Context: an optimization exercise on an open-source flow, tuned for small area, a short achievable clock period and few clock cycles. The choices shown serve that exercise and are no tape-out recipe.
Where RTL was checked, it was by simulation tests only, not by an equivalence proof against the original.
The series may have gaps, and a smaller design here may also do less where the tests do not look.
For runs 3, 4, 12 and 13, only the layout was checked, not whether the RTL still works.

===== flow/run.sh =====
#!/bin/bash
# synth_recipe.tcl (not shown) runs the flow's synth.tcl, then flattens the netlist and writes it again
# the make line also repeats each setting of config.mk as NAME=value (left out here)
make -C /OpenROAD-flow-scripts/flow DESIGN_CONFIG=/design/flow/config.mk WORK_HOME=/design/flow/orfs CLKGATE_MAP_FILE= SYNTH_SCRIPT=/design/flow/synth_recipe.tcl finish

===== flow/config.mk =====
export PLATFORM = sky130hd
export DESIGN_NAME = LearningMachine
export DESIGN_NICKNAME = LearningMachine
export VERILOG_FILES = /design/flow/design.v
export SDC_FILE = /design/flow/constraint.sdc
export NUM_CORES = 4
export LEC_CHECK = 0
export ABC_CLOCK_PERIOD_IN_PS = 5000
export CAP_MARGIN = 20
export CORE_MARGIN = 2
export CORE_UTILIZATION = 40
export SETUP_SLACK_MARGIN = 5
export SLEW_MARGIN = 20
export SYNTH_HIERARCHICAL = 1
export SYNTH_MINIMUM_KEEP_SIZE = 0

===== flow/constraint.sdc =====
create_clock -name core_clock -period 12.0 [get_ports {clk}]
set_input_delay 2.4000 -clock core_clock [delete_from_list [all_inputs] [get_ports {clk}]]
set_output_delay 2.4000 -clock core_clock [all_outputs]
set_load 0.01 [all_outputs]

===== flow/design.v =====
`timescale 1ns/1ns
module Controller(input clk, rst, start, compare, flag, output InitYin, InitW1, InitW2, InitB, InitFlag, InitAlpha, LdX1, LdX2, LdT, Select2, LdYin, LdFlag, LdAlphaT, LdW1, LdW2, LdB,ReadEn,Ready, output [1:0] Select1, Sel1, Sel2);
	reg initYin, initW1, initW2, initB, initFlag, initAlpha, ldX1, ldX2, ldT, select2, ldYin, ldFlag, ldAlphaT, ldW1, ldW2, ldB;
	reg [1:0] select1, sel1, sel2;
	reg [3:0] ns, ps;
	reg ldCnt, cntDown;
	reg readEn, ready;
	wire co;
	reg [7:0] Cout;
	always@(ps, start, co, compare, flag)begin
		ns = 4'b0;
		case(ps)
			4'b0000: begin
				ns = (start)? 4'b0001 : 4'b0000;
			  end
			4'b0001: begin
				ns = 4'b0010;
				end
			4'b0010: begin
				ns = 4'b0011;
				end
			4'b0011: begin
				ns = 4'b0100;
				end
			4'b0100: begin
				ns = 4'b0101;
				end
			4'b0101: begin
				ns = compare ? 4'b0110 : 4'b1010;
				end
			4'b0110: begin
				ns = 4'b0111;
				end
			4'b0111: begin
				ns = 4'b1000;
				end
			4'b1000: begin
				ns = 4'b1001;
				end
			4'b1001: begin
				ns = 4'b1010;
				end
			4'b1010: begin
				ns = (co == 0) ? 4'b0010 : 
				     (flag == 1) ? 4'b1011 : 
				     (flag == 0) ? 4'b0000 : 4'b1010;
				end
			4'b1011: begin
			  ns = 4'b0010;
			  end
			default: ns = 4'b0000;
		endcase
	end
	always@(ps)begin
		{initYin, initW1, initW2, initB, initFlag, ldCnt, initAlpha, ldX1, ldX2, ldT, cntDown, select2, ldYin, ldFlag, ldAlphaT, ldW1, ldW2, ldB} = 18'b0;
		readEn = 1'b0;
		ready = 1'b0;
		select1 = 2'b0;
		sel1 = 2'b0;
		sel2 = 2'b0;
		case(ps)
			4'b0000: begin
				ready = 1;
			  end
			4'b0001: begin
				initW1 = 1;
				initW2 = 1;
				initB = 1;
				initYin = 1;
				ldCnt = 1;
				initAlpha = 1;
				end
			4'b0010: begin
				ldX1 = 1;
				ldX2 = 1;
				ldT = 1;
				cntDown = 1;
				readEn = 1;
				end
			4'b0011: begin
				sel1 = 2'b00;
				sel2 = 2'b01;
				select1 = 2'b01;
				select2 = 1;
				ldYin = 1;
				end
			4'b0100: begin
				sel1 = 2'b01;
				sel2 = 2'b10;
				select1 = 2'b00;
				select2 = 1;
				ldYin = 1;
				end
			4'b0101: begin
				end
			4'b0110: begin
				sel1 = 2'b10;
				sel2 = 2'b0;
				ldAlphaT = 1;
				ldFlag = 1;
				end
			4'b0111: begin
				sel1 = 2'b11;
				sel2 = 2'b01;
				select2 = 1;
				select1 = 2'b10;
				ldW1 = 1;
				end
			4'b1000: begin
				sel1 = 2'b11;
				sel2 = 2'b10;
				select2 = 1;
				select1 = 2'b11;
				ldW2 = 1;
				end
			4'b1001: begin
				select2 = 0;
				select1 = 2'b01;
				ldB = 1;
				end
			4'b1010: begin
				end
			4'b1011: begin
			  ldCnt = 1;
			  initFlag = 1;
			  end
		endcase
	end
	always@(posedge clk,posedge rst)begin
		if(rst) ps <= 4'b0000;
		else ps <= ns;
	end
	always@(posedge clk, posedge rst)begin
	  if(rst)
	    Cout = 8'b11001000;
	  else begin
	    if(ldCnt) Cout <= 8'b11001000;
	    else if(cntDown) Cout <= Cout - 1;
	  end
  end
  assign co = ~|{Cout};
  assign InitYin = initYin;
  assign InitW1 = initW1;
  assign InitW2 = initW2;
  assign InitB = initB;
  assign InitFlag = initFlag;
  assign LdCnt = ldCnt;
  assign InitAlpha = initAlpha;
  assign LdX1 = ldX1;
  assign LdX2 = ldX2;
  assign LdT = ldT;
  assign CntDown = cntDown;
  assign Select1 = select1;
  assign Select2 = select2;
  assign LdYin = ldYin;
  assign LdFlag = ldFlag;
  assign LdAlphaT = ldAlphaT;
  assign LdW1 = ldW1;
  assign LdW2 = ldW2;
  assign LdB = ldB;
  assign Sel1 = sel1;
  assign Sel2 = sel2;
  assign ReadEn = readEn;
  assign Ready = ready;
endmodule
`timescale 1ns/1ns
module FlagReg(input clk,rst,loadData,initVal, output out);
  reg outData;
  assign out = outData;
  always@(posedge clk, posedge rst)begin
    if(rst) outData <= 1'b0;
    else
    begin
      if(initVal) outData <= 1'b0;
      else
    begin
    if (loadData) outData <= 1'b1;
    else outData <= outData;
    end
  end
  end
endmodule
`timescale 1ns/1ns
module Reg2bit(input clk,rst,loadData,initVal, input [1:0] inData, output[1:0] out);
  reg [1:0] outData;
  assign out = outData;
  always@(posedge clk, posedge rst)begin
    if(rst) outData <= 2'b0;
    else
    begin
      if(initVal) outData <= 2'b0;
      else
    begin
    if (loadData) outData <= inData;
    else outData <= outData;
    end
  end
  end
endmodule
`timescale 1ns/1ns
module Reg3bit(input clk,rst,loadData,initVal, input [2:0] inData, output[2:0] out);
  reg [2:0] outData;
  assign out = outData;
  always@(posedge clk, posedge rst)begin
    if(rst) outData <= 3'b0;
    else
    begin
      if(initVal) outData <= 3'b0;
      else
    begin
    if (loadData) outData <= inData;
    else outData <= outData;
    end
  end
  end
endmodule
`timescale 1ns/1ns
module Reg7bit(input clk,rst,loadData,initVal, input [6:0] inData, output[6:0] out);
  reg [6:0] outData;
  assign out = outData;
  always@(posedge clk, posedge rst)begin
    if(rst) outData <= 7'b0;
    else
    begin
      if(initVal) outData <= 7'b0;
      else
    begin
    if (loadData) outData <= inData;
    else outData <= outData;
    end
  end
  end
endmodule
`timescale 1ns/1ns
module Reg14bit(input clk,rst,loadData,initVal, input [13:0] inData, output[13:0] out);
  reg [13:0] outData;
  assign out = outData;
  always@(posedge clk, posedge rst)begin
    if(rst) outData <= 14'b0;
    else
    begin
      if(initVal) outData <= 14'b0;
      else
    begin
    if (loadData) outData <= inData;
    else outData <= outData;
    end
  end
  end
endmodule
`timescale 1ns/1ns
module Mux2to1(input select, input [13:0]in1,in2, output [13:0]MuxOut);
  assign MuxOut = ~select ? in1 : in2;
endmodule
`timescale 1ns/1ns
module Mux4to1(input [1:0]select, input [13:0]in1,in2,in3,in4, output [13:0]MuxOut);
  assign MuxOut = select==2'b00 ? in1 :
          select==2'b01 ? in2 :
          select==2'b10 ? in3 :
          select==2'b11 ? in4 : 14'bz;
endmodule
`timescale 1ns/1ns
module adder( input [13:0] op1, op2, output [13:0] result );
  assign result = op1 + op2;
endmodule
`timescale 1ns/1ns
module multiplier( input [13:0] op1, op2, output [13:0] result );
  wire [27:0] w;
  wire signed [13:0] operand1,operand2;
  assign operand1 = op1;
  assign operand2 = op2;
  assign w = operand1 * operand2;
  assign result = w[21:8];
endmodule
`timescale 1ns/1ns
module DataPath(input clk,rst, input [6:0] x1Data,x2Data, input [1:0] tData, input InitYin, InitW1, InitW2, InitB, InitFlag, InitAlpha, LdX1, LdX2, LdT, Select2, LdYin, LdFlag, LdAlphaT, LdW1, LdW2, LdB, input [1:0]  Select1, Sel1, Sel2, output compare, flag, output[1:0] signYin, output[13:0] w1,w2,b,Yin);
  wire [6:0] x1,x2;
  wire [1:0] t;
  wire [2:0] alpha,alphaT;
  wire [13:0] AddOut,MultOut,MultOp1,MultOp2,AddOp1,AddOp2;
  wire [13:0] castedT,castedAlphaT,castedAlpha,castedX1,castedX2;
  assign castedT = t[1] ? {4'b1111, t, 8'b0}: {4'b0, t, 8'b0};
  assign castedAlphaT = alphaT[2] ? {5'b11111, alphaT, 6'b0}: {5'b0, alphaT, 6'b0};
  assign castedAlpha = alpha[2] ? {5'b11111, alpha, 6'b0}: {5'b0, alpha, 6'b0};
  assign castedX1 = x1[6] ? {3'b111, x1, 4'b0}: {3'b0, x1, 4'b0};
  assign castedX2 = x2[6] ? {3'b111, x2, 4'b0}: {3'b0, x2, 4'b0};
  FlagReg FLAG(clk,rst,LdFlag,InitFlag, flag);
  Reg2bit T(clk,rst,LdT,1'b0,tData,t);
  Reg3bit ALPHA(clk,rst,InitAlpha,1'b0,3'b011, alpha);
  Reg3bit ALPHAT(clk,rst,LdAlphaT,1'b0,MultOut[8:6], alphaT);
  Reg7bit X1(clk,rst,LdX1,1'b0,x1Data, x1);
  Reg7bit X2(clk,rst,LdX2,1'b0,x2Data, x2);
  Reg14bit W1(clk,rst,LdW1,InitW1,AddOut, w1);
  Reg14bit W2(clk,rst,LdW2,InitW2,AddOut, w2);
  Reg14bit B (clk,rst,LdB,InitB,AddOut, b);
  Reg14bit YIN (clk,rst,LdYin,InitYin,AddOut, Yin);
  Mux4to1 MULTOP1(Sel1,w1,w2,castedT,castedAlphaT, MultOp1);
  Mux4to1 MULTOP2(Sel2,castedAlpha,castedX1,castedX2,14'b0, MultOp2);
  Mux4to1 ADDOP1(Select1,Yin,b,w1,w2, AddOp1);
  Mux2to1 ADDOP2(Select2,castedAlphaT,MultOut, AddOp2);
  multiplier MULTIPLIER(MultOp1,MultOp2, MultOut);
  adder ADDER(AddOp1,AddOp2, AddOut);
  assign compare = (Yin == 14'b0) ? 1 : (Yin[13] ^ t[1]);
  assign signYin = Yin[13] ? 2'b11 : 2'b01;  
endmodule
`timescale 1ns/1ns
module LearningMachine(input clk,rst, start, input [6:0] x1Data,x2Data, input [1:0] tData, output[1:0] signYin, output[13:0] w1,w2,b,Yin,output ReadEn, Ready);
  reg busy, rdEn, valid;
  reg xlast, flag;
  reg [7:0] cnt;
  reg [6:0] x1, x2;
  reg [3:0] o1, o2;      
  reg [2:0] tw1, tw2;    
  reg t;
  reg [11:0] u1, u2;
  reg [7:0] v;
  reg [13:0] yReg;
  wire [13:0] ya, yb;
  wire [11:0] u1n, u2n;
  wire n1;
  wire n2;
  wire n3;
  wire n4;
  wire n5;
  wire n6;
  wire n7;
  wire n8;
  wire n9;
  wire n10;
  wire n11;
  wire n12;
  wire n13;
  wire n14;
  wire n15;
  wire n16;
  wire n17;
  wire n18;
  wire n19;
  wire n20;
  wire n21;
  wire n22;
  wire n23;
  wire n24;
  wire n25;
  wire n26;
  wire n27;
  wire n28;
  wire n29;
  wire n30;
  wire n31;
  wire n32;
  wire n33;
  wire n34;
  wire n35;
  wire n36;
  wire n37;
  wire n38;
  wire n39;
  wire n40;
  wire n41;
  wire n42;
  wire n43;
  wire n44;
  wire n45;
  wire n46;
  wire n47;
  wire n48;
  wire n49;
  wire s50;
  wire c51;
  wire s52;
  wire c53;
  wire n54;
  wire n55;
  wire n56;
  wire n57;
  wire n58;
  wire n59;
  wire n60;
  wire n61;
  wire n62;
  wire n63;
  wire n64;
  wire n65;
  wire n66;
  wire n67;
  wire n68;
  wire n69;
  wire n70;
  wire n71;
  wire n72;
  wire n73;
  wire n74;
  wire n75;
  wire n76;
  wire n77;
  wire n78;
  wire n79;
  wire n80;
  wire n81;
  wire n82;
  wire n83;
  wire n84;
  wire n85;
  wire n86;
  wire n87;
  wire n88;
  wire n89;
  wire n90;
  wire n91;
  wire n92;
  wire n93;
  wire n94;
  wire n95;
  wire n96;
  wire n97;
  wire n98;
  wire n99;
  wire n100;
  wire n101;
  wire s102;
  wire c103;
  wire s104;
  wire c105;
  wire s106;
  wire c107;
  wire s108;
  wire c109;
  wire s110;
  wire c111;
  wire s112;
  wire c113;
  wire s114;
  wire c115;
  wire s116;
  wire c117;
  wire s118;
  wire c119;
  wire s120;
  wire c121;
  wire s122;
  wire c123;
  wire s124;
  wire c125;
  wire s126;
  wire c127;
  wire s128;
  wire c129;
  wire s130;
  wire c131;
  wire s132;
  wire c133;
  wire s134;
  wire c135;
  wire s136;
  wire c137;
  wire s138;
  wire c139;
  wire s140;
  wire c141;
  wire s142;
  wire c143;
  wire s144;
  wire c145;
  wire s146;
  wire c147;
  wire s148;
  wire c149;
  wire s150;
  wire c151;
  wire s152;
  wire c153;
  wire s154;
  wire c155;
  wire s156;
  wire c157;
  wire s158;
  wire c159;
  wire s160;
  wire c161;
  wire s162;
  wire c163;
  wire s164;
  wire c165;
  wire s166;
  wire c167;
  wire s168;
  wire c169;
  wire s170;
  wire c171;
  wire s172;
  wire c173;
  wire s174;
  wire c175;
  wire s176;
  wire c177;
  wire s178;
  wire c179;
  wire s180;
  wire c181;
  wire s182;
  wire c183;
  wire s184;
  wire c185;
  wire s186;
  wire c187;
  wire s188;
  wire c189;
  wire s190;
  wire c191;
  wire s192;
  wire c193;
  wire s194;
  wire c195;
  wire s196;
  wire c197;
  wire s198;
  wire c199;
  wire s200;
  wire c201;
  wire s202;
  wire c203;
  wire s204;
  wire c205;
  wire s206;
  wire c207;
  wire s208;
  wire c209;
  wire s210;
  wire c211;
  wire s212;
  wire c213;
  wire s214;
  wire c215;
  wire s216;
  wire c217;
  wire s218;
  wire c219;
  wire s220;
  wire c221;
  wire s222;
  wire c223;
  wire s224;
  wire c225;
  wire s226;
  wire c227;
  wire s228;
  wire c229;
  wire s230;
  wire c231;
  wire s232;
  wire c233;
  wire s234;
  wire c235;
  wire s236;
  wire c237;
  wire s238;
  wire c239;
  wire s240;
  wire c241;
  wire s242;
  wire c243;
  wire s244;
  wire c245;
  wire s246;
  wire c247;
  wire s248;
  wire c249;
  wire s250;
  wire c251;
  wire s252;
  wire c253;
  wire s254;
  wire c255;
  wire s256;
  wire c257;
  wire s258;
  wire c259;
  wire s260;
  wire c261;
  wire s262;
  wire c263;
  wire s264;
  wire c265;
  wire s266;
  wire c267;
  wire s268;
  wire c269;
  wire s270;
  wire c271;
  wire s272;
  wire c273;
  wire n274;
  wire n275;
  wire n276;
  wire n277;
  wire n278;
  wire n279;
  wire n280;
  wire n281;
  wire n282;
  wire n283;
  wire n284;
  wire n285;
  wire s286;
  wire c287;
  wire s288;
  wire c289;
  wire s290;
  wire c291;
  wire s292;
  wire c293;
  wire s294;
  wire c295;
  wire s296;
  wire c297;
  wire s298;
  wire c299;
  wire s300;
  wire c301;
  wire s302;
  wire c303;
  wire s304;
  wire c305;
  wire s306;
  wire c307;
  wire s308;
  wire c309;
  wire s310;
  wire c311;
  wire s312;
  wire c313;
  wire s314;
  wire c315;
  wire s316;
  wire c317;
  wire s318;
  wire c319;
  wire s320;
  wire c321;
  wire s322;
  wire c323;
  wire s324;
  wire c325;
  wire s326;
  wire c327;
  wire s328;
  wire c329;
  wire s330;
  wire c331;
  wire n332;
  wire n333;
  wire n334;
  wire n335;
  wire n336;
  wire n337;
  wire n338;
  wire n339;
  wire n340;
  wire n341;
  wire n342;
  wire n343;
  wire s344;
  wire c345;
  wire s346;
  wire c347;
  wire s348;
  wire c349;
  wire s350;
  wire c351;
  wire s352;
  wire c353;
  wire s354;
  wire c355;
  wire s356;
  wire c357;
  wire s358;
  wire c359;
  wire s360;
  wire c361;
  wire s362;
  wire c363;
  wire s364;
  wire c365;
  wire s366;
  wire c367;
  wire s368;
  wire c369;
  wire s370;
  wire c371;
  wire s372;
  wire c373;
  wire s374;
  wire c375;
  wire s376;
  wire c377;
  wire s378;
  wire c379;
  wire s380;
  wire c381;
  wire s382;
  wire c383;
  wire s384;
  wire c385;
  wire s386;
  wire c387;
  wire s388;
  wire c389;
  assign n1 = ((o1[0] & u1[0])) ^ x1[1];
  assign n2 = ((o1[0] & u1[1]) | (tw1[0] & u1[0])) ^ x1[1];
  assign n3 = ((o1[0] & u1[2]) | (tw1[0] & u1[1])) ^ x1[1];
  assign n4 = ((o1[0] & u1[3]) | (tw1[0] & u1[2])) ^ x1[1];
  assign n5 = ((o1[0] & u1[4]) | (tw1[0] & u1[3])) ^ x1[1];
  assign n6 = ((o1[0] & u1[5]) | (tw1[0] & u1[4])) ^ x1[1];
  assign n7 = ((o1[0] & u1[6]) | (tw1[0] & u1[5])) ^ x1[1];
  assign n8 = ((o1[0] & u1[7]) | (tw1[0] & u1[6])) ^ x1[1];
  assign n9 = ((o1[0] & u1[8]) | (tw1[0] & u1[7])) ^ x1[1];
  assign n10 = ((o1[0] & u1[9]) | (tw1[0] & u1[8])) ^ x1[1];
  assign n11 = ((o1[0] & u1[10]) | (tw1[0] & u1[9])) ^ x1[1];
  assign n12 = ((o1[0] & u1[11]) | (tw1[0] & u1[10])) ^ x1[1];
  assign n13 = ~(((o1[0] & u1[11]) | (tw1[0] & u1[11])) ^ x1[1]);
  assign n14 = ((o1[1] & u1[0])) ^ x1[3];
  assign n15 = ((o1[1] & u1[1]) | (tw1[1] & u1[0])) ^ x1[3];
  assign n16 = ((o1[1] & u1[2]) | (tw1[1] & u1[1])) ^ x1[3];
  assign n17 = ((o1[1] & u1[3]) | (tw1[1] & u1[2])) ^ x1[3];
  assign n18 = ((o1[1] & u1[4]) | (tw1[1] & u1[3])) ^ x1[3];
  assign n19 = ((o1[1] & u1[5]) | (tw1[1] & u1[4])) ^ x1[3];
  assign n20 = ((o1[1] & u1[6]) | (tw1[1] & u1[5])) ^ x1[3];
  assign n21 = ((o1[1] & u1[7]) | (tw1[1] & u1[6])) ^ x1[3];
  assign n22 = ((o1[1] & u1[8]) | (tw1[1] & u1[7])) ^ x1[3];
  assign n23 = ((o1[1] & u1[9]) | (tw1[1] & u1[8])) ^ x1[3];
  assign n24 = ((o1[1] & u1[10]) | (tw1[1] & u1[9])) ^ x1[3];
  assign n25 = ((o1[1] & u1[11]) | (tw1[1] & u1[10])) ^ x1[3];
  assign n26 = ~(((o1[1] & u1[11]) | (tw1[1] & u1[11])) ^ x1[3]);
  assign n27 = ((o1[2] & u1[0])) ^ x1[5];
  assign n28 = ((o1[2] & u1[1]) | (tw1[2] & u1[0])) ^ x1[5];
  assign n29 = ((o1[2] & u1[2]) | (tw1[2] & u1[1])) ^ x1[5];
  assign n30 = ((o1[2] & u1[3]) | (tw1[2] & u1[2])) ^ x1[5];
  assign n31 = ((o1[2] & u1[4]) | (tw1[2] & u1[3])) ^ x1[5];
  assign n32 = ((o1[2] & u1[5]) | (tw1[2] & u1[4])) ^ x1[5];
  assign n33 = ((o1[2] & u1[6]) | (tw1[2] & u1[5])) ^ x1[5];
  assign n34 = ((o1[2] & u1[7]) | (tw1[2] & u1[6])) ^ x1[5];
  assign n35 = ((o1[2] & u1[8]) | (tw1[2] & u1[7])) ^ x1[5];
  assign n36 = ((o1[2] & u1[9]) | (tw1[2] & u1[8])) ^ x1[5];
  assign n37 = ((o1[2] & u1[10]) | (tw1[2] & u1[9])) ^ x1[5];
  assign n38 = ((o1[2] & u1[11]) | (tw1[2] & u1[10])) ^ x1[5];
  assign n39 = (o1[3] & u1[0]);
  assign n40 = x1[6] & ~((o1[3] & u1[0]));
  assign n41 = ((o1[3] & u1[1])) ^ x1[6];
  assign n42 = ((o1[3] & u1[2])) ^ x1[6];
  assign n43 = ((o1[3] & u1[3])) ^ x1[6];
  assign n44 = ((o1[3] & u1[4])) ^ x1[6];
  assign n45 = ((o1[3] & u1[5])) ^ x1[6];
  assign n46 = ((o1[3] & u1[6])) ^ x1[6];
  assign n47 = ((o1[3] & u1[7])) ^ x1[6];
  assign n48 = ((o1[3] & u1[8])) ^ x1[6];
  assign n49 = ((o1[3] & u1[9])) ^ x1[6];
  LM_ha hs50(n1, x1[1], s50, c51);
  LM_ha hs52(n2, c51, s52, c53);
  assign n54 = ((o2[0] & u2[0])) ^ x2[1];
  assign n55 = ((o2[0] & u2[1]) | (tw2[0] & u2[0])) ^ x2[1];
  assign n56 = ((o2[0] & u2[2]) | (tw2[0] & u2[1])) ^ x2[1];
  assign n57 = ((o2[0] & u2[3]) | (tw2[0] & u2[2])) ^ x2[1];
  assign n58 = ((o2[0] & u2[4]) | (tw2[0] & u2[3])) ^ x2[1];
  assign n59 = ((o2[0] & u2[5]) | (tw2[0] & u2[4])) ^ x2[1];
  assign n60 = ((o2[0] & u2[6]) | (tw2[0] & u2[5])) ^ x2[1];
  assign n61 = ((o2[0] & u2[7]) | (tw2[0] & u2[6])) ^ x2[1];
  assign n62 = ((o2[0] & u2[8]) | (tw2[0] & u2[7])) ^ x2[1];
  assign n63 = ((o2[0] & u2[9]) | (tw2[0] & u2[8])) ^ x2[1];
  assign n64 = ((o2[0] & u2[10]) | (tw2[0] & u2[9])) ^ x2[1];
  assign n65 = ((o2[0] & u2[11]) | (tw2[0] & u2[10])) ^ x2[1];
  assign n66 = ~(((o2[0] & u2[11]) | (tw2[0] & u2[11])) ^ x2[1]);
  assign n67 = ((o2[1] & u2[0])) ^ x2[3];
  assign n68 = ((o2[1] & u2[1]) | (tw2[1] & u2[0])) ^ x2[3];
  assign n69 = ((o2[1] & u2[2]) | (tw2[1] & u2[1])) ^ x2[3];
  assign n70 = ((o2[1] & u2[3]) | (tw2[1] & u2[2])) ^ x2[3];
  assign n71 = ((o2[1] & u2[4]) | (tw2[1] & u2[3])) ^ x2[3];
  assign n72 = ((o2[1] & u2[5]) | (tw2[1] & u2[4])) ^ x2[3];
  assign n73 = ((o2[1] & u2[6]) | (tw2[1] & u2[5])) ^ x2[3];
  assign n74 = ((o2[1] & u2[7]) | (tw2[1] & u2[6])) ^ x2[3];
  assign n75 = ((o2[1] & u2[8]) | (tw2[1] & u2[7])) ^ x2[3];
  assign n76 = ((o2[1] & u2[9]) | (tw2[1] & u2[8])) ^ x2[3];
  assign n77 = ((o2[1] & u2[10]) | (tw2[1] & u2[9])) ^ x2[3];
  assign n78 = ((o2[1] & u2[11]) | (tw2[1] & u2[10])) ^ x2[3];
  assign n79 = ~(((o2[1] & u2[11]) | (tw2[1] & u2[11])) ^ x2[3]);
  assign n80 = ((o2[2] & u2[0])) ^ x2[5];
  assign n81 = ((o2[2] & u2[1]) | (tw2[2] & u2[0])) ^ x2[5];
  assign n82 = ((o2[2] & u2[2]) | (tw2[2] & u2[1])) ^ x2[5];
  assign n83 = ((o2[2] & u2[3]) | (tw2[2] & u2[2])) ^ x2[5];
  assign n84 = ((o2[2] & u2[4]) | (tw2[2] & u2[3])) ^ x2[5];
  assign n85 = ((o2[2] & u2[5]) | (tw2[2] & u2[4])) ^ x2[5];
  assign n86 = ((o2[2] & u2[6]) | (tw2[2] & u2[5])) ^ x2[5];
  assign n87 = ((o2[2] & u2[7]) | (tw2[2] & u2[6])) ^ x2[5];
  assign n88 = ((o2[2] & u2[8]) | (tw2[2] & u2[7])) ^ x2[5];
  assign n89 = ((o2[2] & u2[9]) | (tw2[2] & u2[8])) ^ x2[5];
  assign n90 = ((o2[2] & u2[10]) | (tw2[2] & u2[9])) ^ x2[5];
  assign n91 = ((o2[2] & u2[11]) | (tw2[2] & u2[10])) ^ x2[5];
  assign n92 = ((o2[3] & u2[0])) ^ x2[6];
  assign n93 = ((o2[3] & u2[1])) ^ x2[6];
  assign n94 = ((o2[3] & u2[2])) ^ x2[6];
  assign n95 = ((o2[3] & u2[3])) ^ x2[6];
  assign n96 = ((o2[3] & u2[4])) ^ x2[6];
  assign n97 = ((o2[3] & u2[5])) ^ x2[6];
  assign n98 = ((o2[3] & u2[6])) ^ x2[6];
  assign n99 = ((o2[3] & u2[7])) ^ x2[6];
  assign n100 = ((o2[3] & u2[8])) ^ x2[6];
  assign n101 = ((o2[3] & u2[9])) ^ x2[6];
  LM_ha hs102(n54, x2[1], s102, c103);
  LM_ha hs104(n55, c103, s104, c105);
  LM_fa fs106(n3, n14, x1[3], s106, c107);
  LM_fa fs108(n5, n16, n27, s108, c109);
  LM_ha hs110(n6, n17, s110, c111);
  LM_fa fs112(n7, n18, n29, s112, c113);
  LM_fa fs114(n39, n60, n71, s114, c115);
  LM_fa fs116(n8, n19, n30, s116, c117);
  LM_fa fs118(n40, n41, n61, s118, c119);
  LM_ha hs120(n72, n83, s120, c121);
  LM_fa fs122(n9, n20, n31, s122, c123);
  LM_fa fs124(n42, n62, n73, s124, c125);
  LM_fa fs126(n84, n94, v[0], s126, c127);
  LM_fa fs128(n10, n21, n32, s128, c129);
  LM_fa fs130(n43, n63, n74, s130, c131);
  LM_fa fs132(n85, n95, v[1], s132, c133);
  LM_fa fs134(n11, n22, n33, s134, c135);
  LM_fa fs136(n44, n64, n75, s136, c137);
  LM_fa fs138(n86, n96, v[2], s138, c139);
  LM_fa fs140(n12, n23, n34, s140, c141);
  LM_fa fs142(n45, n65, n76, s142, c143);
  LM_fa fs144(n87, n97, v[3], s144, c145);
  LM_fa fs146(n13, n24, n35, s146, c147);
  LM_fa fs148(n46, n66, n77, s148, c149);
  LM_fa fs150(n88, n98, v[4], s150, c151);
  LM_fa fs152(n25, n36, n47, s152, c153);
  LM_fa fs154(n78, n89, n99, s154, c155);
  LM_ha hs156(v[5], 1'b1, s156, c157);
  LM_fa fs158(n26, n37, n48, s158, c159);
  LM_fa fs160(n79, n90, n100, s160, c161);
  LM_ha hs162(v[6], 1'b1, s162, c163);
  LM_fa fs164(n38, n49, n91, s164, c165);
  LM_fa fs166(s106, c53, n56, s166, c167);
  LM_fa fs168(c107, n4, n15, s168, c169);
  LM_fa fs170(s108, x1[5], n58, s170, c171);
  LM_ha hs172(n69, n80, s172, c173);
  LM_fa fs174(c109, s110, n28, s174, c175);
  LM_fa fs176(n59, n70, n81, s176, c177);
  LM_fa fs178(c111, s112, s114, s178, c179);
  LM_fa fs180(n82, n92, x2[6], s180, c181);
  LM_fa fs182(c113, c115, s116, s182, c183);
  LM_fa fs184(s118, s120, n93, s184, c185);
  LM_fa fs186(c117, c119, c121, s186, c187);
  LM_fa fs188(s122, s124, s126, s188, c189);
  LM_fa fs190(c123, c125, c127, s190, c191);
  LM_fa fs192(s128, s130, s132, s192, c193);
  LM_fa fs194(c129, c131, c133, s194, c195);
  LM_fa fs196(s134, s136, s138, s196, c197);
  LM_fa fs198(c135, c137, c139, s198, c199);
  LM_fa fs200(s140, s142, s144, s200, c201);
  LM_fa fs202(c141, c143, c145, s202, c203);
  LM_fa fs204(s146, s148, s150, s204, c205);
  LM_fa fs206(c147, c149, c151, s206, c207);
  LM_fa fs208(s152, s154, s156, s208, c209);
  LM_fa fs210(c153, c155, c157, s210, c211);
  LM_fa fs212(s158, s160, s162, s212, c213);
  LM_fa fs214(c159, c161, c163, s214, c215);
  LM_fa fs216(s164, n101, v[7], s216, c217);
  LM_ha hs218(s166, n67, s218, c219);
  LM_fa fs220(c167, s168, n57, s220, c221);
  LM_fa fs222(c169, s170, s172, s222, c223);
  LM_fa fs224(c171, c173, s174, s224, c225);
  LM_fa fs226(c175, c177, s178, s226, c227);
  LM_fa fs228(c179, c181, s182, s228, c229);
  LM_fa fs230(c183, c185, s186, s230, c231);
  LM_fa fs232(c187, c189, s190, s232, c233);
  LM_fa fs234(c191, c193, s194, s234, c235);
  LM_fa fs236(c195, c197, s198, s236, c237);
  LM_fa fs238(c199, c201, s202, s238, c239);
  LM_fa fs240(c203, c205, s206, s240, c241);
  LM_fa fs242(c207, c209, s210, s242, c243);
  LM_fa fs244(c211, c213, s214, s244, c245);
  LM_ha hs246(s218, x2[3], s246, c247);
  LM_fa fs248(c219, s220, n68, s248, c249);
  LM_fa fs250(c221, s222, x2[5], s250, c251);
  LM_fa fs252(c223, s224, s176, s252, c253);
  LM_fa fs254(c225, s226, s180, s254, c255);
  LM_fa fs256(c227, s228, s184, s256, c257);
  LM_fa fs258(c229, s230, s188, s258, c259);
  LM_fa fs260(c231, s232, s192, s260, c261);
  LM_fa fs262(c233, s234, s196, s262, c263);
  LM_fa fs264(c235, s236, s200, s264, c265);
  LM_fa fs266(c237, s238, s204, s266, c267);
  LM_fa fs268(c239, s240, s208, s268, c269);
  LM_fa fs270(c241, s242, s212, s270, c271);
  LM_fa fs272(c243, s244, s216, s272, c273);
  assign ya = {c271, c269, c267, c265, c263, c261, c259, c257, c255, c253, c251, c249, c247, s246};
  assign yb = {s272, s270, s268, s266, s264, s262, s260, s258, s256, s254, s252, s250, s248, c105};
  assign n274 = x1[0] ^ t;
  assign n275 = x1[1] ^ t;
  assign n276 = x1[2] ^ t;
  assign n277 = x1[3] ^ t;
  assign n278 = x1[4] ^ t;
  assign n279 = x1[5] ^ t;
  assign n280 = x1[6] ^ t;
  assign n281 = x1[6] ^ t;
  assign n282 = x1[6] ^ t;
  assign n283 = x1[6] ^ t;
  assign n284 = x1[6] ^ t;
  assign n285 = x1[6] ^ t;
  LM_ha hs286(u1[1], n275, s286, c287);
  LM_ha hs288(u1[2], n276, s288, c289);
  LM_ha hs290(u1[3], n277, s290, c291);
  LM_ha hs292(u1[4], n278, s292, c293);
  LM_ha hs294(u1[5], n279, s294, c295);
  LM_ha hs296(u1[6], n280, s296, c297);
  LM_ha hs298(u1[7], n281, s298, c299);
  LM_ha hs300(u1[8], n282, s300, c301);
  LM_ha hs302(u1[9], n283, s302, c303);
  LM_ha hs304(u1[10], n284, s304, c305);
  LM_ha hs306(u1[11], n285, s306, c307);
  LM_ha hs308(u1[0], n274, s308, c309);
  LM_fa fs310(s286, n274, t, s310, c311);
  LM_fa fs312(c287, s288, n275, s312, c313);
  LM_fa fs314(c289, s290, n276, s314, c315);
  LM_fa fs316(c291, s292, n277, s316, c317);
  LM_fa fs318(c293, s294, n278, s318, c319);
  LM_fa fs320(c295, s296, n279, s320, c321);
  LM_fa fs322(c297, s298, n280, s322, c323);
  LM_fa fs324(c299, s300, n281, s324, c325);
  LM_fa fs326(c301, s302, n282, s326, c327);
  LM_fa fs328(c303, s304, n283, s328, c329);
  LM_fa fs330(c305, s306, n284, s330, c331);
  assign u1n = {c329, c327, c325, c323, c321, c319, c317, c315, c313, c311, c309, s308} + {s330, s328, s326, s324, s322, s320, s318, s316, s314, s312, s310, t};
  assign n332 = x2[0] ^ t;
  assign n333 = x2[1] ^ t;
  assign n334 = x2[2] ^ t;
  assign n335 = x2[3] ^ t;
  assign n336 = x2[4] ^ t;
  assign n337 = x2[5] ^ t;
  assign n338 = x2[6] ^ t;
  assign n339 = x2[6] ^ t;
  assign n340 = x2[6] ^ t;
  assign n341 = x2[6] ^ t;
  assign n342 = x2[6] ^ t;
  assign n343 = x2[6] ^ t;
  LM_ha hs344(u2[1], n333, s344, c345);
  LM_ha hs346(u2[2], n334, s346, c347);
  LM_ha hs348(u2[3], n335, s348, c349);
  LM_ha hs350(u2[4], n336, s350, c351);
  LM_ha hs352(u2[5], n337, s352, c353);
  LM_ha hs354(u2[6], n338, s354, c355);
  LM_ha hs356(u2[7], n339, s356, c357);
  LM_ha hs358(u2[8], n340, s358, c359);
  LM_ha hs360(u2[9], n341, s360, c361);
  LM_ha hs362(u2[10], n342, s362, c363);
  LM_ha hs364(u2[11], n343, s364, c365);
  LM_ha hs366(u2[0], n332, s366, c367);
  LM_fa fs368(s344, n332, t, s368, c369);
  LM_fa fs370(c345, s346, n333, s370, c371);
  LM_fa fs372(c347, s348, n334, s372, c373);
  LM_fa fs374(c349, s350, n335, s374, c375);
  LM_fa fs376(c351, s352, n336, s376, c377);
  LM_fa fs378(c353, s354, n337, s378, c379);
  LM_fa fs380(c355, s356, n338, s380, c381);
  LM_fa fs382(c357, s358, n339, s382, c383);
  LM_fa fs384(c359, s360, n340, s384, c385);
  LM_fa fs386(c361, s362, n341, s386, c387);
  LM_fa fs388(c363, s364, n342, s388, c389);
  assign u2n = {c387, c385, c383, c381, c379, c377, c375, c373, c371, c369, c367, s366} + {s388, s386, s384, s382, s380, s378, s376, s374, s372, s370, s368, t};
  wire [13:0] y = ya + yb;
  wire [13:0] zx = ya ^ yb ^ {ya[12:0] | yb[12:0], 1'b0};
  wire yzero = ~|zx;
  wire mis = yzero | (y[13] ^ t);
  wire upd = valid & mis;
  wire [7:0] vn = t ? v - 8'd3 : v + 8'd3;
  wire last = (cnt == 8'd199);
  function [6:0] booth(input [6:0] x);
    reg [8:0] e;
    integer i;
    begin
      e = {x[6], x, 1'b0};
      for (i = 0; i < 4; i = i + 1)
        booth[i] = e[2*i+1] ^ e[2*i];
      for (i = 0; i < 3; i = i + 1)
        booth[4+i] = (e[2*i+2] & ~e[2*i+1] & ~e[2*i]) | (~e[2*i+2] & e[2*i+1] & e[2*i]);
    end
  endfunction
  wire [6:0] bd1 = booth(x1Data);
  wire [6:0] bd2 = booth(x2Data);
  always @(posedge clk) begin
    x1 <= x1Data; x2 <= x2Data; t <= tData[1];
    o1 <= bd1[3:0]; tw1 <= bd1[6:4];
    o2 <= bd2[3:0]; tw2 <= bd2[6:4];
  end
  always @(posedge clk) begin
    if (!busy) begin
      xlast <= 1'b0; flag <= 1'b0; cnt <= 8'd0;
    end else begin
      if (rdEn) begin
        xlast <= last;
        cnt <= last ? 8'd0 : cnt + 8'd1;
      end
      if (rdEn && last) flag <= 1'b0;
      else if (upd && !xlast) flag <= 1'b1;
    end
  end
  always @(posedge clk, posedge rst) begin
    if (rst) begin
      busy <= 1'b0; rdEn <= 1'b0; valid <= 1'b0;
      u1 <= 12'd0; u2 <= 12'd0; v <= 8'd0; yReg <= 14'd0;
    end else begin
      if (valid) yReg <= y;
      if (!busy) begin
        if (start) begin
          busy <= 1'b1; rdEn <= 1'b1; valid <= 1'b0;
          u1 <= 12'd0; u2 <= 12'd0; v <= 8'd0;
        end
      end else begin
        valid <= rdEn;
        if (upd) begin
          u1 <= u1n; u2 <= u2n; v <= vn;
        end
        if (rdEn && last) begin
          rdEn <= flag | upd;
        end else if (!rdEn && xlast && valid) begin
          rdEn <= mis;
          busy <= mis;
        end
      end
    end
  end
  assign w1 = {u1, 2'b00};
  assign w2 = {u2, 2'b00};
  assign b = {v, 6'b0};
  assign Yin = yReg;
  assign signYin = {yReg[13], 1'b1};
  assign ReadEn = rdEn;
  assign Ready = ~busy;
endmodule
module LM_fa(input a, b, c, output s, co);
  assign s = a ^ b ^ c;
  assign co = (a & b) | (a & c) | (b & c);
endmodule
module LM_ha(input a, b, output s, co);
  assign s = a ^ b;
  assign co = a & b;
endmodule

==> out/results.tsv, run 1 <==
metric	value	unit
gpl congestion	0.848	
Nets	1163	
top cell type's share of synthesized area	0.217	
gr ovfl total	0	
leading area contributor after synthesis	fa_1	
cts bufs inserted	9	
Setup crit start kind	register	
CTS Root Cell	clkbuf_16	
RSZ-0062 raised after global routing	false	
die footprint	0.0250	sq mm
post-detail-place hpwl	16200	microns
register bit total from synthesis	86	
Layout area overhead	11.1	%
Initial Util	0.405	
number of cells produced by synthesis	934	
CP bufs+invs	2	
layout cells sized above 1	0.0418	
Crit Path Max Fanout	27	
PostCTS Resize Cnt	0	
Yosys Warn Count	8	
relative slew slack	0.324	
Pre-antenna DRT Iters	5	
Slew Limit Fails	0	
CP Capture Type	register	
clk buf depth	2	
crit-path most repeated cell	fa_1	
final non-filler cell area	0.0105	sq mm
Avg Inst Size Synth	10.2	sq um
vias	6584	
CTS sink cnt	86	
htree depth	3	
clock latency (worst-skew pair)	0.35	ns
DR DRC count	0	
synth cell count leaders	xnor2_1 (121), fa_1 (103), ha_1 (90), nand2_1 (81), a22oi_1 (66)	
# hold bufs at CTS	0	
std cell rows	56	
fmax	167	MHz
clock period minus worst slack	5.97	ns
run status	complete, no violations	
Final Cycle Share	0.498	
core area	0.0234	sq mm
Layout Utilization	0.450	
Synth Flop Type	dfrtp_1	
CTS tree	yes	
initial antenna violation count	0	
Largest stage delay, worst path	0.90	ns
Post-synth EDFFs	0	
sequential fraction of the synthesis area	0.207	
CP Class	register to register	
n_diodes	0	
io pins	79	
Testbench counts for the RTL of run 1, summed over its fixed seeds: cycles 145,544.
==> run 1: worst paths after layout <==
kind                            depth (start not counted)         startpoint                end
worst max-delay path                                   16      x1[3]$_DFF_P_  u1[8]$_DFFE_PP0P_
worst min-delay path                                    2  flag$_SDFFE_PN0P_  flag$_SDFFE_PN0P_
worst max register to register                         16      x1[3]$_DFF_P_  u1[8]$_DFFE_PP0P_
worst min register to register                          2  flag$_SDFFE_PN0P_  flag$_SDFFE_PN0P_
max in group asynchronous                               3                rst  u1[7]$_DFFE_PP0P_
min in group asynchronous                               3                rst  valid$_DFFE_PP0P_
==> run 1: layout make-up <==
class | count | area, sq um | share of cell area
Clock buffer | 11 | 264 | 0.0251
Clock inverter | 5 | 37.5 | 0.00356
Inverter | 42 | 158 | 0.0150
Multi-Input combinational cell | 742 | 7020 | 0.666
Sequential cell | 86 | 1970 | 0.187
Tap cell | 319 | 399 | 0.0379
Timing Repair Buffer | 70 | 691 | 0.0656
==> run 1: kinds of logic (layout without fill, tap and decap cells) <==
kind of cell | count (synthesis) | after routing | synth area share
fa+ha+maj | 193 | 193 | 0.336
xor+xnor | 171 | 171 | 0.158
compound gates | 168 | 168 | 0.119
mux | 41 | 41 | 0.0451
simple gates | 156 | 156 | 0.0769
other cells | 2 | 13 | 0.000792
buf+inv | 117 | 128 | 0.0571
flops | 86 | 86 | 0.207
==> run 1: layer usage <==
| layer | global-route usage | vias to the layer above | part of all wire |
|---|---|---|---|
| met5 | 0 | - | 0 |
| met4 | 0.0446 | 0 | 0.015 |
| met3 | 0.0279 | 17 | 0.037 |
| met2 | 0.281 | 121 | 0.46 |
| met1 | 0.247 | 3308 | 0.49 |
| li1 | - | 3138 | - |
==> run 1: registers in the layout, summed over array words and instances (netlist names), 6 cells and up <==
signal  cells
x1          6
u1         12
v           8
yReg       14
cnt         8
x2          6
u2         12
==> run 1: metrics by stage <==
| step | worst slack [ns] |
|---|---|
| 3_3_place_gp | 6.11 |
| 5_1_grt | 5.72 |
| 4_1_cts | 6.04 |
| 2_1_floorplan | 6.66 |
| 3_5_place_dp | 6.08 |
| 6_report | 6.03 |
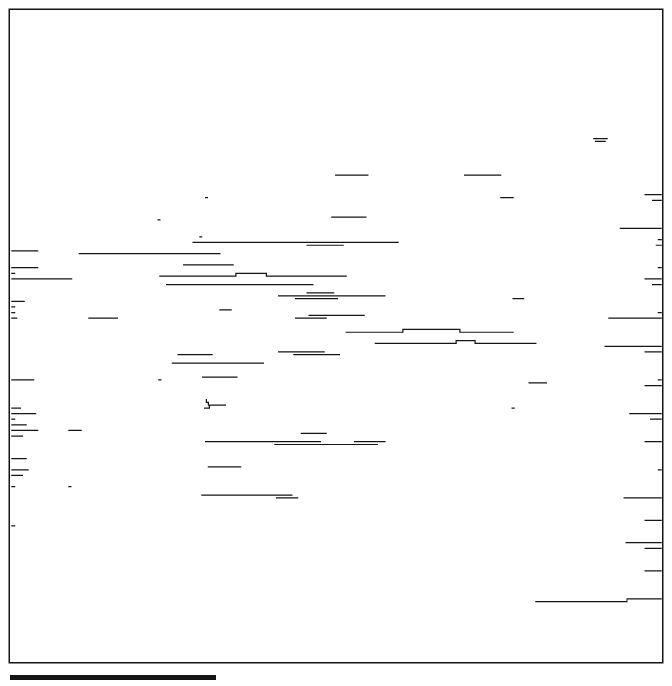
run_1/m3.png
The bar under the picture is 50 microns long.
The layer carries 760 microns of wire. The wires run mostly horizontal. 73 nets have wire on it. The layer holds 3.7% of the routed length. The longest straight run is 49.7 microns.

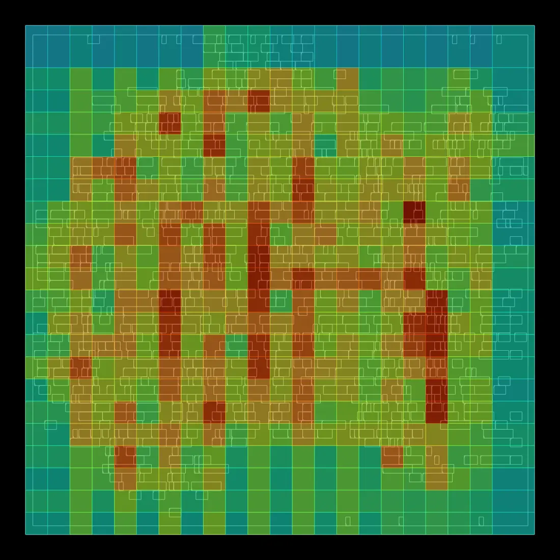
run_1/congestion_map.png
Tot GR Track Use: 0.175
GRT met2 Usage: 0.281

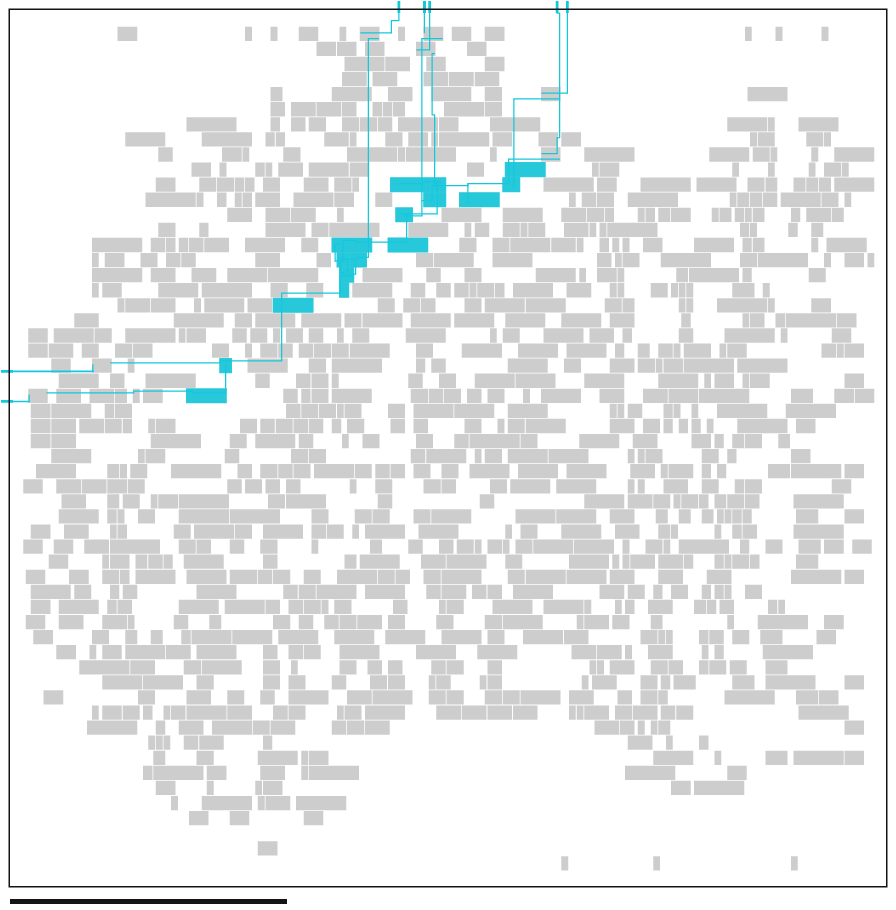
run_1/port_trees.png
The bar under the picture is 50 microns long.
Cyan is x2Data, bits 7, direction input, edge 5 top, 2 left, end cells 17, buffers 7, wire 415 microns.

==> inputs of run 2 (changes only) <==
==> flow/flow/run.sh (new file) <==
#!/bin/bash
set -euo pipefail
bash standard.sh SETUP_SLACK_MARGIN=6.5 'BUFFER_PORTS_ARGS=-buffer_cell sky130_fd_sc_hd__buf_1' finish > standard_make.log 2>&1
==> flow/standard.sh (new file) <==
#!/bin/bash
# synth_recipe.tcl (not shown) runs the flow's synth.tcl, then flattens the netlist and writes it again
# the make line also repeats each setting of config.mk as NAME=value (left out here)
make -C /OpenROAD-flow-scripts/flow DESIGN_CONFIG=/design/flow/config.mk WORK_HOME=/design/flow/orfs CLKGATE_MAP_FILE= SYNTH_SCRIPT=/design/flow/synth_recipe.tcl "${@:-finish}"
removed: flow/run.sh
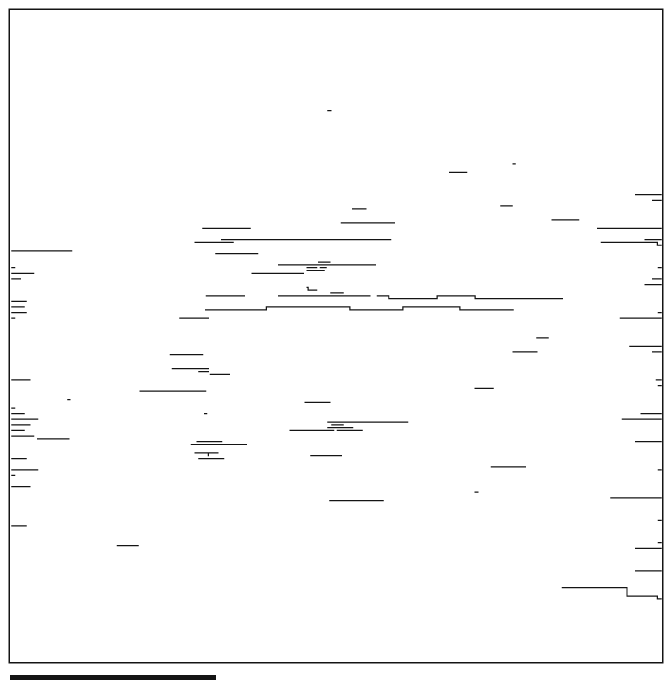
run_2/m3.png
The bar under the picture is 50 microns long.
The longest straight run is 40.9 microns. The wires run mostly horizontal. 80 nets have wire on it.

==> run 2 against run 1 <==
Non-clock buffer count increased by 27; final area increased by 0.68%; synthesized cell count unchanged; largest cell class unchanged; first-iteration DRC count decreased by 2.1%; via count increased by 0.14%; die area unchanged.
==> out/results.tsv, run 2 <==
metric	value	unit	change
run status	complete, no violations		
std cell rows	56		unchanged
sequential fraction of the synthesis area	0.207		unchanged
largest registers	yReg (14), u1 (12), u2 (12)		
max-cap violations	0		
Crit-path slowest cell	fa_1		
Biggest register	yReg		
cts bufs inserted	9		unchanged
DP Worst Slack	5.95	ns	-0.125 ns
clock latency (worst-skew pair)	0.36	ns	about the same
fin cells	1302		
mapped cell area	0.00948	sq mm	
CTS Root Cell	clkbuf_16		
leading area contributor after synthesis	fa_1		
max FFs per register	14		unchanged
post-detail-place hpwl	16300	microns	+0.66%
gpl congestion	0.843		-0.53%
fmax	189	MHz	+13%
CTS sink cnt	86		unchanged
clock period minus worst slack	5.28	ns	-0.689 ns
Crit Path Max Fanout	6		-78%
clk buf depth	2		unchanged
DR DRC count	0		unchanged
register bit total from synthesis	86		unchanged
Yosys Warn Count	8		unchanged
Avg Inst Size Synth	10.2	sq um	unchanged
Post-DRT Antenna Nets	0		
Filler cells	2292		
relative slew slack	0.338		+0.0136
post-route setup slack	6.72	ns	+0.689 ns
layout cells sized above 1	0.138		+0.0965
n_diodes	0		unchanged
Slew Limit Fails	0		unchanged
Initial Util	0.405		unchanged
CP Capture Type	register		
Tightest Pin Transition	0.990	ns	
Pre-antenna DRT Iters	5		unchanged
initial antenna violation count	0		unchanged
final non-filler cell area	0.0106	sq mm	+0.68%
Detailed Route Iter0 Violations	412		
# hold bufs at CTS	0		unchanged
CTS tree	yes		
Fin Hold WS	0.484	ns	
Tot GR Track Use	0.177		+0.00213
CP Class	register to register		
Layout Utilization	0.453		+0.00305
io pins	79		unchanged
first-pass GRT wire length	35000	microns	
Final Hold Vio Count	0		
chip width	158	microns	
crit-path most repeated cell	fa_1		
RSZ-0062 raised after global routing	false		
final setup vio count	0		
Final Cycle Share	0.440		-0.0574
top cell type's share of synthesized area	0.217		unchanged
Placed Area	0.00982	sq mm	
Post-synth EDFFs	0		unchanged
drt via density	5.06		
gr ovfl total	0		unchanged
area of the multi-input gates	0.00716	sq mm	+2.1%
vias	6593		+0.14%
core area	0.0234	sq mm	unchanged
Largest stage delay, worst path	0.62	ns	-0.28 ns
die footprint	0.0250	sq mm	unchanged
Nets	1190		+2.3%
area occupied by registers	0.00204	sq mm	+3.6%
per-cell routed wire length	16.5	microns	
CP bufs+invs	2		unchanged
Layout area overhead	11.8	%	
synth cell count leaders	xnor2_1 (121), fa_1 (103), ha_1 (90), nand2_1 (81), a22oi_1 (66)		
htree depth	3		unchanged
number of cells produced by synthesis	934		unchanged
Top delay family on crit path	adder cells		
Setup crit start kind	register		
Synth Flop Type	dfrtp_1		
CP Cell Sequence	a22oi_2, xnor2_2, fa_1, fa_1, fa_1, fa_2, buf_4, buf_4, fa_1, a21o_1, a21o_1, a21oi_1, o21a_1, nor3_1, o31a_1, or3_1, a31o_1		
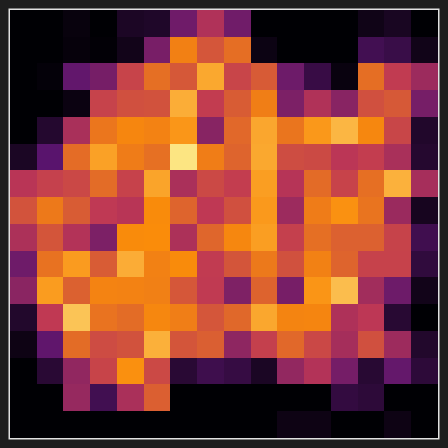
run_2/util_map.png
16 x 16 tiles, from black (low) to pale yellow (high), 0 to 100% covered.
The mean over all tiles is 41%. The emptiest ninth of the die: top left. 9.8% of the tiles are over 75% full. 18% of the tiles are nearly empty. The fullest tile reaches 94%.

-- run 2: cell counts after synthesis --
Identical to the previous run, type by type.
-- run 2: routing by layer --
layer | track usage | share of wire | vias to the layer above
met5 | 0 | 0 | -
met4 | 0.0390 | 0.011 | 0
met3 | 0.0235 | 0.033 | 15
met2 | 0.282 | 0.46 | 138
met1 | 0.257 | 0.50 | 3249
li1 | - | - | 3191
-- run 2: Yosys stat by module (local to each module, per instance) --
module | flops+latches | times used | cell area, sq um
LearningMachine | 86 | 1 | 7060
LM_fa | 0 | 99 | 20.0
LM_ha | 0 | 35 | 12.5
-- run 2: worst register-to-register path, stage by stage, from the launching register on --
cell     delay (ns)
dfrtp_2        0.45
a22oi_2        0.22
xnor2_2        0.10
fa_1           0.42
fa_1           0.53
fa_1           0.62
fa_2           0.46
buf_4          0.15
buf_4          0.13
fa_1           0.44
a21o_1         0.18
a21o_1         0.20
a21oi_1        0.20
o21a_1         0.18
nor3_1         0.07
o31a_1         0.29
or3_1          0.31
a31o_1         0.22
-- run 2: cell families (layout without fill, tap and decap cells) --
group,Yosys count,count (layout),share of synthesized area
mux,41,41,0.0451
other cells,2,13,0.000792
simple gates,156,156,0.0769
fa+ha+maj,193,193,0.336
compound gates,168,168,0.119
xor+xnor,171,171,0.158
flops,86,86,0.207
buf+inv,117,155,0.0571
-- run 2: layout make-up --
type / instances / share of cell area
Sequential cell: 86 / 0.192
Multi-Input combinational cell: 742 / 0.675
Timing Repair Buffer: 97 / 0.0491
Clock buffer: 13 / 0.0267
Tap cell: 319 / 0.0376
Inverter: 42 / 0.0149
Clock inverter: 3 / 0.00437
-- run 2: final timing paths --
kind                       slack (ns)         startpoint  cells past startpoint                   end
max                              6.72  u1[1]$_DFFE_PP0P_                     17  yReg[12]$_DFFE_PP0P_
min                              0.48  flag$_SDFFE_PN0P_                      2     flag$_SDFFE_PN0P_
max reg2reg                      6.72  u1[1]$_DFFE_PP0P_                     17  yReg[12]$_DFFE_PP0P_
min reg2reg                      0.48  flag$_SDFFE_PN0P_                      2     flag$_SDFFE_PN0P_
max in group asynchronous        9.28                rst                      3     u1[7]$_DFFE_PP0P_
min in group asynchronous        2.21                rst                      3     valid$_DFFE_PP0P_
-- run 2: what timing repair did --
item,4_1_cts,5_1_grt
setup buffers,3,23
gates resized for setup,17,69
cloned,1,0
endpoints found under the hold margin,0,0
pin swaps,1,13
endpoints found under the setup margin,32,33
==> inputs of run 3 (changes only) <==
--- a/flow/design.v
+++ b/flow/design.v
@@ -309,3 +309,3 @@
   reg xlast, flag;
-  reg [7:0] cnt;
+  reg [7:0] cnt;      
   reg [6:0] x1, x2;
@@ -592,4 +592,4 @@
   wire c273;
-  wire n274;
-  wire n275;
+  wire s274;
+  wire c275;
   wire n276;
@@ -604,4 +604,4 @@
   wire n285;
-  wire s286;
-  wire c287;
+  wire n286;
+  wire n287;
   wire s288;
@@ -650,4 +650,4 @@
   wire c331;
-  wire n332;
-  wire n333;
+  wire s332;
+  wire c333;
   wire n334;
@@ -662,4 +662,4 @@
   wire n343;
-  wire s344;
-  wire c345;
+  wire n344;
+  wire n345;
   wire s346;
@@ -708,2 +708,4 @@
   wire c389;
+  wire s390;
+  wire c391;
   assign n1 = ((o1[0] & u1[0])) ^ x1[1];
@@ -809,7 +811,7 @@
   LM_ha hs104(n55, c103, s104, c105);
-  LM_fa fs106(n3, n14, x1[3], s106, c107);
-  LM_fa fs108(n5, n16, n27, s108, c109);
+  LM_fa fs106(x1[3], x2[3], n3, s106, c107);
+  LM_fa fs108(x1[5], x2[5], n5, s108, c109);
   LM_ha hs110(n6, n17, s110, c111);
-  LM_fa fs112(n7, n18, n29, s112, c113);
-  LM_fa fs114(n39, n60, n71, s114, c115);
+  LM_fa fs112(x2[6], n7, n18, s112, c113);
+  LM_fa fs114(n29, n39, n60, s114, c115);
   LM_fa fs116(n8, n19, n30, s116, c117);
@@ -817,88 +819,87 @@
   LM_ha hs120(n72, n83, s120, c121);
-  LM_fa fs122(n9, n20, n31, s122, c123);
-  LM_fa fs124(n42, n62, n73, s124, c125);
-  LM_fa fs126(n84, n94, v[0], s126, c127);
-  LM_fa fs128(n10, n21, n32, s128, c129);
-  LM_fa fs130(n43, n63, n74, s130, c131);
-  LM_fa fs132(n85, n95, v[1], s132, c133);
-  LM_fa fs134(n11, n22, n33, s134, c135);
-  LM_fa fs136(n44, n64, n75, s136, c137);
-  LM_fa fs138(n86, n96, v[2], s138, c139);
-  LM_fa fs140(n12, n23, n34, s140, c141);
-  LM_fa fs142(n45, n65, n76, s142, c143);
-  LM_fa fs144(n87, n97, v[3], s144, c145);
-  LM_fa fs146(n13, n24, n35, s146, c147);
-  LM_fa fs148(n46, n66, n77, s148, c149);
-  LM_fa fs150(n88, n98, v[4], s150, c151);
-  LM_fa fs152(n25, n36, n47, s152, c153);
-  LM_fa fs154(n78, n89, n99, s154, c155);
-  LM_ha hs156(v[5], 1'b1, s156, c157);
-  LM_fa fs158(n26, n37, n48, s158, c159);
-  LM_fa fs160(n79, n90, n100, s160, c161);
-  LM_ha hs162(v[6], 1'b1, s162, c163);
-  LM_fa fs164(n38, n49, n91, s164, c165);
-  LM_fa fs166(s106, c53, n56, s166, c167);
-  LM_fa fs168(c107, n4, n15, s168, c169);
-  LM_fa fs170(s108, x1[5], n58, s170, c171);
-  LM_ha hs172(n69, n80, s172, c173);
-  LM_fa fs174(c109, s110, n28, s174, c175);
-  LM_fa fs176(n59, n70, n81, s176, c177);
-  LM_fa fs178(c111, s112, s114, s178, c179);
-  LM_fa fs180(n82, n92, x2[6], s180, c181);
-  LM_fa fs182(c113, c115, s116, s182, c183);
-  LM_fa fs184(s118, s120, n93, s184, c185);
-  LM_fa fs186(c117, c119, c121, s186, c187);
-  LM_fa fs188(s122, s124, s126, s188, c189);
-  LM_fa fs190(c123, c125, c127, s190, c191);
-  LM_fa fs192(s128, s130, s132, s192, c193);
-  LM_fa fs194(c129, c131, c133, s194, c195);
-  LM_fa fs196(s134, s136, s138, s196, c197);
-  LM_fa fs198(c135, c137, c139, s198, c199);
-  LM_fa fs200(s140, s142, s144, s200, c201);
-  LM_fa fs202(c141, c143, c145, s202, c203);
-  LM_fa fs204(s146, s148, s150, s204, c205);
-  LM_fa fs206(c147, c149, c151, s206, c207);
-  LM_fa fs208(s152, s154, s156, s208, c209);
-  LM_fa fs210(c153, c155, c157, s210, c211);
-  LM_fa fs212(s158, s160, s162, s212, c213);
-  LM_fa fs214(c159, c161, c163, s214, c215);
-  LM_fa fs216(s164, n101, v[7], s216, c217);
-  LM_ha hs218(s166, n67, s218, c219);
-  LM_fa fs220(c167, s168, n57, s220, c221);
-  LM_fa fs222(c169, s170, s172, s222, c223);
-  LM_fa fs224(c171, c173, s174, s224, c225);
-  LM_fa fs226(c175, c177, s178, s226, c227);
-  LM_fa fs228(c179, c181, s182, s228, c229);
-  LM_fa fs230(c183, c185, s186, s230, c231);
-  LM_fa fs232(c187, c189, s190, s232, c233);
-  LM_fa fs234(c191, c193, s194, s234, c235);
-  LM_fa fs236(c195, c197, s198, s236, c237);
-  LM_fa fs238(c199, c201, s202, s238, c239);
-  LM_fa fs240(c203, c205, s206, s240, c241);
-  LM_fa fs242(c207, c209, s210, s242, c243);
-  LM_fa fs244(c211, c213, s214, s244, c245);
-  LM_ha hs246(s218, x2[3], s246, c247);
-  LM_fa fs248(c219, s220, n68, s248, c249);
-  LM_fa fs250(c221, s222, x2[5], s250, c251);
-  LM_fa fs252(c223, s224, s176, s252, c253);
-  LM_fa fs254(c225, s226, s180, s254, c255);
-  LM_fa fs256(c227, s228, s184, s256, c257);
-  LM_fa fs258(c229, s230, s188, s258, c259);
-  LM_fa fs260(c231, s232, s192, s260, c261);
-  LM_fa fs262(c233, s234, s196, s262, c263);
-  LM_fa fs264(c235, s236, s200, s264, c265);
-  LM_fa fs266(c237, s238, s204, s266, c267);
-  LM_fa fs268(c239, s240, s208, s268, c269);
-  LM_fa fs270(c241, s242, s212, s270, c271);
-  LM_fa fs272(c243, s244, s216, s272, c273);
-  assign ya = {c271, c269, c267, c265, c263, c261, c259, c257, c255, c253, c251, c249, c247, s246};
-  assign yb = {s272, s270, s268, s266, s264, s262, s260, s258, s256, s254, s252, s250, s248, c105};
-  assign n274 = x1[0] ^ t;
-  assign n275 = x1[1] ^ t;
-  assign n276 = x1[2] ^ t;
-  assign n277 = x1[3] ^ t;
-  assign n278 = x1[4] ^ t;
-  assign n279 = x1[5] ^ t;
-  assign n280 = x1[6] ^ t;
-  assign n281 = x1[6] ^ t;
+  LM_fa fs122(v[0], n9, n20, s122, c123);
+  LM_fa fs124(n31, n42, n62, s124, c125);
+  LM_fa fs126(n73, n84, n94, s126, c127);
+  LM_fa fs128(v[1], n10, n21, s128, c129);
+  LM_fa fs130(n32, n43, n63, s130, c131);
+  LM_fa fs132(n74, n85, n95, s132, c133);
+  LM_fa fs134(v[2], n11, n22, s134, c135);
+  LM_fa fs136(n33, n44, n64, s136, c137);
+  LM_fa fs138(n75, n86, n96, s138, c139);
+  LM_fa fs140(v[3], n12, n23, s140, c141);
+  LM_fa fs142(n34, n45, n65, s142, c143);
+  LM_fa fs144(n76, n87, n97, s144, c145);
+  LM_fa fs146(v[4], n13, n24, s146, c147);
+  LM_fa fs148(n35, n46, n66, s148, c149);
+  LM_fa fs150(n77, n88, n98, s150, c151);
+  LM_fa fs152(1'b1, v[5], n25, s152, c153);
+  LM_fa fs154(n36, n47, n78, s154, c155);
+  LM_ha hs156(n89, n99, s156, c157);
+  LM_fa fs158(1'b1, v[6], n26, s158, c159);
+  LM_fa fs160(n37, n48, n79, s160, c161);
+  LM_ha hs162(n90, n100, s162, c163);
+  LM_fa fs164(v[7], n38, n49, s164, c165);
+  LM_ha hs166(n91, n101, s166, c167);
+  LM_fa fs168(n14, n56, n67, s168, c169);
+  LM_fa fs170(n4, n15, n57, s170, c171);
+  LM_fa fs172(n16, n27, n58, s172, c173);
+  LM_ha hs174(n69, n80, s174, c175);
+  LM_fa fs176(n28, n59, n70, s176, c177);
+  LM_fa fs178(n81, s110, c109, s178, c179);
+  LM_fa fs180(n71, n82, n92, s180, c181);
+  LM_fa fs182(c111, s112, s114, s182, c183);
+  LM_fa fs184(n93, s120, c113, s184, c185);
+  LM_fa fs186(c115, s116, s118, s186, c187);
+  LM_fa fs188(c121, c117, c119, s188, c189);
+  LM_fa fs190(s122, s124, s126, s190, c191);
+  LM_fa fs192(c123, c125, c127, s192, c193);
+  LM_fa fs194(s128, s130, s132, s194, c195);
+  LM_fa fs196(c129, c131, c133, s196, c197);
+  LM_fa fs198(s134, s136, s138, s198, c199);
+  LM_fa fs200(c135, c137, c139, s200, c201);
+  LM_fa fs202(s140, s142, s144, s202, c203);
+  LM_fa fs204(c141, c143, c145, s204, c205);
+  LM_fa fs206(s146, s148, s150, s206, c207);
+  LM_fa fs208(s156, c147, c149, s208, c209);
+  LM_fa fs210(c151, s152, s154, s210, c211);
+  LM_fa fs212(c157, s162, c153, s212, c213);
+  LM_fa fs214(c155, s158, s160, s214, c215);
+  LM_fa fs216(t, c163, s166, s216, c217);
+  LM_fa fs218(c159, c161, s164, s218, c219);
+  LM_ha hs220(s106, c53, s220, c221);
+  LM_fa fs222(n68, c107, c169, s222, c223);
+  LM_fa fs224(s174, c171, s108, s224, c225);
+  LM_fa fs226(c175, c173, s176, s226, c227);
+  LM_fa fs228(c177, s180, c179, s228, c229);
+  LM_fa fs230(c181, s184, c183, s230, c231);
+  LM_fa fs232(c185, c187, s188, s232, c233);
+  LM_fa fs234(c189, c191, s192, s234, c235);
+  LM_fa fs236(c193, c195, s196, s236, c237);
+  LM_fa fs238(c197, c199, s200, s238, c239);
+  LM_fa fs240(c201, c203, s204, s240, c241);
+  LM_fa fs242(c205, c207, s208, s242, c243);
+  LM_fa fs244(c209, s212, c211, s244, c245);
+  LM_fa fs246(c213, s216, c215, s246, c247);
+  LM_ha hs248(c105, s168, s248, c249);
+  LM_fa fs250(s170, c221, s222, s250, c251);
+  LM_fa fs252(s172, c223, s224, s252, c253);
+  LM_fa fs254(c225, s178, s226, s254, c255);
+  LM_fa fs256(c227, s182, s228, s256, c257);
+  LM_fa fs258(s186, c229, s230, s258, c259);
+  LM_fa fs260(s190, c231, s232, s260, c261);
+  LM_fa fs262(s194, c233, s234, s262, c263);
+  LM_fa fs264(s198, c235, s236, s264, c265);
+  LM_fa fs266(s202, c237, s238, s266, c267);
+  LM_fa fs268(s206, c239, s240, s268, c269);
+  LM_fa fs270(s210, c241, s242, s270, c271);
+  LM_fa fs272(s214, c243, s244, s272, c273);
+  LM_fa fs274(s218, c245, s246, s274, c275);
+  assign ya = {c273, c271, c269, c267, c265, c263, c261, c259, c257, c255, c253, c251, c249, s248};
+  assign yb = {s274, s272, s270, s268, s266, s264, s262, s260, s258, s256, s254, s252, s250, s220};
+  assign n276 = x1[0] ^ t;
+  assign n277 = x1[1] ^ t;
+  assign n278 = x1[2] ^ t;
+  assign n279 = x1[3] ^ t;
+  assign n280 = x1[4] ^ t;
+  assign n281 = x1[5] ^ t;
   assign n282 = x1[6] ^ t;
@@ -907,34 +908,34 @@
   assign n285 = x1[6] ^ t;
-  LM_ha hs286(u1[1], n275, s286, c287);
-  LM_ha hs288(u1[2], n276, s288, c289);
-  LM_ha hs290(u1[3], n277, s290, c291);
-  LM_ha hs292(u1[4], n278, s292, c293);
-  LM_ha hs294(u1[5], n279, s294, c295);
-  LM_ha hs296(u1[6], n280, s296, c297);
-  LM_ha hs298(u1[7], n281, s298, c299);
-  LM_ha hs300(u1[8], n282, s300, c301);
-  LM_ha hs302(u1[9], n283, s302, c303);
-  LM_ha hs304(u1[10], n284, s304, c305);
-  LM_ha hs306(u1[11], n285, s306, c307);
-  LM_ha hs308(u1[0], n274, s308, c309);
-  LM_fa fs310(s286, n274, t, s310, c311);
-  LM_fa fs312(c287, s288, n275, s312, c313);
-  LM_fa fs314(c289, s290, n276, s314, c315);
-  LM_fa fs316(c291, s292, n277, s316, c317);
-  LM_fa fs318(c293, s294, n278, s318, c319);
-  LM_fa fs320(c295, s296, n279, s320, c321);
-  LM_fa fs322(c297, s298, n280, s322, c323);
-  LM_fa fs324(c299, s300, n281, s324, c325);
-  LM_fa fs326(c301, s302, n282, s326, c327);
-  LM_fa fs328(c303, s304, n283, s328, c329);
-  LM_fa fs330(c305, s306, n284, s330, c331);
-  assign u1n = {c329, c327, c325, c323, c321, c319, c317, c315, c313, c311, c309, s308} + {s330, s328, s326, s324, s322, s320, s318, s316, s314, s312, s310, t};
-  assign n332 = x2[0] ^ t;
-  assign n333 = x2[1] ^ t;
-  assign n334 = x2[2] ^ t;
-  assign n335 = x2[3] ^ t;
-  assign n336 = x2[4] ^ t;
-  assign n337 = x2[5] ^ t;
-  assign n338 = x2[6] ^ t;
-  assign n339 = x2[6] ^ t;
+  assign n286 = x1[6] ^ t;
+  assign n287 = x1[6] ^ t;
+  LM_ha hs288(u1[1], n277, s288, c289);
+  LM_ha hs290(u1[2], n278, s290, c291);
+  LM_ha hs292(u1[3], n279, s292, c293);
+  LM_ha hs294(u1[4], n280, s294, c295);
+  LM_ha hs296(u1[5], n281, s296, c297);
+  LM_ha hs298(u1[6], n282, s298, c299);
+  LM_ha hs300(u1[7], n283, s300, c301);
+  LM_ha hs302(u1[8], n284, s302, c303);
+  LM_ha hs304(u1[9], n285, s304, c305);
+  LM_ha hs306(u1[10], n286, s306, c307);
+  LM_ha hs308(u1[11], n287, s308, c309);
+  LM_ha hs310(u1[0], n276, s310, c311);
+  LM_fa fs312(n276, t, s288, s312, c313);
+  LM_fa fs314(n277, c289, s290, s314, c315);
+  LM_fa fs316(n278, c291, s292, s316, c317);
+  LM_fa fs318(n279, c293, s294, s318, c319);
+  LM_fa fs320(n280, c295, s296, s320, c321);
+  LM_fa fs322(n281, c297, s298, s322, c323);
+  LM_fa fs324(n282, c299, s300, s324, c325);
+  LM_fa fs326(n283, c301, s302, s326, c327);
+  LM_fa fs328(n284, c303, s304, s328, c329);
+  LM_fa fs330(n285, c305, s306, s330, c331);
+  LM_fa fs332(n286, c307, s308, s332, c333);
+  assign u1n = {c331, c329, c327, c325, c323, c321, c319, c317, c315, c313, c311, s310} + {s332, s330, s328, s326, s324, s322, s320, s318, s316, s314, s312, t};
+  assign n334 = x2[0] ^ t;
+  assign n335 = x2[1] ^ t;
+  assign n336 = x2[2] ^ t;
+  assign n337 = x2[3] ^ t;
+  assign n338 = x2[4] ^ t;
+  assign n339 = x2[5] ^ t;
   assign n340 = x2[6] ^ t;
@@ -943,33 +944,36 @@
   assign n343 = x2[6] ^ t;
-  LM_ha hs344(u2[1], n333, s344, c345);
-  LM_ha hs346(u2[2], n334, s346, c347);
-  LM_ha hs348(u2[3], n335, s348, c349);
-  LM_ha hs350(u2[4], n336, s350, c351);
-  LM_ha hs352(u2[5], n337, s352, c353);
-  LM_ha hs354(u2[6], n338, s354, c355);
-  LM_ha hs356(u2[7], n339, s356, c357);
-  LM_ha hs358(u2[8], n340, s358, c359);
-  LM_ha hs360(u2[9], n341, s360, c361);
-  LM_ha hs362(u2[10], n342, s362, c363);
-  LM_ha hs364(u2[11], n343, s364, c365);
-  LM_ha hs366(u2[0], n332, s366, c367);
-  LM_fa fs368(s344, n332, t, s368, c369);
-  LM_fa fs370(c345, s346, n333, s370, c371);
-  LM_fa fs372(c347, s348, n334, s372, c373);
-  LM_fa fs374(c349, s350, n335, s374, c375);
-  LM_fa fs376(c351, s352, n336, s376, c377);
-  LM_fa fs378(c353, s354, n337, s378, c379);
-  LM_fa fs380(c355, s356, n338, s380, c381);
-  LM_fa fs382(c357, s358, n339, s382, c383);
-  LM_fa fs384(c359, s360, n340, s384, c385);
-  LM_fa fs386(c361, s362, n341, s386, c387);
-  LM_fa fs388(c363, s364, n342, s388, c389);
-  assign u2n = {c387, c385, c383, c381, c379, c377, c375, c373, c371, c369, c367, s366} + {s388, s386, s384, s382, s380, s378, s376, s374, s372, s370, s368, t};
-  wire [13:0] y = ya + yb;
-  wire [13:0] zx = ya ^ yb ^ {ya[12:0] | yb[12:0], 1'b0};
+  assign n344 = x2[6] ^ t;
+  assign n345 = x2[6] ^ t;
+  LM_ha hs346(u2[1], n335, s346, c347);
+  LM_ha hs348(u2[2], n336, s348, c349);
+  LM_ha hs350(u2[3], n337, s350, c351);
+  LM_ha hs352(u2[4], n338, s352, c353);
+  LM_ha hs354(u2[5], n339, s354, c355);
+  LM_ha hs356(u2[6], n340, s356, c357);
+  LM_ha hs358(u2[7], n341, s358, c359);
+  LM_ha hs360(u2[8], n342, s360, c361);
+  LM_ha hs362(u2[9], n343, s362, c363);
+  LM_ha hs364(u2[10], n344, s364, c365);
+  LM_ha hs366(u2[11], n345, s366, c367);
+  LM_ha hs368(u2[0], n334, s368, c369);
+  LM_fa fs370(n334, t, s346, s370, c371);
+  LM_fa fs372(n335, c347, s348, s372, c373);
+  LM_fa fs374(n336, c349, s350, s374, c375);
+  LM_fa fs376(n337, c351, s352, s376, c377);
+  LM_fa fs378(n338, c353, s354, s378, c379);
+  LM_fa fs380(n339, c355, s356, s380, c381);
+  LM_fa fs382(n340, c357, s358, s382, c383);
+  LM_fa fs384(n341, c359, s360, s384, c385);
+  LM_fa fs386(n342, c361, s362, s386, c387);
+  LM_fa fs388(n343, c363, s364, s388, c389);
+  LM_fa fs390(n344, c365, s366, s390, c391);
+  assign u2n = {c389, c387, c385, c383, c381, c379, c377, c375, c373, c371, c369, s368} + {s390, s388, s386, s384, s382, s380, s378, s376, s374, s372, s370, t};
+  wire [13:0] yt = ya + yb;
+  wire [13:0] y = {yt[13] ^ t, yt[12:0]};
+  wire [13:0] zx = ya ^ yb ^ {ya[12:0] | yb[12:0], 1'b0} ^ {t, 13'd0};
   wire yzero = ~|zx;
-  wire mis = yzero | (y[13] ^ t);
+  wire mis = yzero | yt[13];
   wire upd = valid & mis;
   wire [7:0] vn = t ? v - 8'd3 : v + 8'd3;
-  wire last = (cnt == 8'd199);
+  wire last = (cnt == 8'd14);
   function [6:0] booth(input [6:0] x);
@@ -994,3 +998,3 @@
     if (!busy) begin
-      xlast <= 1'b0; flag <= 1'b0; cnt <= 8'd0;
+      xlast <= 1'b0; flag <= 1'b0; cnt <= 8'd1;
     end else begin
@@ -998,3 +1002,3 @@
         xlast <= last;
-        cnt <= last ? 8'd0 : cnt + 8'd1;
+        cnt <= last ? 8'd1 : {cnt[6:0], cnt[7] ^ cnt[5] ^ cnt[4] ^ cnt[3]};
       end
==> flow/flow/run.sh (replaced) <==
#!/bin/bash
set -euo pipefail
bash standard.sh SETUP_SLACK_MARGIN=7 'BUFFER_PORTS_ARGS=-buffer_cell sky130_fd_sc_hd__buf_1' finish > standard_make.log 2>&1
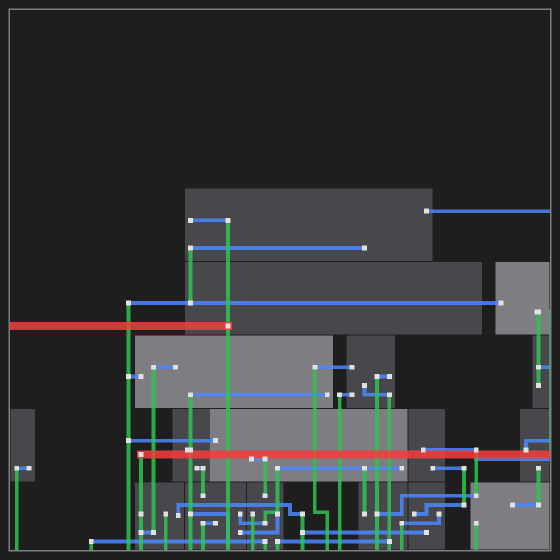
run_3/closeup.png
Region (109, 109) to (129, 129) microns. Cells in gray, sequential cells in the stronger gray; small squares are vias.
Green is M2. Red is M3. Blue is M1.
13 logic cells have their middle in the window. Most frequent: nor2_1 (2), inv_1 (2), dfxtp_1 (2). Sequential cells in the window: 2. Netlist names of flops here include flag (1), xlast (1).

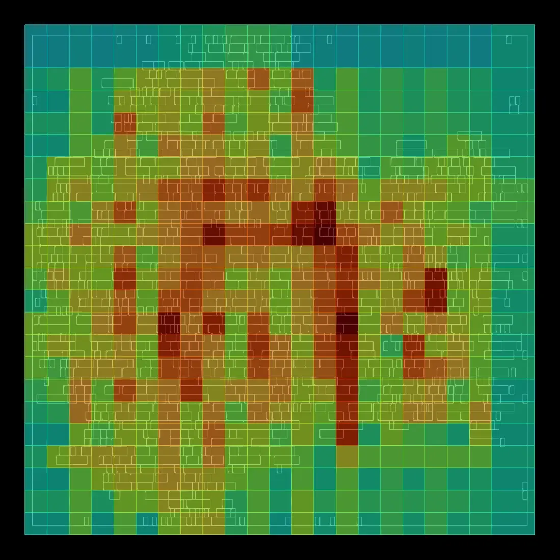
run_3/congestion_map.png
Layout Utilization: 0.469
global-route track usage on met3: 0.0416

==> run 3 against run 2 <==
Synthesized cell count up 1.8%; first-iteration DRC count down 8.7%; fmax increased by 6.0%; die area rose by 0.26%; critical path depth did not move; largest cell class unchanged; still clean on timing, DRC and antenna; non-clock buffer count grew 17; critical endpoint is now u2[6]$_DFFE_PP0P_; worst hold slack gained 0.00062 ns; cell count up 2.3%.
==> out/results.tsv, run 3 <==
metric	value	unit	change
largest net degree at the start of global routing	50		
mapped cell area	0.00951	sq mm	+0.26%
final setup vio count	0		unchanged
Hold Path Stages	2		unchanged
n_diodes	0		unchanged
largest registers	yReg (14), u1 (12), u2 (12)		
std cell rows	56		unchanged
Final Hold Vio Count	0		unchanged
Synth Flop Type	dfrtp_1		
area occupied by registers	0.00205	sq mm	+0.43%
# hold bufs at CTS	0		unchanged
max-cap violations	0		unchanged
drt via density	5.17		+2.1%
vias	6885		+4.4%
Slew Limit Fails	0		unchanged
Nets	1220		+2.5%
Final Cycle Share	0.416		-0.0248
Layout area overhead	15.5	%	
Pre-antenna DRT Iters	5		unchanged
PostCTS Resize Cnt	79		+62
clock skew	0.00892	ns	
register bit total from synthesis	86		unchanged
Tightest Pin Transition	0.960	ns	-0.0302 ns
Initial Util	0.406		+0.00107
CP Data Required Time	12.28	ns	
per-cell routed wire length	17.5	microns	+6.1%
Largest stage delay, worst path	0.57	ns	-0.05 ns
synth cell count leaders	xnor2_1 (133), fa_1 (103), ha_1 (90), nand2_1 (71), a22oi_1 (66)		
critical path depth	17		unchanged
io pins	79		unchanged
relative slew slack	0.360		+0.0224
DR DRC count	0		unchanged
htree depth	3		unchanged
fmax	201	MHz	+6.0%
asr flop ratio synth	0.570		
die footprint	0.0250	sq mm	+0.26%
CTS sink cnt	86		unchanged
sequential fraction of the synthesis area	0.207		-0.000546
run status	complete, no violations		
top cell type's share of synthesized area	0.217		-0.000572
Filler cells	2244		-2.1%
Compound-Gate Fraction of Synth Area	0.138		+0.0197
RSZ-0062 raised after global routing	true		
Hold WC Path Type	register to register		
count of different cell masters after synthesis	53		
CTS tree	yes		
chip height	158	microns	
post-synthesis simple-gate area fraction	0.0792		+0.00230
post-synthesis xor/xnor area fraction	0.156		-0.00226
r2r worst-path depth	17		unchanged
synth top area cells	fa_1 (22%), dfrtp_1 (13%), xnor2_1 (12%)		
vias in the first global route	6825		
Port-buffer cells	66		
Adder-Cell Fraction of Synth Area	0.335		-0.000885
Post-synth EDFFs	0		unchanged
Crit Path Max Fanout	8		+2
CP Class	register to register		
gr ovfl total	0		unchanged
clock period minus worst slack	4.99	ns	-0.297 ns
gpl congestion	0.836		-0.90%
CP bufs+invs	3		+1
largest family of logic cells by synthesized area	adder cells		
number of cells produced by synthesis	951		+1.8%
leading area contributor after synthesis	fa_1		
Biggest register	yReg		
multiplexer area fraction after synthesis	0.0316		-0.0135
max FFs per register	14		unchanged
Post-CTS Repair Setup Buffers	31		+28
CP Cell Sequence	buf_4, a22oi_2, xnor2_2, fa_1, fa_1, fa_1, fa_1, inv_1, ha_4, xnor2_1, nor4_2, and4_1, a21o_1, mux2i_4, nor2_4, clkbuf_16, mux2i_1		
post-detail-place hpwl	17200	microns	+5.3%
Avg Inst Size Synth	10.0	sq um	-1.5%
Tot GR Track Use	0.193		+0.0157
area of the multi-input gates	0.00742	sq mm	+3.6%
clock latency (worst-skew pair)	0.36	ns	about the same
Crit-path slowest cell	fa_1		
most numerous cell in the Yosys netlist	xnor2_1		
Worst-path clk slew	0.07	ns	
commonest non-fill, non-tap cell in the layout	xnor2_1		
CTS Root Cell	clkbuf_16		
core area	0.0234	sq mm	unchanged
clk buf depth	2		unchanged
layout cells sized above 1	0.175		+0.0364
cts bufs inserted	9		unchanged
initial antenna violation count	0		unchanged
Post-DRT Antenna Nets	0		unchanged
chip width	158	microns	+0.13%
Detailed Route Iter0 Violations	376		-8.7%
crit-path most repeated cell	fa_1		
CP Capture Type	register		
Top delay family on crit path	adder cells		
Yosys Warn Count	8		unchanged
first-pass GRT wire length	37000	microns	+5.5%
Setup crit start kind	register		
run 3: final cells by class:
type,count,area share
clock inverters,7,0.00650
multi-input cells,759,0.676
inverters,38,0.0130
clock buffers,9,0.0205
well taps,319,0.0363
flip-flops and latches,86,0.186
repair buffers,114,0.0615
run 3: per-module statistics from Yosys, one instance, submodules excluded:
module           cells  flops+latches  area [sq um]
LM_fa                1              0          20.0
LearningMachine    816             86          7080
LM_ha                1              0          12.5
run 3: final timing paths:
check | startpoint | to | slack [ns]
max in group asynchronous | rst | u1[9]$_DFFE_PP0P_ | 9.27
worst min register to register | flag$_SDFFE_PN0P_ | flag$_SDFFE_PN0P_ | 0.48
worst max register to register | u1[7]$_DFFE_PP0P_ | u2[6]$_DFFE_PP0P_ | 7.01
min in group asynchronous | rst | busy$_DFF_PP0_ | 2.21
worst min-delay path | flag$_SDFFE_PN0P_ | flag$_SDFFE_PN0P_ | 0.48
worst max-delay path | u1[7]$_DFFE_PP0P_ | u2[6]$_DFFE_PP0P_ | 7.01
run 3: layer usage:
layer	global-route usage	up-vias	routed length (microns)
li1	-	3313	-
met5	0	-	0
met3	0.0416	32	1330
met4	0.0480	0	499
met1	0.267	3366	10600
met2	0.307	174	10800
run 3: worst register-to-register path, cell delays in order (launching register included):
cell       delay [ns]
dfrtp_2          0.48
buf_4            0.16
a22oi_2          0.17
xnor2_2          0.10
fa_1             0.43
fa_1             0.56
fa_1             0.43
fa_1             0.57
inv_1            0.08
ha_4             0.31
xnor2_1          0.08
nor4_2           0.27
and4_1           0.28
a21o_1           0.18
mux2i_4          0.12
nor2_4           0.24
clkbuf_16        0.24
mux2i_1          0.18
run 3: stage by stage:
step           worst slack, ns  instance area [sq um]  std cells  hold WS, ns
5_1_grt                   6.85                  11000       1332        0.518
3_3_place_gp              6.27                   9890       1274        0.466
6_report                  7.01                  11000       1332        0.484
4_1_cts                   6.98                  10700       1322        0.484
3_5_place_dp              6.21                   9890       1274        0.469
2_1_floorplan             7.03                   9560        962        0.446
run_3/port_trees.png
The bar under the picture is 50 microns long.
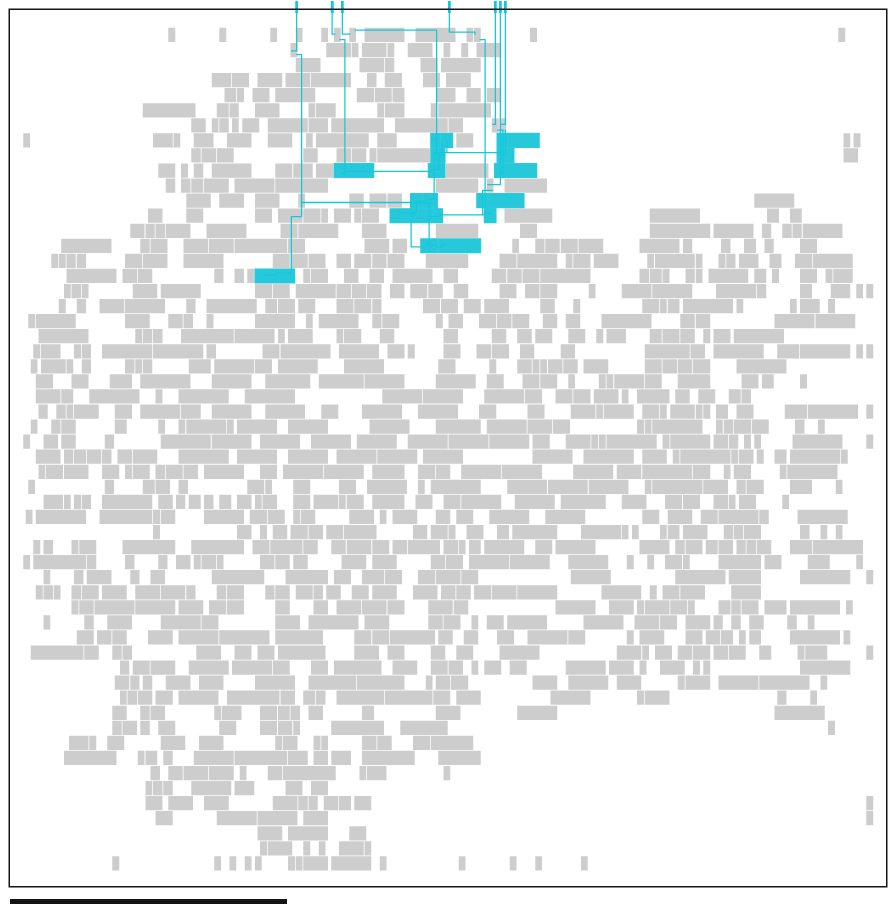

==> inputs of run 4 (changes only) <==
==> flow/flow/run.sh (replaced) <==
#!/bin/bash
set -euo pipefail
bash standard.sh SETUP_SLACK_MARGIN=8 'BUFFER_PORTS_ARGS=-buffer_cell sky130_fd_sc_hd__buf_1' finish > standard_make.log 2>&1
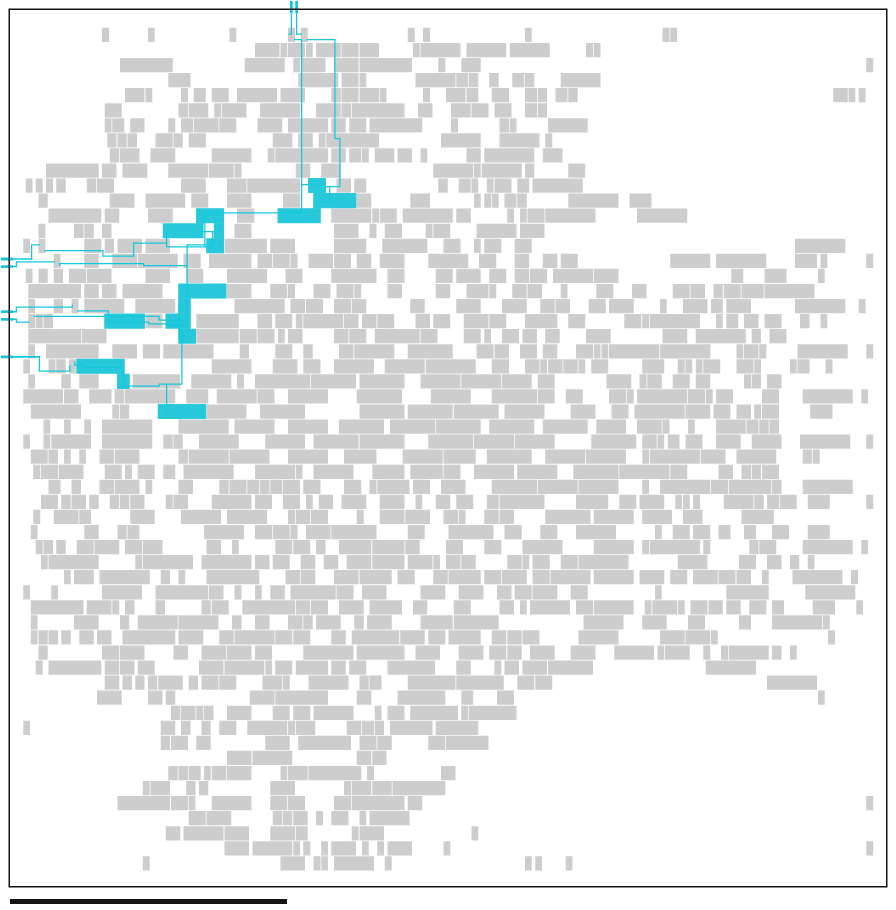
run_4/port_trees.png
The bar under the picture is 50 microns long.
Cyan is x2Data, bits 7, direction input, edge 5 left, 2 top, end cells 17, buffers 7, wire 347 microns.

==> run 4 against run 3 <==
Non-clock buffer count is 6 higher; critical path depth down 1; critical endpoint is now u2[8]$_DFFE_PP0P_.
==> out/results.tsv, run 4 <==
metric	value	unit	change
relative slew slack	0.411		+0.0507
final setup vio count	0		unchanged
Hold WC Path Type	register to register		
Post-DRT Antenna Nets	0		unchanged
Tightest Pin Transition	0.884	ns	-0.0761 ns
std cell rows	56		unchanged
chip height	158	microns	unchanged
Final Hold Vio Count	0		unchanged
crit-path most repeated cell	fa_1		
vias	6949		+0.93%
GRT met2 Usage	0.342		+0.0346
CP Capture Type	register		
Port-buffer cells	66		unchanged
largest net degree at the start of global routing	50		unchanged
largest registers	yReg (14), u1 (12), u2 (12)		
synth cell count leaders	xnor2_1 (133), fa_1 (103), ha_1 (90), nand2_1 (71), a22oi_1 (66)		
DR WL met3	1130	microns	-15%
Post-synth EDFFs	0		unchanged
Crit Path Max Fanout	11		+3
Setup crit start kind	register		
GR peak layer	met2		
Placed Area	0.0101	sq mm	+1.7%
top cell type's share of synthesized area	0.217		unchanged
Initial Util	0.406		unchanged
register bit total from synthesis	86		unchanged
clk buf depth	2		unchanged
Top Metal Used	met4		
gr ovfl total	0		unchanged
clock period minus worst slack	4.97	ns	-0.0138 ns
Detailed Route Iter0 Violations	342		-9.0%
CP Class	register to register		
vias in the first global route	7185		+5.3%
Tot GR Track Use	0.206		+0.0133
leading area contributor after synthesis	fa_1		
RSZ-0062 raised after global routing	true		
layout cells sized above 1	0.236		+0.0608
Final Cycle Share	0.414		-0.00115
Pre-antenna DRT Iters	6		+1
Top delay family on crit path	adder cells		
# hold bufs at CTS	0		unchanged
Layout area overhead	18.9	%	
max-cap violations	0		unchanged
CTS tree	yes		
post-route setup slack	7.03	ns	+0.0138 ns
htree depth	3		unchanged
chip width	158	microns	unchanged
die footprint	0.0250	sq mm	unchanged
post-detail-place hpwl	17500	microns	+2.0%
commonest non-fill, non-tap cell in the layout	xnor2_1		
Largest stage delay, worst path	0.58	ns	about the same
initial antenna violation count	0		unchanged
run status	complete, no violations		
sequential fraction of the synthesis area	0.207		unchanged
Biggest register	yReg		
Avg Inst Size Synth	10.0	sq um	unchanged
asr flop ratio synth	0.570		unchanged
core area	0.0234	sq mm	unchanged
global-route track usage on met3	0.0372		-0.00438
per-cell routed wire length	18.1	microns	+3.3%
n_diodes	0		unchanged
met2 wire length	11700	microns	+7.8%
Crit-path slowest cell	dfxtp_2		
CP Data Required Time	12.23	ns	-0.05 ns
count of different cell masters after synthesis	53		unchanged
CP bufs+invs	3		unchanged
Yosys Warn Count	8		unchanged
DP Worst Slack	6.53	ns	+0.329 ns
synth top area cells	fa_1 (22%), dfrtp_1 (13%), xnor2_1 (12%)		
grt met1 use	0.278		+0.0110
fmax	201	MHz	+0.28%
Worst-path clk slew	0.07	ns	about the same
most numerous cell in the Yosys netlist	xnor2_1		
cts bufs inserted	9		unchanged
max FFs per register	14		unchanged
Synth Flop Type	dfrtp_1		
first-pass GRT wire length	39200	microns	+5.9%
Slew Limit Fails	0		unchanged
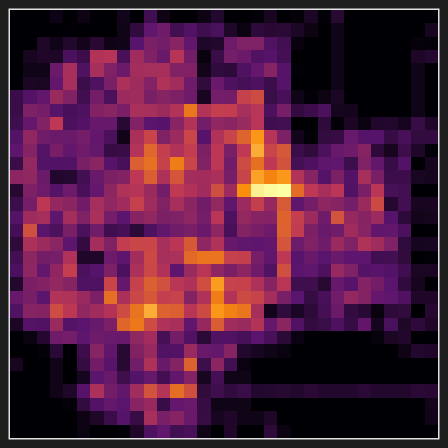
run_4/route_heat.png
32 x 32 tiles, from black (low) to pale yellow (high), scaled to the fullest tile. Values are wire area over tile area, all layers added.
The densest ninth of the die: middle. The fullest tile reaches 0.65. 9.8% of the tiles are over half the peak. 21% of the tiles are nearly empty. The emptiest ninth of the die: top right.

-- run 4: cell counts after synthesis --
Identical to the previous run, type by type.
-- run 4: logic make-up (layout without fill, tap and decap cells) --
logic type	Yosys count	count (layout)	synth area share
other	2	13	0.000790
multiplexers	29	29	0.0316
AO/OA/AOI/OAI	196	196	0.138
buffers and inverters	117	174	0.0524
flip-flops	86	86	0.207
XOR/XNOR	169	169	0.156
adder cells (fa/ha/maj)	193	193	0.335
AND/OR/NAND/NOR	159	159	0.0792
-- run 4: final timing paths --
kind | startpoint | endpoint | slack [ns] | cells after the start
worst max-delay path | x1[6]$_DFF_P_ | u2[8]$_DFFE_PP0P_ | 7.03 | 16
worst min-delay path | cnt[2]$_SDFFE_PN0P_ | cnt[2]$_SDFFE_PN0P_ | 0.49 | 2
worst max register to register | x1[6]$_DFF_P_ | u2[8]$_DFFE_PP0P_ | 7.03 | 16
worst min register to register | cnt[2]$_SDFFE_PN0P_ | cnt[2]$_SDFFE_PN0P_ | 0.49 | 2
max in group asynchronous | rst | u1[11]$_DFFE_PP0P_ | 9.22 | 3
min in group asynchronous | rst | yReg[11]$_DFFE_PP0P_ | 2.21 | 3
-- run 4: per-stage QoR --
step | hold slack, ns | utilization | cells
6_report | 0.487 | 0.483 | 1338
5_1_grt | 0.522 | 0.483 | 1338
4_1_cts | 0.491 | 0.476 | 1335
3_5_place_dp | 0.476 | 0.430 | 1274
3_3_place_gp | 0.457 | 0.430 | 1274
2_1_floorplan | 0.446 | - | 962
-- run 4: modules after synthesis (local to each module, per instance) --
module           times used  cells  cell area, sq um  flops+latches
LM_ha                    36      1              12.5              0
LM_fa                    99      1              20.0              0
LearningMachine           1    816              7080             86
-- run 4: layout make-up --
cell class / count / area, sq um
clock buffers: 9 / 225
clock inverters: 7 / 66.3
fillers: 2235 / 12100
inverters: 38 / 143
multi-input cells: 759 / 7680
flip-flops and latches: 86 / 2050
well taps: 319 / 399
repair buffers: 120 / 739
-- run 4: repair_timing --
item	CTS	global route
gates cloned	2	1
resized for setup	120	31
buffers inserted	43	2
endpoints found under the setup margin	44	44
pin swaps	43	20
==> inputs of run 5 (changes only) <==
--- a/flow/design.v
+++ b/flow/design.v
@@ -594,14 +594,14 @@
   wire c275;
-  wire n276;
-  wire n277;
-  wire n278;
-  wire n279;
-  wire n280;
-  wire n281;
-  wire n282;
-  wire n283;
-  wire n284;
-  wire n285;
-  wire n286;
-  wire n287;
+  wire s276;
+  wire c277;
+  wire s278;
+  wire c279;
+  wire s280;
+  wire c281;
+  wire s282;
+  wire c283;
+  wire s284;
+  wire c285;
+  wire s286;
+  wire c287;
   wire s288;
@@ -622,90 +622,65 @@
   wire c303;
-  wire s304;
-  wire c305;
-  wire s306;
-  wire c307;
-  wire s308;
-  wire c309;
-  wire s310;
-  wire c311;
-  wire s312;
-  wire c313;
-  wire s314;
-  wire c315;
-  wire s316;
-  wire c317;
-  wire s318;
-  wire c319;
-  wire s320;
-  wire c321;
-  wire s322;
-  wire c323;
-  wire s324;
-  wire c325;
-  wire s326;
-  wire c327;
-  wire s328;
-  wire c329;
-  wire s330;
-  wire c331;
-  wire s332;
-  wire c333;
-  wire n334;
-  wire n335;
-  wire n336;
-  wire n337;
-  wire n338;
-  wire n339;
-  wire n340;
-  wire n341;
-  wire n342;
-  wire n343;
-  wire n344;
-  wire n345;
-  wire s346;
-  wire c347;
-  wire s348;
-  wire c349;
-  wire s350;
-  wire c351;
-  wire s352;
-  wire c353;
-  wire s354;
-  wire c355;
-  wire s356;
-  wire c357;
-  wire s358;
-  wire c359;
-  wire s360;
-  wire c361;
-  wire s362;
-  wire c363;
-  wire s364;
-  wire c365;
-  wire s366;
-  wire c367;
-  wire s368;
-  wire c369;
-  wire s370;
-  wire c371;
-  wire s372;
-  wire c373;
-  wire s374;
-  wire c375;
-  wire s376;
-  wire c377;
-  wire s378;
-  wire c379;
-  wire s380;
-  wire c381;
-  wire s382;
-  wire c383;
-  wire s384;
-  wire c385;
-  wire s386;
-  wire c387;
-  wire s388;
-  wire c389;
-  wire s390;
-  wire c391;
+  wire g304;
+  wire p305;
+  wire g306;
+  wire p307;
+  wire g308;
+  wire p309;
+  wire g310;
+  wire p311;
+  wire g312;
+  wire p313;
+  wire g314;
+  wire p315;
+  wire g316;
+  wire p317;
+  wire g318;
+  wire p319;
+  wire g320;
+  wire p321;
+  wire g322;
+  wire p323;
+  wire g324;
+  wire p325;
+  wire g326;
+  wire p327;
+  wire g328;
+  wire p329;
+  wire g330;
+  wire p331;
+  wire g332;
+  wire p333;
+  wire g334;
+  wire p335;
+  wire g336;
+  wire p337;
+  wire g338;
+  wire p339;
+  wire g340;
+  wire p341;
+  wire g342;
+  wire p343;
+  wire g344;
+  wire p345;
+  wire g346;
+  wire p347;
+  wire g348;
+  wire p349;
+  wire g350;
+  wire p351;
+  wire g352;
+  wire p353;
+  wire y354;
+  wire y355;
+  wire y356;
+  wire y357;
+  wire y358;
+  wire y359;
+  wire y360;
+  wire y361;
+  wire y362;
+  wire y363;
+  wire y364;
+  wire y365;
+  wire y366;
   assign n1 = ((o1[0] & u1[0])) ^ x1[1];
@@ -898,75 +873,62 @@
   assign yb = {s274, s272, s270, s268, s266, s264, s262, s260, s258, s256, s254, s252, s250, s220};
-  assign n276 = x1[0] ^ t;
-  assign n277 = x1[1] ^ t;
-  assign n278 = x1[2] ^ t;
-  assign n279 = x1[3] ^ t;
-  assign n280 = x1[4] ^ t;
-  assign n281 = x1[5] ^ t;
-  assign n282 = x1[6] ^ t;
-  assign n283 = x1[6] ^ t;
-  assign n284 = x1[6] ^ t;
-  assign n285 = x1[6] ^ t;
-  assign n286 = x1[6] ^ t;
-  assign n287 = x1[6] ^ t;
-  LM_ha hs288(u1[1], n277, s288, c289);
-  LM_ha hs290(u1[2], n278, s290, c291);
-  LM_ha hs292(u1[3], n279, s292, c293);
-  LM_ha hs294(u1[4], n280, s294, c295);
-  LM_ha hs296(u1[5], n281, s296, c297);
-  LM_ha hs298(u1[6], n282, s298, c299);
-  LM_ha hs300(u1[7], n283, s300, c301);
-  LM_ha hs302(u1[8], n284, s302, c303);
-  LM_ha hs304(u1[9], n285, s304, c305);
-  LM_ha hs306(u1[10], n286, s306, c307);
-  LM_ha hs308(u1[11], n287, s308, c309);
-  LM_ha hs310(u1[0], n276, s310, c311);
-  LM_fa fs312(n276, t, s288, s312, c313);
-  LM_fa fs314(n277, c289, s290, s314, c315);
-  LM_fa fs316(n278, c291, s292, s316, c317);
-  LM_fa fs318(n279, c293, s294, s318, c319);
-  LM_fa fs320(n280, c295, s296, s320, c321);
-  LM_fa fs322(n281, c297, s298, s322, c323);
-  LM_fa fs324(n282, c299, s300, s324, c325);
-  LM_fa fs326(n283, c301, s302, s326, c327);
-  LM_fa fs328(n284, c303, s304, s328, c329);
-  LM_fa fs330(n285, c305, s306, s330, c331);
-  LM_fa fs332(n286, c307, s308, s332, c333);
-  assign u1n = {c331, c329, c327, c325, c323, c321, c319, c317, c315, c313, c311, s310} + {s332, s330, s328, s326, s324, s322, s320, s318, s316, s314, s312, t};
-  assign n334 = x2[0] ^ t;
-  assign n335 = x2[1] ^ t;
-  assign n336 = x2[2] ^ t;
-  assign n337 = x2[3] ^ t;
-  assign n338 = x2[4] ^ t;
-  assign n339 = x2[5] ^ t;
-  assign n340 = x2[6] ^ t;
-  assign n341 = x2[6] ^ t;
-  assign n342 = x2[6] ^ t;
-  assign n343 = x2[6] ^ t;
-  assign n344 = x2[6] ^ t;
-  assign n345 = x2[6] ^ t;
-  LM_ha hs346(u2[1], n335, s346, c347);
-  LM_ha hs348(u2[2], n336, s348, c349);
-  LM_ha hs350(u2[3], n337, s350, c351);
-  LM_ha hs352(u2[4], n338, s352, c353);
-  LM_ha hs354(u2[5], n339, s354, c355);
-  LM_ha hs356(u2[6], n340, s356, c357);
-  LM_ha hs358(u2[7], n341, s358, c359);
-  LM_ha hs360(u2[8], n342, s360, c361);
-  LM_ha hs362(u2[9], n343, s362, c363);
-  LM_ha hs364(u2[10], n344, s364, c365);
-  LM_ha hs366(u2[11], n345, s366, c367);
-  LM_ha hs368(u2[0], n334, s368, c369);
-  LM_fa fs370(n334, t, s346, s370, c371);
-  LM_fa fs372(n335, c347, s348, s372, c373);
-  LM_fa fs374(n336, c349, s350, s374, c375);
-  LM_fa fs376(n337, c351, s352, s376, c377);
-  LM_fa fs378(n338, c353, s354, s378, c379);
-  LM_fa fs380(n339, c355, s356, s380, c381);
-  LM_fa fs382(n340, c357, s358, s382, c383);
-  LM_fa fs384(n341, c359, s360, s384, c385);
-  LM_fa fs386(n342, c361, s362, s386, c387);
-  LM_fa fs388(n343, c363, s364, s388, c389);
-  LM_fa fs390(n344, c365, s366, s390, c391);
-  assign u2n = {c389, c387, c385, c383, c381, c379, c377, c375, c373, c371, c369, s368} + {s390, s388, s386, s384, s382, s380, s378, s376, s374, s372, s370, t};
-  wire [13:0] yt = ya + yb;
+  LM_ha hs276(s248, s220, s276, c277);
+  LM_ha hs278(c249, s250, s278, c279);
+  LM_ha hs280(c251, s252, s280, c281);
+  LM_ha hs282(c253, s254, s282, c283);
+  LM_ha hs284(c255, s256, s284, c285);
+  LM_ha hs286(c257, s258, s286, c287);
+  LM_ha hs288(c259, s260, s288, c289);
+  LM_ha hs290(c261, s262, s290, c291);
+  LM_ha hs292(c263, s264, s292, c293);
+  LM_ha hs294(c265, s266, s294, c295);
+  LM_ha hs296(c267, s268, s296, c297);
+  LM_ha hs298(c269, s270, s298, c299);
+  LM_ha hs300(c271, s272, s300, c301);
+  LM_ha hs302(c273, s274, s302, c303);
+  LM_g qg304(c279, s278, c277, g304);
+  LM_gp qg306(c283, s282, c281, s280, g306, p307);
+  LM_gp qg308(c287, s286, c285, s284, g308, p309);
+  LM_gp qg310(c291, s290, c289, s288, g310, p311);
+  LM_gp qg312(c295, s294, c293, s292, g312, p313);
+  LM_gp qg314(c299, s298, c297, s296, g314, p315);
+  LM_gp qg316(c303, s302, c301, s300, g316, p317);
+  LM_g qg318(c281, s280, g304, g318);
+  LM_g qg320(g306, p307, g304, g320);
+  LM_gp qg322(c289, s288, g308, p309, g322, p323);
+  LM_gp qg324(g310, p311, g308, p309, g324, p325);
+  LM_gp qg326(c297, s296, g312, p313, g326, p327);
+  LM_gp qg328(g314, p315, g312, p313, g328, p329);
+  LM_g qg330(c285, s284, g320, g330);
+  LM_g qg332(g308, p309, g320, g332);
+  LM_g qg334(g322, p323, g320, g334);
+  LM_g qg336(g324, p325, g320, g336);
+  LM_gp qg338(c301, s300, g328, p329, g338, p339);
+  LM_gp qg340(g316, p317, g328, p329, g340, p341);
+  LM_g qg342(c293, s292, g336, g342);
+  LM_g qg344(g312, p313, g336, g344);
+  LM_g qg346(g326, p327, g336, g346);
+  LM_g qg348(g328, p329, g336, g348);
+  LM_g qg350(g338, p339, g336, g350);
+  LM_g qg352(g340, p341, g336, g352);
+  assign y354 = s278 ^ c277;
+  assign y355 = s280 ^ g304;
+  assign y356 = s282 ^ g318;
+  assign y357 = s284 ^ g320;
+  assign y358 = s286 ^ g330;
+  assign y359 = s288 ^ g332;
+  assign y360 = s290 ^ g334;
+  assign y361 = s292 ^ g336;
+  assign y362 = s294 ^ g342;
+  assign y363 = s296 ^ g344;
+  assign y364 = s298 ^ g346;
+  assign y365 = s300 ^ g348;
+  assign y366 = s302 ^ g350;
+  assign yt = {y366, y365, y364, y363, y362, y361, y360, y359, y358, y357, y356, y355, y354, s276};
+  wire [5:0] xl1 = x1[5:0] ^ {6{t}};
+  wire xs1 = x1[6] ^ t;
+  assign u1n = u1 + {4'd0, ~xs1, xs1, xl1} + {4'd0, ~xs1, xl1, t} + {4'b1111, 6'd0, t, 1'b0};
+  wire [5:0] xl2 = x2[5:0] ^ {6{t}};
+  wire xs2 = x2[6] ^ t;
+  assign u2n = u2 + {4'd0, ~xs2, xs2, xl2} + {4'd0, ~xs2, xl2, t} + {4'b1111, 6'd0, t, 1'b0};
+  wire [13:0] yt;    
   wire [13:0] y = {yt[13] ^ t, yt[12:0]};
@@ -976,3 +938,3 @@
   wire upd = valid & mis;
-  wire [7:0] vn = t ? v - 8'd3 : v + 8'd3;
+  wire [7:0] vn = v + {{6{t}}, ~t, 1'b1};    
   wire last = (cnt == 8'd14);
@@ -1049 +1011,8 @@
 endmodule
+module LM_gp(input gh, ph, gl, pl, output g, p);
+  assign g = gh | (ph & gl);
+  assign p = ph & pl;
+endmodule
+module LM_g(input gh, ph, gl, output g);
+  assign g = gh | (ph & gl);
+endmodule
==> flow/flow/run.sh (replaced) <==
#!/bin/bash
set -euo pipefail
bash standard.sh SETUP_SLACK_MARGIN=7 'BUFFER_PORTS_ARGS=-buffer_cell sky130_fd_sc_hd__buf_1' finish > standard_make.log 2>&1
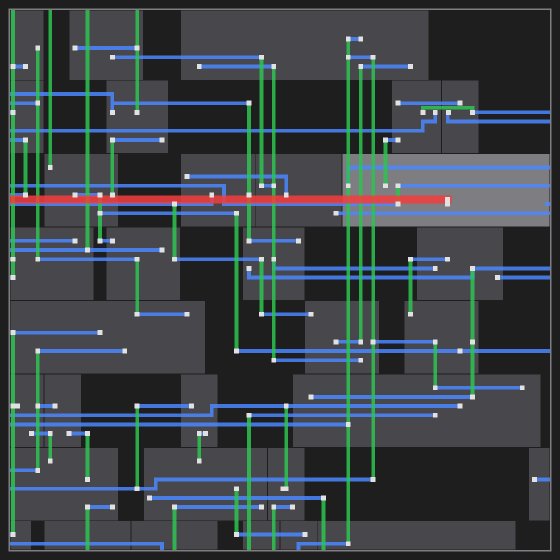
run_5/closeup.png
Region (105, 105) to (125, 125) microns. Cells in gray, sequential cells in the stronger gray; small squares are vias.
Blue is M1. Red is M3. Green is M2.
Sequential cells in the window: 1. Most frequent: a21o_1 (5), inv_1 (4), ha_4 (3). 22 logic cells have their middle in the window. Netlist names of flops here include yReg (1).

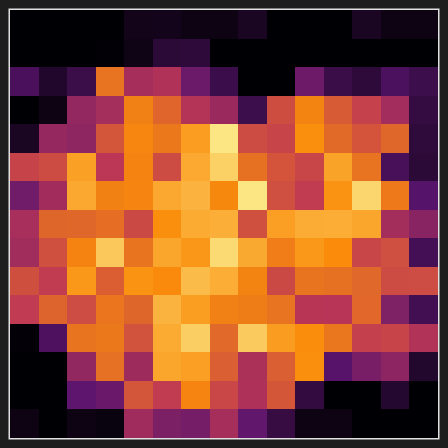
run_5/util_map.png
15 x 15 tiles, from black (low) to pale yellow (high), 0 to 100% covered.
The emptiest ninth of the die: top left. 15% of the tiles are nearly empty. The mean over all tiles is 44%. The fullest tile reaches 95%.

==> run 5 against run 4 <==
Still clean on timing, DRC and antenna; cell count decreased by 3.1%; worst hold slack got worse by 0.0065 ns; global-route usage decreased by 0.49 points; register-to-register slack got worse by 0.10 ns; die area decreased by 5.6%; synthesized area decreased by 5.7%.
==> out/results.tsv, run 5 <==
metric	value	unit	change
top cell type's share of synthesized area	0.201		-0.0158
largest net degree at the start of global routing	50		unchanged
Layout Utilization	0.490		+0.00724
fmax	197	MHz	-2.0%
largest registers	yReg (14), u1 (12), u2 (12)		
Yosys Warn Count	8		unchanged
Biggest register	yReg		
run status	complete, no violations		
Largest stage delay, worst path	0.64	ns	+0.06 ns
Slew Limit Fails	0		unchanged
fin cells	1296		-3.1%
max-cap violations	0		unchanged
max FFs per register	14		unchanged
Post-DRT Antenna Nets	0		unchanged
Adder-Cell Fraction of Synth Area	0.292		-0.0435
synth cell count leaders	xnor2_1 (123), fa_1 (90), inv_1 (70), a22oi_1 (66), ha_1 (65)		
CP bufs+invs	3		unchanged
Final Hold Vio Count	0		unchanged
most numerous cell in the Yosys netlist	xnor2_1		
layout cells sized above 1	0.219		-0.0160
sequential fraction of the synthesis area	0.219		+0.0126
Layout area overhead	19.8	%	
Placed Area	0.00931	sq mm	-7.4%
CP Capture Type	register		
reg2reg start	u1[5]$_DFFE_PP0P_		
cts bufs inserted	9		unchanged
die footprint	0.0236	sq mm	-5.6%
Port-buffer cells	66		unchanged
Filler cells	2051		-8.2%
post-synthesis xor/xnor area fraction	0.164		+0.00838
core area	0.0219	sq mm	-6.5%
Reg2Reg Setup Slack	6.93	ns	-0.10 ns
register bit total from synthesis	86		unchanged
Detailed Route Iter0 Violations	446		+30%
Initial Util	0.409		+0.00308
Hold WC Path Type	register to register		
clock period minus worst slack	5.07	ns	+0.102 ns
largest family of logic cells by synthesized area	adder cells		
clk buf depth	2		unchanged
Top delay family on crit path	adder cells		
Synth Flop Type	dfrtp_1		
Crit Path Max Fanout	15		+4
synth top area cells	fa_1 (20%), dfrtp_1 (14%), xnor2_1 (12%)		
n_diodes	0		unchanged
Setup crit start kind	register		
post-route setup slack	6.93	ns	-0.102 ns
Worst-path clk slew	0.07	ns	about the same
Compound-Gate Fraction of Synth Area	0.148		+0.0101
final setup vio count	0		unchanged
CTS tree	yes		
HP Start	flag$_SDFFE_PN0P_		
vias in the first global route	6905		-3.9%
CP startpoint	u1[5]$_DFFE_PP0P_		
first-pass GRT wire length	37500	microns	-4.3%
initial antenna violation count	0		unchanged
gr ovfl total	0		unchanged
std cell rows	54		-3.6%
Testbench counts for the RTL of run 5, summed over its fixed seeds: cycles 145,544.
run 5: cell count changes after synthesis, sizes merged, moves of 10 or more:
cell	before	now
inv	38	70
ha	90	65
nand2	71	47
nor2	19	37
a21o	12	28
mux2i	21	5
fa	103	90
nand3	18	30
xnor2	133	123
run 5: logic make-up after synthesis:
logic type                 after synthesis
muxes                                   11
AOI/OAI and AO/OA                      197
DFF                                     86
other                                    2
adders and majority gates              155
xor gates and xnor gates               167
buffers and inverters                  148
and+or+nand+nor                        174
run 5: per-layer routing:
metal	vias up	global-route usage	wire, microns
met1	3352	0.267	10500
li1	3256	-	-
met3	48	0.0364	1280
met4	0	0.0765	806
met5	-	0	0
met2	222	0.328	11300
run 5: layout make-up:
cell class              count  area (sq um)  area share
clock buffers              10           250      0.0233
repair buffers            127           828      0.0771
multi-input cells         717          6930       0.645
well taps                 280           350      0.0326
inverters                  70           263      0.0245
flip-flops and latches     86          2060       0.192
clock inverters             6          57.6     0.00536
run 5: timing repair:
item | 4_1_cts | 5_1_grt
gates resized for setup | 114 | 56
endpoints found under the setup margin | 36 | 33
buffers inserted | 43 | 9
pin swaps | 31 | 36
gates cloned | 2 | 3
run 5: worst paths after layout:
check,to,cells after the start
max,u1[5]$_DFFE_PP0P_,18
min,flag$_SDFFE_PN0P_,2
max reg2reg,u1[5]$_DFFE_PP0P_,18
min reg2reg,flag$_SDFFE_PN0P_,2
max in group asynchronous,u2[11]$_DFFE_PP0P_,3
min in group asynchronous,rdEn$_DFFE_PP0P_,3
run 5: Yosys stat by module (local to each module, per instance):
| module | cell area, sq um | cells inside | flip-flops and latches |
|---|---|---|---|
| LearningMachine | 6870 | 805 | 86 |
| LM_ha | 12.5 | 1 | 0 |
| LM_fa | 20.0 | 1 | 0 |
| LM_gp | 13.8 | 2 | 0 |
| LM_g | 7.51 | 1 | 0 |
==> inputs of run 6 (changes only) <==
==> flow/flow/run.sh (replaced) <==
#!/bin/bash
set -euo pipefail
bash standard.sh SETUP_SLACK_MARGIN=7.5 'BUFFER_PORTS_ARGS=-buffer_cell sky130_fd_sc_hd__buf_1' finish > standard_make.log 2>&1
==> run 6 against run 5 <==
Synthesized cell count stayed put; still clean; first-iteration DRC count is 3.8% lower; non-clock buffer count is 1 lower.
==> out/results.tsv, run 6 <==
metric	value	unit	change
max FFs per register	14		unchanged
Post-DRT Antenna Nets	0		unchanged
CP arrival	5.16	ns	
n_diodes	0		unchanged
gr ovfl total	0		unchanged
fmax	203	MHz	+3.1%
mapped cell area	0.00896	sq mm	
count of different cell masters after synthesis	55		
register bit total from synthesis	86		unchanged
drt total wl	22800	microns	
Largest stage delay, worst path	0.54	ns	-0.10 ns
synth cell count leaders	xnor2_1 (123), fa_1 (90), inv_1 (70), a22oi_1 (66), ha_1 (65)		
drt via density	5.27		
first-pass GRT wire length	37400	microns	-0.18%
clock latency (worst-skew pair)	0.36	ns	
CP Capture Type	register		
Final Hold Vio Count	0		unchanged
Initial Util	0.409		unchanged
gpl congestion	0.834		
Port-buffer cells	66		unchanged
layout cells sized above 1	0.229		+0.00908
Yosys Warn Count	8		unchanged
Pre-antenna DRT Iters	4		
top cell type's share of synthesized area	0.201		unchanged
Setup crit start kind	register		
Crit-path slowest cell	fa_2		
Final Cycle Share	0.410		
asr flop ratio synth	0.570		
cts bufs inserted	9		unchanged
Biggest register	yReg		
Worst-path clk slew	0.06	ns	about the same
Detailed Route Iter0 Violations	429		-3.8%
Filler cells	2003		-2.3%
DR DRC count	0		
io pins	79		
per-cell routed wire length	17.6	microns	
run status	complete, no violations		
synth top area cells	fa_1 (20%), dfrtp_1 (14%), xnor2_1 (12%)		
chip height	154	microns	
clk buf depth	2		unchanged
post-detail-place hpwl	15600	microns	
largest registers	yReg (14), u1 (12), u2 (12)		
Tot GR Track Use	0.199		
htree depth	3		
die footprint	0.0236	sq mm	unchanged
CP Data Required Time	12.24	ns	
number of cells produced by synthesis	940		
Layout area overhead	20.5	%	
sequential fraction of the synthesis area	0.219		unchanged
vias	6830		
CTS Root Cell	clkbuf_16		
vias in the first global route	7060		+2.2%
leading area contributor after synthesis	fa_1		
Layout Utilization	0.493		+0.00269
RSZ-0062 raised after global routing	true		
core area	0.0219	sq mm	unchanged
most numerous cell in the Yosys netlist	xnor2_1		
most frequent cells in the layout	xnor2_1 (106), inv_1 (69), buf_1 (66)		
std cell rows	54		unchanged
CTS sink cnt	86		
Placed Area	0.00945	sq mm	+1.5%
Synth Flop Type	dfrtp_1		
initial antenna violation count	0		unchanged
final setup vio count	0		unchanged
Hold WC Path Type	register to register		
Slew Limit Fails	0		unchanged
CP bufs+invs	2		-1
largest net degree at the start of global routing	50		unchanged
clock period minus worst slack	4.92	ns	-0.152 ns
Post-synth EDFFs	0		
Crit Path Max Fanout	8		-7
Nets	1184		
final non-filler cell area	0.0108	sq mm	
max-cap violations	0		unchanged
CTS tree	yes		
CP Class	register to register		
chip width	154	microns	
Top delay family on crit path	adder cells		
-- run 6: cell counts after synthesis --
No cell type changed its count.
-- run 6: worst paths after layout --
path                              startpoint              endpoint  slack [ns]  depth (start not counted)
setup / recovery           u1[7]$_DFFE_PP0P_     u1[5]$_DFFE_PP0P_        7.08                         18
hold / removal             flag$_SDFFE_PN0P_     flag$_SDFFE_PN0P_        0.48                          2
setup reg to reg           u1[7]$_DFFE_PP0P_     u1[5]$_DFFE_PP0P_        7.08                         18
hold reg to reg            flag$_SDFFE_PN0P_     flag$_SDFFE_PN0P_        0.48                          2
max in group asynchronous                rst     u2[8]$_DFFE_PP0P_        9.27                          3
min in group asynchronous                rst  yReg[13]$_DFFE_PP0P_        2.23                          3
-- run 6: routing by layer --
metal  part of all wire  global-route usage
met5                  0                   0
met3              0.041              0.0276
met1               0.46               0.271
met4              0.011              0.0485
met2               0.49               0.336
-- run 6: stage by stage --
step	worst slack [ns]	instances	hold WS [ns]
floorplan	7.11	951	0.446
global placement	6.06	1223	0.469
detailed placement	6.06	1223	0.474
CTS	7.07	1290	0.484
global route	6.91	1295	0.522
finish	7.08	1295	0.478
-- run 6: area by class of cell --
class / instances / area [sq um] / area share
flip-flops and latches: 86 / 2070 / 0.191
repair buffers: 126 / 816 / 0.0756
multi-input cells: 717 / 6990 / 0.647
clock inverters: 2 / 38.8 / 0.00359
inverters: 70 / 263 / 0.0243
well taps: 280 / 350 / 0.0325
clock buffers: 14 / 275 / 0.0255
-- run 6: logic make-up (layout without fill, tap and decap cells) --
kind of cell             after synthesis  in the layout  share of synthesized area
AO/OA/AOI/OAI                        197            197                      0.148
adder cells (fa/ha/maj)              155            155                      0.292
multiplexers                          11             11                     0.0131
other                                  2             13                   0.000838
AND/OR/NAND/NOR                      174            174                     0.0940
buffers and inverters                148            212                     0.0684
XOR/XNOR                             167            167                      0.164
flip-flops                            86             86                      0.219
-- run 6: timing repair --
action / CTS / global route
setup buffers: 49 / 4
cloned: 2 / 1
hold buffers: 0 / 0
endpoints found under the setup margin: 40 / 40
pin swaps: 61 / 23
gates resized for setup: 133 / 21
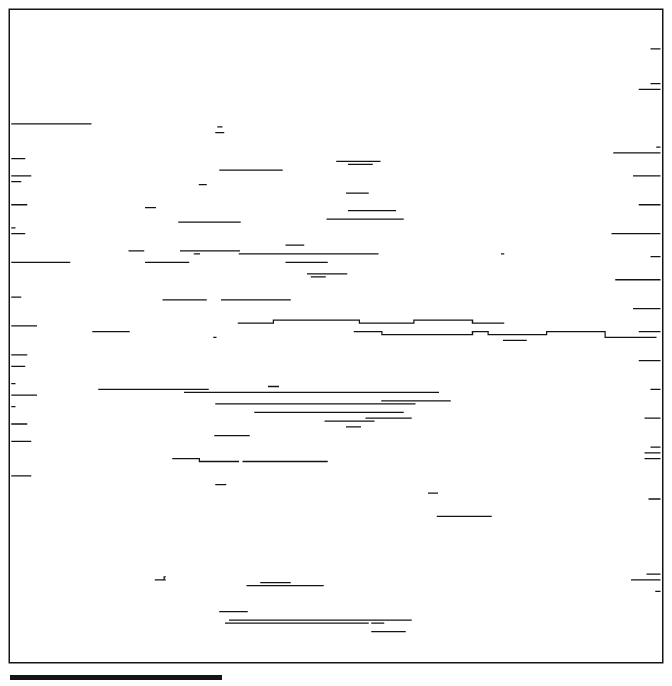
run_6/m3.png
The bar under the picture is 50 microns long.
73 nets have wire on it. The wires run mostly horizontal. The longest straight run is 59.8 microns.

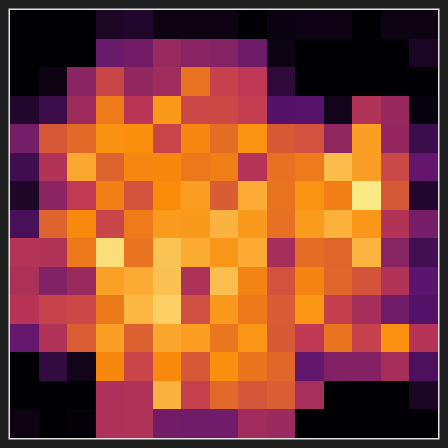
run_6/util_map.png
15 x 15 tiles, from black (low) to pale yellow (high), 0 to 100% covered.
14% of the tiles are nearly empty. The mean over all tiles is 44%. The emptiest ninth of the die: top right. The densest ninth of the die: middle. The fullest tile reaches 95%. 18% of the tiles are over 75% full.

==> inputs of run 7 (changes only) <==
--- a/flow/config.mk
+++ b/flow/config.mk
@@ -10,3 +10,3 @@
 export CORE_MARGIN = 2
-export CORE_UTILIZATION = 40
+export CORE_UTILIZATION = 60
 export SETUP_SLACK_MARGIN = 5
==> run 7 against run 6 <==
Clock skew grew 0.00062 ns; critical path depth shrank 1; cell count shrank 7.5%; synthesized cell count unchanged; synthesized area unchanged; largest cell class unchanged.
==> out/results.tsv, run 7 <==
metric	value	unit	change
Initial Util	0.614		+0.205
drt via density	5.90		+12%
clock period minus worst slack	5.02	ns	+0.102 ns
Biggest register	yReg		
vias in the first global route	7007		-0.75%
chip width	126	microns	-18%
post-synthesis xor/xnor area fraction	0.164		unchanged
vias	7065		+3.4%
Hold Path Stages	2		unchanged
core area	0.0146	sq mm	-33%
cts bufs inserted	9		unchanged
Reg2Reg Setup Slack	6.98	ns	-0.10 ns
io pins	79		unchanged
Crit Path Max Fanout	7		-1
first-pass GRT wire length	35800	microns	-4.4%
# hold bufs at CTS	0		unchanged
initial antenna violation count	0		unchanged
per-cell routed wire length	19.4	microns	+10%
Top delay family on crit path	adder cells		
Detailed Route Iter0 Violations	538		+25%
final setup vio count	0		unchanged
Post-synth EDFFs	0		unchanged
max FFs per register	14		unchanged
Slew Limit Fails	0		unchanged
run status	complete, no violations		
r2r worst-path depth	17		-1
area occupied by registers	0.00206	sq mm	-0.24%
n_diodes	0		unchanged
asr flop ratio synth	0.570		unchanged
layout cells sized above 1	0.237		+0.00811
Final Hold Vio Count	0		unchanged
Crit-path slowest cell	fa_2		
register bit total from synthesis	86		unchanged
Hold WC Path Type	register to register		
CTS Root Cell	clkbuf_16		
gpl congestion	0.852		+2.2%
## run 7: changes by cell type in the layout (fill, tap and decap cells not counted), moves of 5 or more
cell,before,now
o21ai_0,31,24
fa_1,59,64
nand3_2,9,14
o21ai_1,11,16
buf_4,49,43
nand3_1,21,15
fa_2,31,26
## run 7: through the flow
stage,area [sq um],hold slack [ns],util,worst slack [ns]
2_1_floorplan,9300,0.446,-,7.11
3_3_place_gp,9330,0.460,0.639,6.13
3_5_place_dp,9330,0.479,0.639,6.08
4_1_cts,10200,0.481,0.701,6.98
5_1_grt,10700,0.510,0.736,6.82
6_report,10700,0.480,0.736,6.98
## run 7: worst max path at each step
stage | to | slack (ns) | cells after the start
after CTS | u1[5]$_DFFE_PP0P_ | 6.98 | 17
after detailed placement | v[7]$_DFFE_PP0P_ | 6.08 | 17
final | u1[5]$_DFFE_PP0P_ | 6.98 | 17
after global routing | u1[5]$_DFFE_PP0P_ | 6.82 | 17
after floorplan | u1[5]$_DFFE_PP0P_ | 7.11 | 17
after global placement | v[7]$_DFFE_PP0P_ | 6.13 | 17
## run 7: routing by layer
layer | up-vias | part of all wire | global-route usage
met4 | 0 | 0.028 | 0.0963
met5 | - | 0 | 0
li1 | 3258 | - | -
met1 | 3520 | 0.41 | 0.372
met3 | 36 | 0.062 | 0.0374
met2 | 251 | 0.50 | 0.491
## run 7: kinds of logic after synthesis
kind of cell | after synthesis
AOI/OAI and AO/OA | 197
xor gates and xnor gates | 167
adders and majority gates | 155
buffers and inverters | 148
DFF | 86
muxes | 11
other | 2
and+or+nand+nor | 174
## run 7: repair_timing
| action | 4_1_cts | 5_1_grt |
|---|---|---|
| setup buffers | 37 | 12 |
| pin swaps | 28 | 40 |
| gates resized for setup | 85 | 86 |
| gates cloned | 2 | 4 |
| setup endpoints to repair | 41 | 40 |
## run 7: layout make-up
class                   count  area share
multi-input cells         717       0.654
well taps                 184      0.0214
flip-flops and latches     86       0.192
clock inverters             5     0.00396
repair buffers            125      0.0782
inverters                  70      0.0245
clock buffers              11      0.0256
## run 7: modules after synthesis (local to each module, per instance)
module	cells inside	copies in the design	cell area (sq um)	flip-flops and latches
LM_fa	1	77	20.0	0
LM_g	1	12	7.51	0
LM_gp	2	10	13.8	0
LM_ha	1	26	12.5	0
LearningMachine	805	1	6870	86
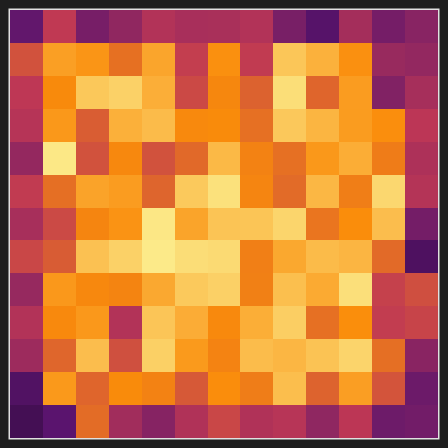
run_7/util_map.png
13 x 13 tiles, from black (low) to pale yellow (high), 0 to 100% covered.
The mean over all tiles is 66%. 41% of the tiles are over 75% full. The fullest tile reaches 96%. The densest ninth of the die: middle.

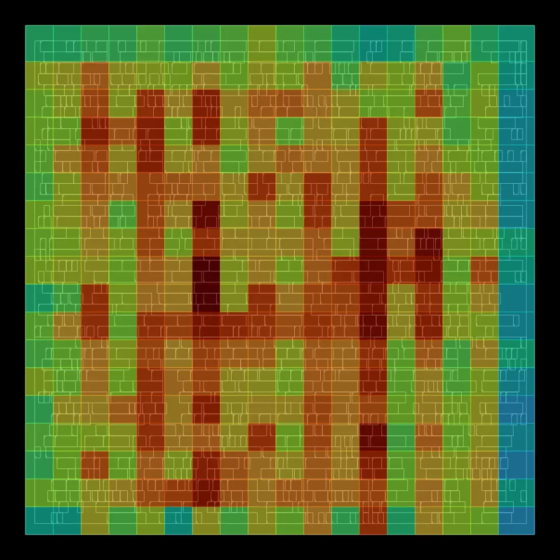
run_7/congestion_map.png
grt met1 use: 0.372
GR peak layer: met2
Tot GR Track Use: 0.285

run_7/m3.png
The bar under the picture is 50 microns long.
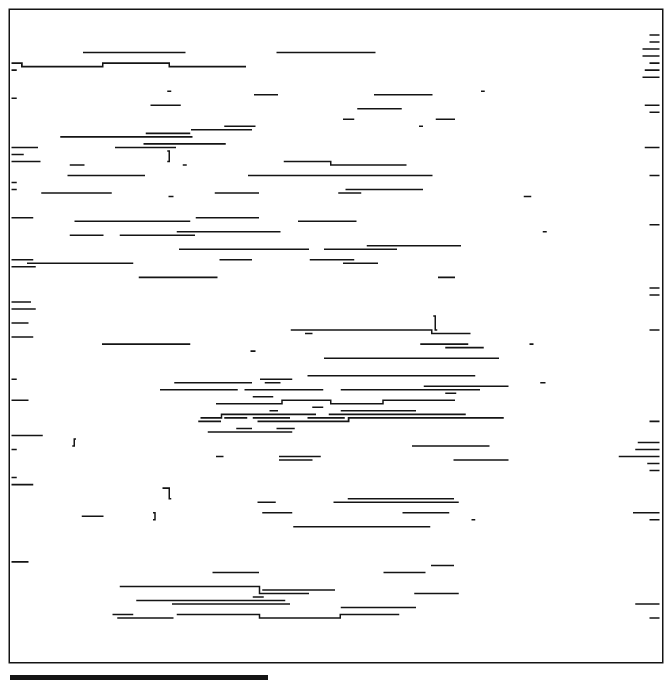

==> inputs of run 8 (changes only) <==
--- a/flow/design.v
+++ b/flow/design.v
@@ -938,2 +938,3 @@
   wire upd = valid & mis;
+  wire clr = ~busy & start;
   wire [7:0] vn = v + {{6{t}}, ~t, 1'b1};    
@@ -976,2 +977,5 @@
       if (valid) yReg <= y;
+      u1 <= upd ? u1n : u1 & {12{~clr}};
+      u2 <= upd ? u2n : u2 & {12{~clr}};
+      v <= upd ? vn : v & {8{~clr}};
       if (!busy) begin
@@ -979,3 +983,2 @@
           busy <= 1'b1; rdEn <= 1'b1; valid <= 1'b0;
-          u1 <= 12'd0; u2 <= 12'd0; v <= 8'd0;
         end
@@ -983,5 +986,2 @@
         valid <= rdEn;
-        if (upd) begin
-          u1 <= u1n; u2 <= u2n; v <= vn;
-        end
         if (rdEn && last) begin
--- a/flow/config.mk
+++ b/flow/config.mk
@@ -10,3 +10,3 @@
 export CORE_MARGIN = 2
-export CORE_UTILIZATION = 60
+export CORE_UTILIZATION = 40
 export SETUP_SLACK_MARGIN = 5
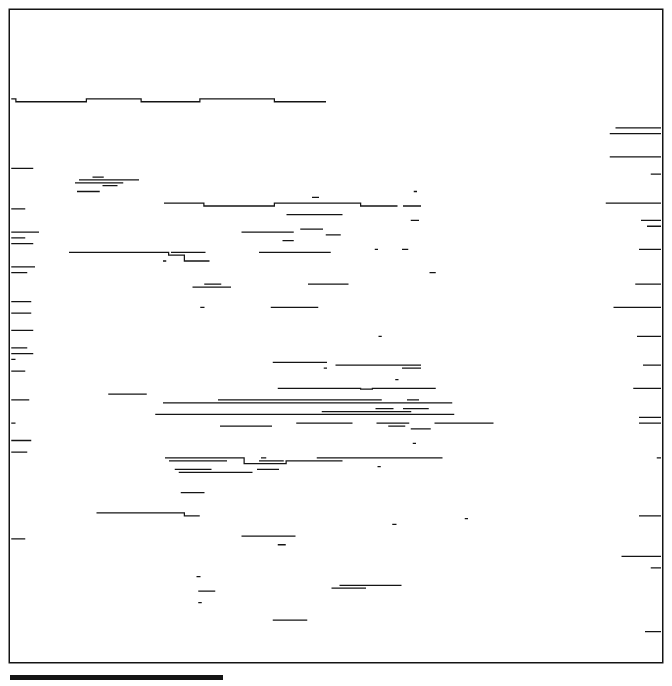
run_8/m3.png
The bar under the picture is 50 microns long.
The wires run mostly horizontal. The layer holds 4.8% of the routed length. The longest straight run is 69.9 microns.

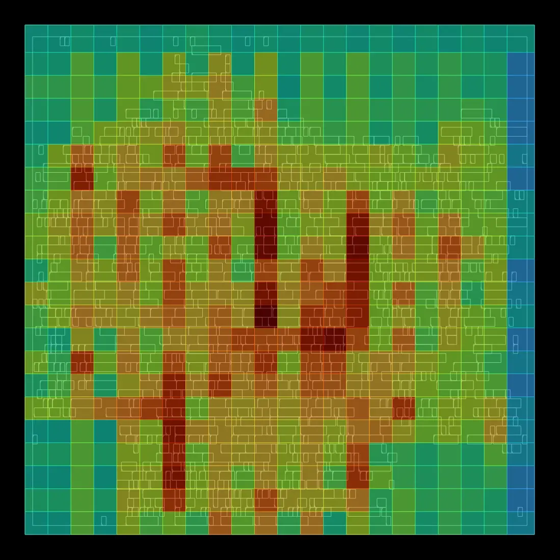
run_8/congestion_map.png
GRT met2 Usage: 0.301
grt met1 use: 0.269

==> run 8 against run 7 <==
Sequential share of layout area rose by 0.50 points; die area increased by 47%.
==> out/results.tsv, run 8 <==
metric	value	unit	change
vias	6711		-5.0%
Initial Util	0.408		-0.207
Worst-path clk slew	0.07	ns	
Hold Path Stages	1		-1
crit-path most repeated cell	a21o_1		
Detailed Route Iter0 Violations	316		-41%
Top delay family on crit path	adder cells		
sequential fraction of the synthesis area	0.221		
Layout Utilization	0.479		-0.257
n_diodes	0		unchanged
Fin Hold WS	0.461	ns	-0.0191 ns
layout cells sized above 1	0.204		-0.0323
CTS Root Cell	clkbuf_16		
gpl congestion	0.870		+2.1%
most numerous cell in the Yosys netlist	xnor2_1		
die footprint	0.0234	sq mm	
DP Worst Slack	5.99	ns	-0.0822 ns
max FFs per register	14		unchanged
clock latency (worst-skew pair)	0.36	ns	
CP Data Required Time	12.29	ns	
reg2reg end	u1[11]$_DFF_PP0_		
post-route setup slack	6.96	ns	-0.0133 ns
Post-synth EDFFs	0		unchanged
CP arrival	5.33	ns	
Tightest Pin Transition	0.958	ns	
final non-filler cell area	0.0105	sq mm	-2.7%
synth top area cells	fa_1 (20%), dfrtp_1 (14%), xnor2_1 (13%)		
fin cells	1278		
Crit Path Max Fanout	7		unchanged
Largest stage delay, worst path	0.61	ns	
CP Capture Type	register		
Reg2Reg Setup Slack	6.96	ns	about the same
std cell rows	54		
drt via density	5.25		-11%
register bit total from synthesis	86		unchanged
Pre-antenna DRT Iters	6		
gr ovfl total	0		
final setup vio count	0		unchanged
core area	0.0218	sq mm	+50%
leading area contributor after synthesis	fa_1		
cts bufs inserted	9		unchanged
Hold WC Path Type	register to register		
per-cell routed wire length	17.1	microns	-12%
max-cap violations	0		
chip width	153	microns	+21%
Tot GR Track Use	0.192		-0.0927
Placed Area	0.00928	sq mm	-0.48%
io pins	79		unchanged
Crit-path slowest cell	fa_2		
Yosys Warn Count	8		
vias in the first global route	6678		-4.7%
chip height	153	microns	
Biggest register	yReg		
fmax	199	MHz	
relative slew slack	0.361		
r2r worst-path depth	18		+1
initial antenna violation count	0		unchanged
count of different cell masters after synthesis	51		
Final Hold Vio Count	0		unchanged
run status	complete, no violations		
clock period minus worst slack	5.04	ns	+0.0133 ns
first-pass GRT wire length	35700	microns	-0.19%
# hold bufs at CTS	0		unchanged
Slew Limit Fails	0		unchanged
asr flop ratio synth	0.570		unchanged
Testbench counts for the RTL of run 8, summed over its fixed seeds: cycles 145,544.
run 8: cell types whose count changed after synthesis, moves of 5 or more:
cell	before	now
o21ai_0	38	45
xor2_1	43	38
inv_1	70	63
nand2b_1	7	14
xnor2_1	123	135
and3_1	6	1
nor2b_1	11	6
run 8: per-layer routing:
metal  vias up  GRT usage  share of wire  wire length [microns]
met5         -          0              0                      0
met4         0     0.0666          0.025                    548
met3        32     0.0343          0.048                   1050
met2       159      0.301           0.47                  10200
met1      3335      0.269           0.46                  10100
li1       3185          -              -                      -
run 8: final cells by class:
class,instances,area (sq um)
clock buffer,9,225
clock inverter,7,50.0
fill,2039,11400
inverter,64,240
multi-input combinational,711,6800
sequential,86,2060
tap,280,350
timing repair buffer,121,724
run 8: what timing repair did:
item / 4_1_cts / 5_1_grt
pin swaps: 39 / 41
setup buffers: 36 / 13
resized for setup: 110 / 32
cloned: 2 / 0
setup endpoints to repair: 40 / 38
run 8: worst max-delay path by stage:
stage	from	endpoint	slack, ns	cells past startpoint
floorplan	u1[6]$_DFF_PP0_	u1[11]$_DFF_PP0_	7.13	19
global placement	x1[3]$_DFF_P_	u2[8]$_DFF_PP0_	6.10	16
detailed placement	x1[3]$_DFF_P_	v[7]$_DFF_PP0_	5.99	17
CTS	u1[5]$_DFF_PP0_	u1[11]$_DFF_PP0_	7.00	18
global route	u1[6]$_DFF_PP0_	u1[11]$_DFF_PP0_	6.79	18
finish	u1[6]$_DFF_PP0_	u1[11]$_DFF_PP0_	6.96	18
run 8: kinds of logic (layout without fill, tap and decap cells):
| kind of cell | Yosys count | after routing | synth area share |
|---|---|---|---|
| AO/OA/AOI/OAI | 195 | 195 | 0.145 |
| XOR/XNOR | 173 | 173 | 0.170 |
| AND/OR/NAND/NOR | 167 | 167 | 0.0909 |
| adder cells (fa/ha/maj) | 155 | 155 | 0.294 |
| buffers and inverters | 143 | 201 | 0.0682 |
| flip-flops | 86 | 86 | 0.221 |
| multiplexers | 8 | 8 | 0.00928 |
| other | 2 | 13 | 0.000844 |
run 8: per-module statistics from Yosys (local to each module, per instance):
module           times used  flip-flops and latches  cells
LM_g                     12                       0      1
LM_fa                    77                       0      1
LearningMachine           1                      86    794
LM_ha                    26                       0      1
LM_gp                    10                       0      2
==> inputs of run 9 (changes only) <==
--- a/flow/config.mk
+++ b/flow/config.mk
@@ -11,2 +11,3 @@
 export CORE_UTILIZATION = 40
+export CTS_BUF_LIST = sky130_fd_sc_hd__clkbuf_8
 export SETUP_SLACK_MARGIN = 5
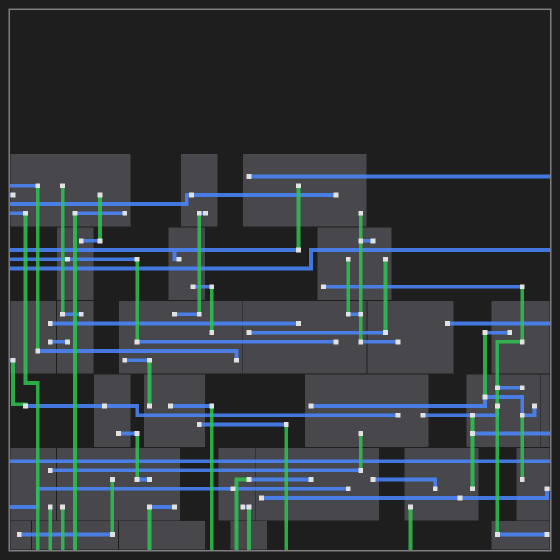
run_9/closeup.png
Region (105, 105) to (125, 125) microns. Cells in gray, sequential cells in the stronger gray; small squares are vias.
Green is M2. Blue is M1.
20 logic cells have their middle in the window. Most frequent: ha_1 (7), inv_1 (6), a21o_1 (3). Sequential cells in the window: 0.

==> run 9 against run 8 <==
Global-route usage shrank 0.064 points; worst hold slack gained 0.0084 ns; synthesized cell count is the same; die area is the same; fmax shrank 0.13%; highest routed layer unchanged.
==> out/results.tsv, run 9 <==
metric	value	unit	change
worst hold path endpoint	flag$_SDFFE_PN0P_		
most frequent cells in the layout	xnor2_1 (120), buf_1 (66), fa_1 (65)		
core area	0.0218	sq mm	unchanged
most numerous cell in the Yosys netlist	xnor2_1		
leading area contributor after synthesis	fa_1		
per-cell routed wire length	17.6	microns	+2.5%
initial antenna violation count	0		unchanged
Final Hold Vio Count	0		unchanged
synth top area cells	fa_1 (20%), dfrtp_1 (14%), xnor2_1 (13%)		
die footprint	0.0234	sq mm	unchanged
largest registers	yReg (14), u1 (12), u2 (12)		
DR DRC count	0		
Detailed Route Iter0 Violations	349		+10%
CTS sink cnt	86		
vias in the first global route	6693		+0.22%
post-synthesis simple-gate area fraction	0.0909		unchanged
Post-synth EDFFs	0		unchanged
CP arrival	5.37	ns	+0.04 ns
chip height	153	microns	unchanged
drt via density	5.28		+0.53%
register bit total from synthesis	86		unchanged
post-detail-place hpwl	15600	microns	
# hold bufs at CTS	0		unchanged
crit-path most repeated cell	a21o_1		
Compound-Gate Fraction of Synth Area	0.145		unchanged
Crit-path slowest cell	fa_2		
reg2reg end	u1[11]$_DFF_PP0_		
clock skew	0.0177	ns	
n_diodes	0		unchanged
asr flop ratio synth	0.570		unchanged
Setup crit start kind	register		
Crit Path Max Fanout	6		-1
Yosys Warn Count	8		unchanged
post-route setup slack	6.96	ns	-0.00633 ns
post-synthesis xor/xnor area fraction	0.170		unchanged
relative slew slack	0.377		+0.0158
Pre-antenna DRT Iters	7		+1
gr ovfl total	0		unchanged
Slew Limit Fails	0		unchanged
layout cells sized above 1	0.214		+0.00916
Initial Util	0.408		unchanged
gpl congestion	0.870		unchanged
Tightest Pin Transition	0.934	ns	-0.0237 ns
run status	complete, no violations		
Adder-Cell Fraction of Synth Area	0.294		unchanged
CP Class	register to register		
Hold Path Stages	1		unchanged
CP Data Required Time	12.33	ns	+0.04 ns
Filler cells	2043		+0.20%
cts bufs inserted	9		unchanged
CTS Root Cell	clkbuf_8		
Reg2Reg Setup Slack	6.96	ns	about the same
clock period minus worst slack	5.04	ns	+0.00633 ns
Top delay family on crit path	adder cells		
mapped cell area	0.00890	sq mm	
fmax	198	MHz	-0.13%
final setup vio count	0		unchanged
multiplexer area fraction after synthesis	0.00928		unchanged
io pins	79		unchanged
Hold WC Path Type	register to register		
first-pass GRT wire length	35700	microns	about the same
Largest stage delay, worst path	0.61	ns	about the same
CP Capture Type	register		
vias	6768		+0.85%
max FFs per register	14		unchanged
r2r worst-path depth	17		-1
largest family of logic cells by synthesized area	adder cells		
std cell rows	54		unchanged
DP Worst Slack	5.99	ns	unchanged
synth cell count leaders	xnor2_1 (135), fa_1 (90), a22oi_1 (66), ha_1 (65), inv_1 (63)		
clock latency (worst-skew pair)	0.40	ns	+0.04 ns
Synth Flop Type	dfrtp_1		
sequential fraction of the synthesis area	0.221		unchanged
Worst-path clk slew	0.10	ns	+0.03 ns
count of different cell masters after synthesis	51		unchanged
CP startpoint	u1[10]$_DFF_PP0_		
max-cap violations	0		unchanged
Final Cycle Share	0.420		
Biggest register	yReg		
chip width	153	microns	unchanged
htree depth	3		
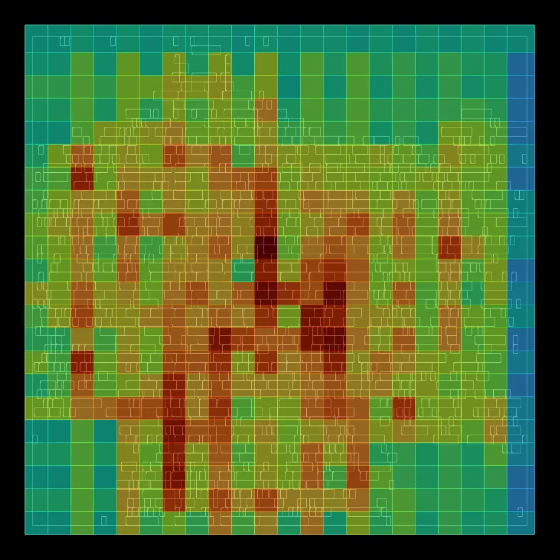
run_9/congestion_map.png
grt met1 use: 0.266
Tot GR Track Use: 0.192
GRT met2 Usage: 0.306

==> run 9: final cells by class <==
class                      count  area (sq um)  share of cell area
multi-input combinational    711          6850               0.653
sequential                    86          2060               0.196
timing repair buffer         125           813              0.0775
tap                          280           350              0.0334
inverter                      64           240              0.0229
clock buffer                   9           124              0.0118
clock inverter                 7          50.0             0.00477
==> run 9: metal layers <==
| metal | up-vias | GRT usage | part of all wire |
|---|---|---|---|
| li1 | 3199 | - | - |
| met1 | 3369 | 0.266 | 0.46 |
| met2 | 164 | 0.306 | 0.47 |
| met3 | 36 | 0.0320 | 0.045 |
| met4 | 0 | 0.0635 | 0.022 |
| met5 | - | 0 | 0 |
==> run 9: worst max-delay path by stage <==
stage                                  end  depth (start not counted)
final                     u1[11]$_DFF_PP0_                         17
after CTS                 u1[11]$_DFF_PP0_                         18
after global routing      u1[11]$_DFF_PP0_                         17
after global placement     u2[8]$_DFF_PP0_                         16
after floorplan           u1[11]$_DFF_PP0_                         19
after detailed placement    v[7]$_DFF_PP0_                         17
==> run 9: what timing repair did <==
item                                    in CTS  in global routing
gates cloned                                 2                  3
resized for setup                          109                 45
buffers inserted                            38                 12
endpoints found under the hold margin        0                  0
pin swaps                                   52                 19
endpoints found under the setup margin      40                 37
==> run 9: through the flow <==
| stage | hold slack (ns) | instances | utilization | area (sq um) |
|---|---|---|---|---|
| floorplan | 0.435 | 940 | - | 9110 |
| global placement | 0.444 | 1211 | 0.425 | 9280 |
| detailed placement | 0.450 | 1211 | 0.425 | 9280 |
| CTS | 0.473 | 1267 | 0.465 | 10100 |
| global route | 0.519 | 1282 | 0.481 | 10500 |
| finish | 0.469 | 1282 | 0.481 | 10500 |
==> run 9: Yosys stat by module (local to each module, per instance) <==
module / copies in the design / flops+latches / cell area (sq um)
LM_fa: 77 / 0 / 20.0
LM_g: 12 / 0 / 7.51
LM_gp: 10 / 0 / 13.8
LM_ha: 26 / 0 / 12.5
LearningMachine: 1 / 86 / 6800
run_9/m3.png
The bar under the picture is 50 microns long.
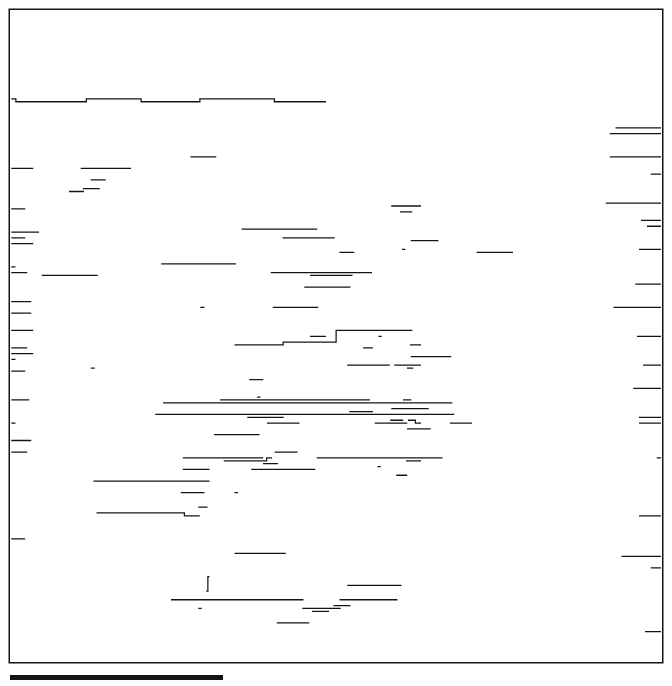

==> inputs of run 10 (changes only) <==
==> flow/flow/run.sh (replaced) <==
#!/bin/bash
set -euo pipefail
bash standard.sh SETUP_SLACK_MARGIN=8 'BUFFER_PORTS_ARGS=-buffer_cell sky130_fd_sc_hd__buf_1' finish > standard_make.log 2>&1
--- a/flow/config.mk
+++ b/flow/config.mk
@@ -7,2 +7,3 @@
 export LEC_CHECK = 0
+export ABC_AREA = 1
 export ABC_CLOCK_PERIOD_IN_PS = 5000
@@ -11,3 +12,2 @@
 export CORE_UTILIZATION = 40
-export CTS_BUF_LIST = sky130_fd_sc_hd__clkbuf_8
 export SETUP_SLACK_MARGIN = 5
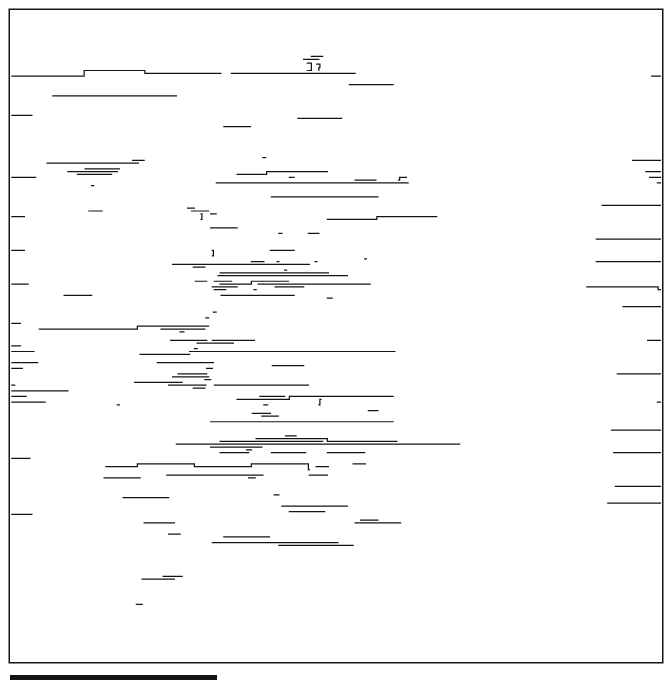
run_10/m3.png
The bar under the picture is 50 microns long.
116 nets have wire on it. The wires run mostly horizontal. The layer holds 5.8% of the routed length. The layer carries 1510 microns of wire.

==> run 10 against run 9 <==
Global-route usage up 2.8 points; via count grew 18%; die area increased by 6.2%; synthesized cell count up 27%; synthesized area up 6.3%; sequential share of layout area fell by 2.0 points; clock-buffer cell count increased by 3.
==> out/results.tsv, run 10 <==
metric	value	unit	change
CP Capture Type	register		
n_diodes	0		unchanged
Final Cycle Share	0.392		-0.0283
mapped cell area	0.00946	sq mm	+6.3%
r2r worst-path depth	23		+6
first-pass GRT wire length	41800	microns	+17%
# hold bufs at CTS	0		unchanged
max FFs per register	14		unchanged
sequential fraction of the synthesis area	0.208		-0.0132
Yosys Warn Count	8		unchanged
Crit Path Max Fanout	8		+2
Adder-Cell Fraction of Synth Area	0.276		-0.0175
CP Data Required Time	12.24	ns	-0.09 ns
Tot GR Track Use	0.220		+0.0279
chip height	158	microns	+3.0%
Synth Flop Type	dfrtp_1		
fin cells	1602		+25%
die footprint	0.0249	sq mm	+6.2%
cts bufs inserted	9		unchanged
vias in the first global route	7696		+15%
Critical Path Sink	u1[6]$_DFF_PP0_		
reg2reg end	u1[6]$_DFF_PP0_		
most numerous cell in the Yosys netlist	nand2_1		
post-detail-place hpwl	18500	microns	+18%
gpl congestion	0.922		+6.0%
max-cap violations	0		unchanged
Final Hold Vio Count	0		unchanged
htree depth	3		unchanged
# placed instances	1525		+26%
chip width	158	microns	+3.0%
io pins	79		unchanged
Tightest Pin Transition	1.05	ns	+0.119 ns
Post-synth EDFFs	0		unchanged
post-synthesis xor/xnor area fraction	0.141		-0.0293
Biggest register	yReg		
Top Metal Used	met4		
most frequent cells in the layout	nand2_1 (259), inv_1 (146), xor2_1 (109)		
CP startpoint	o1[1]$_DFF_P_		
clock period minus worst slack	4.70	ns	-0.340 ns
Initial Util	0.405		-0.00223
Placed Area	0.0101	sq mm	+8.8%
largest family of logic cells by synthesized area	adder cells		
asr flop ratio synth	0.570		unchanged
Detailed Route Iter0 Violations	620		+78%
CP Class	register to register		
GRT met2 Usage	0.352		+0.0463
Pre-antenna DRT Iters	5		-2
synth top area cells	fa_1 (19%), dfrtp_1 (13%), xor2_1 (11%)		
met2 wire length	12100	microns	+14%
CTS sink cnt	86		unchanged
vias	7986		+18%
Hold WC Path Type	register to register		
fmax	213	MHz	+7.2%
layout cells sized above 1	0.188		-0.0257
leading area contributor after synthesis	fa_1		
register bit total from synthesis	86		unchanged
Layout Utilization	0.490		+0.00962
global-route track usage on met3	0.0334		+0.00136
final non-filler cell area	0.0114	sq mm	+9.1%
CTS Root Cell	clkbuf_16		
std cell rows	56		+3.7%
run status	complete, no violations		
DR DRC count	0		unchanged
count of different cell masters after synthesis	37		-27%
CP arrival	4.94	ns	-0.43 ns
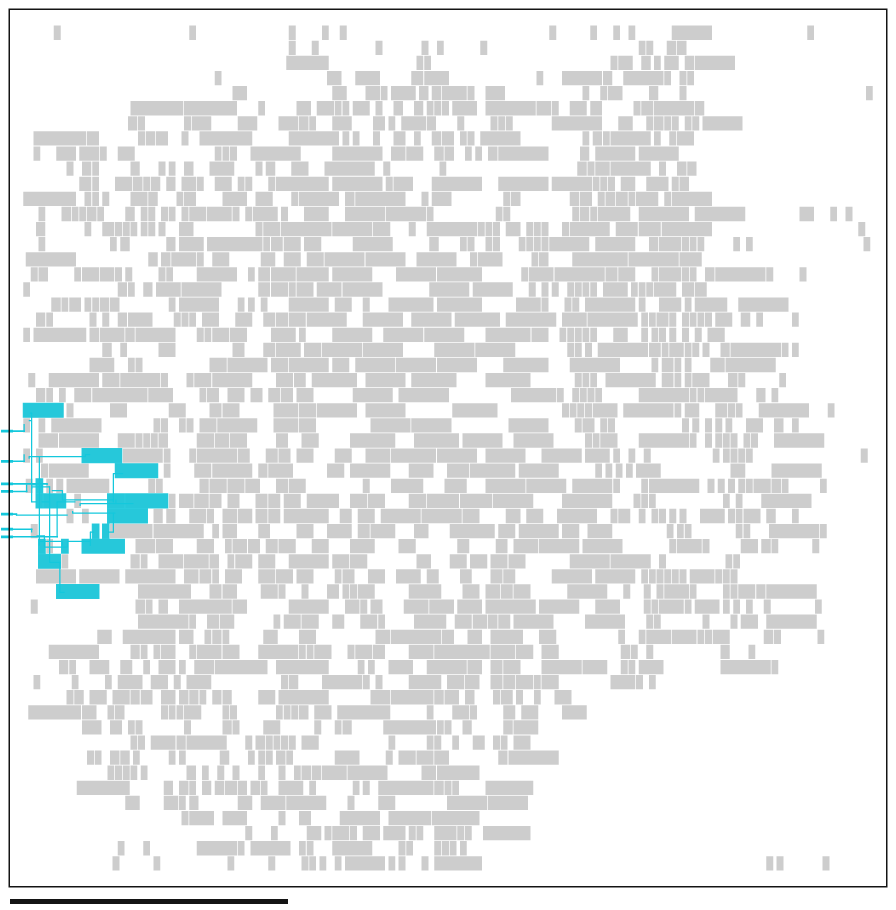
run_10/port_trees.png
The bar under the picture is 50 microns long.
Cyan is x2Data, bits 7, direction input, edge left, end cells 16, buffers 7, wire 184 microns.

run 10: worst max-delay path, cell delays in order (launching register included):
cell	delay (ns)
dfxtp_4	0.39
clkinvlp_4	0.15
buf_6	0.14
o22ai_2	0.14
xor2_1	0.25
fa_1	0.48
fa_2	0.38
fa_1	0.55
fa_2	0.49
ha_4	0.31
nand2_1	0.05
inv_1	0.08
nand2_1	0.05
inv_1	0.06
nand2_1	0.06
inv_1	0.08
nand2_2	0.08
nand2_4	0.09
xnor2_4	0.10
buf_12	0.15
nand2_8	0.16
nand2_8	0.15
nand3_2	0.13
nand2_1	0.05
run 10: Yosys stat by module (local to each module, per instance):
module	area (sq um)	copies in the design
LM_gp	18.8	10
LearningMachine	7270	1
LM_g	11.3	12
LM_fa	20.0	77
LM_ha	12.5	26
run 10: how the worst min path moves through the flow:
stage,end,cells past startpoint,startpoint
2_1_floorplan,flag$_SDFFE_PN0P_,2,flag$_SDFFE_PN0P_
3_3_place_gp,flag$_SDFFE_PN0P_,2,flag$_SDFFE_PN0P_
3_5_place_dp,flag$_SDFFE_PN0P_,2,flag$_SDFFE_PN0P_
4_1_cts,flag$_SDFFE_PN0P_,2,flag$_SDFFE_PN0P_
5_1_grt,flag$_SDFFE_PN0P_,2,flag$_SDFFE_PN0P_
6_report,flag$_SDFFE_PN0P_,2,flag$_SDFFE_PN0P_
run 10: stage by stage:
step | setup slack [ns]
after global routing | 7.10
after floorplan | 7.79
after CTS | 7.36
after global placement | 6.45
final | 7.30
after detailed placement | 6.41
run 10: layout make-up:
type                            instances  area (sq um)
Clock inverter                          4          26.3
Fill cell                            2242         11900
Timing Repair inverter                  3          17.5
Clock buffer                           12           279
Sequential cell                        86          2010
Inverter                              182           722
Timing Repair Buffer                  122           783
Tap cell                              319           399
Multi-Input combinational cell        874          7200
run 10: repair_timing:
item                       CTS  global route
pin swaps                   26            34
cloned                       7             2
setup endpoints to repair   43            44
resized for setup           74            51
buffers inserted            40            12
==> inputs of run 11 (changes only) <==
--- a/flow/config.mk
+++ b/flow/config.mk
@@ -7,3 +7,2 @@
 export LEC_CHECK = 0
-export ABC_AREA = 1
 export ABC_CLOCK_PERIOD_IN_PS = 5000
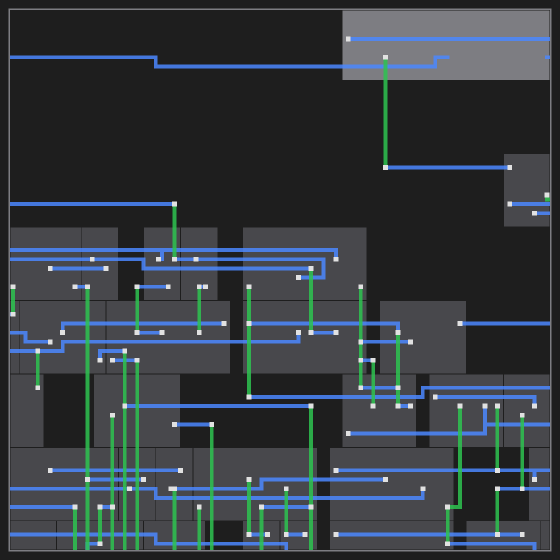
run_11/closeup.png
Region (105, 105) to (125, 125) microns. Cells in gray, sequential cells in the stronger gray; small squares are vias.
Blue is M1. Green is M2.
Netlist names of flops here include yReg (1). Most frequent: ha_1 (7), inv_1 (5), xnor2_1 (4). 20 logic cells have their middle in the window. Sequential cells in the window: 1.

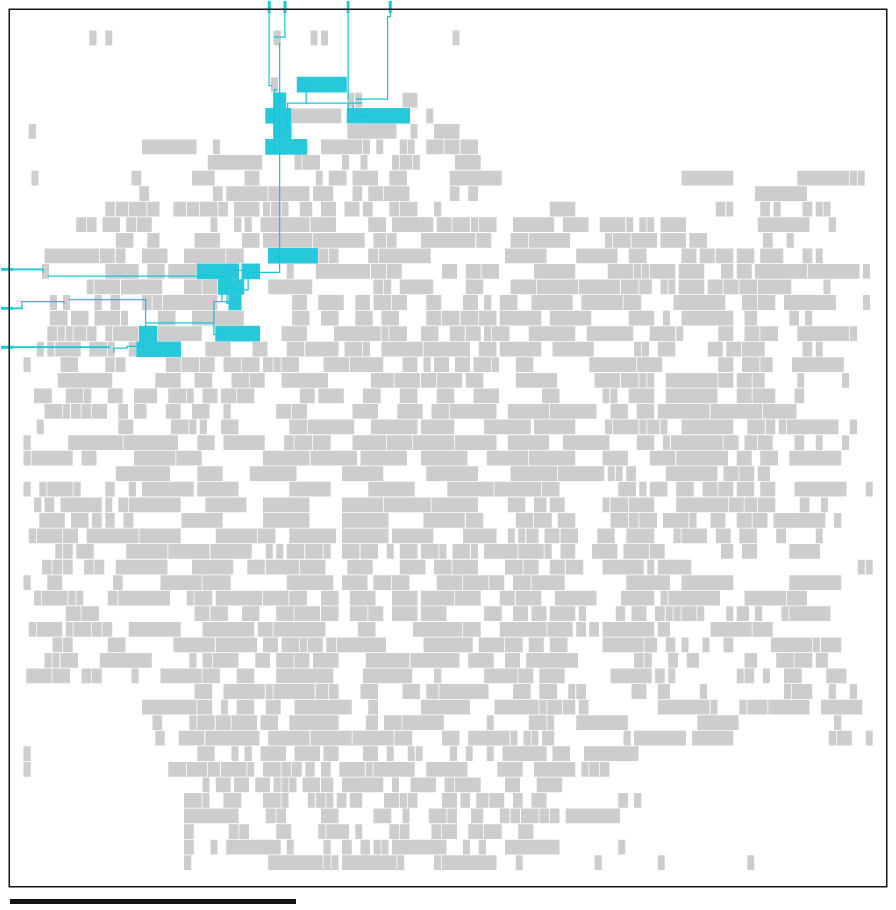
run_11/port_trees.png
The bar under the picture is 50 microns long.
Cyan is x2Data, bits 7, direction input, edge 4 top, 3 left, end cells 17, buffers 7, wire 285 microns.

==> run 11 against run 10 <==
Final area decreased by 8.2%; first-iteration DRC count shrank 37%; worst setup slack worse by 0.27 ns; still clean; die area decreased by 5.8%.
==> out/results.tsv, run 11 <==
metric	value	unit	change
commonest non-fill, non-tap cell in the layout	xnor2_1		
Tightest Pin Transition	0.942	ns	-0.111 ns
HP Start	flag$_SDFFE_PN0P_		
std cell rows	54		-3.6%
register bit total from synthesis	86		unchanged
Top delay family on crit path	adder cells		
crit-path most repeated cell	fa_2		
count of different cell masters after synthesis	51		+38%
area of the multi-input gates	0.00684	sq mm	-4.9%
die footprint	0.0234	sq mm	-5.8%
Top Metal Used	met4		
asr flop ratio synth	0.570		unchanged
first-pass GRT wire length	35600	microns	-15%
vias	6668		-17%
chip width	153	microns	-2.9%
# placed instances	1211		-21%
post-detail-place hpwl	15500	microns	-16%
CTS Root Cell	clkbuf_16		
vias in the first global route	6515		-15%
clock period minus worst slack	4.98	ns	+0.274 ns
Synth Flop Type	dfrtp_1		
Initial Util	0.408		+0.00223
fmax	201	MHz	-5.5%
Crit-path slowest cell	fa_2		
io pins	79		unchanged
Tot GR Track Use	0.191		-0.0285
layout cells sized above 1	0.210		+0.0226
Crit Path Max Fanout	7		-1
max FFs per register	14		unchanged
top cell type's share of synthesized area	0.203		
post-synthesis xor/xnor area fraction	0.170		+0.0293
htree depth	3		unchanged
Post-synth EDFFs	0		unchanged
synth top area cells	fa_1 (20%), dfrtp_1 (14%), xnor2_1 (13%)		
Pre-antenna DRT Iters	5		unchanged
gpl congestion	0.868		-5.9%
Adder-Cell Fraction of Synth Area	0.294		+0.0175
mapped cell area	0.00890	sq mm	-6.0%
area occupied by registers	0.00206	sq mm	+2.2%
DR WL met3	983	microns	
CP bufs+invs	0		-6
CP Class	register to register		
leading area contributor after synthesis	fa_1		
Final Hold Vio Count	0		unchanged
CP Data Required Time	12.29	ns	+0.05 ns
CP startpoint	u2[5]$_DFF_PP0_		
largest family of logic cells by synthesized area	adder cells		
max-cap violations	0		unchanged
CTS sink cnt	86		unchanged
Final Cycle Share	0.415		+0.0229
Hold WC Path Type	register to register		
CP Capture Type	register		
Yosys Warn Count	8		unchanged
DR DRC count	0		unchanged
Detailed Route Iter0 Violations	392		-37%
Setup crit start kind	register		
met2 wire length	10400	microns	-14%
Filler cells	2050		-8.6%
chip height	153	microns	-2.9%
Biggest register	yReg		
fin cells	1273		-21%
run status	complete, no violations		
==> run 11: modules after synthesis, one instance, submodules excluded <==
module           flip-flops and latches  copies in the design  cells
LM_ha                                 0                    26      1
LM_fa                                 0                    77      1
LearningMachine                      86                     1    794
LM_gp                                 0                    10      2
LM_g                                  0                    12      1
==> run 11: metrics by stage <==
| stage | setup slack [ns] | hold WS [ns] | util | instance area, sq um |
|---|---|---|---|---|
| floorplan | 7.13 | 0.435 | - | 9110 |
| global placement | 6.10 | 0.445 | 0.425 | 9280 |
| detailed placement | 5.99 | 0.449 | 0.425 | 9280 |
| CTS | 7.09 | 0.464 | 0.476 | 10400 |
| global route | 6.86 | 0.496 | 0.481 | 10500 |
| finish | 7.02 | 0.460 | 0.481 | 10500 |
==> run 11: layout make-up <==
| class | instances | area share |
|---|---|---|
| Multi-Input combinational cell | 711 | 0.651 |
| Sequential cell | 86 | 0.196 |
| Timing Repair Buffer | 116 | 0.0674 |
| Tap cell | 280 | 0.0334 |
| Clock buffer | 13 | 0.0268 |
| Inverter | 64 | 0.0229 |
| Clock inverter | 3 | 0.00214 |
==> run 11: metal layers <==
layer | global-route usage | vias to the layer above
met2 | 0.301 | 170
met4 | 0.0591 | 0
met3 | 0.0301 | 36
li1 | - | 3194
met5 | 0 | -
met1 | 0.271 | 3268
==> run 11: cell families after synthesis <==
| family | count (synthesis) |
|---|---|
| adders and majority gates | 155 |
| DFF | 86 |
| xor gates and xnor gates | 173 |
| muxes | 8 |
| other | 2 |
| buffers and inverters | 143 |
| and+or+nand+nor | 167 |
| AOI/OAI and AO/OA | 195 |
==> run 11: timing repair <==
item / CTS / global route
setup buffers: 38 / 6
gates resized for setup: 133 / 21
pin swaps: 62 / 15
cloned: 2 / 0
setup endpoints to repair: 45 / 44
hold endpoints to repair: 0 / 0
==> run 11: path summary, 6_finish.rpt <==
kind | to | slack, ns | depth (start not counted)
hold / removal | flag$_SDFFE_PN0P_ | 0.46 | 1
min in group asynchronous | u1[0]$_DFF_PP0_ | 2.22 | 3
setup / recovery | u1[11]$_DFF_PP0_ | 7.02 | 17
max in group asynchronous | u2[6]$_DFF_PP0_ | 9.29 | 3
hold reg to reg | flag$_SDFFE_PN0P_ | 0.46 | 1
setup reg to reg | u1[11]$_DFF_PP0_ | 7.02 | 17
==> inputs of run 12 (changes only) <==
--- a/flow/design.v
+++ b/flow/design.v
@@ -685,2 +685,118 @@
   wire y366;
+  wire n367;
+  wire n368;
+  wire n369;
+  wire n370;
+  wire n371;
+  wire n372;
+  wire n373;
+  wire n374;
+  wire n375;
+  wire n376;
+  wire n377;
+  wire n378;
+  wire s379;
+  wire c380;
+  wire s381;
+  wire c382;
+  wire s383;
+  wire c384;
+  wire s385;
+  wire c386;
+  wire s387;
+  wire c388;
+  wire s389;
+  wire c390;
+  wire s391;
+  wire c392;
+  wire s393;
+  wire c394;
+  wire s395;
+  wire c396;
+  wire s397;
+  wire c398;
+  wire s399;
+  wire c400;
+  wire s401;
+  wire c402;
+  wire s403;
+  wire c404;
+  wire s405;
+  wire c406;
+  wire s407;
+  wire c408;
+  wire s409;
+  wire c410;
+  wire s411;
+  wire c412;
+  wire s413;
+  wire c414;
+  wire s415;
+  wire c416;
+  wire s417;
+  wire c418;
+  wire s419;
+  wire c420;
+  wire s421;
+  wire c422;
+  wire s423;
+  wire c424;
+  wire n425;
+  wire n426;
+  wire n427;
+  wire n428;
+  wire n429;
+  wire n430;
+  wire n431;
+  wire n432;
+  wire n433;
+  wire n434;
+  wire n435;
+  wire n436;
+  wire s437;
+  wire c438;
+  wire s439;
+  wire c440;
+  wire s441;
+  wire c442;
+  wire s443;
+  wire c444;
+  wire s445;
+  wire c446;
+  wire s447;
+  wire c448;
+  wire s449;
+  wire c450;
+  wire s451;
+  wire c452;
+  wire s453;
+  wire c454;
+  wire s455;
+  wire c456;
+  wire s457;
+  wire c458;
+  wire s459;
+  wire c460;
+  wire s461;
+  wire c462;
+  wire s463;
+  wire c464;
+  wire s465;
+  wire c466;
+  wire s467;
+  wire c468;
+  wire s469;
+  wire c470;
+  wire s471;
+  wire c472;
+  wire s473;
+  wire c474;
+  wire s475;
+  wire c476;
+  wire s477;
+  wire c478;
+  wire s479;
+  wire c480;
+  wire s481;
+  wire c482;
   assign n1 = ((o1[0] & u1[0])) ^ x1[1];
@@ -926,8 +1042,74 @@
   assign yt = {y366, y365, y364, y363, y362, y361, y360, y359, y358, y357, y356, y355, y354, s276};
-  wire [5:0] xl1 = x1[5:0] ^ {6{t}};
-  wire xs1 = x1[6] ^ t;
-  assign u1n = u1 + {4'd0, ~xs1, xs1, xl1} + {4'd0, ~xs1, xl1, t} + {4'b1111, 6'd0, t, 1'b0};
-  wire [5:0] xl2 = x2[5:0] ^ {6{t}};
-  wire xs2 = x2[6] ^ t;
-  assign u2n = u2 + {4'd0, ~xs2, xs2, xl2} + {4'd0, ~xs2, xl2, t} + {4'b1111, 6'd0, t, 1'b0};
+  assign n367 = x1[0] ^ t;
+  assign n368 = x1[1] ^ t;
+  assign n369 = x1[2] ^ t;
+  assign n370 = x1[3] ^ t;
+  assign n371 = x1[4] ^ t;
+  assign n372 = x1[5] ^ t;
+  assign n373 = x1[6] ^ t;
+  assign n374 = x1[6] ^ t;
+  assign n375 = x1[6] ^ t;
+  assign n376 = x1[6] ^ t;
+  assign n377 = x1[6] ^ t;
+  assign n378 = x1[6] ^ t;
+  LM_ha hs379(u1[1], n368, s379, c380);
+  LM_ha hs381(u1[2], n369, s381, c382);
+  LM_ha hs383(u1[3], n370, s383, c384);
+  LM_ha hs385(u1[4], n371, s385, c386);
+  LM_ha hs387(u1[5], n372, s387, c388);
+  LM_ha hs389(u1[6], n373, s389, c390);
+  LM_ha hs391(u1[7], n374, s391, c392);
+  LM_ha hs393(u1[8], n375, s393, c394);
+  LM_ha hs395(u1[9], n376, s395, c396);
+  LM_ha hs397(u1[10], n377, s397, c398);
+  LM_ha hs399(u1[11], n378, s399, c400);
+  LM_ha hs401(u1[0], n367, s401, c402);
+  LM_fa fs403(n367, t, s379, s403, c404);
+  LM_fa fs405(n368, c380, s381, s405, c406);
+  LM_fa fs407(n369, c382, s383, s407, c408);
+  LM_fa fs409(n370, c384, s385, s409, c410);
+  LM_fa fs411(n371, c386, s387, s411, c412);
+  LM_fa fs413(n372, c388, s389, s413, c414);
+  LM_fa fs415(n373, c390, s391, s415, c416);
+  LM_fa fs417(n374, c392, s393, s417, c418);
+  LM_fa fs419(n375, c394, s395, s419, c420);
+  LM_fa fs421(n376, c396, s397, s421, c422);
+  LM_fa fs423(n377, c398, s399, s423, c424);
+  assign u1n = {c422, c420, c418, c416, c414, c412, c410, c408, c406, c404, c402, s401} + {s423, s421, s419, s417, s415, s413, s411, s409, s407, s405, s403, t};
+  assign n425 = x2[0] ^ t;
+  assign n426 = x2[1] ^ t;
+  assign n427 = x2[2] ^ t;
+  assign n428 = x2[3] ^ t;
+  assign n429 = x2[4] ^ t;
+  assign n430 = x2[5] ^ t;
+  assign n431 = x2[6] ^ t;
+  assign n432 = x2[6] ^ t;
+  assign n433 = x2[6] ^ t;
+  assign n434 = x2[6] ^ t;
+  assign n435 = x2[6] ^ t;
+  assign n436 = x2[6] ^ t;
+  LM_ha hs437(u2[1], n426, s437, c438);
+  LM_ha hs439(u2[2], n427, s439, c440);
+  LM_ha hs441(u2[3], n428, s441, c442);
+  LM_ha hs443(u2[4], n429, s443, c444);
+  LM_ha hs445(u2[5], n430, s445, c446);
+  LM_ha hs447(u2[6], n431, s447, c448);
+  LM_ha hs449(u2[7], n432, s449, c450);
+  LM_ha hs451(u2[8], n433, s451, c452);
+  LM_ha hs453(u2[9], n434, s453, c454);
+  LM_ha hs455(u2[10], n435, s455, c456);
+  LM_ha hs457(u2[11], n436, s457, c458);
+  LM_ha hs459(u2[0], n425, s459, c460);
+  LM_fa fs461(n425, t, s437, s461, c462);
+  LM_fa fs463(n426, c438, s439, s463, c464);
+  LM_fa fs465(n427, c440, s441, s465, c466);
+  LM_fa fs467(n428, c442, s443, s467, c468);
+  LM_fa fs469(n429, c444, s445, s469, c470);
+  LM_fa fs471(n430, c446, s447, s471, c472);
+  LM_fa fs473(n431, c448, s449, s473, c474);
+  LM_fa fs475(n432, c450, s451, s475, c476);
+  LM_fa fs477(n433, c452, s453, s477, c478);
+  LM_fa fs479(n434, c454, s455, s479, c480);
+  LM_fa fs481(n435, c456, s457, s481, c482);
+  assign u2n = {c480, c478, c476, c474, c472, c470, c468, c466, c464, c462, c460, s459} + {s481, s479, s477, s475, s473, s471, s469, s467, s465, s463, s461, t};
   wire [13:0] yt;    
@@ -938,4 +1120,3 @@
   wire upd = valid & mis;
-  wire clr = ~busy & start;
-  wire [7:0] vn = v + {{6{t}}, ~t, 1'b1};    
+  wire [7:0] vn = t ? v - 8'd3 : v + 8'd3;
   wire last = (cnt == 8'd14);
@@ -977,5 +1158,2 @@
       if (valid) yReg <= y;
-      u1 <= upd ? u1n : u1 & {12{~clr}};
-      u2 <= upd ? u2n : u2 & {12{~clr}};
-      v <= upd ? vn : v & {8{~clr}};
       if (!busy) begin
@@ -983,2 +1161,3 @@
           busy <= 1'b1; rdEn <= 1'b1; valid <= 1'b0;
+          u1 <= 12'd0; u2 <= 12'd0; v <= 8'd0;
         end
@@ -986,2 +1165,5 @@
         valid <= rdEn;
+        if (upd) begin
+          u1 <= u1n; u2 <= u2n; v <= vn;
+        end
         if (rdEn && last) begin
==> flow/flow/run.sh (replaced) <==
#!/bin/bash
set -euo pipefail
bash standard.sh SETUP_SLACK_MARGIN=7 'BUFFER_PORTS_ARGS=-buffer_cell sky130_fd_sc_hd__buf_1' finish > standard_make.log 2>&1
==> run 12 against run 11 <==
First-iteration DRC count rose by 55%; worst setup slack got worse by 0.036 ns; register-to-register slack got worse by 0.04 ns; via count increased by 5.0%; clock-buffer cell count shrank 3; wire length grew 11%; worst hold slack gained 0.0054 ns; critical path depth is the same; largest cell class unchanged.
==> out/results.tsv, run 12 <==
metric	value	unit	change
run status	complete, no violations		
CTS Root Cell	clkbuf_16		
vias in the first global route	6728		+3.3%
Crit-path slowest cell	fa_2		
commonest non-fill, non-tap cell in the layout	xnor2_1		
Top Metal Used	met4		
asr flop ratio synth	0.570		unchanged
Initial Util	0.403		-0.00456
die footprint	0.0247	sq mm	+5.3%
fin cells	1324		+4.0%
# placed instances	1253		+3.5%
crit-path most repeated cell	a21o_1		
Setup crit start kind	register		
DP Worst Slack	6.01	ns	+0.0192 ns
post-detail-place hpwl	16600	microns	+7.2%
first-pass GRT wire length	37700	microns	+5.8%
post-synthesis xor/xnor area fraction	0.158		-0.0126
Detailed Route Iter0 Violations	606		+55%
Layout Utilization	0.475		-0.00584
DR DRC count	0		unchanged
met2 wire length	11500	microns	+11%
Crit Path Max Fanout	11		+4
fmax	199	MHz	-0.72%
synth top area cells	fa_1 (22%), dfrtp_1 (13%), ha_1 (12%)		
post-route setup slack	6.99	ns	-0.0361 ns
chip height	157	microns	+2.6%
layout cells sized above 1	0.195		-0.0153
leading area contributor after synthesis	fa_1		
Final Cycle Share	0.418		+0.00301
CP Data Required Time	12.25	ns	-0.04 ns
chip width	157	microns	+2.6%
Post-synth EDFFs	0		unchanged
register bit total from synthesis	86		unchanged
clock period minus worst slack	5.01	ns	+0.0361 ns
largest family of logic cells by synthesized area	adder cells		
Yosys Warn Count	8		unchanged
htree depth	3		unchanged
Hold WC Path Type	register to register		
Adder-Cell Fraction of Synth Area	0.339		+0.0453
mapped cell area	0.00938	sq mm	+5.4%
std cell rows	56		+3.7%
Final Hold Vio Count	0		unchanged
io pins	79		unchanged
count of different cell masters after synthesis	54		+5.9%
CP arrival	5.27	ns	
CP Class	register to register		
Reg2Reg Setup Slack	6.99	ns	-0.04 ns
max FFs per register	14		unchanged
Synth Flop Type	dfrtp_1		
Tot GR Track Use	0.199		+0.00768
DR WL met3	1310	microns	+33%
gpl congestion	0.862		-0.65%
max-cap violations	0		unchanged
vias	7001		+5.0%
Pre-antenna DRT Iters	5		unchanged
Tightest Pin Transition	0.987	ns	+0.0452 ns
Fin Hold WS	0.466	ns	+0.00536 ns
final setup vio count	0		
Layout area overhead	18.0	%	
Biggest register	yReg		
CTS sink cnt	86		unchanged
-- run 12: cell types whose count changed after synthesis, sizes merged, moves of 8 or more --
cell and delta:
a22o +20, nand3 -24, inv -25, clkbuf -8, fa +12, o21ai -26, xnor2 -9, ha +26
-- run 12: cells by family after synthesis --
kind of cell | after synthesis
xor gates and xnor gates | 168
and+or+nand+nor | 148
buffers and inverters | 113
muxes | 8
other | 2
adders and majority gates | 193
AOI/OAI and AO/OA | 208
DFF | 86
-- run 12: layout make-up --
type | count | area [sq um]
clock buffers | 10 | 229
repair buffers | 120 | 696
inverters | 38 | 143
well taps | 319 | 399
flip-flops and latches | 86 | 2050
clock inverters | 6 | 66.3
fillers | 2231 | 12200
multi-input cells | 744 | 7470
diodes | 1 | 2.50
-- run 12: per-layer routing --
metal,GRT usage,up-vias
li1,-,3290
met1,0.283,3458
met2,0.320,222
met3,0.0325,31
met4,0.0424,0
met5,0,-
-- run 12: worst max-delay path, delay by kind of cell, from the launching register on --
| family | cells | cell delay, ns |
|---|---|---|
| adders and majority gates | 5 | 2.26 |
| xor gates and xnor gates | 2 | 0.35 |
| DFF | 1 | 0.46 |
| AOI/OAI and AO/OA | 8 | 1.47 |
| buffers and inverters | 2 | 0.33 |
-- run 12: final timing paths --
kind / to / cells after the start / startpoint
hold reg to reg: flag$_SDFFE_PN0P_ / 2 / flag$_SDFFE_PN0P_
hold / removal: flag$_SDFFE_PN0P_ / 2 / flag$_SDFFE_PN0P_
max in group asynchronous: u2[11]$_DFFE_PP0P_ / 3 / rst
setup reg to reg: v[2]$_DFFE_PP0P_ / 17 / u1[7]$_DFFE_PP0P_
min in group asynchronous: u1[1]$_DFFE_PP0P_ / 3 / rst
setup / recovery: v[2]$_DFFE_PP0P_ / 17 / u1[7]$_DFFE_PP0P_
-- run 12: what timing repair did --
item / 4_1_cts / 5_1_grt
buffers inserted: 34 / 14
pin swaps: 8 / 38
cloned: 4 / 2
resized for setup: 60 / 86
endpoints found under the setup margin: 36 / 36
hold buffers: 0 / 0
-- run 12: per-stage QoR --
step / cell area [sq um]
after floorplan: 9430
after global placement: 9780
after detailed placement: 9780
after CTS: 10600
after global routing: 11100
final: 11100
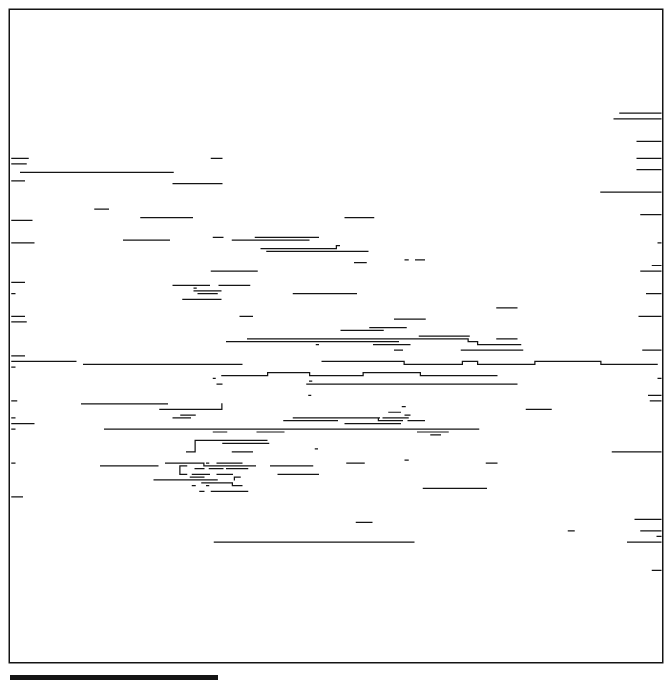
run_12/m3.png
The bar under the picture is 50 microns long.
The layer holds 5.4% of the routed length. 99 nets have wire on it. The wires run mostly horizontal.

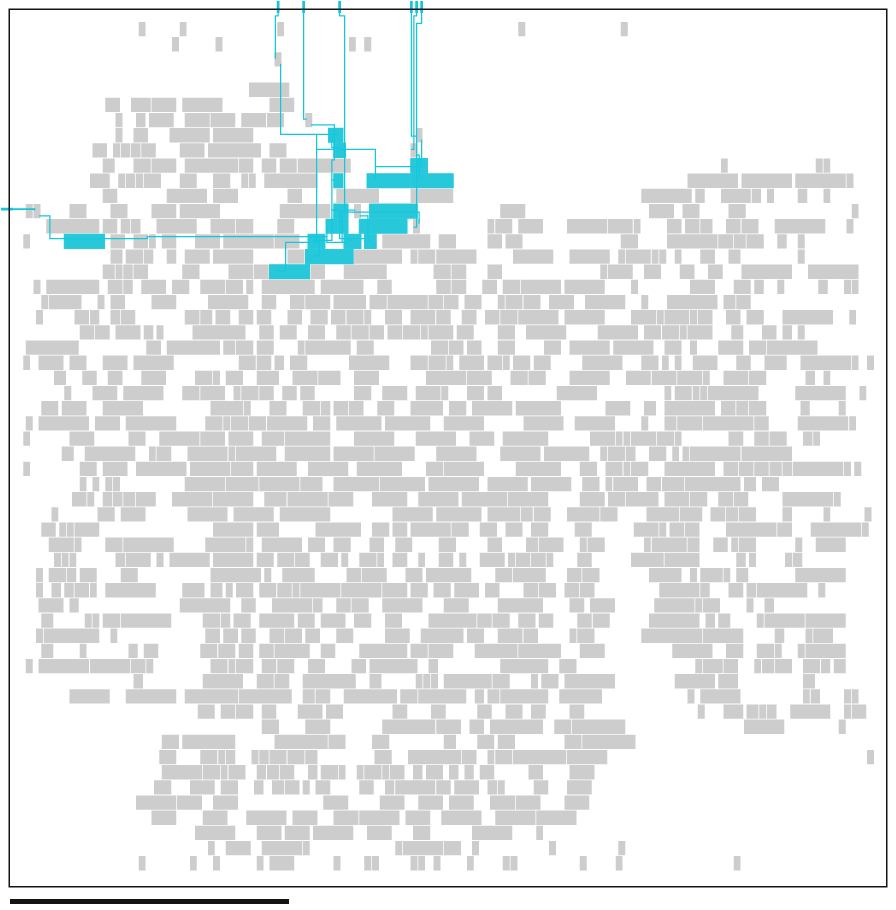
run_12/port_trees.png
The bar under the picture is 50 microns long.
Cyan is x2Data, bits 7, direction input, edge 6 top, 1 left, end cells 17, buffers 7, wire 385 microns.

==> inputs of run 13 (changes only) <==
==> flow/flow/run.sh (replaced) <==
#!/bin/bash
set -euo pipefail
bash standard.sh SETUP_SLACK_MARGIN=8 'BUFFER_PORTS_ARGS=-buffer_cell sky130_fd_sc_hd__buf_1' finish > standard_make.log 2>&1
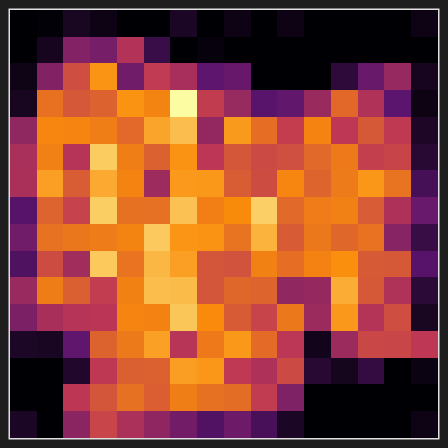
run_13/util_map.png
16 x 16 tiles, from black (low) to pale yellow (high), 0 to 100% covered.
The mean over all tiles is 44%. 13% of the tiles are over 75% full. 15% of the tiles are nearly empty. The densest ninth of the die: middle. The fullest tile reaches 100%.

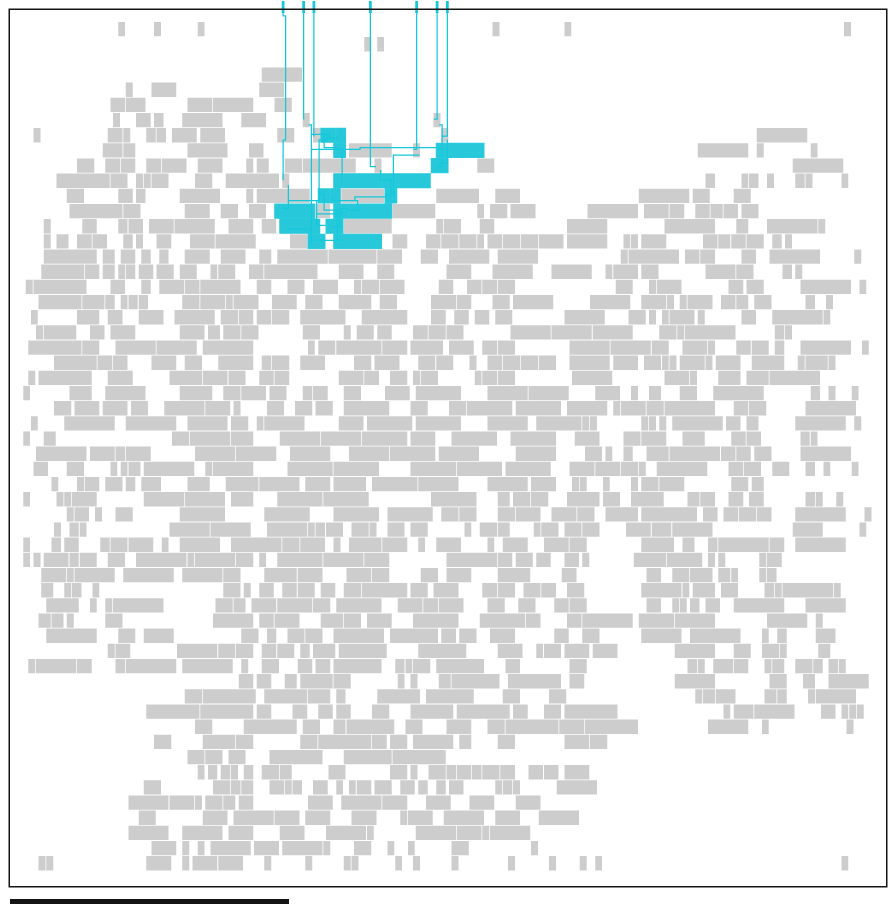
run_13/port_trees.png
The bar under the picture is 50 microns long.
Cyan is x2Data, bits 7, direction input, edge top, end cells 17, buffers 7, wire 343 microns.

==> run 13 against run 12 <==
Still clean on timing, DRC and antenna; register-to-register slack better by 0.12 ns; core utilization up 0.92 points; flip-flop and latch count unchanged; largest cell class unchanged; worst hold slack better by 0.012 ns; non-clock buffer count down 4; critical endpoint is now v[0]$_DFFE_PP0P_; critical path depth unchanged; worst setup slack better by 0.12 ns; sequential share of layout area down 0.29 points.
==> out/results.tsv, run 13 <==
metric	value	unit	change
layout cells sized above 1	0.237		+0.0418
Biggest register	yReg		
r2r worst-path depth	17		unchanged
Critical Path Sink	v[0]$_DFFE_PP0P_		
Setup crit start kind	register		
Synth Flop Type	dfrtp_1		
CP Data Required Time	12.25	ns	about the same
gpl congestion	0.856		-0.71%
htree depth	3		unchanged
Final Cycle Share	0.408		-0.0102
DR DRC count	0		unchanged
Layout area overhead	20.2	%	
n_diodes	0		-1
CP arrival	5.14	ns	-0.13 ns
PostCTS Resize Cnt	131		+120%
largest family of logic cells by synthesized area	adder cells		
Detailed Route Iter0 Violations	419		-31%
CTS Root Cell	clkbuf_16		
vias in the first global route	7136		+6.1%
Placed Area	0.00995	sq mm	+1.7%
register bit total from synthesis	86		unchanged
run status	complete, no violations		
vias	7001		unchanged
asr flop ratio synth	0.570		unchanged
Post-synth EDFFs	0		unchanged
post-detail-place hpwl	16700	microns	+0.66%
CP startpoint	u2[8]$_DFFE_PP0P_		
CP Class	register to register		
max-cap violations	0		unchanged
Final Hold Vio Count	0		unchanged
post-synthesis simple-gate area fraction	0.0753		
io pins	79		unchanged
Crit-path slowest cell	fa_2		
Hold WC Path Type	register to register		
commonest non-fill, non-tap cell in the layout	xnor2_1		
clock period minus worst slack	4.89	ns	-0.123 ns
post-synthesis xor/xnor area fraction	0.158		unchanged
synth top area cells	fa_1 (22%), dfrtp_1 (13%), ha_1 (12%)		
die footprint	0.0247	sq mm	unchanged
max FFs per register	14		unchanged
std cell rows	56		unchanged
Adder-Cell Fraction of Synth Area	0.339		unchanged
Top delay family on crit path	adder cells		
Tot GR Track Use	0.208		+0.00903
mapped cell area	0.00938	sq mm	unchanged
fmax	204	MHz	+2.5%
Pre-antenna DRT Iters	6		+1
Reg2Reg Setup Slack	7.11	ns	+0.12 ns
Tightest Pin Transition	0.914	ns	-0.0728 ns
sequential fraction of the synthesis area	0.210		
chip width	157	microns	unchanged
# hold bufs at CTS	0		unchanged
final setup vio count	0		unchanged
critical path depth	17		unchanged
synth cell count leaders	xnor2_1 (125), fa_1 (102), ha_1 (91), a22oi_1 (66), nand2_1 (50)		
leading area contributor after synthesis	fa_1		
reg2reg end	v[0]$_DFFE_PP0P_		
CTS sink cnt	86		unchanged
CP bufs+invs	2		unchanged
chip height	157	microns	unchanged
Initial Util	0.403		unchanged
RSZ-0062 raised after global routing	true		
crit-path most repeated cell	a21o_1		
-- run 13: changes by cell type in the layout (fill, tap and decap cells not counted), moves of 4 or more --
cell     change
fa_1        -15
fa_2        +15
nand2_1      -4
a22oi_2     +13
buf_4        -8
a22oi_1     -13
o31ai_4      +4
-- run 13: Yosys stat by module (local to each module, per instance) --
| module | copies in the design | area [sq um] |
|---|---|---|
| LM_fa | 99 | 20.0 |
| LM_ha | 50 | 12.5 |
| LM_gp | 10 | 13.8 |
| LearningMachine | 1 | 6540 |
| LM_g | 12 | 7.51 |
-- run 13: worst min-delay path by stage --
stage                                   end               from  cells after the start  slack (ns)
final                     flag$_SDFFE_PN0P_  flag$_SDFFE_PN0P_                      2        0.48
after global routing      flag$_SDFFE_PN0P_  flag$_SDFFE_PN0P_                      2        0.50
after CTS                 flag$_SDFFE_PN0P_  flag$_SDFFE_PN0P_                      2        0.47
after detailed placement  flag$_SDFFE_PN0P_  flag$_SDFFE_PN0P_                      2        0.46
after global placement    flag$_SDFFE_PN0P_  flag$_SDFFE_PN0P_                      2        0.44
after floorplan           flag$_SDFFE_PN0P_  flag$_SDFFE_PN0P_                      2        0.43
-- run 13: metal layers --
| metal | GRT usage | share of wire |
|---|---|---|
| met5 | 0 | 0 |
| met4 | 0.0654 | 0.021 |
| met3 | 0.0333 | 0.056 |
| met2 | 0.336 | 0.47 |
| met1 | 0.286 | 0.45 |
-- run 13: per-stage QoR --
step	hold WS (ns)	cells	setup WS, ns	util
after floorplan	0.428	937	7.28	-
after global placement	0.439	1252	6.08	0.428
after detailed placement	0.455	1252	6.04	0.428
after CTS	0.467	1313	7.16	0.475
after global routing	0.497	1319	6.98	0.485
final	0.478	1319	7.11	0.485
-- run 13: final cells by class --
type                            count  area (sq um)  share of cell area
Sequential cell                    86          2060               0.183
Multi-Input combinational cell    744          7690               0.682
Clock inverter                      7          53.8             0.00477
Clock buffer                        9           225              0.0200
Inverter                           38           143              0.0127
Timing Repair Buffer              116           707              0.0627
Tap cell                          319           399              0.0354
--- run 14 (changed files replaced; the others as in run 13) ---
==> flow/design.v <==
`timescale 1ns/1ns
module Controller(input clk, rst, start, compare, flag, output InitYin, InitW1, InitW2, InitB, InitFlag, InitAlpha, LdX1, LdX2, LdT, Select2, LdYin, LdFlag, LdAlphaT, LdW1, LdW2, LdB,ReadEn,Ready, output [1:0] Select1, Sel1, Sel2);
	reg initYin, initW1, initW2, initB, initFlag, initAlpha, ldX1, ldX2, ldT, select2, ldYin, ldFlag, ldAlphaT, ldW1, ldW2, ldB;
	reg [1:0] select1, sel1, sel2;
	reg [3:0] ns, ps;
	reg ldCnt, cntDown;
	reg readEn, ready;
	wire co;
	reg [7:0] Cout;
	always@(ps, start, co, compare, flag)begin
		ns = 4'b0;
		case(ps)
			4'b0000: begin
				ns = (start)? 4'b0001 : 4'b0000;
			  end
			4'b0001: begin
				ns = 4'b0010;
				end
			4'b0010: begin
				ns = 4'b0011;
				end
			4'b0011: begin
				ns = 4'b0100;
				end
			4'b0100: begin
				ns = 4'b0101;
				end
			4'b0101: begin
				ns = compare ? 4'b0110 : 4'b1010;
				end
			4'b0110: begin
				ns = 4'b0111;
				end
			4'b0111: begin
				ns = 4'b1000;
				end
			4'b1000: begin
				ns = 4'b1001;
				end
			4'b1001: begin
				ns = 4'b1010;
				end
			4'b1010: begin
				ns = (co == 0) ? 4'b0010 : 
				     (flag == 1) ? 4'b1011 : 
				     (flag == 0) ? 4'b0000 : 4'b1010;
				end
			4'b1011: begin
			  ns = 4'b0010;
			  end
			default: ns = 4'b0000;
		endcase
	end
	always@(ps)begin
		{initYin, initW1, initW2, initB, initFlag, ldCnt, initAlpha, ldX1, ldX2, ldT, cntDown, select2, ldYin, ldFlag, ldAlphaT, ldW1, ldW2, ldB} = 18'b0;
		readEn = 1'b0;
		ready = 1'b0;
		select1 = 2'b0;
		sel1 = 2'b0;
		sel2 = 2'b0;
		case(ps)
			4'b0000: begin
				ready = 1;
			  end
			4'b0001: begin
				initW1 = 1;
				initW2 = 1;
				initB = 1;
				initYin = 1;
				ldCnt = 1;
				initAlpha = 1;
				end
			4'b0010: begin
				ldX1 = 1;
				ldX2 = 1;
				ldT = 1;
				cntDown = 1;
				readEn = 1;
				end
			4'b0011: begin
				sel1 = 2'b00;
				sel2 = 2'b01;
				select1 = 2'b01;
				select2 = 1;
				ldYin = 1;
				end
			4'b0100: begin
				sel1 = 2'b01;
				sel2 = 2'b10;
				select1 = 2'b00;
				select2 = 1;
				ldYin = 1;
				end
			4'b0101: begin
				end
			4'b0110: begin
				sel1 = 2'b10;
				sel2 = 2'b0;
				ldAlphaT = 1;
				ldFlag = 1;
				end
			4'b0111: begin
				sel1 = 2'b11;
				sel2 = 2'b01;
				select2 = 1;
				select1 = 2'b10;
				ldW1 = 1;
				end
			4'b1000: begin
				sel1 = 2'b11;
				sel2 = 2'b10;
				select2 = 1;
				select1 = 2'b11;
				ldW2 = 1;
				end
			4'b1001: begin
				select2 = 0;
				select1 = 2'b01;
				ldB = 1;
				end
			4'b1010: begin
				end
			4'b1011: begin
			  ldCnt = 1;
			  initFlag = 1;
			  end
		endcase
	end
	always@(posedge clk,posedge rst)begin
		if(rst) ps <= 4'b0000;
		else ps <= ns;
	end
	always@(posedge clk, posedge rst)begin
	  if(rst)
	    Cout = 8'b11001000;
	  else begin
	    if(ldCnt) Cout <= 8'b11001000;
	    else if(cntDown) Cout <= Cout - 1;
	  end
  end
  assign co = ~|{Cout};
  assign InitYin = initYin;
  assign InitW1 = initW1;
  assign InitW2 = initW2;
  assign InitB = initB;
  assign InitFlag = initFlag;
  assign LdCnt = ldCnt;
  assign InitAlpha = initAlpha;
  assign LdX1 = ldX1;
  assign LdX2 = ldX2;
  assign LdT = ldT;
  assign CntDown = cntDown;
  assign Select1 = select1;
  assign Select2 = select2;
  assign LdYin = ldYin;
  assign LdFlag = ldFlag;
  assign LdAlphaT = ldAlphaT;
  assign LdW1 = ldW1;
  assign LdW2 = ldW2;
  assign LdB = ldB;
  assign Sel1 = sel1;
  assign Sel2 = sel2;
  assign ReadEn = readEn;
  assign Ready = ready;
endmodule
`timescale 1ns/1ns
module FlagReg(input clk,rst,loadData,initVal, output out);
  reg outData;
  assign out = outData;
  always@(posedge clk, posedge rst)begin
    if(rst) outData <= 1'b0;
    else
    begin
      if(initVal) outData <= 1'b0;
      else
    begin
    if (loadData) outData <= 1'b1;
    else outData <= outData;
    end
  end
  end
endmodule
`timescale 1ns/1ns
module Reg2bit(input clk,rst,loadData,initVal, input [1:0] inData, output[1:0] out);
  reg [1:0] outData;
  assign out = outData;
  always@(posedge clk, posedge rst)begin
    if(rst) outData <= 2'b0;
    else
    begin
      if(initVal) outData <= 2'b0;
      else
    begin
    if (loadData) outData <= inData;
    else outData <= outData;
    end
  end
  end
endmodule
`timescale 1ns/1ns
module Reg3bit(input clk,rst,loadData,initVal, input [2:0] inData, output[2:0] out);
  reg [2:0] outData;
  assign out = outData;
  always@(posedge clk, posedge rst)begin
    if(rst) outData <= 3'b0;
    else
    begin
      if(initVal) outData <= 3'b0;
      else
    begin
    if (loadData) outData <= inData;
    else outData <= outData;
    end
  end
  end
endmodule
`timescale 1ns/1ns
module Reg7bit(input clk,rst,loadData,initVal, input [6:0] inData, output[6:0] out);
  reg [6:0] outData;
  assign out = outData;
  always@(posedge clk, posedge rst)begin
    if(rst) outData <= 7'b0;
    else
    begin
      if(initVal) outData <= 7'b0;
      else
    begin
    if (loadData) outData <= inData;
    else outData <= outData;
    end
  end
  end
endmodule
`timescale 1ns/1ns
module Reg14bit(input clk,rst,loadData,initVal, input [13:0] inData, output[13:0] out);
  reg [13:0] outData;
  assign out = outData;
  always@(posedge clk, posedge rst)begin
    if(rst) outData <= 14'b0;
    else
    begin
      if(initVal) outData <= 14'b0;
      else
    begin
    if (loadData) outData <= inData;
    else outData <= outData;
    end
  end
  end
endmodule
`timescale 1ns/1ns
module Mux2to1(input select, input [13:0]in1,in2, output [13:0]MuxOut);
  assign MuxOut = ~select ? in1 : in2;
endmodule
`timescale 1ns/1ns
module Mux4to1(input [1:0]select, input [13:0]in1,in2,in3,in4, output [13:0]MuxOut);
  assign MuxOut = select==2'b00 ? in1 :
          select==2'b01 ? in2 :
          select==2'b10 ? in3 :
          select==2'b11 ? in4 : 14'bz;
endmodule
`timescale 1ns/1ns
module adder( input [13:0] op1, op2, output [13:0] result );
  assign result = op1 + op2;
endmodule
`timescale 1ns/1ns
module multiplier( input [13:0] op1, op2, output [13:0] result );
  wire [27:0] w;
  wire signed [13:0] operand1,operand2;
  assign operand1 = op1;
  assign operand2 = op2;
  assign w = operand1 * operand2;
  assign result = w[21:8];
endmodule
`timescale 1ns/1ns
module DataPath(input clk,rst, input [6:0] x1Data,x2Data, input [1:0] tData, input InitYin, InitW1, InitW2, InitB, InitFlag, InitAlpha, LdX1, LdX2, LdT, Select2, LdYin, LdFlag, LdAlphaT, LdW1, LdW2, LdB, input [1:0]  Select1, Sel1, Sel2, output compare, flag, output[1:0] signYin, output[13:0] w1,w2,b,Yin);
  wire [6:0] x1,x2;
  wire [1:0] t;
  wire [2:0] alpha,alphaT;
  wire [13:0] AddOut,MultOut,MultOp1,MultOp2,AddOp1,AddOp2;
  wire [13:0] castedT,castedAlphaT,castedAlpha,castedX1,castedX2;
  assign castedT = t[1] ? {4'b1111, t, 8'b0}: {4'b0, t, 8'b0};
  assign castedAlphaT = alphaT[2] ? {5'b11111, alphaT, 6'b0}: {5'b0, alphaT, 6'b0};
  assign castedAlpha = alpha[2] ? {5'b11111, alpha, 6'b0}: {5'b0, alpha, 6'b0};
  assign castedX1 = x1[6] ? {3'b111, x1, 4'b0}: {3'b0, x1, 4'b0};
  assign castedX2 = x2[6] ? {3'b111, x2, 4'b0}: {3'b0, x2, 4'b0};
  FlagReg FLAG(clk,rst,LdFlag,InitFlag, flag);
  Reg2bit T(clk,rst,LdT,1'b0,tData,t);
  Reg3bit ALPHA(clk,rst,InitAlpha,1'b0,3'b011, alpha);
  Reg3bit ALPHAT(clk,rst,LdAlphaT,1'b0,MultOut[8:6], alphaT);
  Reg7bit X1(clk,rst,LdX1,1'b0,x1Data, x1);
  Reg7bit X2(clk,rst,LdX2,1'b0,x2Data, x2);
  Reg14bit W1(clk,rst,LdW1,InitW1,AddOut, w1);
  Reg14bit W2(clk,rst,LdW2,InitW2,AddOut, w2);
  Reg14bit B (clk,rst,LdB,InitB,AddOut, b);
  Reg14bit YIN (clk,rst,LdYin,InitYin,AddOut, Yin);
  Mux4to1 MULTOP1(Sel1,w1,w2,castedT,castedAlphaT, MultOp1);
  Mux4to1 MULTOP2(Sel2,castedAlpha,castedX1,castedX2,14'b0, MultOp2);
  Mux4to1 ADDOP1(Select1,Yin,b,w1,w2, AddOp1);
  Mux2to1 ADDOP2(Select2,castedAlphaT,MultOut, AddOp2);
  multiplier MULTIPLIER(MultOp1,MultOp2, MultOut);
  adder ADDER(AddOp1,AddOp2, AddOut);
  assign compare = (Yin == 14'b0) ? 1 : (Yin[13] ^ t[1]);
  assign signYin = Yin[13] ? 2'b11 : 2'b01;  
endmodule
`timescale 1ns/1ns
module LearningMachine(input clk,rst, start, input [6:0] x1Data,x2Data, input [1:0] tData, output[1:0] signYin, output[13:0] w1,w2,b,Yin,output ReadEn, Ready);
  reg busy, rdEn, valid;
  reg xlast, flag;
  reg [7:0] cnt;      
  reg [6:0] x1, x2;
  reg [3:0] o1, o2;      
  reg [2:0] tw1, tw2;    
  reg t;
  reg [11:0] u1, u2;
  reg [7:0] v;
  reg [13:0] yReg;
  wire [13:0] ya, yb;
  wire [11:0] u1n, u2n;
  wire n1;
  wire n2;
  wire n3;
  wire n4;
  wire n5;
  wire n6;
  wire n7;
  wire n8;
  wire n9;
  wire n10;
  wire n11;
  wire n12;
  wire n13;
  wire n14;
  wire n15;
  wire n16;
  wire n17;
  wire n18;
  wire n19;
  wire n20;
  wire n21;
  wire n22;
  wire n23;
  wire n24;
  wire n25;
  wire n26;
  wire n27;
  wire n28;
  wire n29;
  wire n30;
  wire n31;
  wire n32;
  wire n33;
  wire n34;
  wire n35;
  wire n36;
  wire n37;
  wire n38;
  wire n39;
  wire n40;
  wire n41;
  wire n42;
  wire n43;
  wire n44;
  wire n45;
  wire n46;
  wire n47;
  wire n48;
  wire n49;
  wire n50;
  wire n51;
  wire n52;
  wire n53;
  wire n54;
  wire n55;
  wire n56;
  wire n57;
  wire n58;
  wire n59;
  wire n60;
  wire n61;
  wire n62;
  wire n63;
  wire n64;
  wire n65;
  wire n66;
  wire n67;
  wire n68;
  wire n69;
  wire n70;
  wire n71;
  wire n72;
  wire n73;
  wire n74;
  wire n75;
  wire n76;
  wire n77;
  wire n78;
  wire n79;
  wire n80;
  wire n81;
  wire n82;
  wire n83;
  wire n84;
  wire n85;
  wire n86;
  wire n87;
  wire n88;
  wire n89;
  wire n90;
  wire n91;
  wire n92;
  wire n93;
  wire n94;
  wire n95;
  wire n96;
  wire n97;
  wire n98;
  wire n99;
  wire s100;
  wire c101;
  wire s102;
  wire c103;
  wire s104;
  wire c105;
  wire s106;
  wire c107;
  wire s108;
  wire c109;
  wire s110;
  wire c111;
  wire s112;
  wire c113;
  wire s114;
  wire c115;
  wire s116;
  wire c117;
  wire s118;
  wire c119;
  wire s120;
  wire c121;
  wire s122;
  wire c123;
  wire s124;
  wire c125;
  wire s126;
  wire c127;
  wire s128;
  wire c129;
  wire s130;
  wire c131;
  wire s132;
  wire c133;
  wire s134;
  wire c135;
  wire s136;
  wire c137;
  wire s138;
  wire c139;
  wire s140;
  wire c141;
  wire s142;
  wire c143;
  wire s144;
  wire c145;
  wire s146;
  wire c147;
  wire s148;
  wire c149;
  wire s150;
  wire c151;
  wire s152;
  wire c153;
  wire s154;
  wire c155;
  wire s156;
  wire c157;
  wire s158;
  wire c159;
  wire s160;
  wire c161;
  wire s162;
  wire c163;
  wire s164;
  wire c165;
  wire s166;
  wire c167;
  wire s168;
  wire c169;
  wire s170;
  wire c171;
  wire s172;
  wire c173;
  wire s174;
  wire c175;
  wire s176;
  wire c177;
  wire s178;
  wire c179;
  wire s180;
  wire c181;
  wire s182;
  wire c183;
  wire s184;
  wire c185;
  wire s186;
  wire c187;
  wire s188;
  wire c189;
  wire s190;
  wire c191;
  wire s192;
  wire c193;
  wire s194;
  wire c195;
  wire s196;
  wire c197;
  wire s198;
  wire c199;
  wire s200;
  wire c201;
  wire s202;
  wire c203;
  wire s204;
  wire c205;
  wire s206;
  wire c207;
  wire s208;
  wire c209;
  wire s210;
  wire c211;
  wire s212;
  wire c213;
  wire s214;
  wire c215;
  wire s216;
  wire c217;
  wire s218;
  wire c219;
  wire s220;
  wire c221;
  wire s222;
  wire c223;
  wire s224;
  wire c225;
  wire s226;
  wire c227;
  wire s228;
  wire c229;
  wire s230;
  wire c231;
  wire s232;
  wire c233;
  wire s234;
  wire c235;
  wire s236;
  wire c237;
  wire s238;
  wire c239;
  wire s240;
  wire c241;
  wire s242;
  wire c243;
  wire s244;
  wire c245;
  wire s246;
  wire c247;
  wire s248;
  wire c249;
  wire s250;
  wire c251;
  wire s252;
  wire c253;
  wire s254;
  wire c255;
  wire s256;
  wire c257;
  wire s258;
  wire c259;
  wire s260;
  wire c261;
  wire s262;
  wire c263;
  wire s264;
  wire c265;
  wire s266;
  wire c267;
  wire s268;
  wire c269;
  wire s270;
  wire c271;
  wire s272;
  wire c273;
  wire s274;
  wire c275;
  wire s276;
  wire c277;
  wire s278;
  wire c279;
  wire s280;
  wire c281;
  wire s282;
  wire c283;
  wire s284;
  wire c285;
  wire s286;
  wire c287;
  wire s288;
  wire c289;
  wire s290;
  wire c291;
  wire s292;
  wire c293;
  wire s294;
  wire c295;
  wire s296;
  wire c297;
  wire g298;
  wire p299;
  wire g300;
  wire p301;
  wire g302;
  wire p303;
  wire g304;
  wire p305;
  wire g306;
  wire p307;
  wire g308;
  wire p309;
  wire g310;
  wire p311;
  wire g312;
  wire p313;
  wire g314;
  wire p315;
  wire g316;
  wire p317;
  wire g318;
  wire p319;
  wire g320;
  wire p321;
  wire g322;
  wire p323;
  wire g324;
  wire p325;
  wire g326;
  wire p327;
  wire g328;
  wire p329;
  wire g330;
  wire p331;
  wire g332;
  wire p333;
  wire g334;
  wire p335;
  wire g336;
  wire p337;
  wire g338;
  wire p339;
  wire g340;
  wire p341;
  wire g342;
  wire p343;
  wire g344;
  wire p345;
  wire g346;
  wire p347;
  wire y348;
  wire y349;
  wire y350;
  wire y351;
  wire y352;
  wire y353;
  wire y354;
  wire y355;
  wire y356;
  wire y357;
  wire y358;
  wire y359;
  wire y360;
  assign n1 = ((o1[0] & u1[0])) ^ x1[1];
  assign n2 = ((o1[0] & u1[1]) | (tw1[0] & u1[0])) ^ x1[1];
  assign n3 = ((o1[0] & u1[2]) | (tw1[0] & u1[1])) ^ x1[1];
  assign n4 = ((o1[0] & u1[3]) | (tw1[0] & u1[2])) ^ x1[1];
  assign n5 = ((o1[0] & u1[4]) | (tw1[0] & u1[3])) ^ x1[1];
  assign n6 = ((o1[0] & u1[5]) | (tw1[0] & u1[4])) ^ x1[1];
  assign n7 = ((o1[0] & u1[6]) | (tw1[0] & u1[5])) ^ x1[1];
  assign n8 = ((o1[0] & u1[7]) | (tw1[0] & u1[6])) ^ x1[1];
  assign n9 = ((o1[0] & u1[8]) | (tw1[0] & u1[7])) ^ x1[1];
  assign n10 = ((o1[0] & u1[9]) | (tw1[0] & u1[8])) ^ x1[1];
  assign n11 = ((o1[0] & u1[10]) | (tw1[0] & u1[9])) ^ x1[1];
  assign n12 = ((o1[0] & u1[11]) | (tw1[0] & u1[10])) ^ x1[1];
  assign n13 = ~(((o1[0] & u1[11]) | (tw1[0] & u1[11])) ^ x1[1]);
  assign n14 = ((o1[1] & u1[0])) ^ x1[3];
  assign n15 = ((o1[1] & u1[1]) | (tw1[1] & u1[0])) ^ x1[3];
  assign n16 = ((o1[1] & u1[2]) | (tw1[1] & u1[1])) ^ x1[3];
  assign n17 = ((o1[1] & u1[3]) | (tw1[1] & u1[2])) ^ x1[3];
  assign n18 = ((o1[1] & u1[4]) | (tw1[1] & u1[3])) ^ x1[3];
  assign n19 = ((o1[1] & u1[5]) | (tw1[1] & u1[4])) ^ x1[3];
  assign n20 = ((o1[1] & u1[6]) | (tw1[1] & u1[5])) ^ x1[3];
  assign n21 = ((o1[1] & u1[7]) | (tw1[1] & u1[6])) ^ x1[3];
  assign n22 = ((o1[1] & u1[8]) | (tw1[1] & u1[7])) ^ x1[3];
  assign n23 = ((o1[1] & u1[9]) | (tw1[1] & u1[8])) ^ x1[3];
  assign n24 = ((o1[1] & u1[10]) | (tw1[1] & u1[9])) ^ x1[3];
  assign n25 = ((o1[1] & u1[11]) | (tw1[1] & u1[10])) ^ x1[3];
  assign n26 = ~(((o1[1] & u1[11]) | (tw1[1] & u1[11])) ^ x1[3]);
  assign n27 = ((o1[2] & u1[0])) ^ x1[5];
  assign n28 = ((o1[2] & u1[1]) | (tw1[2] & u1[0])) ^ x1[5];
  assign n29 = ((o1[2] & u1[2]) | (tw1[2] & u1[1])) ^ x1[5];
  assign n30 = ((o1[2] & u1[3]) | (tw1[2] & u1[2])) ^ x1[5];
  assign n31 = ((o1[2] & u1[4]) | (tw1[2] & u1[3])) ^ x1[5];
  assign n32 = ((o1[2] & u1[5]) | (tw1[2] & u1[4])) ^ x1[5];
  assign n33 = ((o1[2] & u1[6]) | (tw1[2] & u1[5])) ^ x1[5];
  assign n34 = ((o1[2] & u1[7]) | (tw1[2] & u1[6])) ^ x1[5];
  assign n35 = ((o1[2] & u1[8]) | (tw1[2] & u1[7])) ^ x1[5];
  assign n36 = ((o1[2] & u1[9]) | (tw1[2] & u1[8])) ^ x1[5];
  assign n37 = ((o1[2] & u1[10]) | (tw1[2] & u1[9])) ^ x1[5];
  assign n38 = ((o1[2] & u1[11]) | (tw1[2] & u1[10])) ^ x1[5];
  assign n39 = (o1[3] & u1[0]);
  assign n40 = x1[6] & ~((o1[3] & u1[0]));
  assign n41 = ((o1[3] & u1[1])) ^ x1[6];
  assign n42 = ((o1[3] & u1[2])) ^ x1[6];
  assign n43 = ((o1[3] & u1[3])) ^ x1[6];
  assign n44 = ((o1[3] & u1[4])) ^ x1[6];
  assign n45 = ((o1[3] & u1[5])) ^ x1[6];
  assign n46 = ((o1[3] & u1[6])) ^ x1[6];
  assign n47 = ((o1[3] & u1[7])) ^ x1[6];
  assign n48 = ((o1[3] & u1[8])) ^ x1[6];
  assign n49 = ((o1[3] & u1[9])) ^ x1[6];
  assign n50 = n1 & x1[1] & n2;
  assign n51 = ((o2[0] & u2[0])) ^ x2[1];
  assign n52 = ((o2[0] & u2[1]) | (tw2[0] & u2[0])) ^ x2[1];
  assign n53 = ((o2[0] & u2[2]) | (tw2[0] & u2[1])) ^ x2[1];
  assign n54 = ((o2[0] & u2[3]) | (tw2[0] & u2[2])) ^ x2[1];
  assign n55 = ((o2[0] & u2[4]) | (tw2[0] & u2[3])) ^ x2[1];
  assign n56 = ((o2[0] & u2[5]) | (tw2[0] & u2[4])) ^ x2[1];
  assign n57 = ((o2[0] & u2[6]) | (tw2[0] & u2[5])) ^ x2[1];
  assign n58 = ((o2[0] & u2[7]) | (tw2[0] & u2[6])) ^ x2[1];
  assign n59 = ((o2[0] & u2[8]) | (tw2[0] & u2[7])) ^ x2[1];
  assign n60 = ((o2[0] & u2[9]) | (tw2[0] & u2[8])) ^ x2[1];
  assign n61 = ((o2[0] & u2[10]) | (tw2[0] & u2[9])) ^ x2[1];
  assign n62 = ((o2[0] & u2[11]) | (tw2[0] & u2[10])) ^ x2[1];
  assign n63 = ~(((o2[0] & u2[11]) | (tw2[0] & u2[11])) ^ x2[1]);
  assign n64 = ((o2[1] & u2[0])) ^ x2[3];
  assign n65 = ((o2[1] & u2[1]) | (tw2[1] & u2[0])) ^ x2[3];
  assign n66 = ((o2[1] & u2[2]) | (tw2[1] & u2[1])) ^ x2[3];
  assign n67 = ((o2[1] & u2[3]) | (tw2[1] & u2[2])) ^ x2[3];
  assign n68 = ((o2[1] & u2[4]) | (tw2[1] & u2[3])) ^ x2[3];
  assign n69 = ((o2[1] & u2[5]) | (tw2[1] & u2[4])) ^ x2[3];
  assign n70 = ((o2[1] & u2[6]) | (tw2[1] & u2[5])) ^ x2[3];
  assign n71 = ((o2[1] & u2[7]) | (tw2[1] & u2[6])) ^ x2[3];
  assign n72 = ((o2[1] & u2[8]) | (tw2[1] & u2[7])) ^ x2[3];
  assign n73 = ((o2[1] & u2[9]) | (tw2[1] & u2[8])) ^ x2[3];
  assign n74 = ((o2[1] & u2[10]) | (tw2[1] & u2[9])) ^ x2[3];
  assign n75 = ((o2[1] & u2[11]) | (tw2[1] & u2[10])) ^ x2[3];
  assign n76 = ~(((o2[1] & u2[11]) | (tw2[1] & u2[11])) ^ x2[3]);
  assign n77 = ((o2[2] & u2[0])) ^ x2[5];
  assign n78 = ((o2[2] & u2[1]) | (tw2[2] & u2[0])) ^ x2[5];
  assign n79 = ((o2[2] & u2[2]) | (tw2[2] & u2[1])) ^ x2[5];
  assign n80 = ((o2[2] & u2[3]) | (tw2[2] & u2[2])) ^ x2[5];
  assign n81 = ((o2[2] & u2[4]) | (tw2[2] & u2[3])) ^ x2[5];
  assign n82 = ((o2[2] & u2[5]) | (tw2[2] & u2[4])) ^ x2[5];
  assign n83 = ((o2[2] & u2[6]) | (tw2[2] & u2[5])) ^ x2[5];
  assign n84 = ((o2[2] & u2[7]) | (tw2[2] & u2[6])) ^ x2[5];
  assign n85 = ((o2[2] & u2[8]) | (tw2[2] & u2[7])) ^ x2[5];
  assign n86 = ((o2[2] & u2[9]) | (tw2[2] & u2[8])) ^ x2[5];
  assign n87 = ((o2[2] & u2[10]) | (tw2[2] & u2[9])) ^ x2[5];
  assign n88 = ((o2[2] & u2[11]) | (tw2[2] & u2[10])) ^ x2[5];
  assign n89 = ((o2[3] & u2[0])) ^ x2[6];
  assign n90 = ((o2[3] & u2[1])) ^ x2[6];
  assign n91 = ((o2[3] & u2[2])) ^ x2[6];
  assign n92 = ((o2[3] & u2[3])) ^ x2[6];
  assign n93 = ((o2[3] & u2[4])) ^ x2[6];
  assign n94 = ((o2[3] & u2[5])) ^ x2[6];
  assign n95 = ((o2[3] & u2[6])) ^ x2[6];
  assign n96 = ((o2[3] & u2[7])) ^ x2[6];
  assign n97 = ((o2[3] & u2[8])) ^ x2[6];
  assign n98 = ((o2[3] & u2[9])) ^ x2[6];
  assign n99 = n51 & x2[1] & n52;
  LM_fa fs100(x1[3], x2[3], n3, s100, c101);
  LM_fa fs102(x1[5], x2[5], n5, s102, c103);
  LM_ha hs104(n6, n17, s104, c105);
  LM_fa fs106(x2[6], n7, n18, s106, c107);
  LM_fa fs108(n29, n39, n57, s108, c109);
  LM_fa fs110(n8, n19, n30, s110, c111);
  LM_fa fs112(n40, n41, n58, s112, c113);
  LM_ha hs114(n69, n80, s114, c115);
  LM_fa fs116(v[0], n9, n20, s116, c117);
  LM_fa fs118(n31, n42, n59, s118, c119);
  LM_fa fs120(n70, n81, n91, s120, c121);
  LM_fa fs122(v[1], n10, n21, s122, c123);
  LM_fa fs124(n32, n43, n60, s124, c125);
  LM_fa fs126(n71, n82, n92, s126, c127);
  LM_fa fs128(v[2], n11, n22, s128, c129);
  LM_fa fs130(n33, n44, n61, s130, c131);
  LM_fa fs132(n72, n83, n93, s132, c133);
  LM_fa fs134(v[3], n12, n23, s134, c135);
  LM_fa fs136(n34, n45, n62, s136, c137);
  LM_fa fs138(n73, n84, n94, s138, c139);
  LM_fa fs140(v[4], n13, n24, s140, c141);
  LM_fa fs142(n35, n46, n63, s142, c143);
  LM_fa fs144(n74, n85, n95, s144, c145);
  LM_fa fs146(1'b1, v[5], n25, s146, c147);
  LM_fa fs148(n36, n47, n75, s148, c149);
  LM_ha hs150(n86, n96, s150, c151);
  LM_fa fs152(1'b1, v[6], n26, s152, c153);
  LM_fa fs154(n37, n48, n76, s154, c155);
  LM_ha hs156(n87, n97, s156, c157);
  LM_fa fs158(v[7], n38, n49, s158, c159);
  LM_ha hs160(n88, n98, s160, c161);
  LM_fa fs162(n14, n50, n53, s162, c163);
  LM_fa fs164(n4, n15, n54, s164, c165);
  LM_fa fs166(n16, n27, n55, s166, c167);
  LM_ha hs168(n66, n77, s168, c169);
  LM_fa fs170(n28, n56, n67, s170, c171);
  LM_fa fs172(n78, s104, c103, s172, c173);
  LM_fa fs174(n68, n79, n89, s174, c175);
  LM_fa fs176(c105, s106, s108, s176, c177);
  LM_fa fs178(n90, s114, c107, s178, c179);
  LM_fa fs180(c109, s110, s112, s180, c181);
  LM_fa fs182(c115, c111, c113, s182, c183);
  LM_fa fs184(s116, s118, s120, s184, c185);
  LM_fa fs186(c117, c119, c121, s186, c187);
  LM_fa fs188(s122, s124, s126, s188, c189);
  LM_fa fs190(c123, c125, c127, s190, c191);
  LM_fa fs192(s128, s130, s132, s192, c193);
  LM_fa fs194(c129, c131, c133, s194, c195);
  LM_fa fs196(s134, s136, s138, s196, c197);
  LM_fa fs198(c135, c137, c139, s198, c199);
  LM_fa fs200(s140, s142, s144, s200, c201);
  LM_fa fs202(s150, c141, c143, s202, c203);
  LM_fa fs204(c145, s146, s148, s204, c205);
  LM_fa fs206(c151, s156, c147, s206, c207);
  LM_fa fs208(c149, s152, s154, s208, c209);
  LM_fa fs210(t, c157, s160, s210, c211);
  LM_fa fs212(c153, c155, s158, s212, c213);
  LM_ha hs214(n64, n99, s214, c215);
  LM_fa fs216(n65, c101, c163, s216, c217);
  LM_fa fs218(s168, c165, s102, s218, c219);
  LM_fa fs220(c169, c167, s170, s220, c221);
  LM_fa fs222(c171, s174, c173, s222, c223);
  LM_fa fs224(c175, s178, c177, s224, c225);
  LM_fa fs226(c179, c181, s182, s226, c227);
  LM_fa fs228(c183, c185, s186, s228, c229);
  LM_fa fs230(c187, c189, s190, s230, c231);
  LM_fa fs232(c191, c193, s194, s232, c233);
  LM_fa fs234(c195, c197, s198, s234, c235);
  LM_fa fs236(c199, c201, s202, s236, c237);
  LM_fa fs238(c203, s206, c205, s238, c239);
  LM_fa fs240(c207, s210, c209, s240, c241);
  LM_ha hs242(s214, s100, s242, c243);
  LM_fa fs244(c215, s164, s216, s244, c245);
  LM_fa fs246(s166, c217, s218, s246, c247);
  LM_fa fs248(c219, s172, s220, s248, c249);
  LM_fa fs250(c221, s176, s222, s250, c251);
  LM_fa fs252(s180, c223, s224, s252, c253);
  LM_fa fs254(s184, c225, s226, s254, c255);
  LM_fa fs256(s188, c227, s228, s256, c257);
  LM_fa fs258(s192, c229, s230, s258, c259);
  LM_fa fs260(s196, c231, s232, s260, c261);
  LM_fa fs262(s200, c233, s234, s262, c263);
  LM_fa fs264(s204, c235, s236, s264, c265);
  LM_fa fs266(s208, c237, s238, s266, c267);
  LM_fa fs268(s212, c239, s240, s268, c269);
  assign ya = {c267, c265, c263, c261, c259, c257, c255, c253, c251, c249, c247, c245, c243, s242};
  assign yb = {s268, s266, s264, s262, s260, s258, s256, s254, s252, s250, s248, s246, s244, s162};
  LM_ha hs270(s242, s162, s270, c271);
  LM_ha hs272(c243, s244, s272, c273);
  LM_ha hs274(c245, s246, s274, c275);
  LM_ha hs276(c247, s248, s276, c277);
  LM_ha hs278(c249, s250, s278, c279);
  LM_ha hs280(c251, s252, s280, c281);
  LM_ha hs282(c253, s254, s282, c283);
  LM_ha hs284(c255, s256, s284, c285);
  LM_ha hs286(c257, s258, s286, c287);
  LM_ha hs288(c259, s260, s288, c289);
  LM_ha hs290(c261, s262, s290, c291);
  LM_ha hs292(c263, s264, s292, c293);
  LM_ha hs294(c265, s266, s294, c295);
  LM_ha hs296(c267, s268, s296, c297);
  LM_g qg298(c273, s272, c271, g298);
  LM_gp qg300(c277, s276, c275, s274, g300, p301);
  LM_gp qg302(c281, s280, c279, s278, g302, p303);
  LM_gp qg304(c285, s284, c283, s282, g304, p305);
  LM_gp qg306(c289, s288, c287, s286, g306, p307);
  LM_gp qg308(c293, s292, c291, s290, g308, p309);
  LM_gp qg310(c297, s296, c295, s294, g310, p311);
  LM_g qg312(c275, s274, g298, g312);
  LM_g qg314(g300, p301, g298, g314);
  LM_gp qg316(c283, s282, g302, p303, g316, p317);
  LM_gp qg318(g304, p305, g302, p303, g318, p319);
  LM_gp qg320(c291, s290, g306, p307, g320, p321);
  LM_gp qg322(g308, p309, g306, p307, g322, p323);
  LM_g qg324(c279, s278, g314, g324);
  LM_g qg326(g302, p303, g314, g326);
  LM_g qg328(g316, p317, g314, g328);
  LM_g qg330(g318, p319, g314, g330);
  LM_gp qg332(c295, s294, g322, p323, g332, p333);
  LM_gp qg334(g310, p311, g322, p323, g334, p335);
  LM_g qg336(c287, s286, g330, g336);
  LM_g qg338(g306, p307, g330, g338);
  LM_g qg340(g320, p321, g330, g340);
  LM_g qg342(g322, p323, g330, g342);
  LM_g qg344(g332, p333, g330, g344);
  LM_g qg346(g334, p335, g330, g346);
  assign y348 = s272 ^ c271;
  assign y349 = s274 ^ g298;
  assign y350 = s276 ^ g312;
  assign y351 = s278 ^ g314;
  assign y352 = s280 ^ g324;
  assign y353 = s282 ^ g326;
  assign y354 = s284 ^ g328;
  assign y355 = s286 ^ g330;
  assign y356 = s288 ^ g336;
  assign y357 = s290 ^ g338;
  assign y358 = s292 ^ g340;
  assign y359 = s294 ^ g342;
  assign y360 = s296 ^ g344;
  assign yt = {y360, y359, y358, y357, y356, y355, y354, y353, y352, y351, y350, y349, y348, s270};
  wire [5:0] xl1 = x1[5:0] ^ {6{t}};
  wire xs1 = x1[6] ^ t;
  assign u1n = u1 + {4'd0, ~xs1, xs1, xl1} + {4'd0, ~xs1, xl1, t} + {4'b1111, 6'd0, t, 1'b0};
  wire [5:0] xl2 = x2[5:0] ^ {6{t}};
  wire xs2 = x2[6] ^ t;
  assign u2n = u2 + {4'd0, ~xs2, xs2, xl2} + {4'd0, ~xs2, xl2, t} + {4'b1111, 6'd0, t, 1'b0};
  wire [13:0] yt;    
  wire [13:0] y = {yt[13] ^ t, yt[12:0]};
  wire [13:0] zx = ya ^ yb ^ {ya[12:0] | yb[12:0], 1'b0} ^ {t, 13'd0};
  wire yzero = ~|zx;
  wire mis = yzero | yt[13];
  wire upd = valid & mis;
  wire clr = ~busy & start;
  wire [7:0] vn = v + {{6{t}}, ~t, 1'b1};    
  wire last = (cnt == 8'd14);
  function [6:0] booth(input [6:0] x);
    reg [8:0] e;
    integer i;
    begin
      e = {x[6], x, 1'b0};
      for (i = 0; i < 4; i = i + 1)
        booth[i] = e[2*i+1] ^ e[2*i];
      for (i = 0; i < 3; i = i + 1)
        booth[4+i] = (e[2*i+2] & ~e[2*i+1] & ~e[2*i]) | (~e[2*i+2] & e[2*i+1] & e[2*i]);
    end
  endfunction
  wire [6:0] bd1 = booth(x1Data);
  wire [6:0] bd2 = booth(x2Data);
  always @(posedge clk) begin
    x1 <= x1Data; x2 <= x2Data; t <= tData[1];
    o1 <= bd1[3:0]; tw1 <= bd1[6:4];
    o2 <= bd2[3:0]; tw2 <= bd2[6:4];
  end
  always @(posedge clk) begin
    if (!busy) begin
      xlast <= 1'b0; flag <= 1'b0; cnt <= 8'd1;
    end else begin
      if (rdEn) begin
        xlast <= last;
        cnt <= last ? 8'd1 : {cnt[6:0], cnt[7] ^ cnt[5] ^ cnt[4] ^ cnt[3]};
      end
      if (rdEn && last) flag <= 1'b0;
      else if (upd && !xlast) flag <= 1'b1;
    end
  end
  always @(posedge clk, posedge rst) begin
    if (rst) begin
      busy <= 1'b0; rdEn <= 1'b0; valid <= 1'b0;
      u1 <= 12'd0; u2 <= 12'd0; v <= 8'd0; yReg <= 14'd0;
    end else begin
      if (valid) yReg <= y;
      u1 <= upd ? u1n : u1 & {12{~clr}};
      u2 <= upd ? u2n : u2 & {12{~clr}};
      v <= upd ? vn : v & {8{~clr}};
      if (!busy) begin
        if (start) begin
          busy <= 1'b1; rdEn <= 1'b1; valid <= 1'b0;
        end
      end else begin
        valid <= rdEn;
        if (rdEn && last) begin
          rdEn <= flag | upd;
        end else if (!rdEn && xlast && valid) begin
          rdEn <= mis;
          busy <= mis;
        end
      end
    end
  end
  assign w1 = {u1, 2'b00};
  assign w2 = {u2, 2'b00};
  assign b = {v, 6'b0};
  assign Yin = yReg;
  assign signYin = {yReg[13], 1'b1};
  assign ReadEn = rdEn;
  assign Ready = ~busy;
endmodule
module LM_fa(input a, b, c, output s, co);
  assign s = a ^ b ^ c;
  assign co = (a & b) | (a & c) | (b & c);
endmodule
module LM_ha(input a, b, output s, co);
  assign s = a ^ b;
  assign co = a & b;
endmodule
module LM_gp(input gh, ph, gl, pl, output g, p);
  assign g = gh | (ph & gl);
  assign p = ph & pl;
endmodule
module LM_g(input gh, ph, gl, output g);
  assign g = gh | (ph & gl);
endmodule
==> flow/flow/run.sh <==
#!/bin/bash
set -euo pipefail
bash standard.sh SETUP_SLACK_MARGIN=8 SKIP_REPAIR_TIE_FANOUT=1 'BUFFER_PORTS_ARGS=-buffer_cell sky130_fd_sc_hd__buf_1' finish > standard_make.log 2>&1
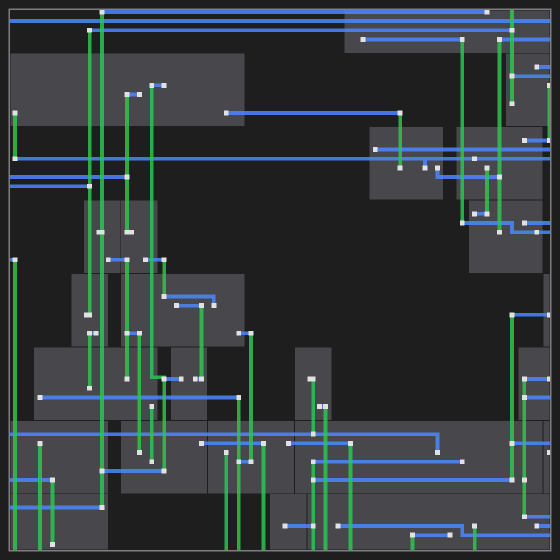
run_14/closeup.png
Region (104, 104) to (124, 124) microns. Cells in gray, sequential cells in the stronger gray; small squares are vias.
Green is M2. Blue is M1.
Most frequent: inv_1 (6), ha_4 (4). 18 logic cells have their middle in the window. Sequential cells in the window: 0.

==> run 14 against run 13 <==
Via count shrank 4.7%; non-clock buffer count grew 6; highest routed layer unchanged; still clean on timing, DRC and antenna; sequential share of layout area rose by 1.5 points; first-iteration DRC count decreased by 3.6%; worst setup slack worse by 0.11 ns; clock-buffer cell count is 3 higher.
==> out/results.tsv, run 14 <==
metric	value	unit	change
run status	complete, no violations		
met2 wire length	10500	microns	-9.1%
Pre-antenna DRT Iters	5		-1
global-route track usage on met3	0.0313		-0.00203
CP arrival	5.24	ns	+0.10 ns
CTS Root Cell	clkbuf_16		
Initial Util	0.406		+0.00261
max FFs per register	14		unchanged
Tot GR Track Use	0.194		-0.0137
clock period minus worst slack	5.00	ns	+0.108 ns
Layout area overhead	17.9	%	
grt met1 use	0.270		-0.0156
sequential fraction of the synthesis area	0.223		+0.0131
asr flop ratio synth	0.570		unchanged
vias in the first global route	6610		-7.4%
chip height	153	microns	-2.9%
Final Cycle Share	0.417		+0.00904
CTS sink cnt	86		unchanged
DR WL met3	1040	microns	-24%
Crit-path slowest cell	fa_2		
register bit total from synthesis	86		unchanged
vias	6674		-4.7%
Hold WC Path Type	register to register		
Top Metal Used	met4		
post-detail-place hpwl	15700	microns	-6.0%
Biggest register	yReg		
DR DRC count	0		unchanged
max-cap violations	0		unchanged
Setup crit start kind	register		
commonest non-fill, non-tap cell in the layout	xnor2_1		
CP bufs+invs	2		unchanged
final setup vio count	0		unchanged
Post-synth EDFFs	0		unchanged
synth cell count leaders	xnor2_1 (131), fa_1 (90), a22oi_1 (64), inv_1 (63), ha_1 (61)		
gpl congestion	0.844		-1.3%
WL met1	10600	microns	-3.7%
synth top area cells	fa_1 (20%), dfrtp_1 (14%), xnor2_1 (13%)		
chip width	153	microns	-2.9%
io pins	79		unchanged
Synth Flop Type	dfrtp_1		
htree depth	3		unchanged
Final Hold Vio Count	0		unchanged
Detailed Route Iter0 Violations	404		-3.6%
layout cells sized above 1	0.215		-0.0224
n_diodes	0		unchanged
GRT met2 Usage	0.313		-0.0231
relative slew slack	0.360		
leading area contributor after synthesis	fa_1		
CP Data Required Time	12.24	ns	about the same
Tightest Pin Transition	0.959	ns	+0.0451 ns
# hold bufs at CTS	0		unchanged
Testbench counts for the RTL of run 14, summed over its fixed seeds: cycles 145,544.
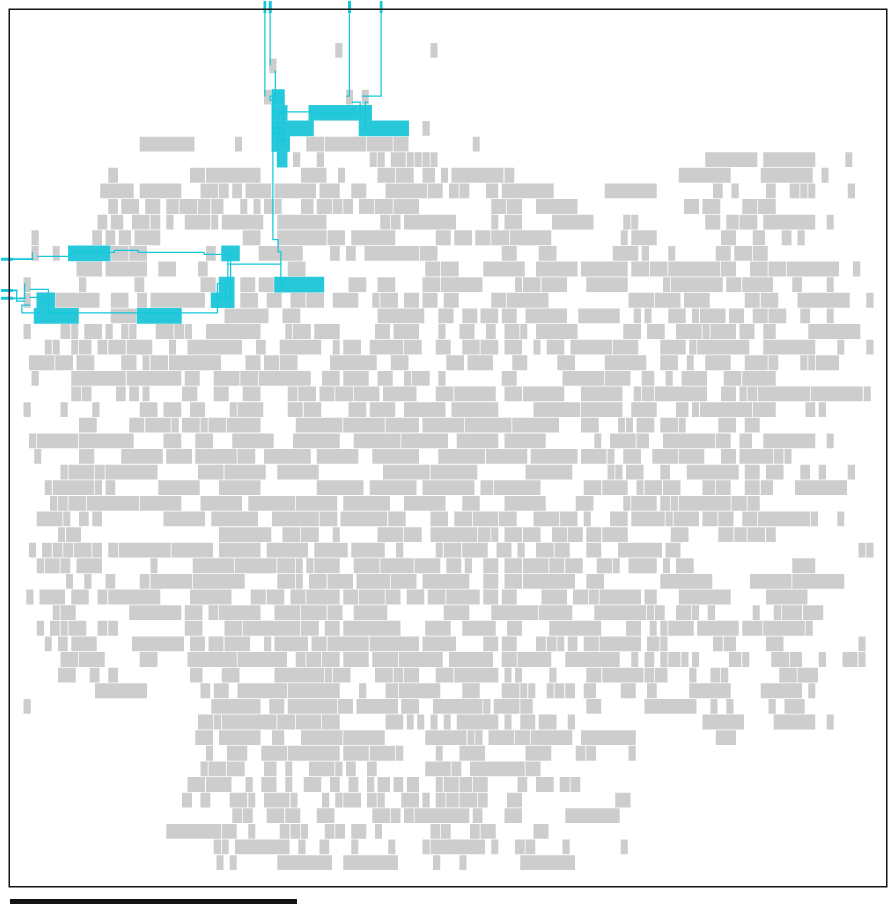
run_14/port_trees.png
The bar under the picture is 50 microns long.
Cyan is x2Data, bits 7, direction input, edge 4 top, 3 left, end cells 17, buffers 7, wire 276 microns.

-- run 14: cell count changes after synthesis, sizes merged, moves of 6 or more --
cell	before	now
ha	91	61
o21ai	21	47
inv	38	63
nand3	7	31
a22o	21	1
fa	102	90
clkbuf	42	51
nand2b	7	14
a211oi	7	1
o31ai	8	2
-- run 14: path summary, 6_finish.rpt --
check	cells past startpoint	slack, ns	endpoint	startpoint
hold / removal	1	0.46	flag$_SDFFE_PN0P_	flag$_SDFFE_PN0P_
min in group asynchronous	3	2.22	v[7]$_DFF_PP0_	rst
max in group asynchronous	3	9.26	u2[9]$_DFF_PP0_	rst
setup reg to reg	17	7.00	u2[8]$_DFF_PP0_	u1[10]$_DFF_PP0_
setup / recovery	17	7.00	u2[8]$_DFF_PP0_	u1[10]$_DFF_PP0_
hold reg to reg	1	0.46	flag$_SDFFE_PN0P_	flag$_SDFFE_PN0P_
-- run 14: cells by family (layout without fill, tap and decap cells) --
kind of cell    count (synthesis)  after routing  share of synthesized area
compound gates                197            197                      0.148
xor+xnor                      169            169                      0.168
fa+ha+maj                     151            151                      0.291
buf+inv                       143            201                     0.0685
flops                          86             86                      0.223
mux                             8              8                    0.00936
other cells                     2              2                   0.000851
simple gates                  169            169                     0.0924
-- run 14: per-stage QoR --
| stage | instance area [sq um] | worst slack, ns | instances | hold WS (ns) | utilization |
|---|---|---|---|---|---|
| 2_1_floorplan | 8980 | 7.13 | 925 | 0.435 | - |
| 6_report | 10400 | 7.00 | 1263 | 0.463 | 0.478 |
| 4_1_cts | 10000 | 7.00 | 1244 | 0.464 | 0.460 |
| 5_1_grt | 10400 | 6.83 | 1263 | 0.513 | 0.478 |
| 3_3_place_gp | 9160 | 6.08 | 1196 | 0.444 | 0.421 |
| 3_5_place_dp | 9160 | 6.00 | 1196 | 0.448 | 0.421 |
-- run 14: what timing repair did --
action | in CTS | in global routing
pin swaps | 41 | 26
endpoints found under the setup margin | 44 | 44
buffers inserted | 31 | 17
resized for setup | 95 | 57
cloned | 2 | 2
-- run 14: final cells by class --
cell class              count  area, sq um
well taps                 280          350
flip-flops and latches     86         2050
inverters                  64          240
fillers                  2067        11300
clock inverters             3         20.0
multi-input cells         696         6750
repair buffers            122          761
clock buffers              12          236
==> inputs of run 15 (changes only) <==
==> flow/flow/run.sh (replaced) <==
#!/bin/bash
set -euo pipefail
bash standard.sh SETUP_SLACK_MARGIN=8 'BUFFER_PORTS_ARGS=-buffer_cell sky130_fd_sc_hd__buf_1' finish > standard_make.log 2>&1
--- a/flow/config.mk
+++ b/flow/config.mk
@@ -11,2 +11,4 @@
 export CORE_UTILIZATION = 40
+export CTS_CLUSTER_DIAMETER = 100
+export CTS_CLUSTER_SIZE = 40
 export SETUP_SLACK_MARGIN = 5
==> run 15 against run 14 <==
Still clean on timing, DRC and antenna; worst setup slack improved by 0.018 ns; critical path depth did not move; worst hold slack improved by 0.0042 ns; highest routed layer unchanged.
==> out/results.tsv, run 15 <==
metric	value	unit	change
Tot GR Track Use	0.195		+0.00129
Final Hold Vio Count	0		unchanged
relative slew slack	0.354		-0.00638
CP arrival	5.23	ns	about the same
Layout area overhead	16.7	%	
post-detail-place hpwl	15700	microns	about the same
HP Start	flag$_SDFFE_PN0P_		
vias in the first global route	6658		+0.73%
vias	6701		+0.40%
reg2reg end	u2[8]$_DFF_PP0_		
gpl congestion	0.841		-0.45%
io pins	79		unchanged
Tightest Pin Transition	0.969	ns	+0.00957 ns
post-synthesis simple-gate area fraction	0.0924		unchanged
Hold Path Stages	1		unchanged
Hold WC Path Type	register to register		
CTS sink cnt	86		unchanged
r2r worst-path depth	17		unchanged
Synth Flop Type	dfrtp_1		
leading area contributor after synthesis	fa_1		
Biggest register	yReg		
Adder-Cell Fraction of Synth Area	0.291		unchanged
Detailed Route Iter0 Violations	438		+8.4%
register bit total from synthesis	86		unchanged
worst hold path endpoint	flag$_SDFFE_PN0P_		
Setup crit start kind	register		
max FFs per register	14		unchanged
synth cell count leaders	xnor2_1 (131), fa_1 (90), a22oi_1 (64), inv_1 (63), ha_1 (61)		
chip width	153	microns	unchanged
commonest non-fill, non-tap cell in the layout	xnor2_1		
clock period minus worst slack	4.98	ns	-0.0185 ns
chip height	153	microns	unchanged
CP Data Required Time	12.25	ns	about the same
n_diodes	0		unchanged
largest family of logic cells by synthesized area	adder cells		
final setup vio count	0		unchanged
Placed Area	0.00920	sq mm	+0.45%
Final Cycle Share	0.415		-0.00154
DR DRC count	0		unchanged
run status	complete, no violations		
Initial Util	0.406		unchanged
run 15: cell counts after synthesis:
Identical to the previous run, type by type.
run 15: kinds of logic after synthesis:
kind of cell,Yosys count
XOR/XNOR,169
flip-flops,86
multiplexers,8
AO/OA/AOI/OAI,197
AND/OR/NAND/NOR,169
adder cells (fa/ha/maj),151
other,2
buffers and inverters,143
run 15: metrics by stage:
stage / setup WS [ns] / util / hold slack, ns / std cells
4_1_cts: 7.01 / 0.466 / 0.470 / 1259
6_report: 7.02 / 0.473 / 0.467 / 1268
2_1_floorplan: 7.13 / - / 0.435 / 936
3_5_place_dp: 6.04 / 0.423 / 0.456 / 1207
3_3_place_gp: 6.07 / 0.423 / 0.445 / 1207
5_1_grt: 6.84 / 0.473 / 0.485 / 1268
run 15: what timing repair did:
| action | CTS | global route |
|---|---|---|
| pin swaps | 36 | 15 |
| cloned | 2 | 0 |
| setup buffers | 34 | 9 |
| endpoints found under the setup margin | 44 | 43 |
| gates resized for setup | 101 | 24 |
run 15: routing by layer:
metal,track usage,share of wire
met1,0.275,0.46
met2,0.310,0.47
met3,0.0307,0.046
met4,0.0631,0.024
met5,0,0
run 15: area by class of cell:
type | instances | area (sq um)
fill | 2060 | 11500
multi-input combinational | 707 | 6670
sequential | 86 | 2060
timing repair buffer | 115 | 669
tap | 280 | 350
clock buffer | 14 | 274
inverter | 64 | 240
clock inverter | 2 | 38.8
run 15: worst max-delay path, cell delays in order, from the launching register on:
cell      delay [ns]
dfrtp_2         0.48
o21ai_1         0.13
xor2_1          0.24
fa_1            0.50
fa_1            0.45
fa_1            0.48
fa_2            0.64
ha_4            0.23
and2_1          0.16
a21o_1          0.16
a21o_1          0.17
a21o_1          0.17
xnor2_2         0.14
nand2b_4        0.14
o41a_4          0.20
buf_4           0.19
buf_16          0.16
a31o_2          0.23
run 15: Yosys stat by module, one instance, submodules excluded:
module / flops+latches / cells / times used
LM_fa: 0 / 1 / 77
LearningMachine: 86 / 794 / 1
LM_gp: 0 / 2 / 10
LM_ha: 0 / 1 / 22
LM_g: 0 / 1 / 12
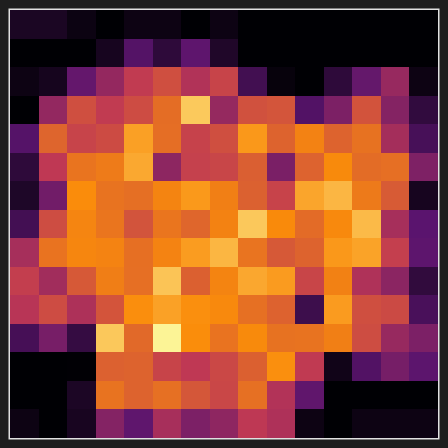
run_15/util_map.png
15 x 15 tiles, from black (low) to pale yellow (high), 0 to 100% covered.
The fullest tile reaches 98%. The mean over all tiles is 43%. The densest ninth of the die: middle. 15% of the tiles are nearly empty. The emptiest ninth of the die: top right. 11% of the tiles are over 75% full.

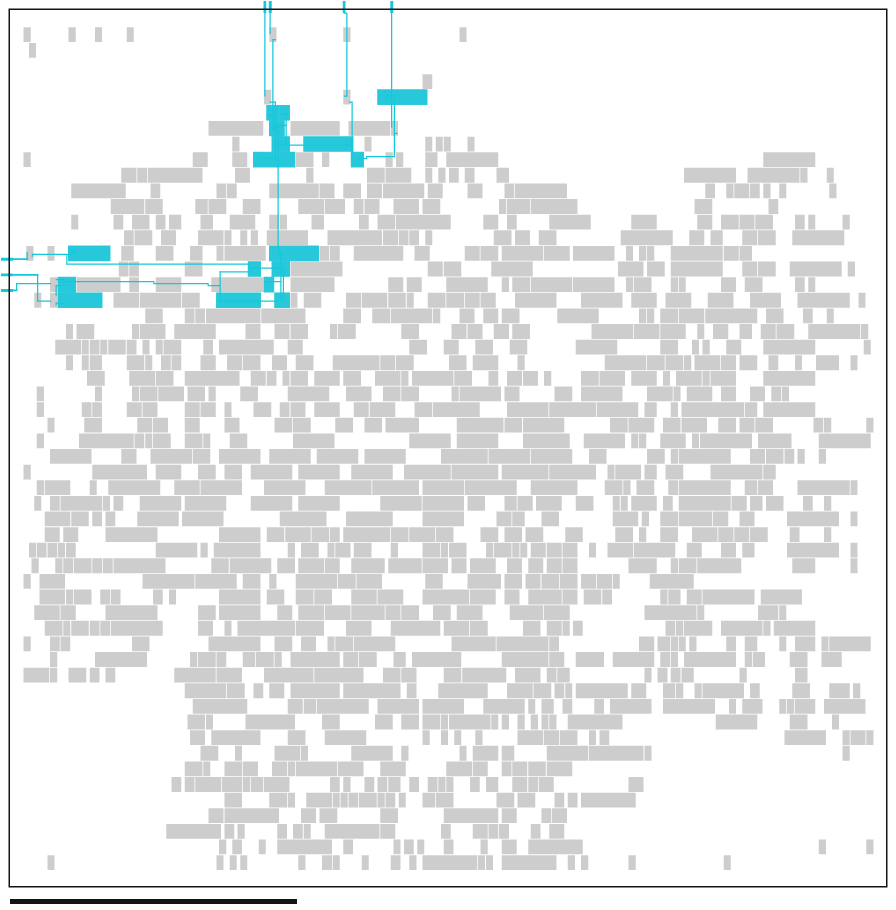
run_15/port_trees.png
The bar under the picture is 50 microns long.
Cyan is x2Data, bits 7, direction input, edge 4 top, 3 left, end cells 17, buffers 7, wire 305 microns.

==> inputs of run 16 (changes only) <==
--- a/flow/config.mk
+++ b/flow/config.mk
@@ -11,4 +11,2 @@
 export CORE_UTILIZATION = 40
-export CTS_CLUSTER_DIAMETER = 100
-export CTS_CLUSTER_SIZE = 40
 export SETUP_SLACK_MARGIN = 5
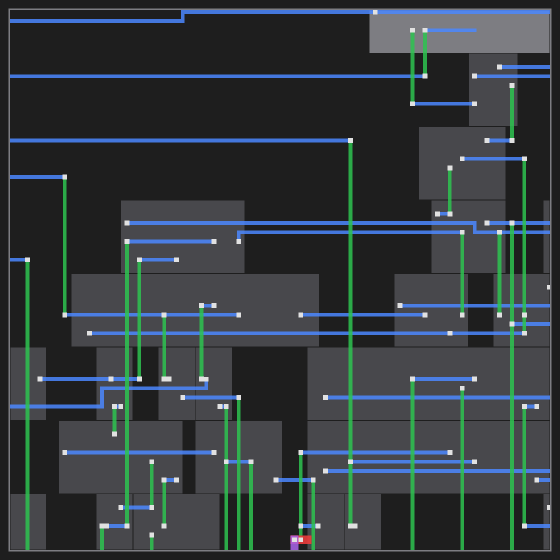
run_16/closeup.png
Region (104, 104) to (124, 124) microns. Cells in gray, sequential cells in the stronger gray; small squares are vias.
Red is M3. Blue is M1. Green is M2. Purple is M4.
19 logic cells have their middle in the window. Netlist names of flops here include yReg (1). Most frequent: inv_1 (6), ha_4 (3). Sequential cells in the window: 1.

==> run 16 against run 15 <==
Core utilization stayed put; clock-buffer cell count unchanged; sequential share of layout area did not move; worst setup slack stayed put; still clean; die area did not move; flip-flop and latch count is the same.
==> out/results.tsv, run 16 <==
metric	value	unit	change
run status	complete, no violations		
Initial Util	0.406		unchanged
Filler cells	2060		unchanged
Post-CTS Repair Setup Buffers	34		unchanged
final setup vio count	0		unchanged
register bit total from synthesis	86		unchanged
Synth Flop Type	dfrtp_1		
synth cell count leaders	xnor2_1 (131), fa_1 (90), a22oi_1 (64), inv_1 (63), ha_1 (61)		
CTS sink cnt	86		unchanged
chip width	153	microns	unchanged
Layout area overhead	16.7	%	unchanged
Hold Path Stages	1		unchanged
Biggest register	yReg		
Setup crit start kind	register		
Hold WC Path Type	register to register		
chip height	153	microns	unchanged
Final Cycle Share	0.415		unchanged
DP Worst Slack	6.04	ns	unchanged
Final Hold Vio Count	0		unchanged
leading area contributor after synthesis	fa_1		
DR DRC count	0		unchanged
post-route setup slack	7.02	ns	unchanged
HP Start	flag$_SDFFE_PN0P_		
PostCTS Resize Cnt	101		unchanged
relative slew slack	0.354		unchanged
CP arrival	5.23	ns	about the same
vias	6701		unchanged
Tot GR Track Use	0.195		unchanged
vias in the first global route	6658		unchanged
Crit-path slowest cell	fa_2		
Largest stage delay, worst path	0.64	ns	about the same
gpl congestion	0.841		unchanged
worst hold path endpoint	flag$_SDFFE_PN0P_		
Fin Hold WS	0.467	ns	unchanged
CP Cell Sequence	o21ai_1, xor2_1, fa_1, fa_1, fa_1, fa_2, ha_4, and2_1, a21o_1, a21o_1, a21o_1, xnor2_2, nand2b_4, o41a_4, buf_4, buf_16, a31o_2		
GR peak layer	met2		
Placed Area	0.00920	sq mm	unchanged
n_diodes	0		unchanged
io pins	79		unchanged
max FFs per register	14		unchanged
post-detail-place hpwl	15700	microns	unchanged
reg2reg end	u2[8]$_DFF_PP0_		
commonest non-fill, non-tap cell in the layout	xnor2_1		
CP Data Required Time	12.25	ns	about the same
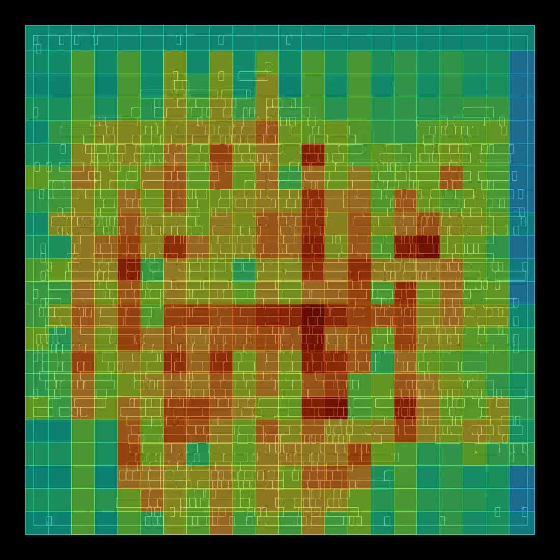
run_16/congestion_map.png
global-route track usage on met3: 0.0307
grt met1 use: 0.275
GRT met2 Usage: 0.310
Layout Utilization: 0.473

[run 16: cell counts in the layout (fill, tap and decap cells not counted)]
No cell type changed its count.
[run 16: worst max-delay path, delay by kind of cell, from the launching register on]
family                     cells  cell delay [ns]
AOI/OAI and AO/OA              6             1.06
and+or+nand+nor                2             0.30
DFF                            1             0.48
buffers and inverters          2             0.35
xor gates and xnor gates       2             0.38
adders and majority gates      5             2.30
[run 16: area by class of cell]
type,instances,area (sq um),share of cell area
clock buffer,14,274,0.0266
inverter,64,240,0.0233
tap,280,350,0.0340
clock inverter,2,38.8,0.00377
sequential,86,2060,0.200
multi-input combinational,707,6670,0.647
timing repair buffer,115,669,0.0650
[run 16: per-module statistics from Yosys (local to each module, per instance)]
| module | times used | cells | cell area (sq um) |
|---|---|---|---|
| LM_ha | 22 | 1 | 12.5 |
| LM_g | 12 | 1 | 7.51 |
| LM_fa | 77 | 1 | 20.0 |
| LM_gp | 10 | 2 | 13.8 |
| LearningMachine | 1 | 794 | 6780 |
[run 16: how the worst max path moves through the flow]
stage	endpoint	from	slack [ns]
finish	u2[8]$_DFF_PP0_	u1[11]$_DFF_PP0_	7.02
CTS	u1[11]$_DFF_PP0_	u2[7]$_DFF_PP0_	7.01
global route	v[7]$_DFF_PP0_	u1[6]$_DFF_PP0_	6.84
global placement	u2[8]$_DFF_PP0_	x1[3]$_DFF_P_	6.07
detailed placement	u2[8]$_DFF_PP0_	x2[3]$_DFF_P_	6.04
floorplan	u1[11]$_DFF_PP0_	u1[6]$_DFF_PP0_	7.13
[run 16: metal layers]
metal,share of wire,wire [microns],up-vias
li1,-,-,3163
met2,0.47,10300,159
met4,0.024,522,0
met3,0.046,1000,33
met1,0.46,10200,3346
met5,0,0,-
[run 16: kinds of logic after synthesis]
kind of cell / count (synthesis) / synth area share
AO/OA/AOI/OAI: 197 / 0.148
AND/OR/NAND/NOR: 169 / 0.0924
XOR/XNOR: 169 / 0.168
flip-flops: 86 / 0.223
adder cells (fa/ha/maj): 151 / 0.291
buffers and inverters: 143 / 0.0685
multiplexers: 8 / 0.00936
other: 2 / 0.000851
==> inputs of run 17 (changes only) <==
==> flow/flow/run.sh (replaced) <==
#!/bin/bash
set -euo pipefail
bash standard.sh SETUP_SLACK_MARGIN=8 SETUP_MOVE_SEQUENCE=unbuffer,size_down,sizeup,swap,clone 'BUFFER_PORTS_ARGS=-buffer_cell sky130_fd_sc_hd__buf_1' finish > standard_make.log 2>&1
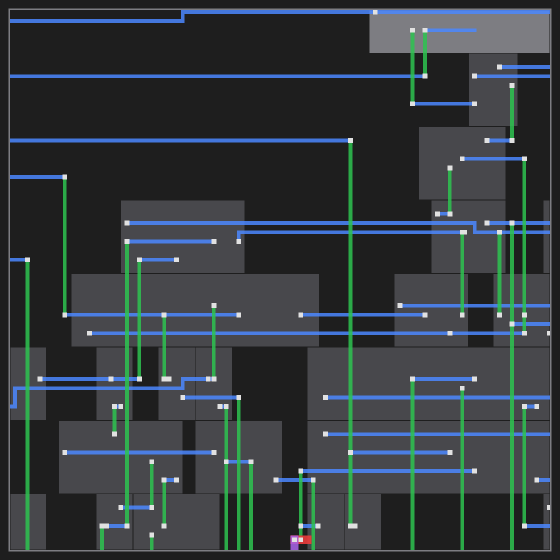
run_17/closeup.png
Region (104, 104) to (124, 124) microns. Cells in gray, sequential cells in the stronger gray; small squares are vias.
Red is M3. Blue is M1. Purple is M4. Green is M2.
Netlist names of flops here include yReg (1). Most frequent: inv_1 (6), ha_4 (3). 19 logic cells have their middle in the window. Sequential cells in the window: 1.

==> run 17 against run 16 <==
Core utilization is 1.2 points lower; critical endpoint is now u1[11]$_DFF_PP0_; final area is 2.5% lower; largest cell class unchanged; flip-flop and latch count stayed put; highest routed layer unchanged.
==> out/results.tsv, run 17 <==
metric	value	unit	change
Tightest Pin Transition	0.957	ns	
Nets	1116		
Biggest register	yReg		
Port-buffer cells	66		
Worst-path clk slew	0.06	ns	
layout cells sized above 1	0.141		
total negative setup slack	0	ns	
Final Cycle Share	0.433		+0.0180
drt via density	5.37		
Synth Flop Type	dfrtp_1		
reg2reg start	u1[6]$_DFF_PP0_		
Filler cells	2090		+1.5%
Avg Inst Size Synth	9.54	sq um	
CP Data Required Time	12.29	ns	+0.04 ns
relative slew slack	0.362		+0.00823
Post-DRT Antenna Nets	0		
clock period minus worst slack	5.20	ns	
die footprint	0.0233	sq mm	
largest net degree at the start of global routing	50		
first-pass GRT wire length	36600	microns	
largest registers	yReg (14), u1 (12), u2 (12)		
fin cells	1231		
post-route setup slack	6.80	ns	-0.215 ns
fmax	192	MHz	
number of cells produced by synthesis	925		
chip width	153	microns	unchanged
std cell rows	54		
DP Worst Slack	6.04	ns	unchanged
run status	complete, no violations		
post-detail-place hpwl	15700	microns	unchanged
Hold WC Path Type	register to register		
gr ovfl total	0		
Pre-antenna DRT Iters	5		
chip height	153	microns	unchanged
# placed instances	1207		
n_diodes	0		unchanged
CP startpoint	u1[6]$_DFF_PP0_		
clock skew	0.00935	ns	
CP arrival	5.49	ns	+0.26 ns
Yosys Warn Count	8		
htree depth	3		
top cell type's share of synthesized area	0.204		
final setup vio count	0		unchanged
max FFs per register	14		unchanged
clock latency (worst-skew pair)	0.35	ns	
vias in the first global route	6448		-3.2%
CTS Root Cell	clkbuf_16		
Layout area overhead	13.7	%	
mapped cell area	0.00883	sq mm	
CP Class	register to register		
vias	6607		-1.4%
RSZ-0062 raised after global routing	true		
drt total wl	22500	microns	
most numerous cell in the Yosys netlist	xnor2_1		
count of different cell masters after synthesis	50		
Detailed Route Iter0 Violations	477		
leading area contributor after synthesis	fa_1		
max-cap violations	0		
synth cell count leaders	xnor2_1 (131), fa_1 (90), a22oi_1 (64), inv_1 (63), ha_1 (61)		
Setup crit start kind	register		
initial antenna violation count	0		
Post-CTS Repair Setup Buffers	0		-100%
synth top area cells	fa_1 (20%), dfrtp_1 (14%), xnor2_1 (13%)		
asr flop ratio synth	0.570		
io pins	79		unchanged
most frequent cells in the layout	xnor2_1 (123), fa_1 (75), buf_1 (66)		
Fin Hold WS	0.461	ns	-0.00598 ns
CTS sink cnt	86		unchanged
final non-filler cell area	0.0100	sq mm	
Layout Utilization	0.461		-0.0120
gpl congestion	0.841		unchanged
CTS tree	yes		
register bit total from synthesis	86		unchanged
Initial Util	0.406		unchanged
Placed Area	0.00920	sq mm	unchanged
cts bufs inserted	9		
Post-synth EDFFs	0		
core area	0.0218	sq mm	
Slew Limit Fails	0		
Crit Path Max Fanout	10		
commonest non-fill, non-tap cell in the layout	xnor2_1		
DR DRC count	0		unchanged
clk buf depth	2		
sequential fraction of the synthesis area	0.223		
CP Capture Type	register		
Final Hold Vio Count	0		unchanged
HP Start	flag$_SDFFE_PN0P_		
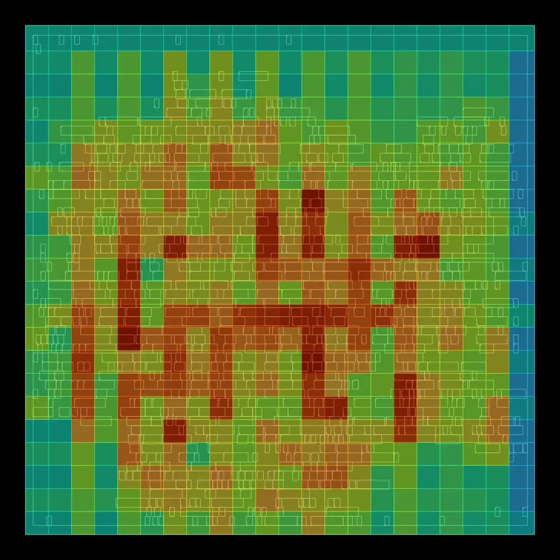
run_17/congestion_map.png
global-route track usage on met3: 0.0327
grt met1 use: 0.286
Tot GR Track Use: 0.199
per-cell routed wire length: 18.3 microns

[run 17: worst max-delay path: stages, from the launching register on]
cell      delay [ns]
dfrtp_2         0.52
a22oi_2         0.26
xnor2_2         0.15
fa_2            0.48
fa_2            0.38
fa_2            0.49
fa_2            0.62
ha_4            0.21
a21o_1          0.18
a21o_1          0.19
a21o_4          0.21
a21o_1          0.18
xnor2_2         0.22
nand2b_4        0.22
o41a_4          0.27
and2_4          0.27
o21bai_1        0.13
a22o_1          0.13
[run 17: final timing paths]
path	cells past startpoint	slack, ns	to
min	1	0.46	flag$_SDFFE_PN0P_
min in group asynchronous	3	2.22	rdEn$_DFFE_PP0P_
min reg2reg	1	0.46	flag$_SDFFE_PN0P_
max in group asynchronous	3	9.28	u2[3]$_DFF_PP0_
max reg2reg	17	6.80	u1[11]$_DFF_PP0_
max	17	6.80	u1[11]$_DFF_PP0_
[run 17: area by class of cell]
cell class	count	area (sq um)	share of cell area
multi-input combinational	710	6660	0.664
sequential	86	2030	0.203
timing repair buffer	75	438	0.0436
tap	280	350	0.0349
clock buffer	14	274	0.0273
inverter	64	240	0.0239
clock inverter	2	38.8	0.00386
[run 17: logic make-up after synthesis]
kind of cell	after synthesis	synth area share
other	2	0.000851
muxes	8	0.00936
DFF	86	0.223
buffers and inverters	143	0.0685
and+or+nand+nor	169	0.0924
xor gates and xnor gates	169	0.168
AOI/OAI and AO/OA	197	0.148
adders and majority gates	151	0.291
[run 17: layer usage]
metal | global-route usage | wire [microns] | vias to the layer above
li1 | - | - | 3103
met1 | 0.286 | 10500 | 3296
met2 | 0.306 | 10300 | 169
met3 | 0.0327 | 1140 | 39
met4 | 0.0688 | 643 | 0
met5 | 0 | 0 | -
[run 17: repair_timing]
| item | in CTS | in global routing |
|---|---|---|
| hold buffers | 0 | 0 |
| cloned | 8 | 0 |
| endpoints found under the hold margin | 0 | 0 |
| pin swaps | 31 | 15 |
| setup endpoints to repair | 44 | 43 |
| gates resized for setup | 134 | 48 |
run_17/port_trees.png
The bar under the picture is 50 microns long.
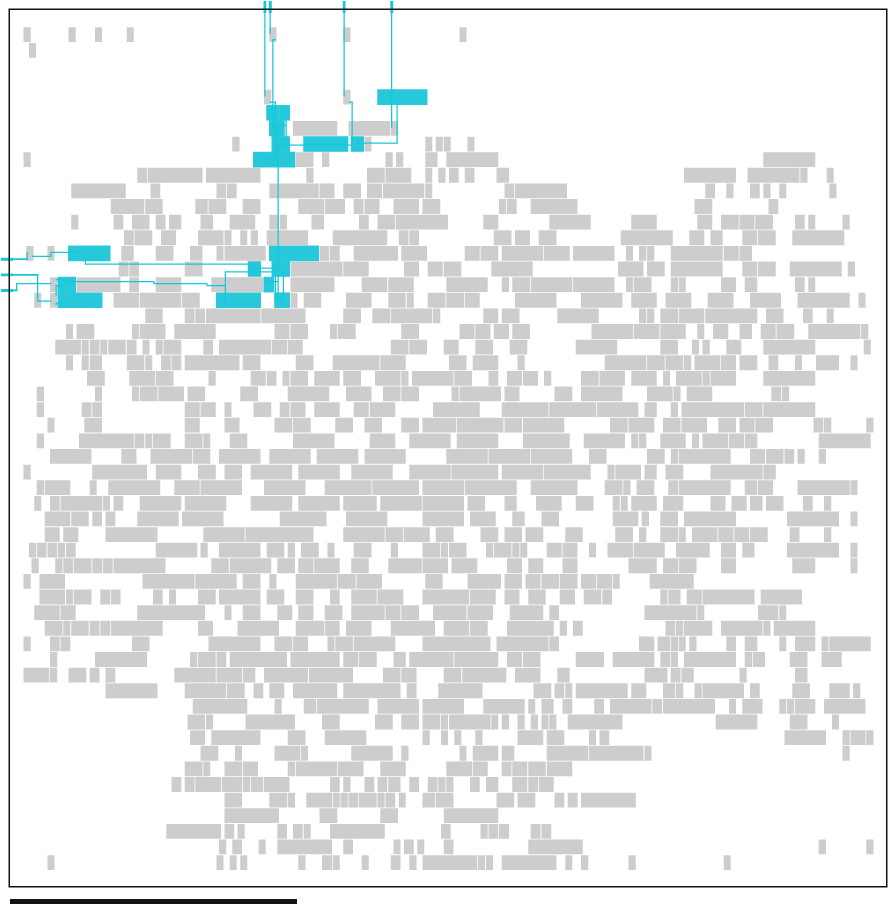

==> inputs of run 18 (changes only) <==
==> flow/flow/run.sh (replaced) <==
#!/bin/bash
set -euo pipefail
bash standard.sh SETUP_SLACK_MARGIN=9 SETUP_MOVE_SEQUENCE=unbuffer,size_down,sizeup,swap,clone 'BUFFER_PORTS_ARGS=-buffer_cell sky130_fd_sc_hd__buf_1' finish > standard_make.log 2>&1
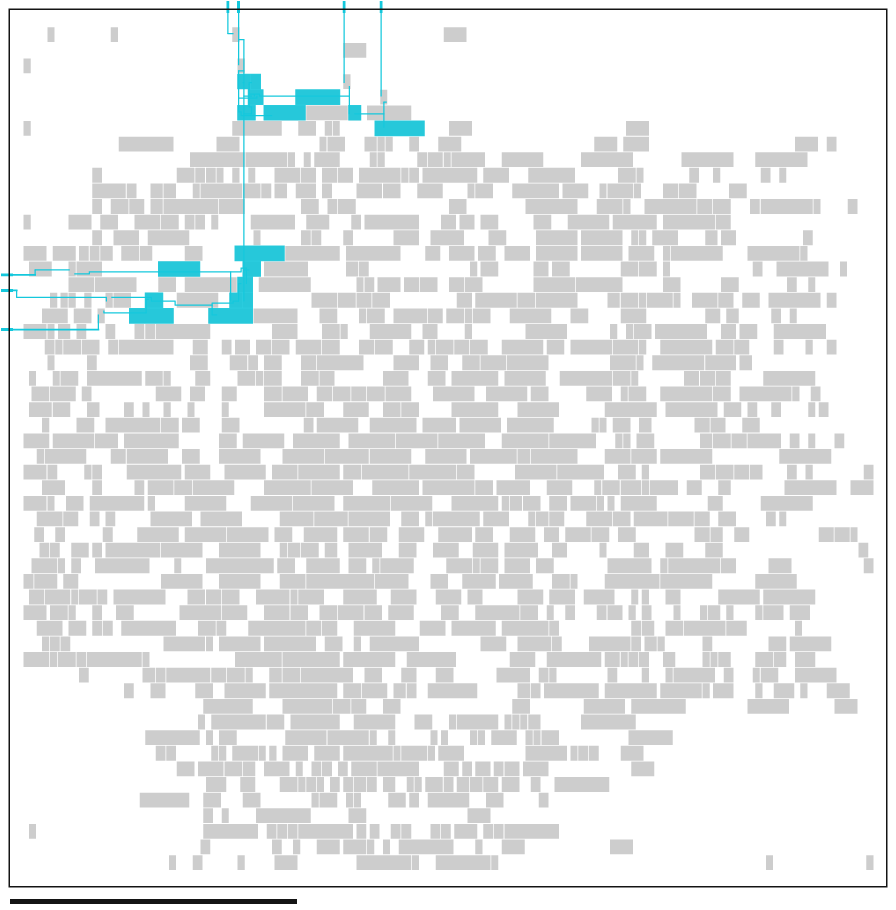
run_18/port_trees.png
The bar under the picture is 50 microns long.
Cyan is x2Data, bits 7, direction input, edge 4 top, 3 left, end cells 17, buffers 7, wire 275 microns.

==> run 18 against run 17 <==
Cell count increased by 0.16%; first-iteration DRC count shrank 26%; global-route usage shrank 0.084 points; fmax shrank 1.5%; die area unchanged; critical path type unchanged; synthesized cell count unchanged; wire length is 3.1% higher.
==> out/results.tsv, run 18 <==
metric	value	unit	change
Pre-antenna DRT Iters	5		unchanged
Crit-path slowest cell	fa_2		
htree depth	3		unchanged
most numerous cell in the Yosys netlist	xnor2_1		
Largest stage delay, worst path	0.64	ns	+0.02 ns
chip height	153	microns	unchanged
vias	6637		+0.45%
gpl congestion	0.850		+1.1%
Setup crit start kind	register		
Initial Util	0.406		unchanged
chip width	153	microns	unchanged
drt total wl	23200	microns	+3.1%
Layout area overhead	20.1	%	
asr flop ratio synth	0.570		unchanged
clock latency (worst-skew pair)	0.35	ns	about the same
sequential fraction of the synthesis area	0.223		unchanged
RSZ-0062 raised after global routing	true		
Avg Inst Size Synth	9.54	sq um	unchanged
gr ovfl total	0		unchanged
clk buf depth	2		unchanged
Hold WC Path Type	register to register		
Worst-path clk slew	0.07	ns	about the same
final non-filler cell area	0.0106	sq mm	+5.6%
top cell type's share of synthesized area	0.204		unchanged
register bit total from synthesis	86		unchanged
first-pass GRT wire length	36500	microns	about the same
CTS tree	yes		
# hold bufs at CTS	0		unchanged
number of cells produced by synthesis	925		unchanged
CTS Root Cell	clkbuf_16		
total negative setup slack	0	ns	unchanged
Biggest register	yReg		
Final Hold Vio Count	0		unchanged
Tightest Pin Transition	0.681	ns	-0.275 ns
Detailed Route Iter0 Violations	354		-26%
Synth Flop Type	dfrtp_1		
Filler cells	2016		-3.5%
Port-buffer cells	66		unchanged
CP Capture Type	register		
CP Data Required Time	12.29	ns	about the same
leading area contributor after synthesis	fa_1		
Nets	1118		+0.18%
fin cells	1233		+0.16%
Post-synth EDFFs	0		unchanged
Top delay family on crit path	adder cells		
drt via density	5.38		+0.29%
most frequent cells in the layout	xnor2_1 (110), fa_1 (65), inv_1 (62)		
Fin Hold WS	0.474	ns	+0.0134 ns
clock period minus worst slack	5.28	ns	+0.0784 ns
die footprint	0.0233	sq mm	unchanged
CP arrival	5.56	ns	+0.07 ns
post-detail-place hpwl	15500	microns	-1.4%
fmax	190	MHz	-1.5%
synth cell count leaders	xnor2_1 (131), fa_1 (90), a22oi_1 (64), inv_1 (63), ha_1 (61)		
run status	complete, no violations		
Post-CTS Repair Setup Buffers	0		unchanged
# placed instances	1208		+0.083%
CP Cell Sequence	a22oi_2, xnor2_1, fa_2, fa_1, fa_1, fa_2, ha_4, and2_4, a21o_1, a21o_1, a21o_1, xnor2_2, nand2b_4, o41a_4, and2_4, o21bai_1, a22o_1		
CTS sink cnt	86		unchanged
count of different cell masters after synthesis	50		unchanged
layout cells sized above 1	0.254		+0.113
synth top area cells	fa_1 (20%), dfrtp_1 (14%), xnor2_1 (13%)		
largest net degree at the start of global routing	50		unchanged
clock skew	0.00889	ns	-0.000465 ns
Reg2Reg Setup Slack	6.72	ns	-0.08 ns
DR DRC count	0		unchanged
crit-path most repeated cell	a21o_1		
io pins	79		unchanged
largest registers	yReg (14), u1 (12), u2 (12)		
core area	0.0218	sq mm	unchanged
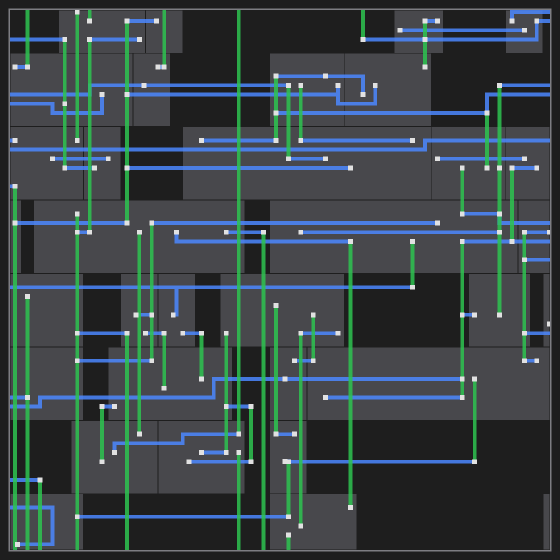
run_18/closeup.png
Region (104, 104) to (124, 124) microns. Cells in gray, sequential cells in the stronger gray; small squares are vias.
Green is M2. Blue is M1.
26 logic cells have their middle in the window. Sequential cells in the window: 0. Most frequent: inv_1 (7), xnor2_1 (5), ha_1 (4).

run 18: final timing paths:
kind,from,endpoint,depth (start not counted)
setup / recovery,u1[10]$_DFF_PP0_,u1[11]$_DFF_PP0_,17
min in group asynchronous,rst,yReg[5]$_DFFE_PP0P_,3
hold / removal,flag$_SDFFE_PN0P_,flag$_SDFFE_PN0P_,1
max in group asynchronous,rst,u2[6]$_DFF_PP0_,3
setup reg to reg,u1[10]$_DFF_PP0_,u1[11]$_DFF_PP0_,17
hold reg to reg,flag$_SDFFE_PN0P_,flag$_SDFFE_PN0P_,1
run 18: what timing repair did:
action                                  4_1_cts  5_1_grt
pin swaps                                    47       59
cloned                                        8        1
endpoints found under the setup margin       97       97
gates resized for setup                     244      188
run 18: cells by family (layout without fill, tap and decap cells):
logic type	Yosys count	count (layout)	synth area share
AOI/OAI and AO/OA	197	200	0.148
xor gates and xnor gates	169	169	0.168
DFF	86	86	0.223
muxes	8	8	0.00936
and+or+nand+nor	169	169	0.0924
adders and majority gates	151	151	0.291
buffers and inverters	143	157	0.0685
other	2	13	0.000851
run 18: stage by stage:
step           utilization  setup WS (ns)
6_report             0.487           6.72
5_1_grt              0.487           6.63
4_1_cts              0.473           6.93
3_5_place_dp         0.426           6.03
3_3_place_gp         0.426           6.09
2_1_floorplan            -           7.13
run 18: final cells by class:
| class | instances | area, sq um | share of cell area |
|---|---|---|---|
| flip-flops and latches | 86 | 2060 | 0.195 |
| clock buffers | 10 | 229 | 0.0216 |
| clock inverters | 6 | 36.3 | 0.00342 |
| inverters | 64 | 249 | 0.0235 |
| repair buffers | 77 | 722 | 0.0681 |
| well taps | 280 | 350 | 0.0330 |
| multi-input cells | 710 | 6950 | 0.656 |
run 18: per-module statistics from Yosys (local to each module, per instance):
module / copies in the design / cells inside
LM_g: 12 / 1
LM_gp: 10 / 2
LM_fa: 77 / 1
LearningMachine: 1 / 794
LM_ha: 22 / 1
run 18: routing by layer:
layer  vias up  wire length, microns  share of wire  track usage
met4         0                   448          0.019       0.0494
li1       3119                     -              -            -
met2       191                 11000           0.47        0.318
met3        30                  1170          0.050       0.0353
met1      3297                 10600           0.46        0.279
met5         -                     0              0            0

## static timing again, ports no longer ideal
The flow's constraints put no driver on any port. The routed layouts listed below were extracted and timed again, unchanged, in two steps.
Step 1: set_driving_cell puts a clkbuf_16 on clk and a buf_2 on each other input, an assumption about the parent block.
Step 2 adds t to the input delays and takes it off the output delays; t is the mean of the earliest and latest rising clock arrival at the registers after step 1. Input paths then give back, and output paths get back, about the clock's delay inside the block.
a / b / c = ideal ports / drivers / drivers and shift; a / b = the first two.
run | shift t [ns] | slack for setup (ns) | pins driven straight from the clock port
run 1 | 0.391 | 6.028 / 6.028 / 6.028 | 1
run 2 | 0.395 | 6.716 / 6.716 / 6.716 | 1
run 3 | 0.399 | 7.014 / 7.014 / 7.014 | 1
run 4 | 0.410 | 7.028 / 7.028 / 7.028 | 1
run 5 | 0.399 | 6.926 / 6.926 / 6.926 | 1
run 6 | 0.393 | 7.078 / 7.078 / 7.078 | 1
run 7 | 0.403 | 6.976 / 6.976 / 6.976 | 1
run 8 | 0.400 | 6.963 / 6.963 / 6.963 | 1
run 9 | 0.427 | 6.957 / 6.957 / 6.957 | 1
run 10 | 0.395 | 7.296 / 7.296 / 7.296 | 1
run 11 | 0.396 | 7.022 / 7.022 / 7.022 | 1
run 12 | 0.393 | 6.986 / 6.986 / 6.986 | 1
run 13 | 0.395 | 7.109 / 7.109 / 7.109 | 1
run 14 | 0.398 | 7.000 / 7.000 / 7.000 | 1
run 15 | 0.395 | 7.019 / 7.019 / 7.019 | 1
run 16 | 0.395 | 7.019 / 7.019 / 7.019 | 1
run 17 | 0.394 | 6.803 / 6.803 / 6.803 | 1
run 18 | 0.398 | 6.725 / 6.725 / 6.725 | 1
After both steps setup and hold are still met in every run listed.
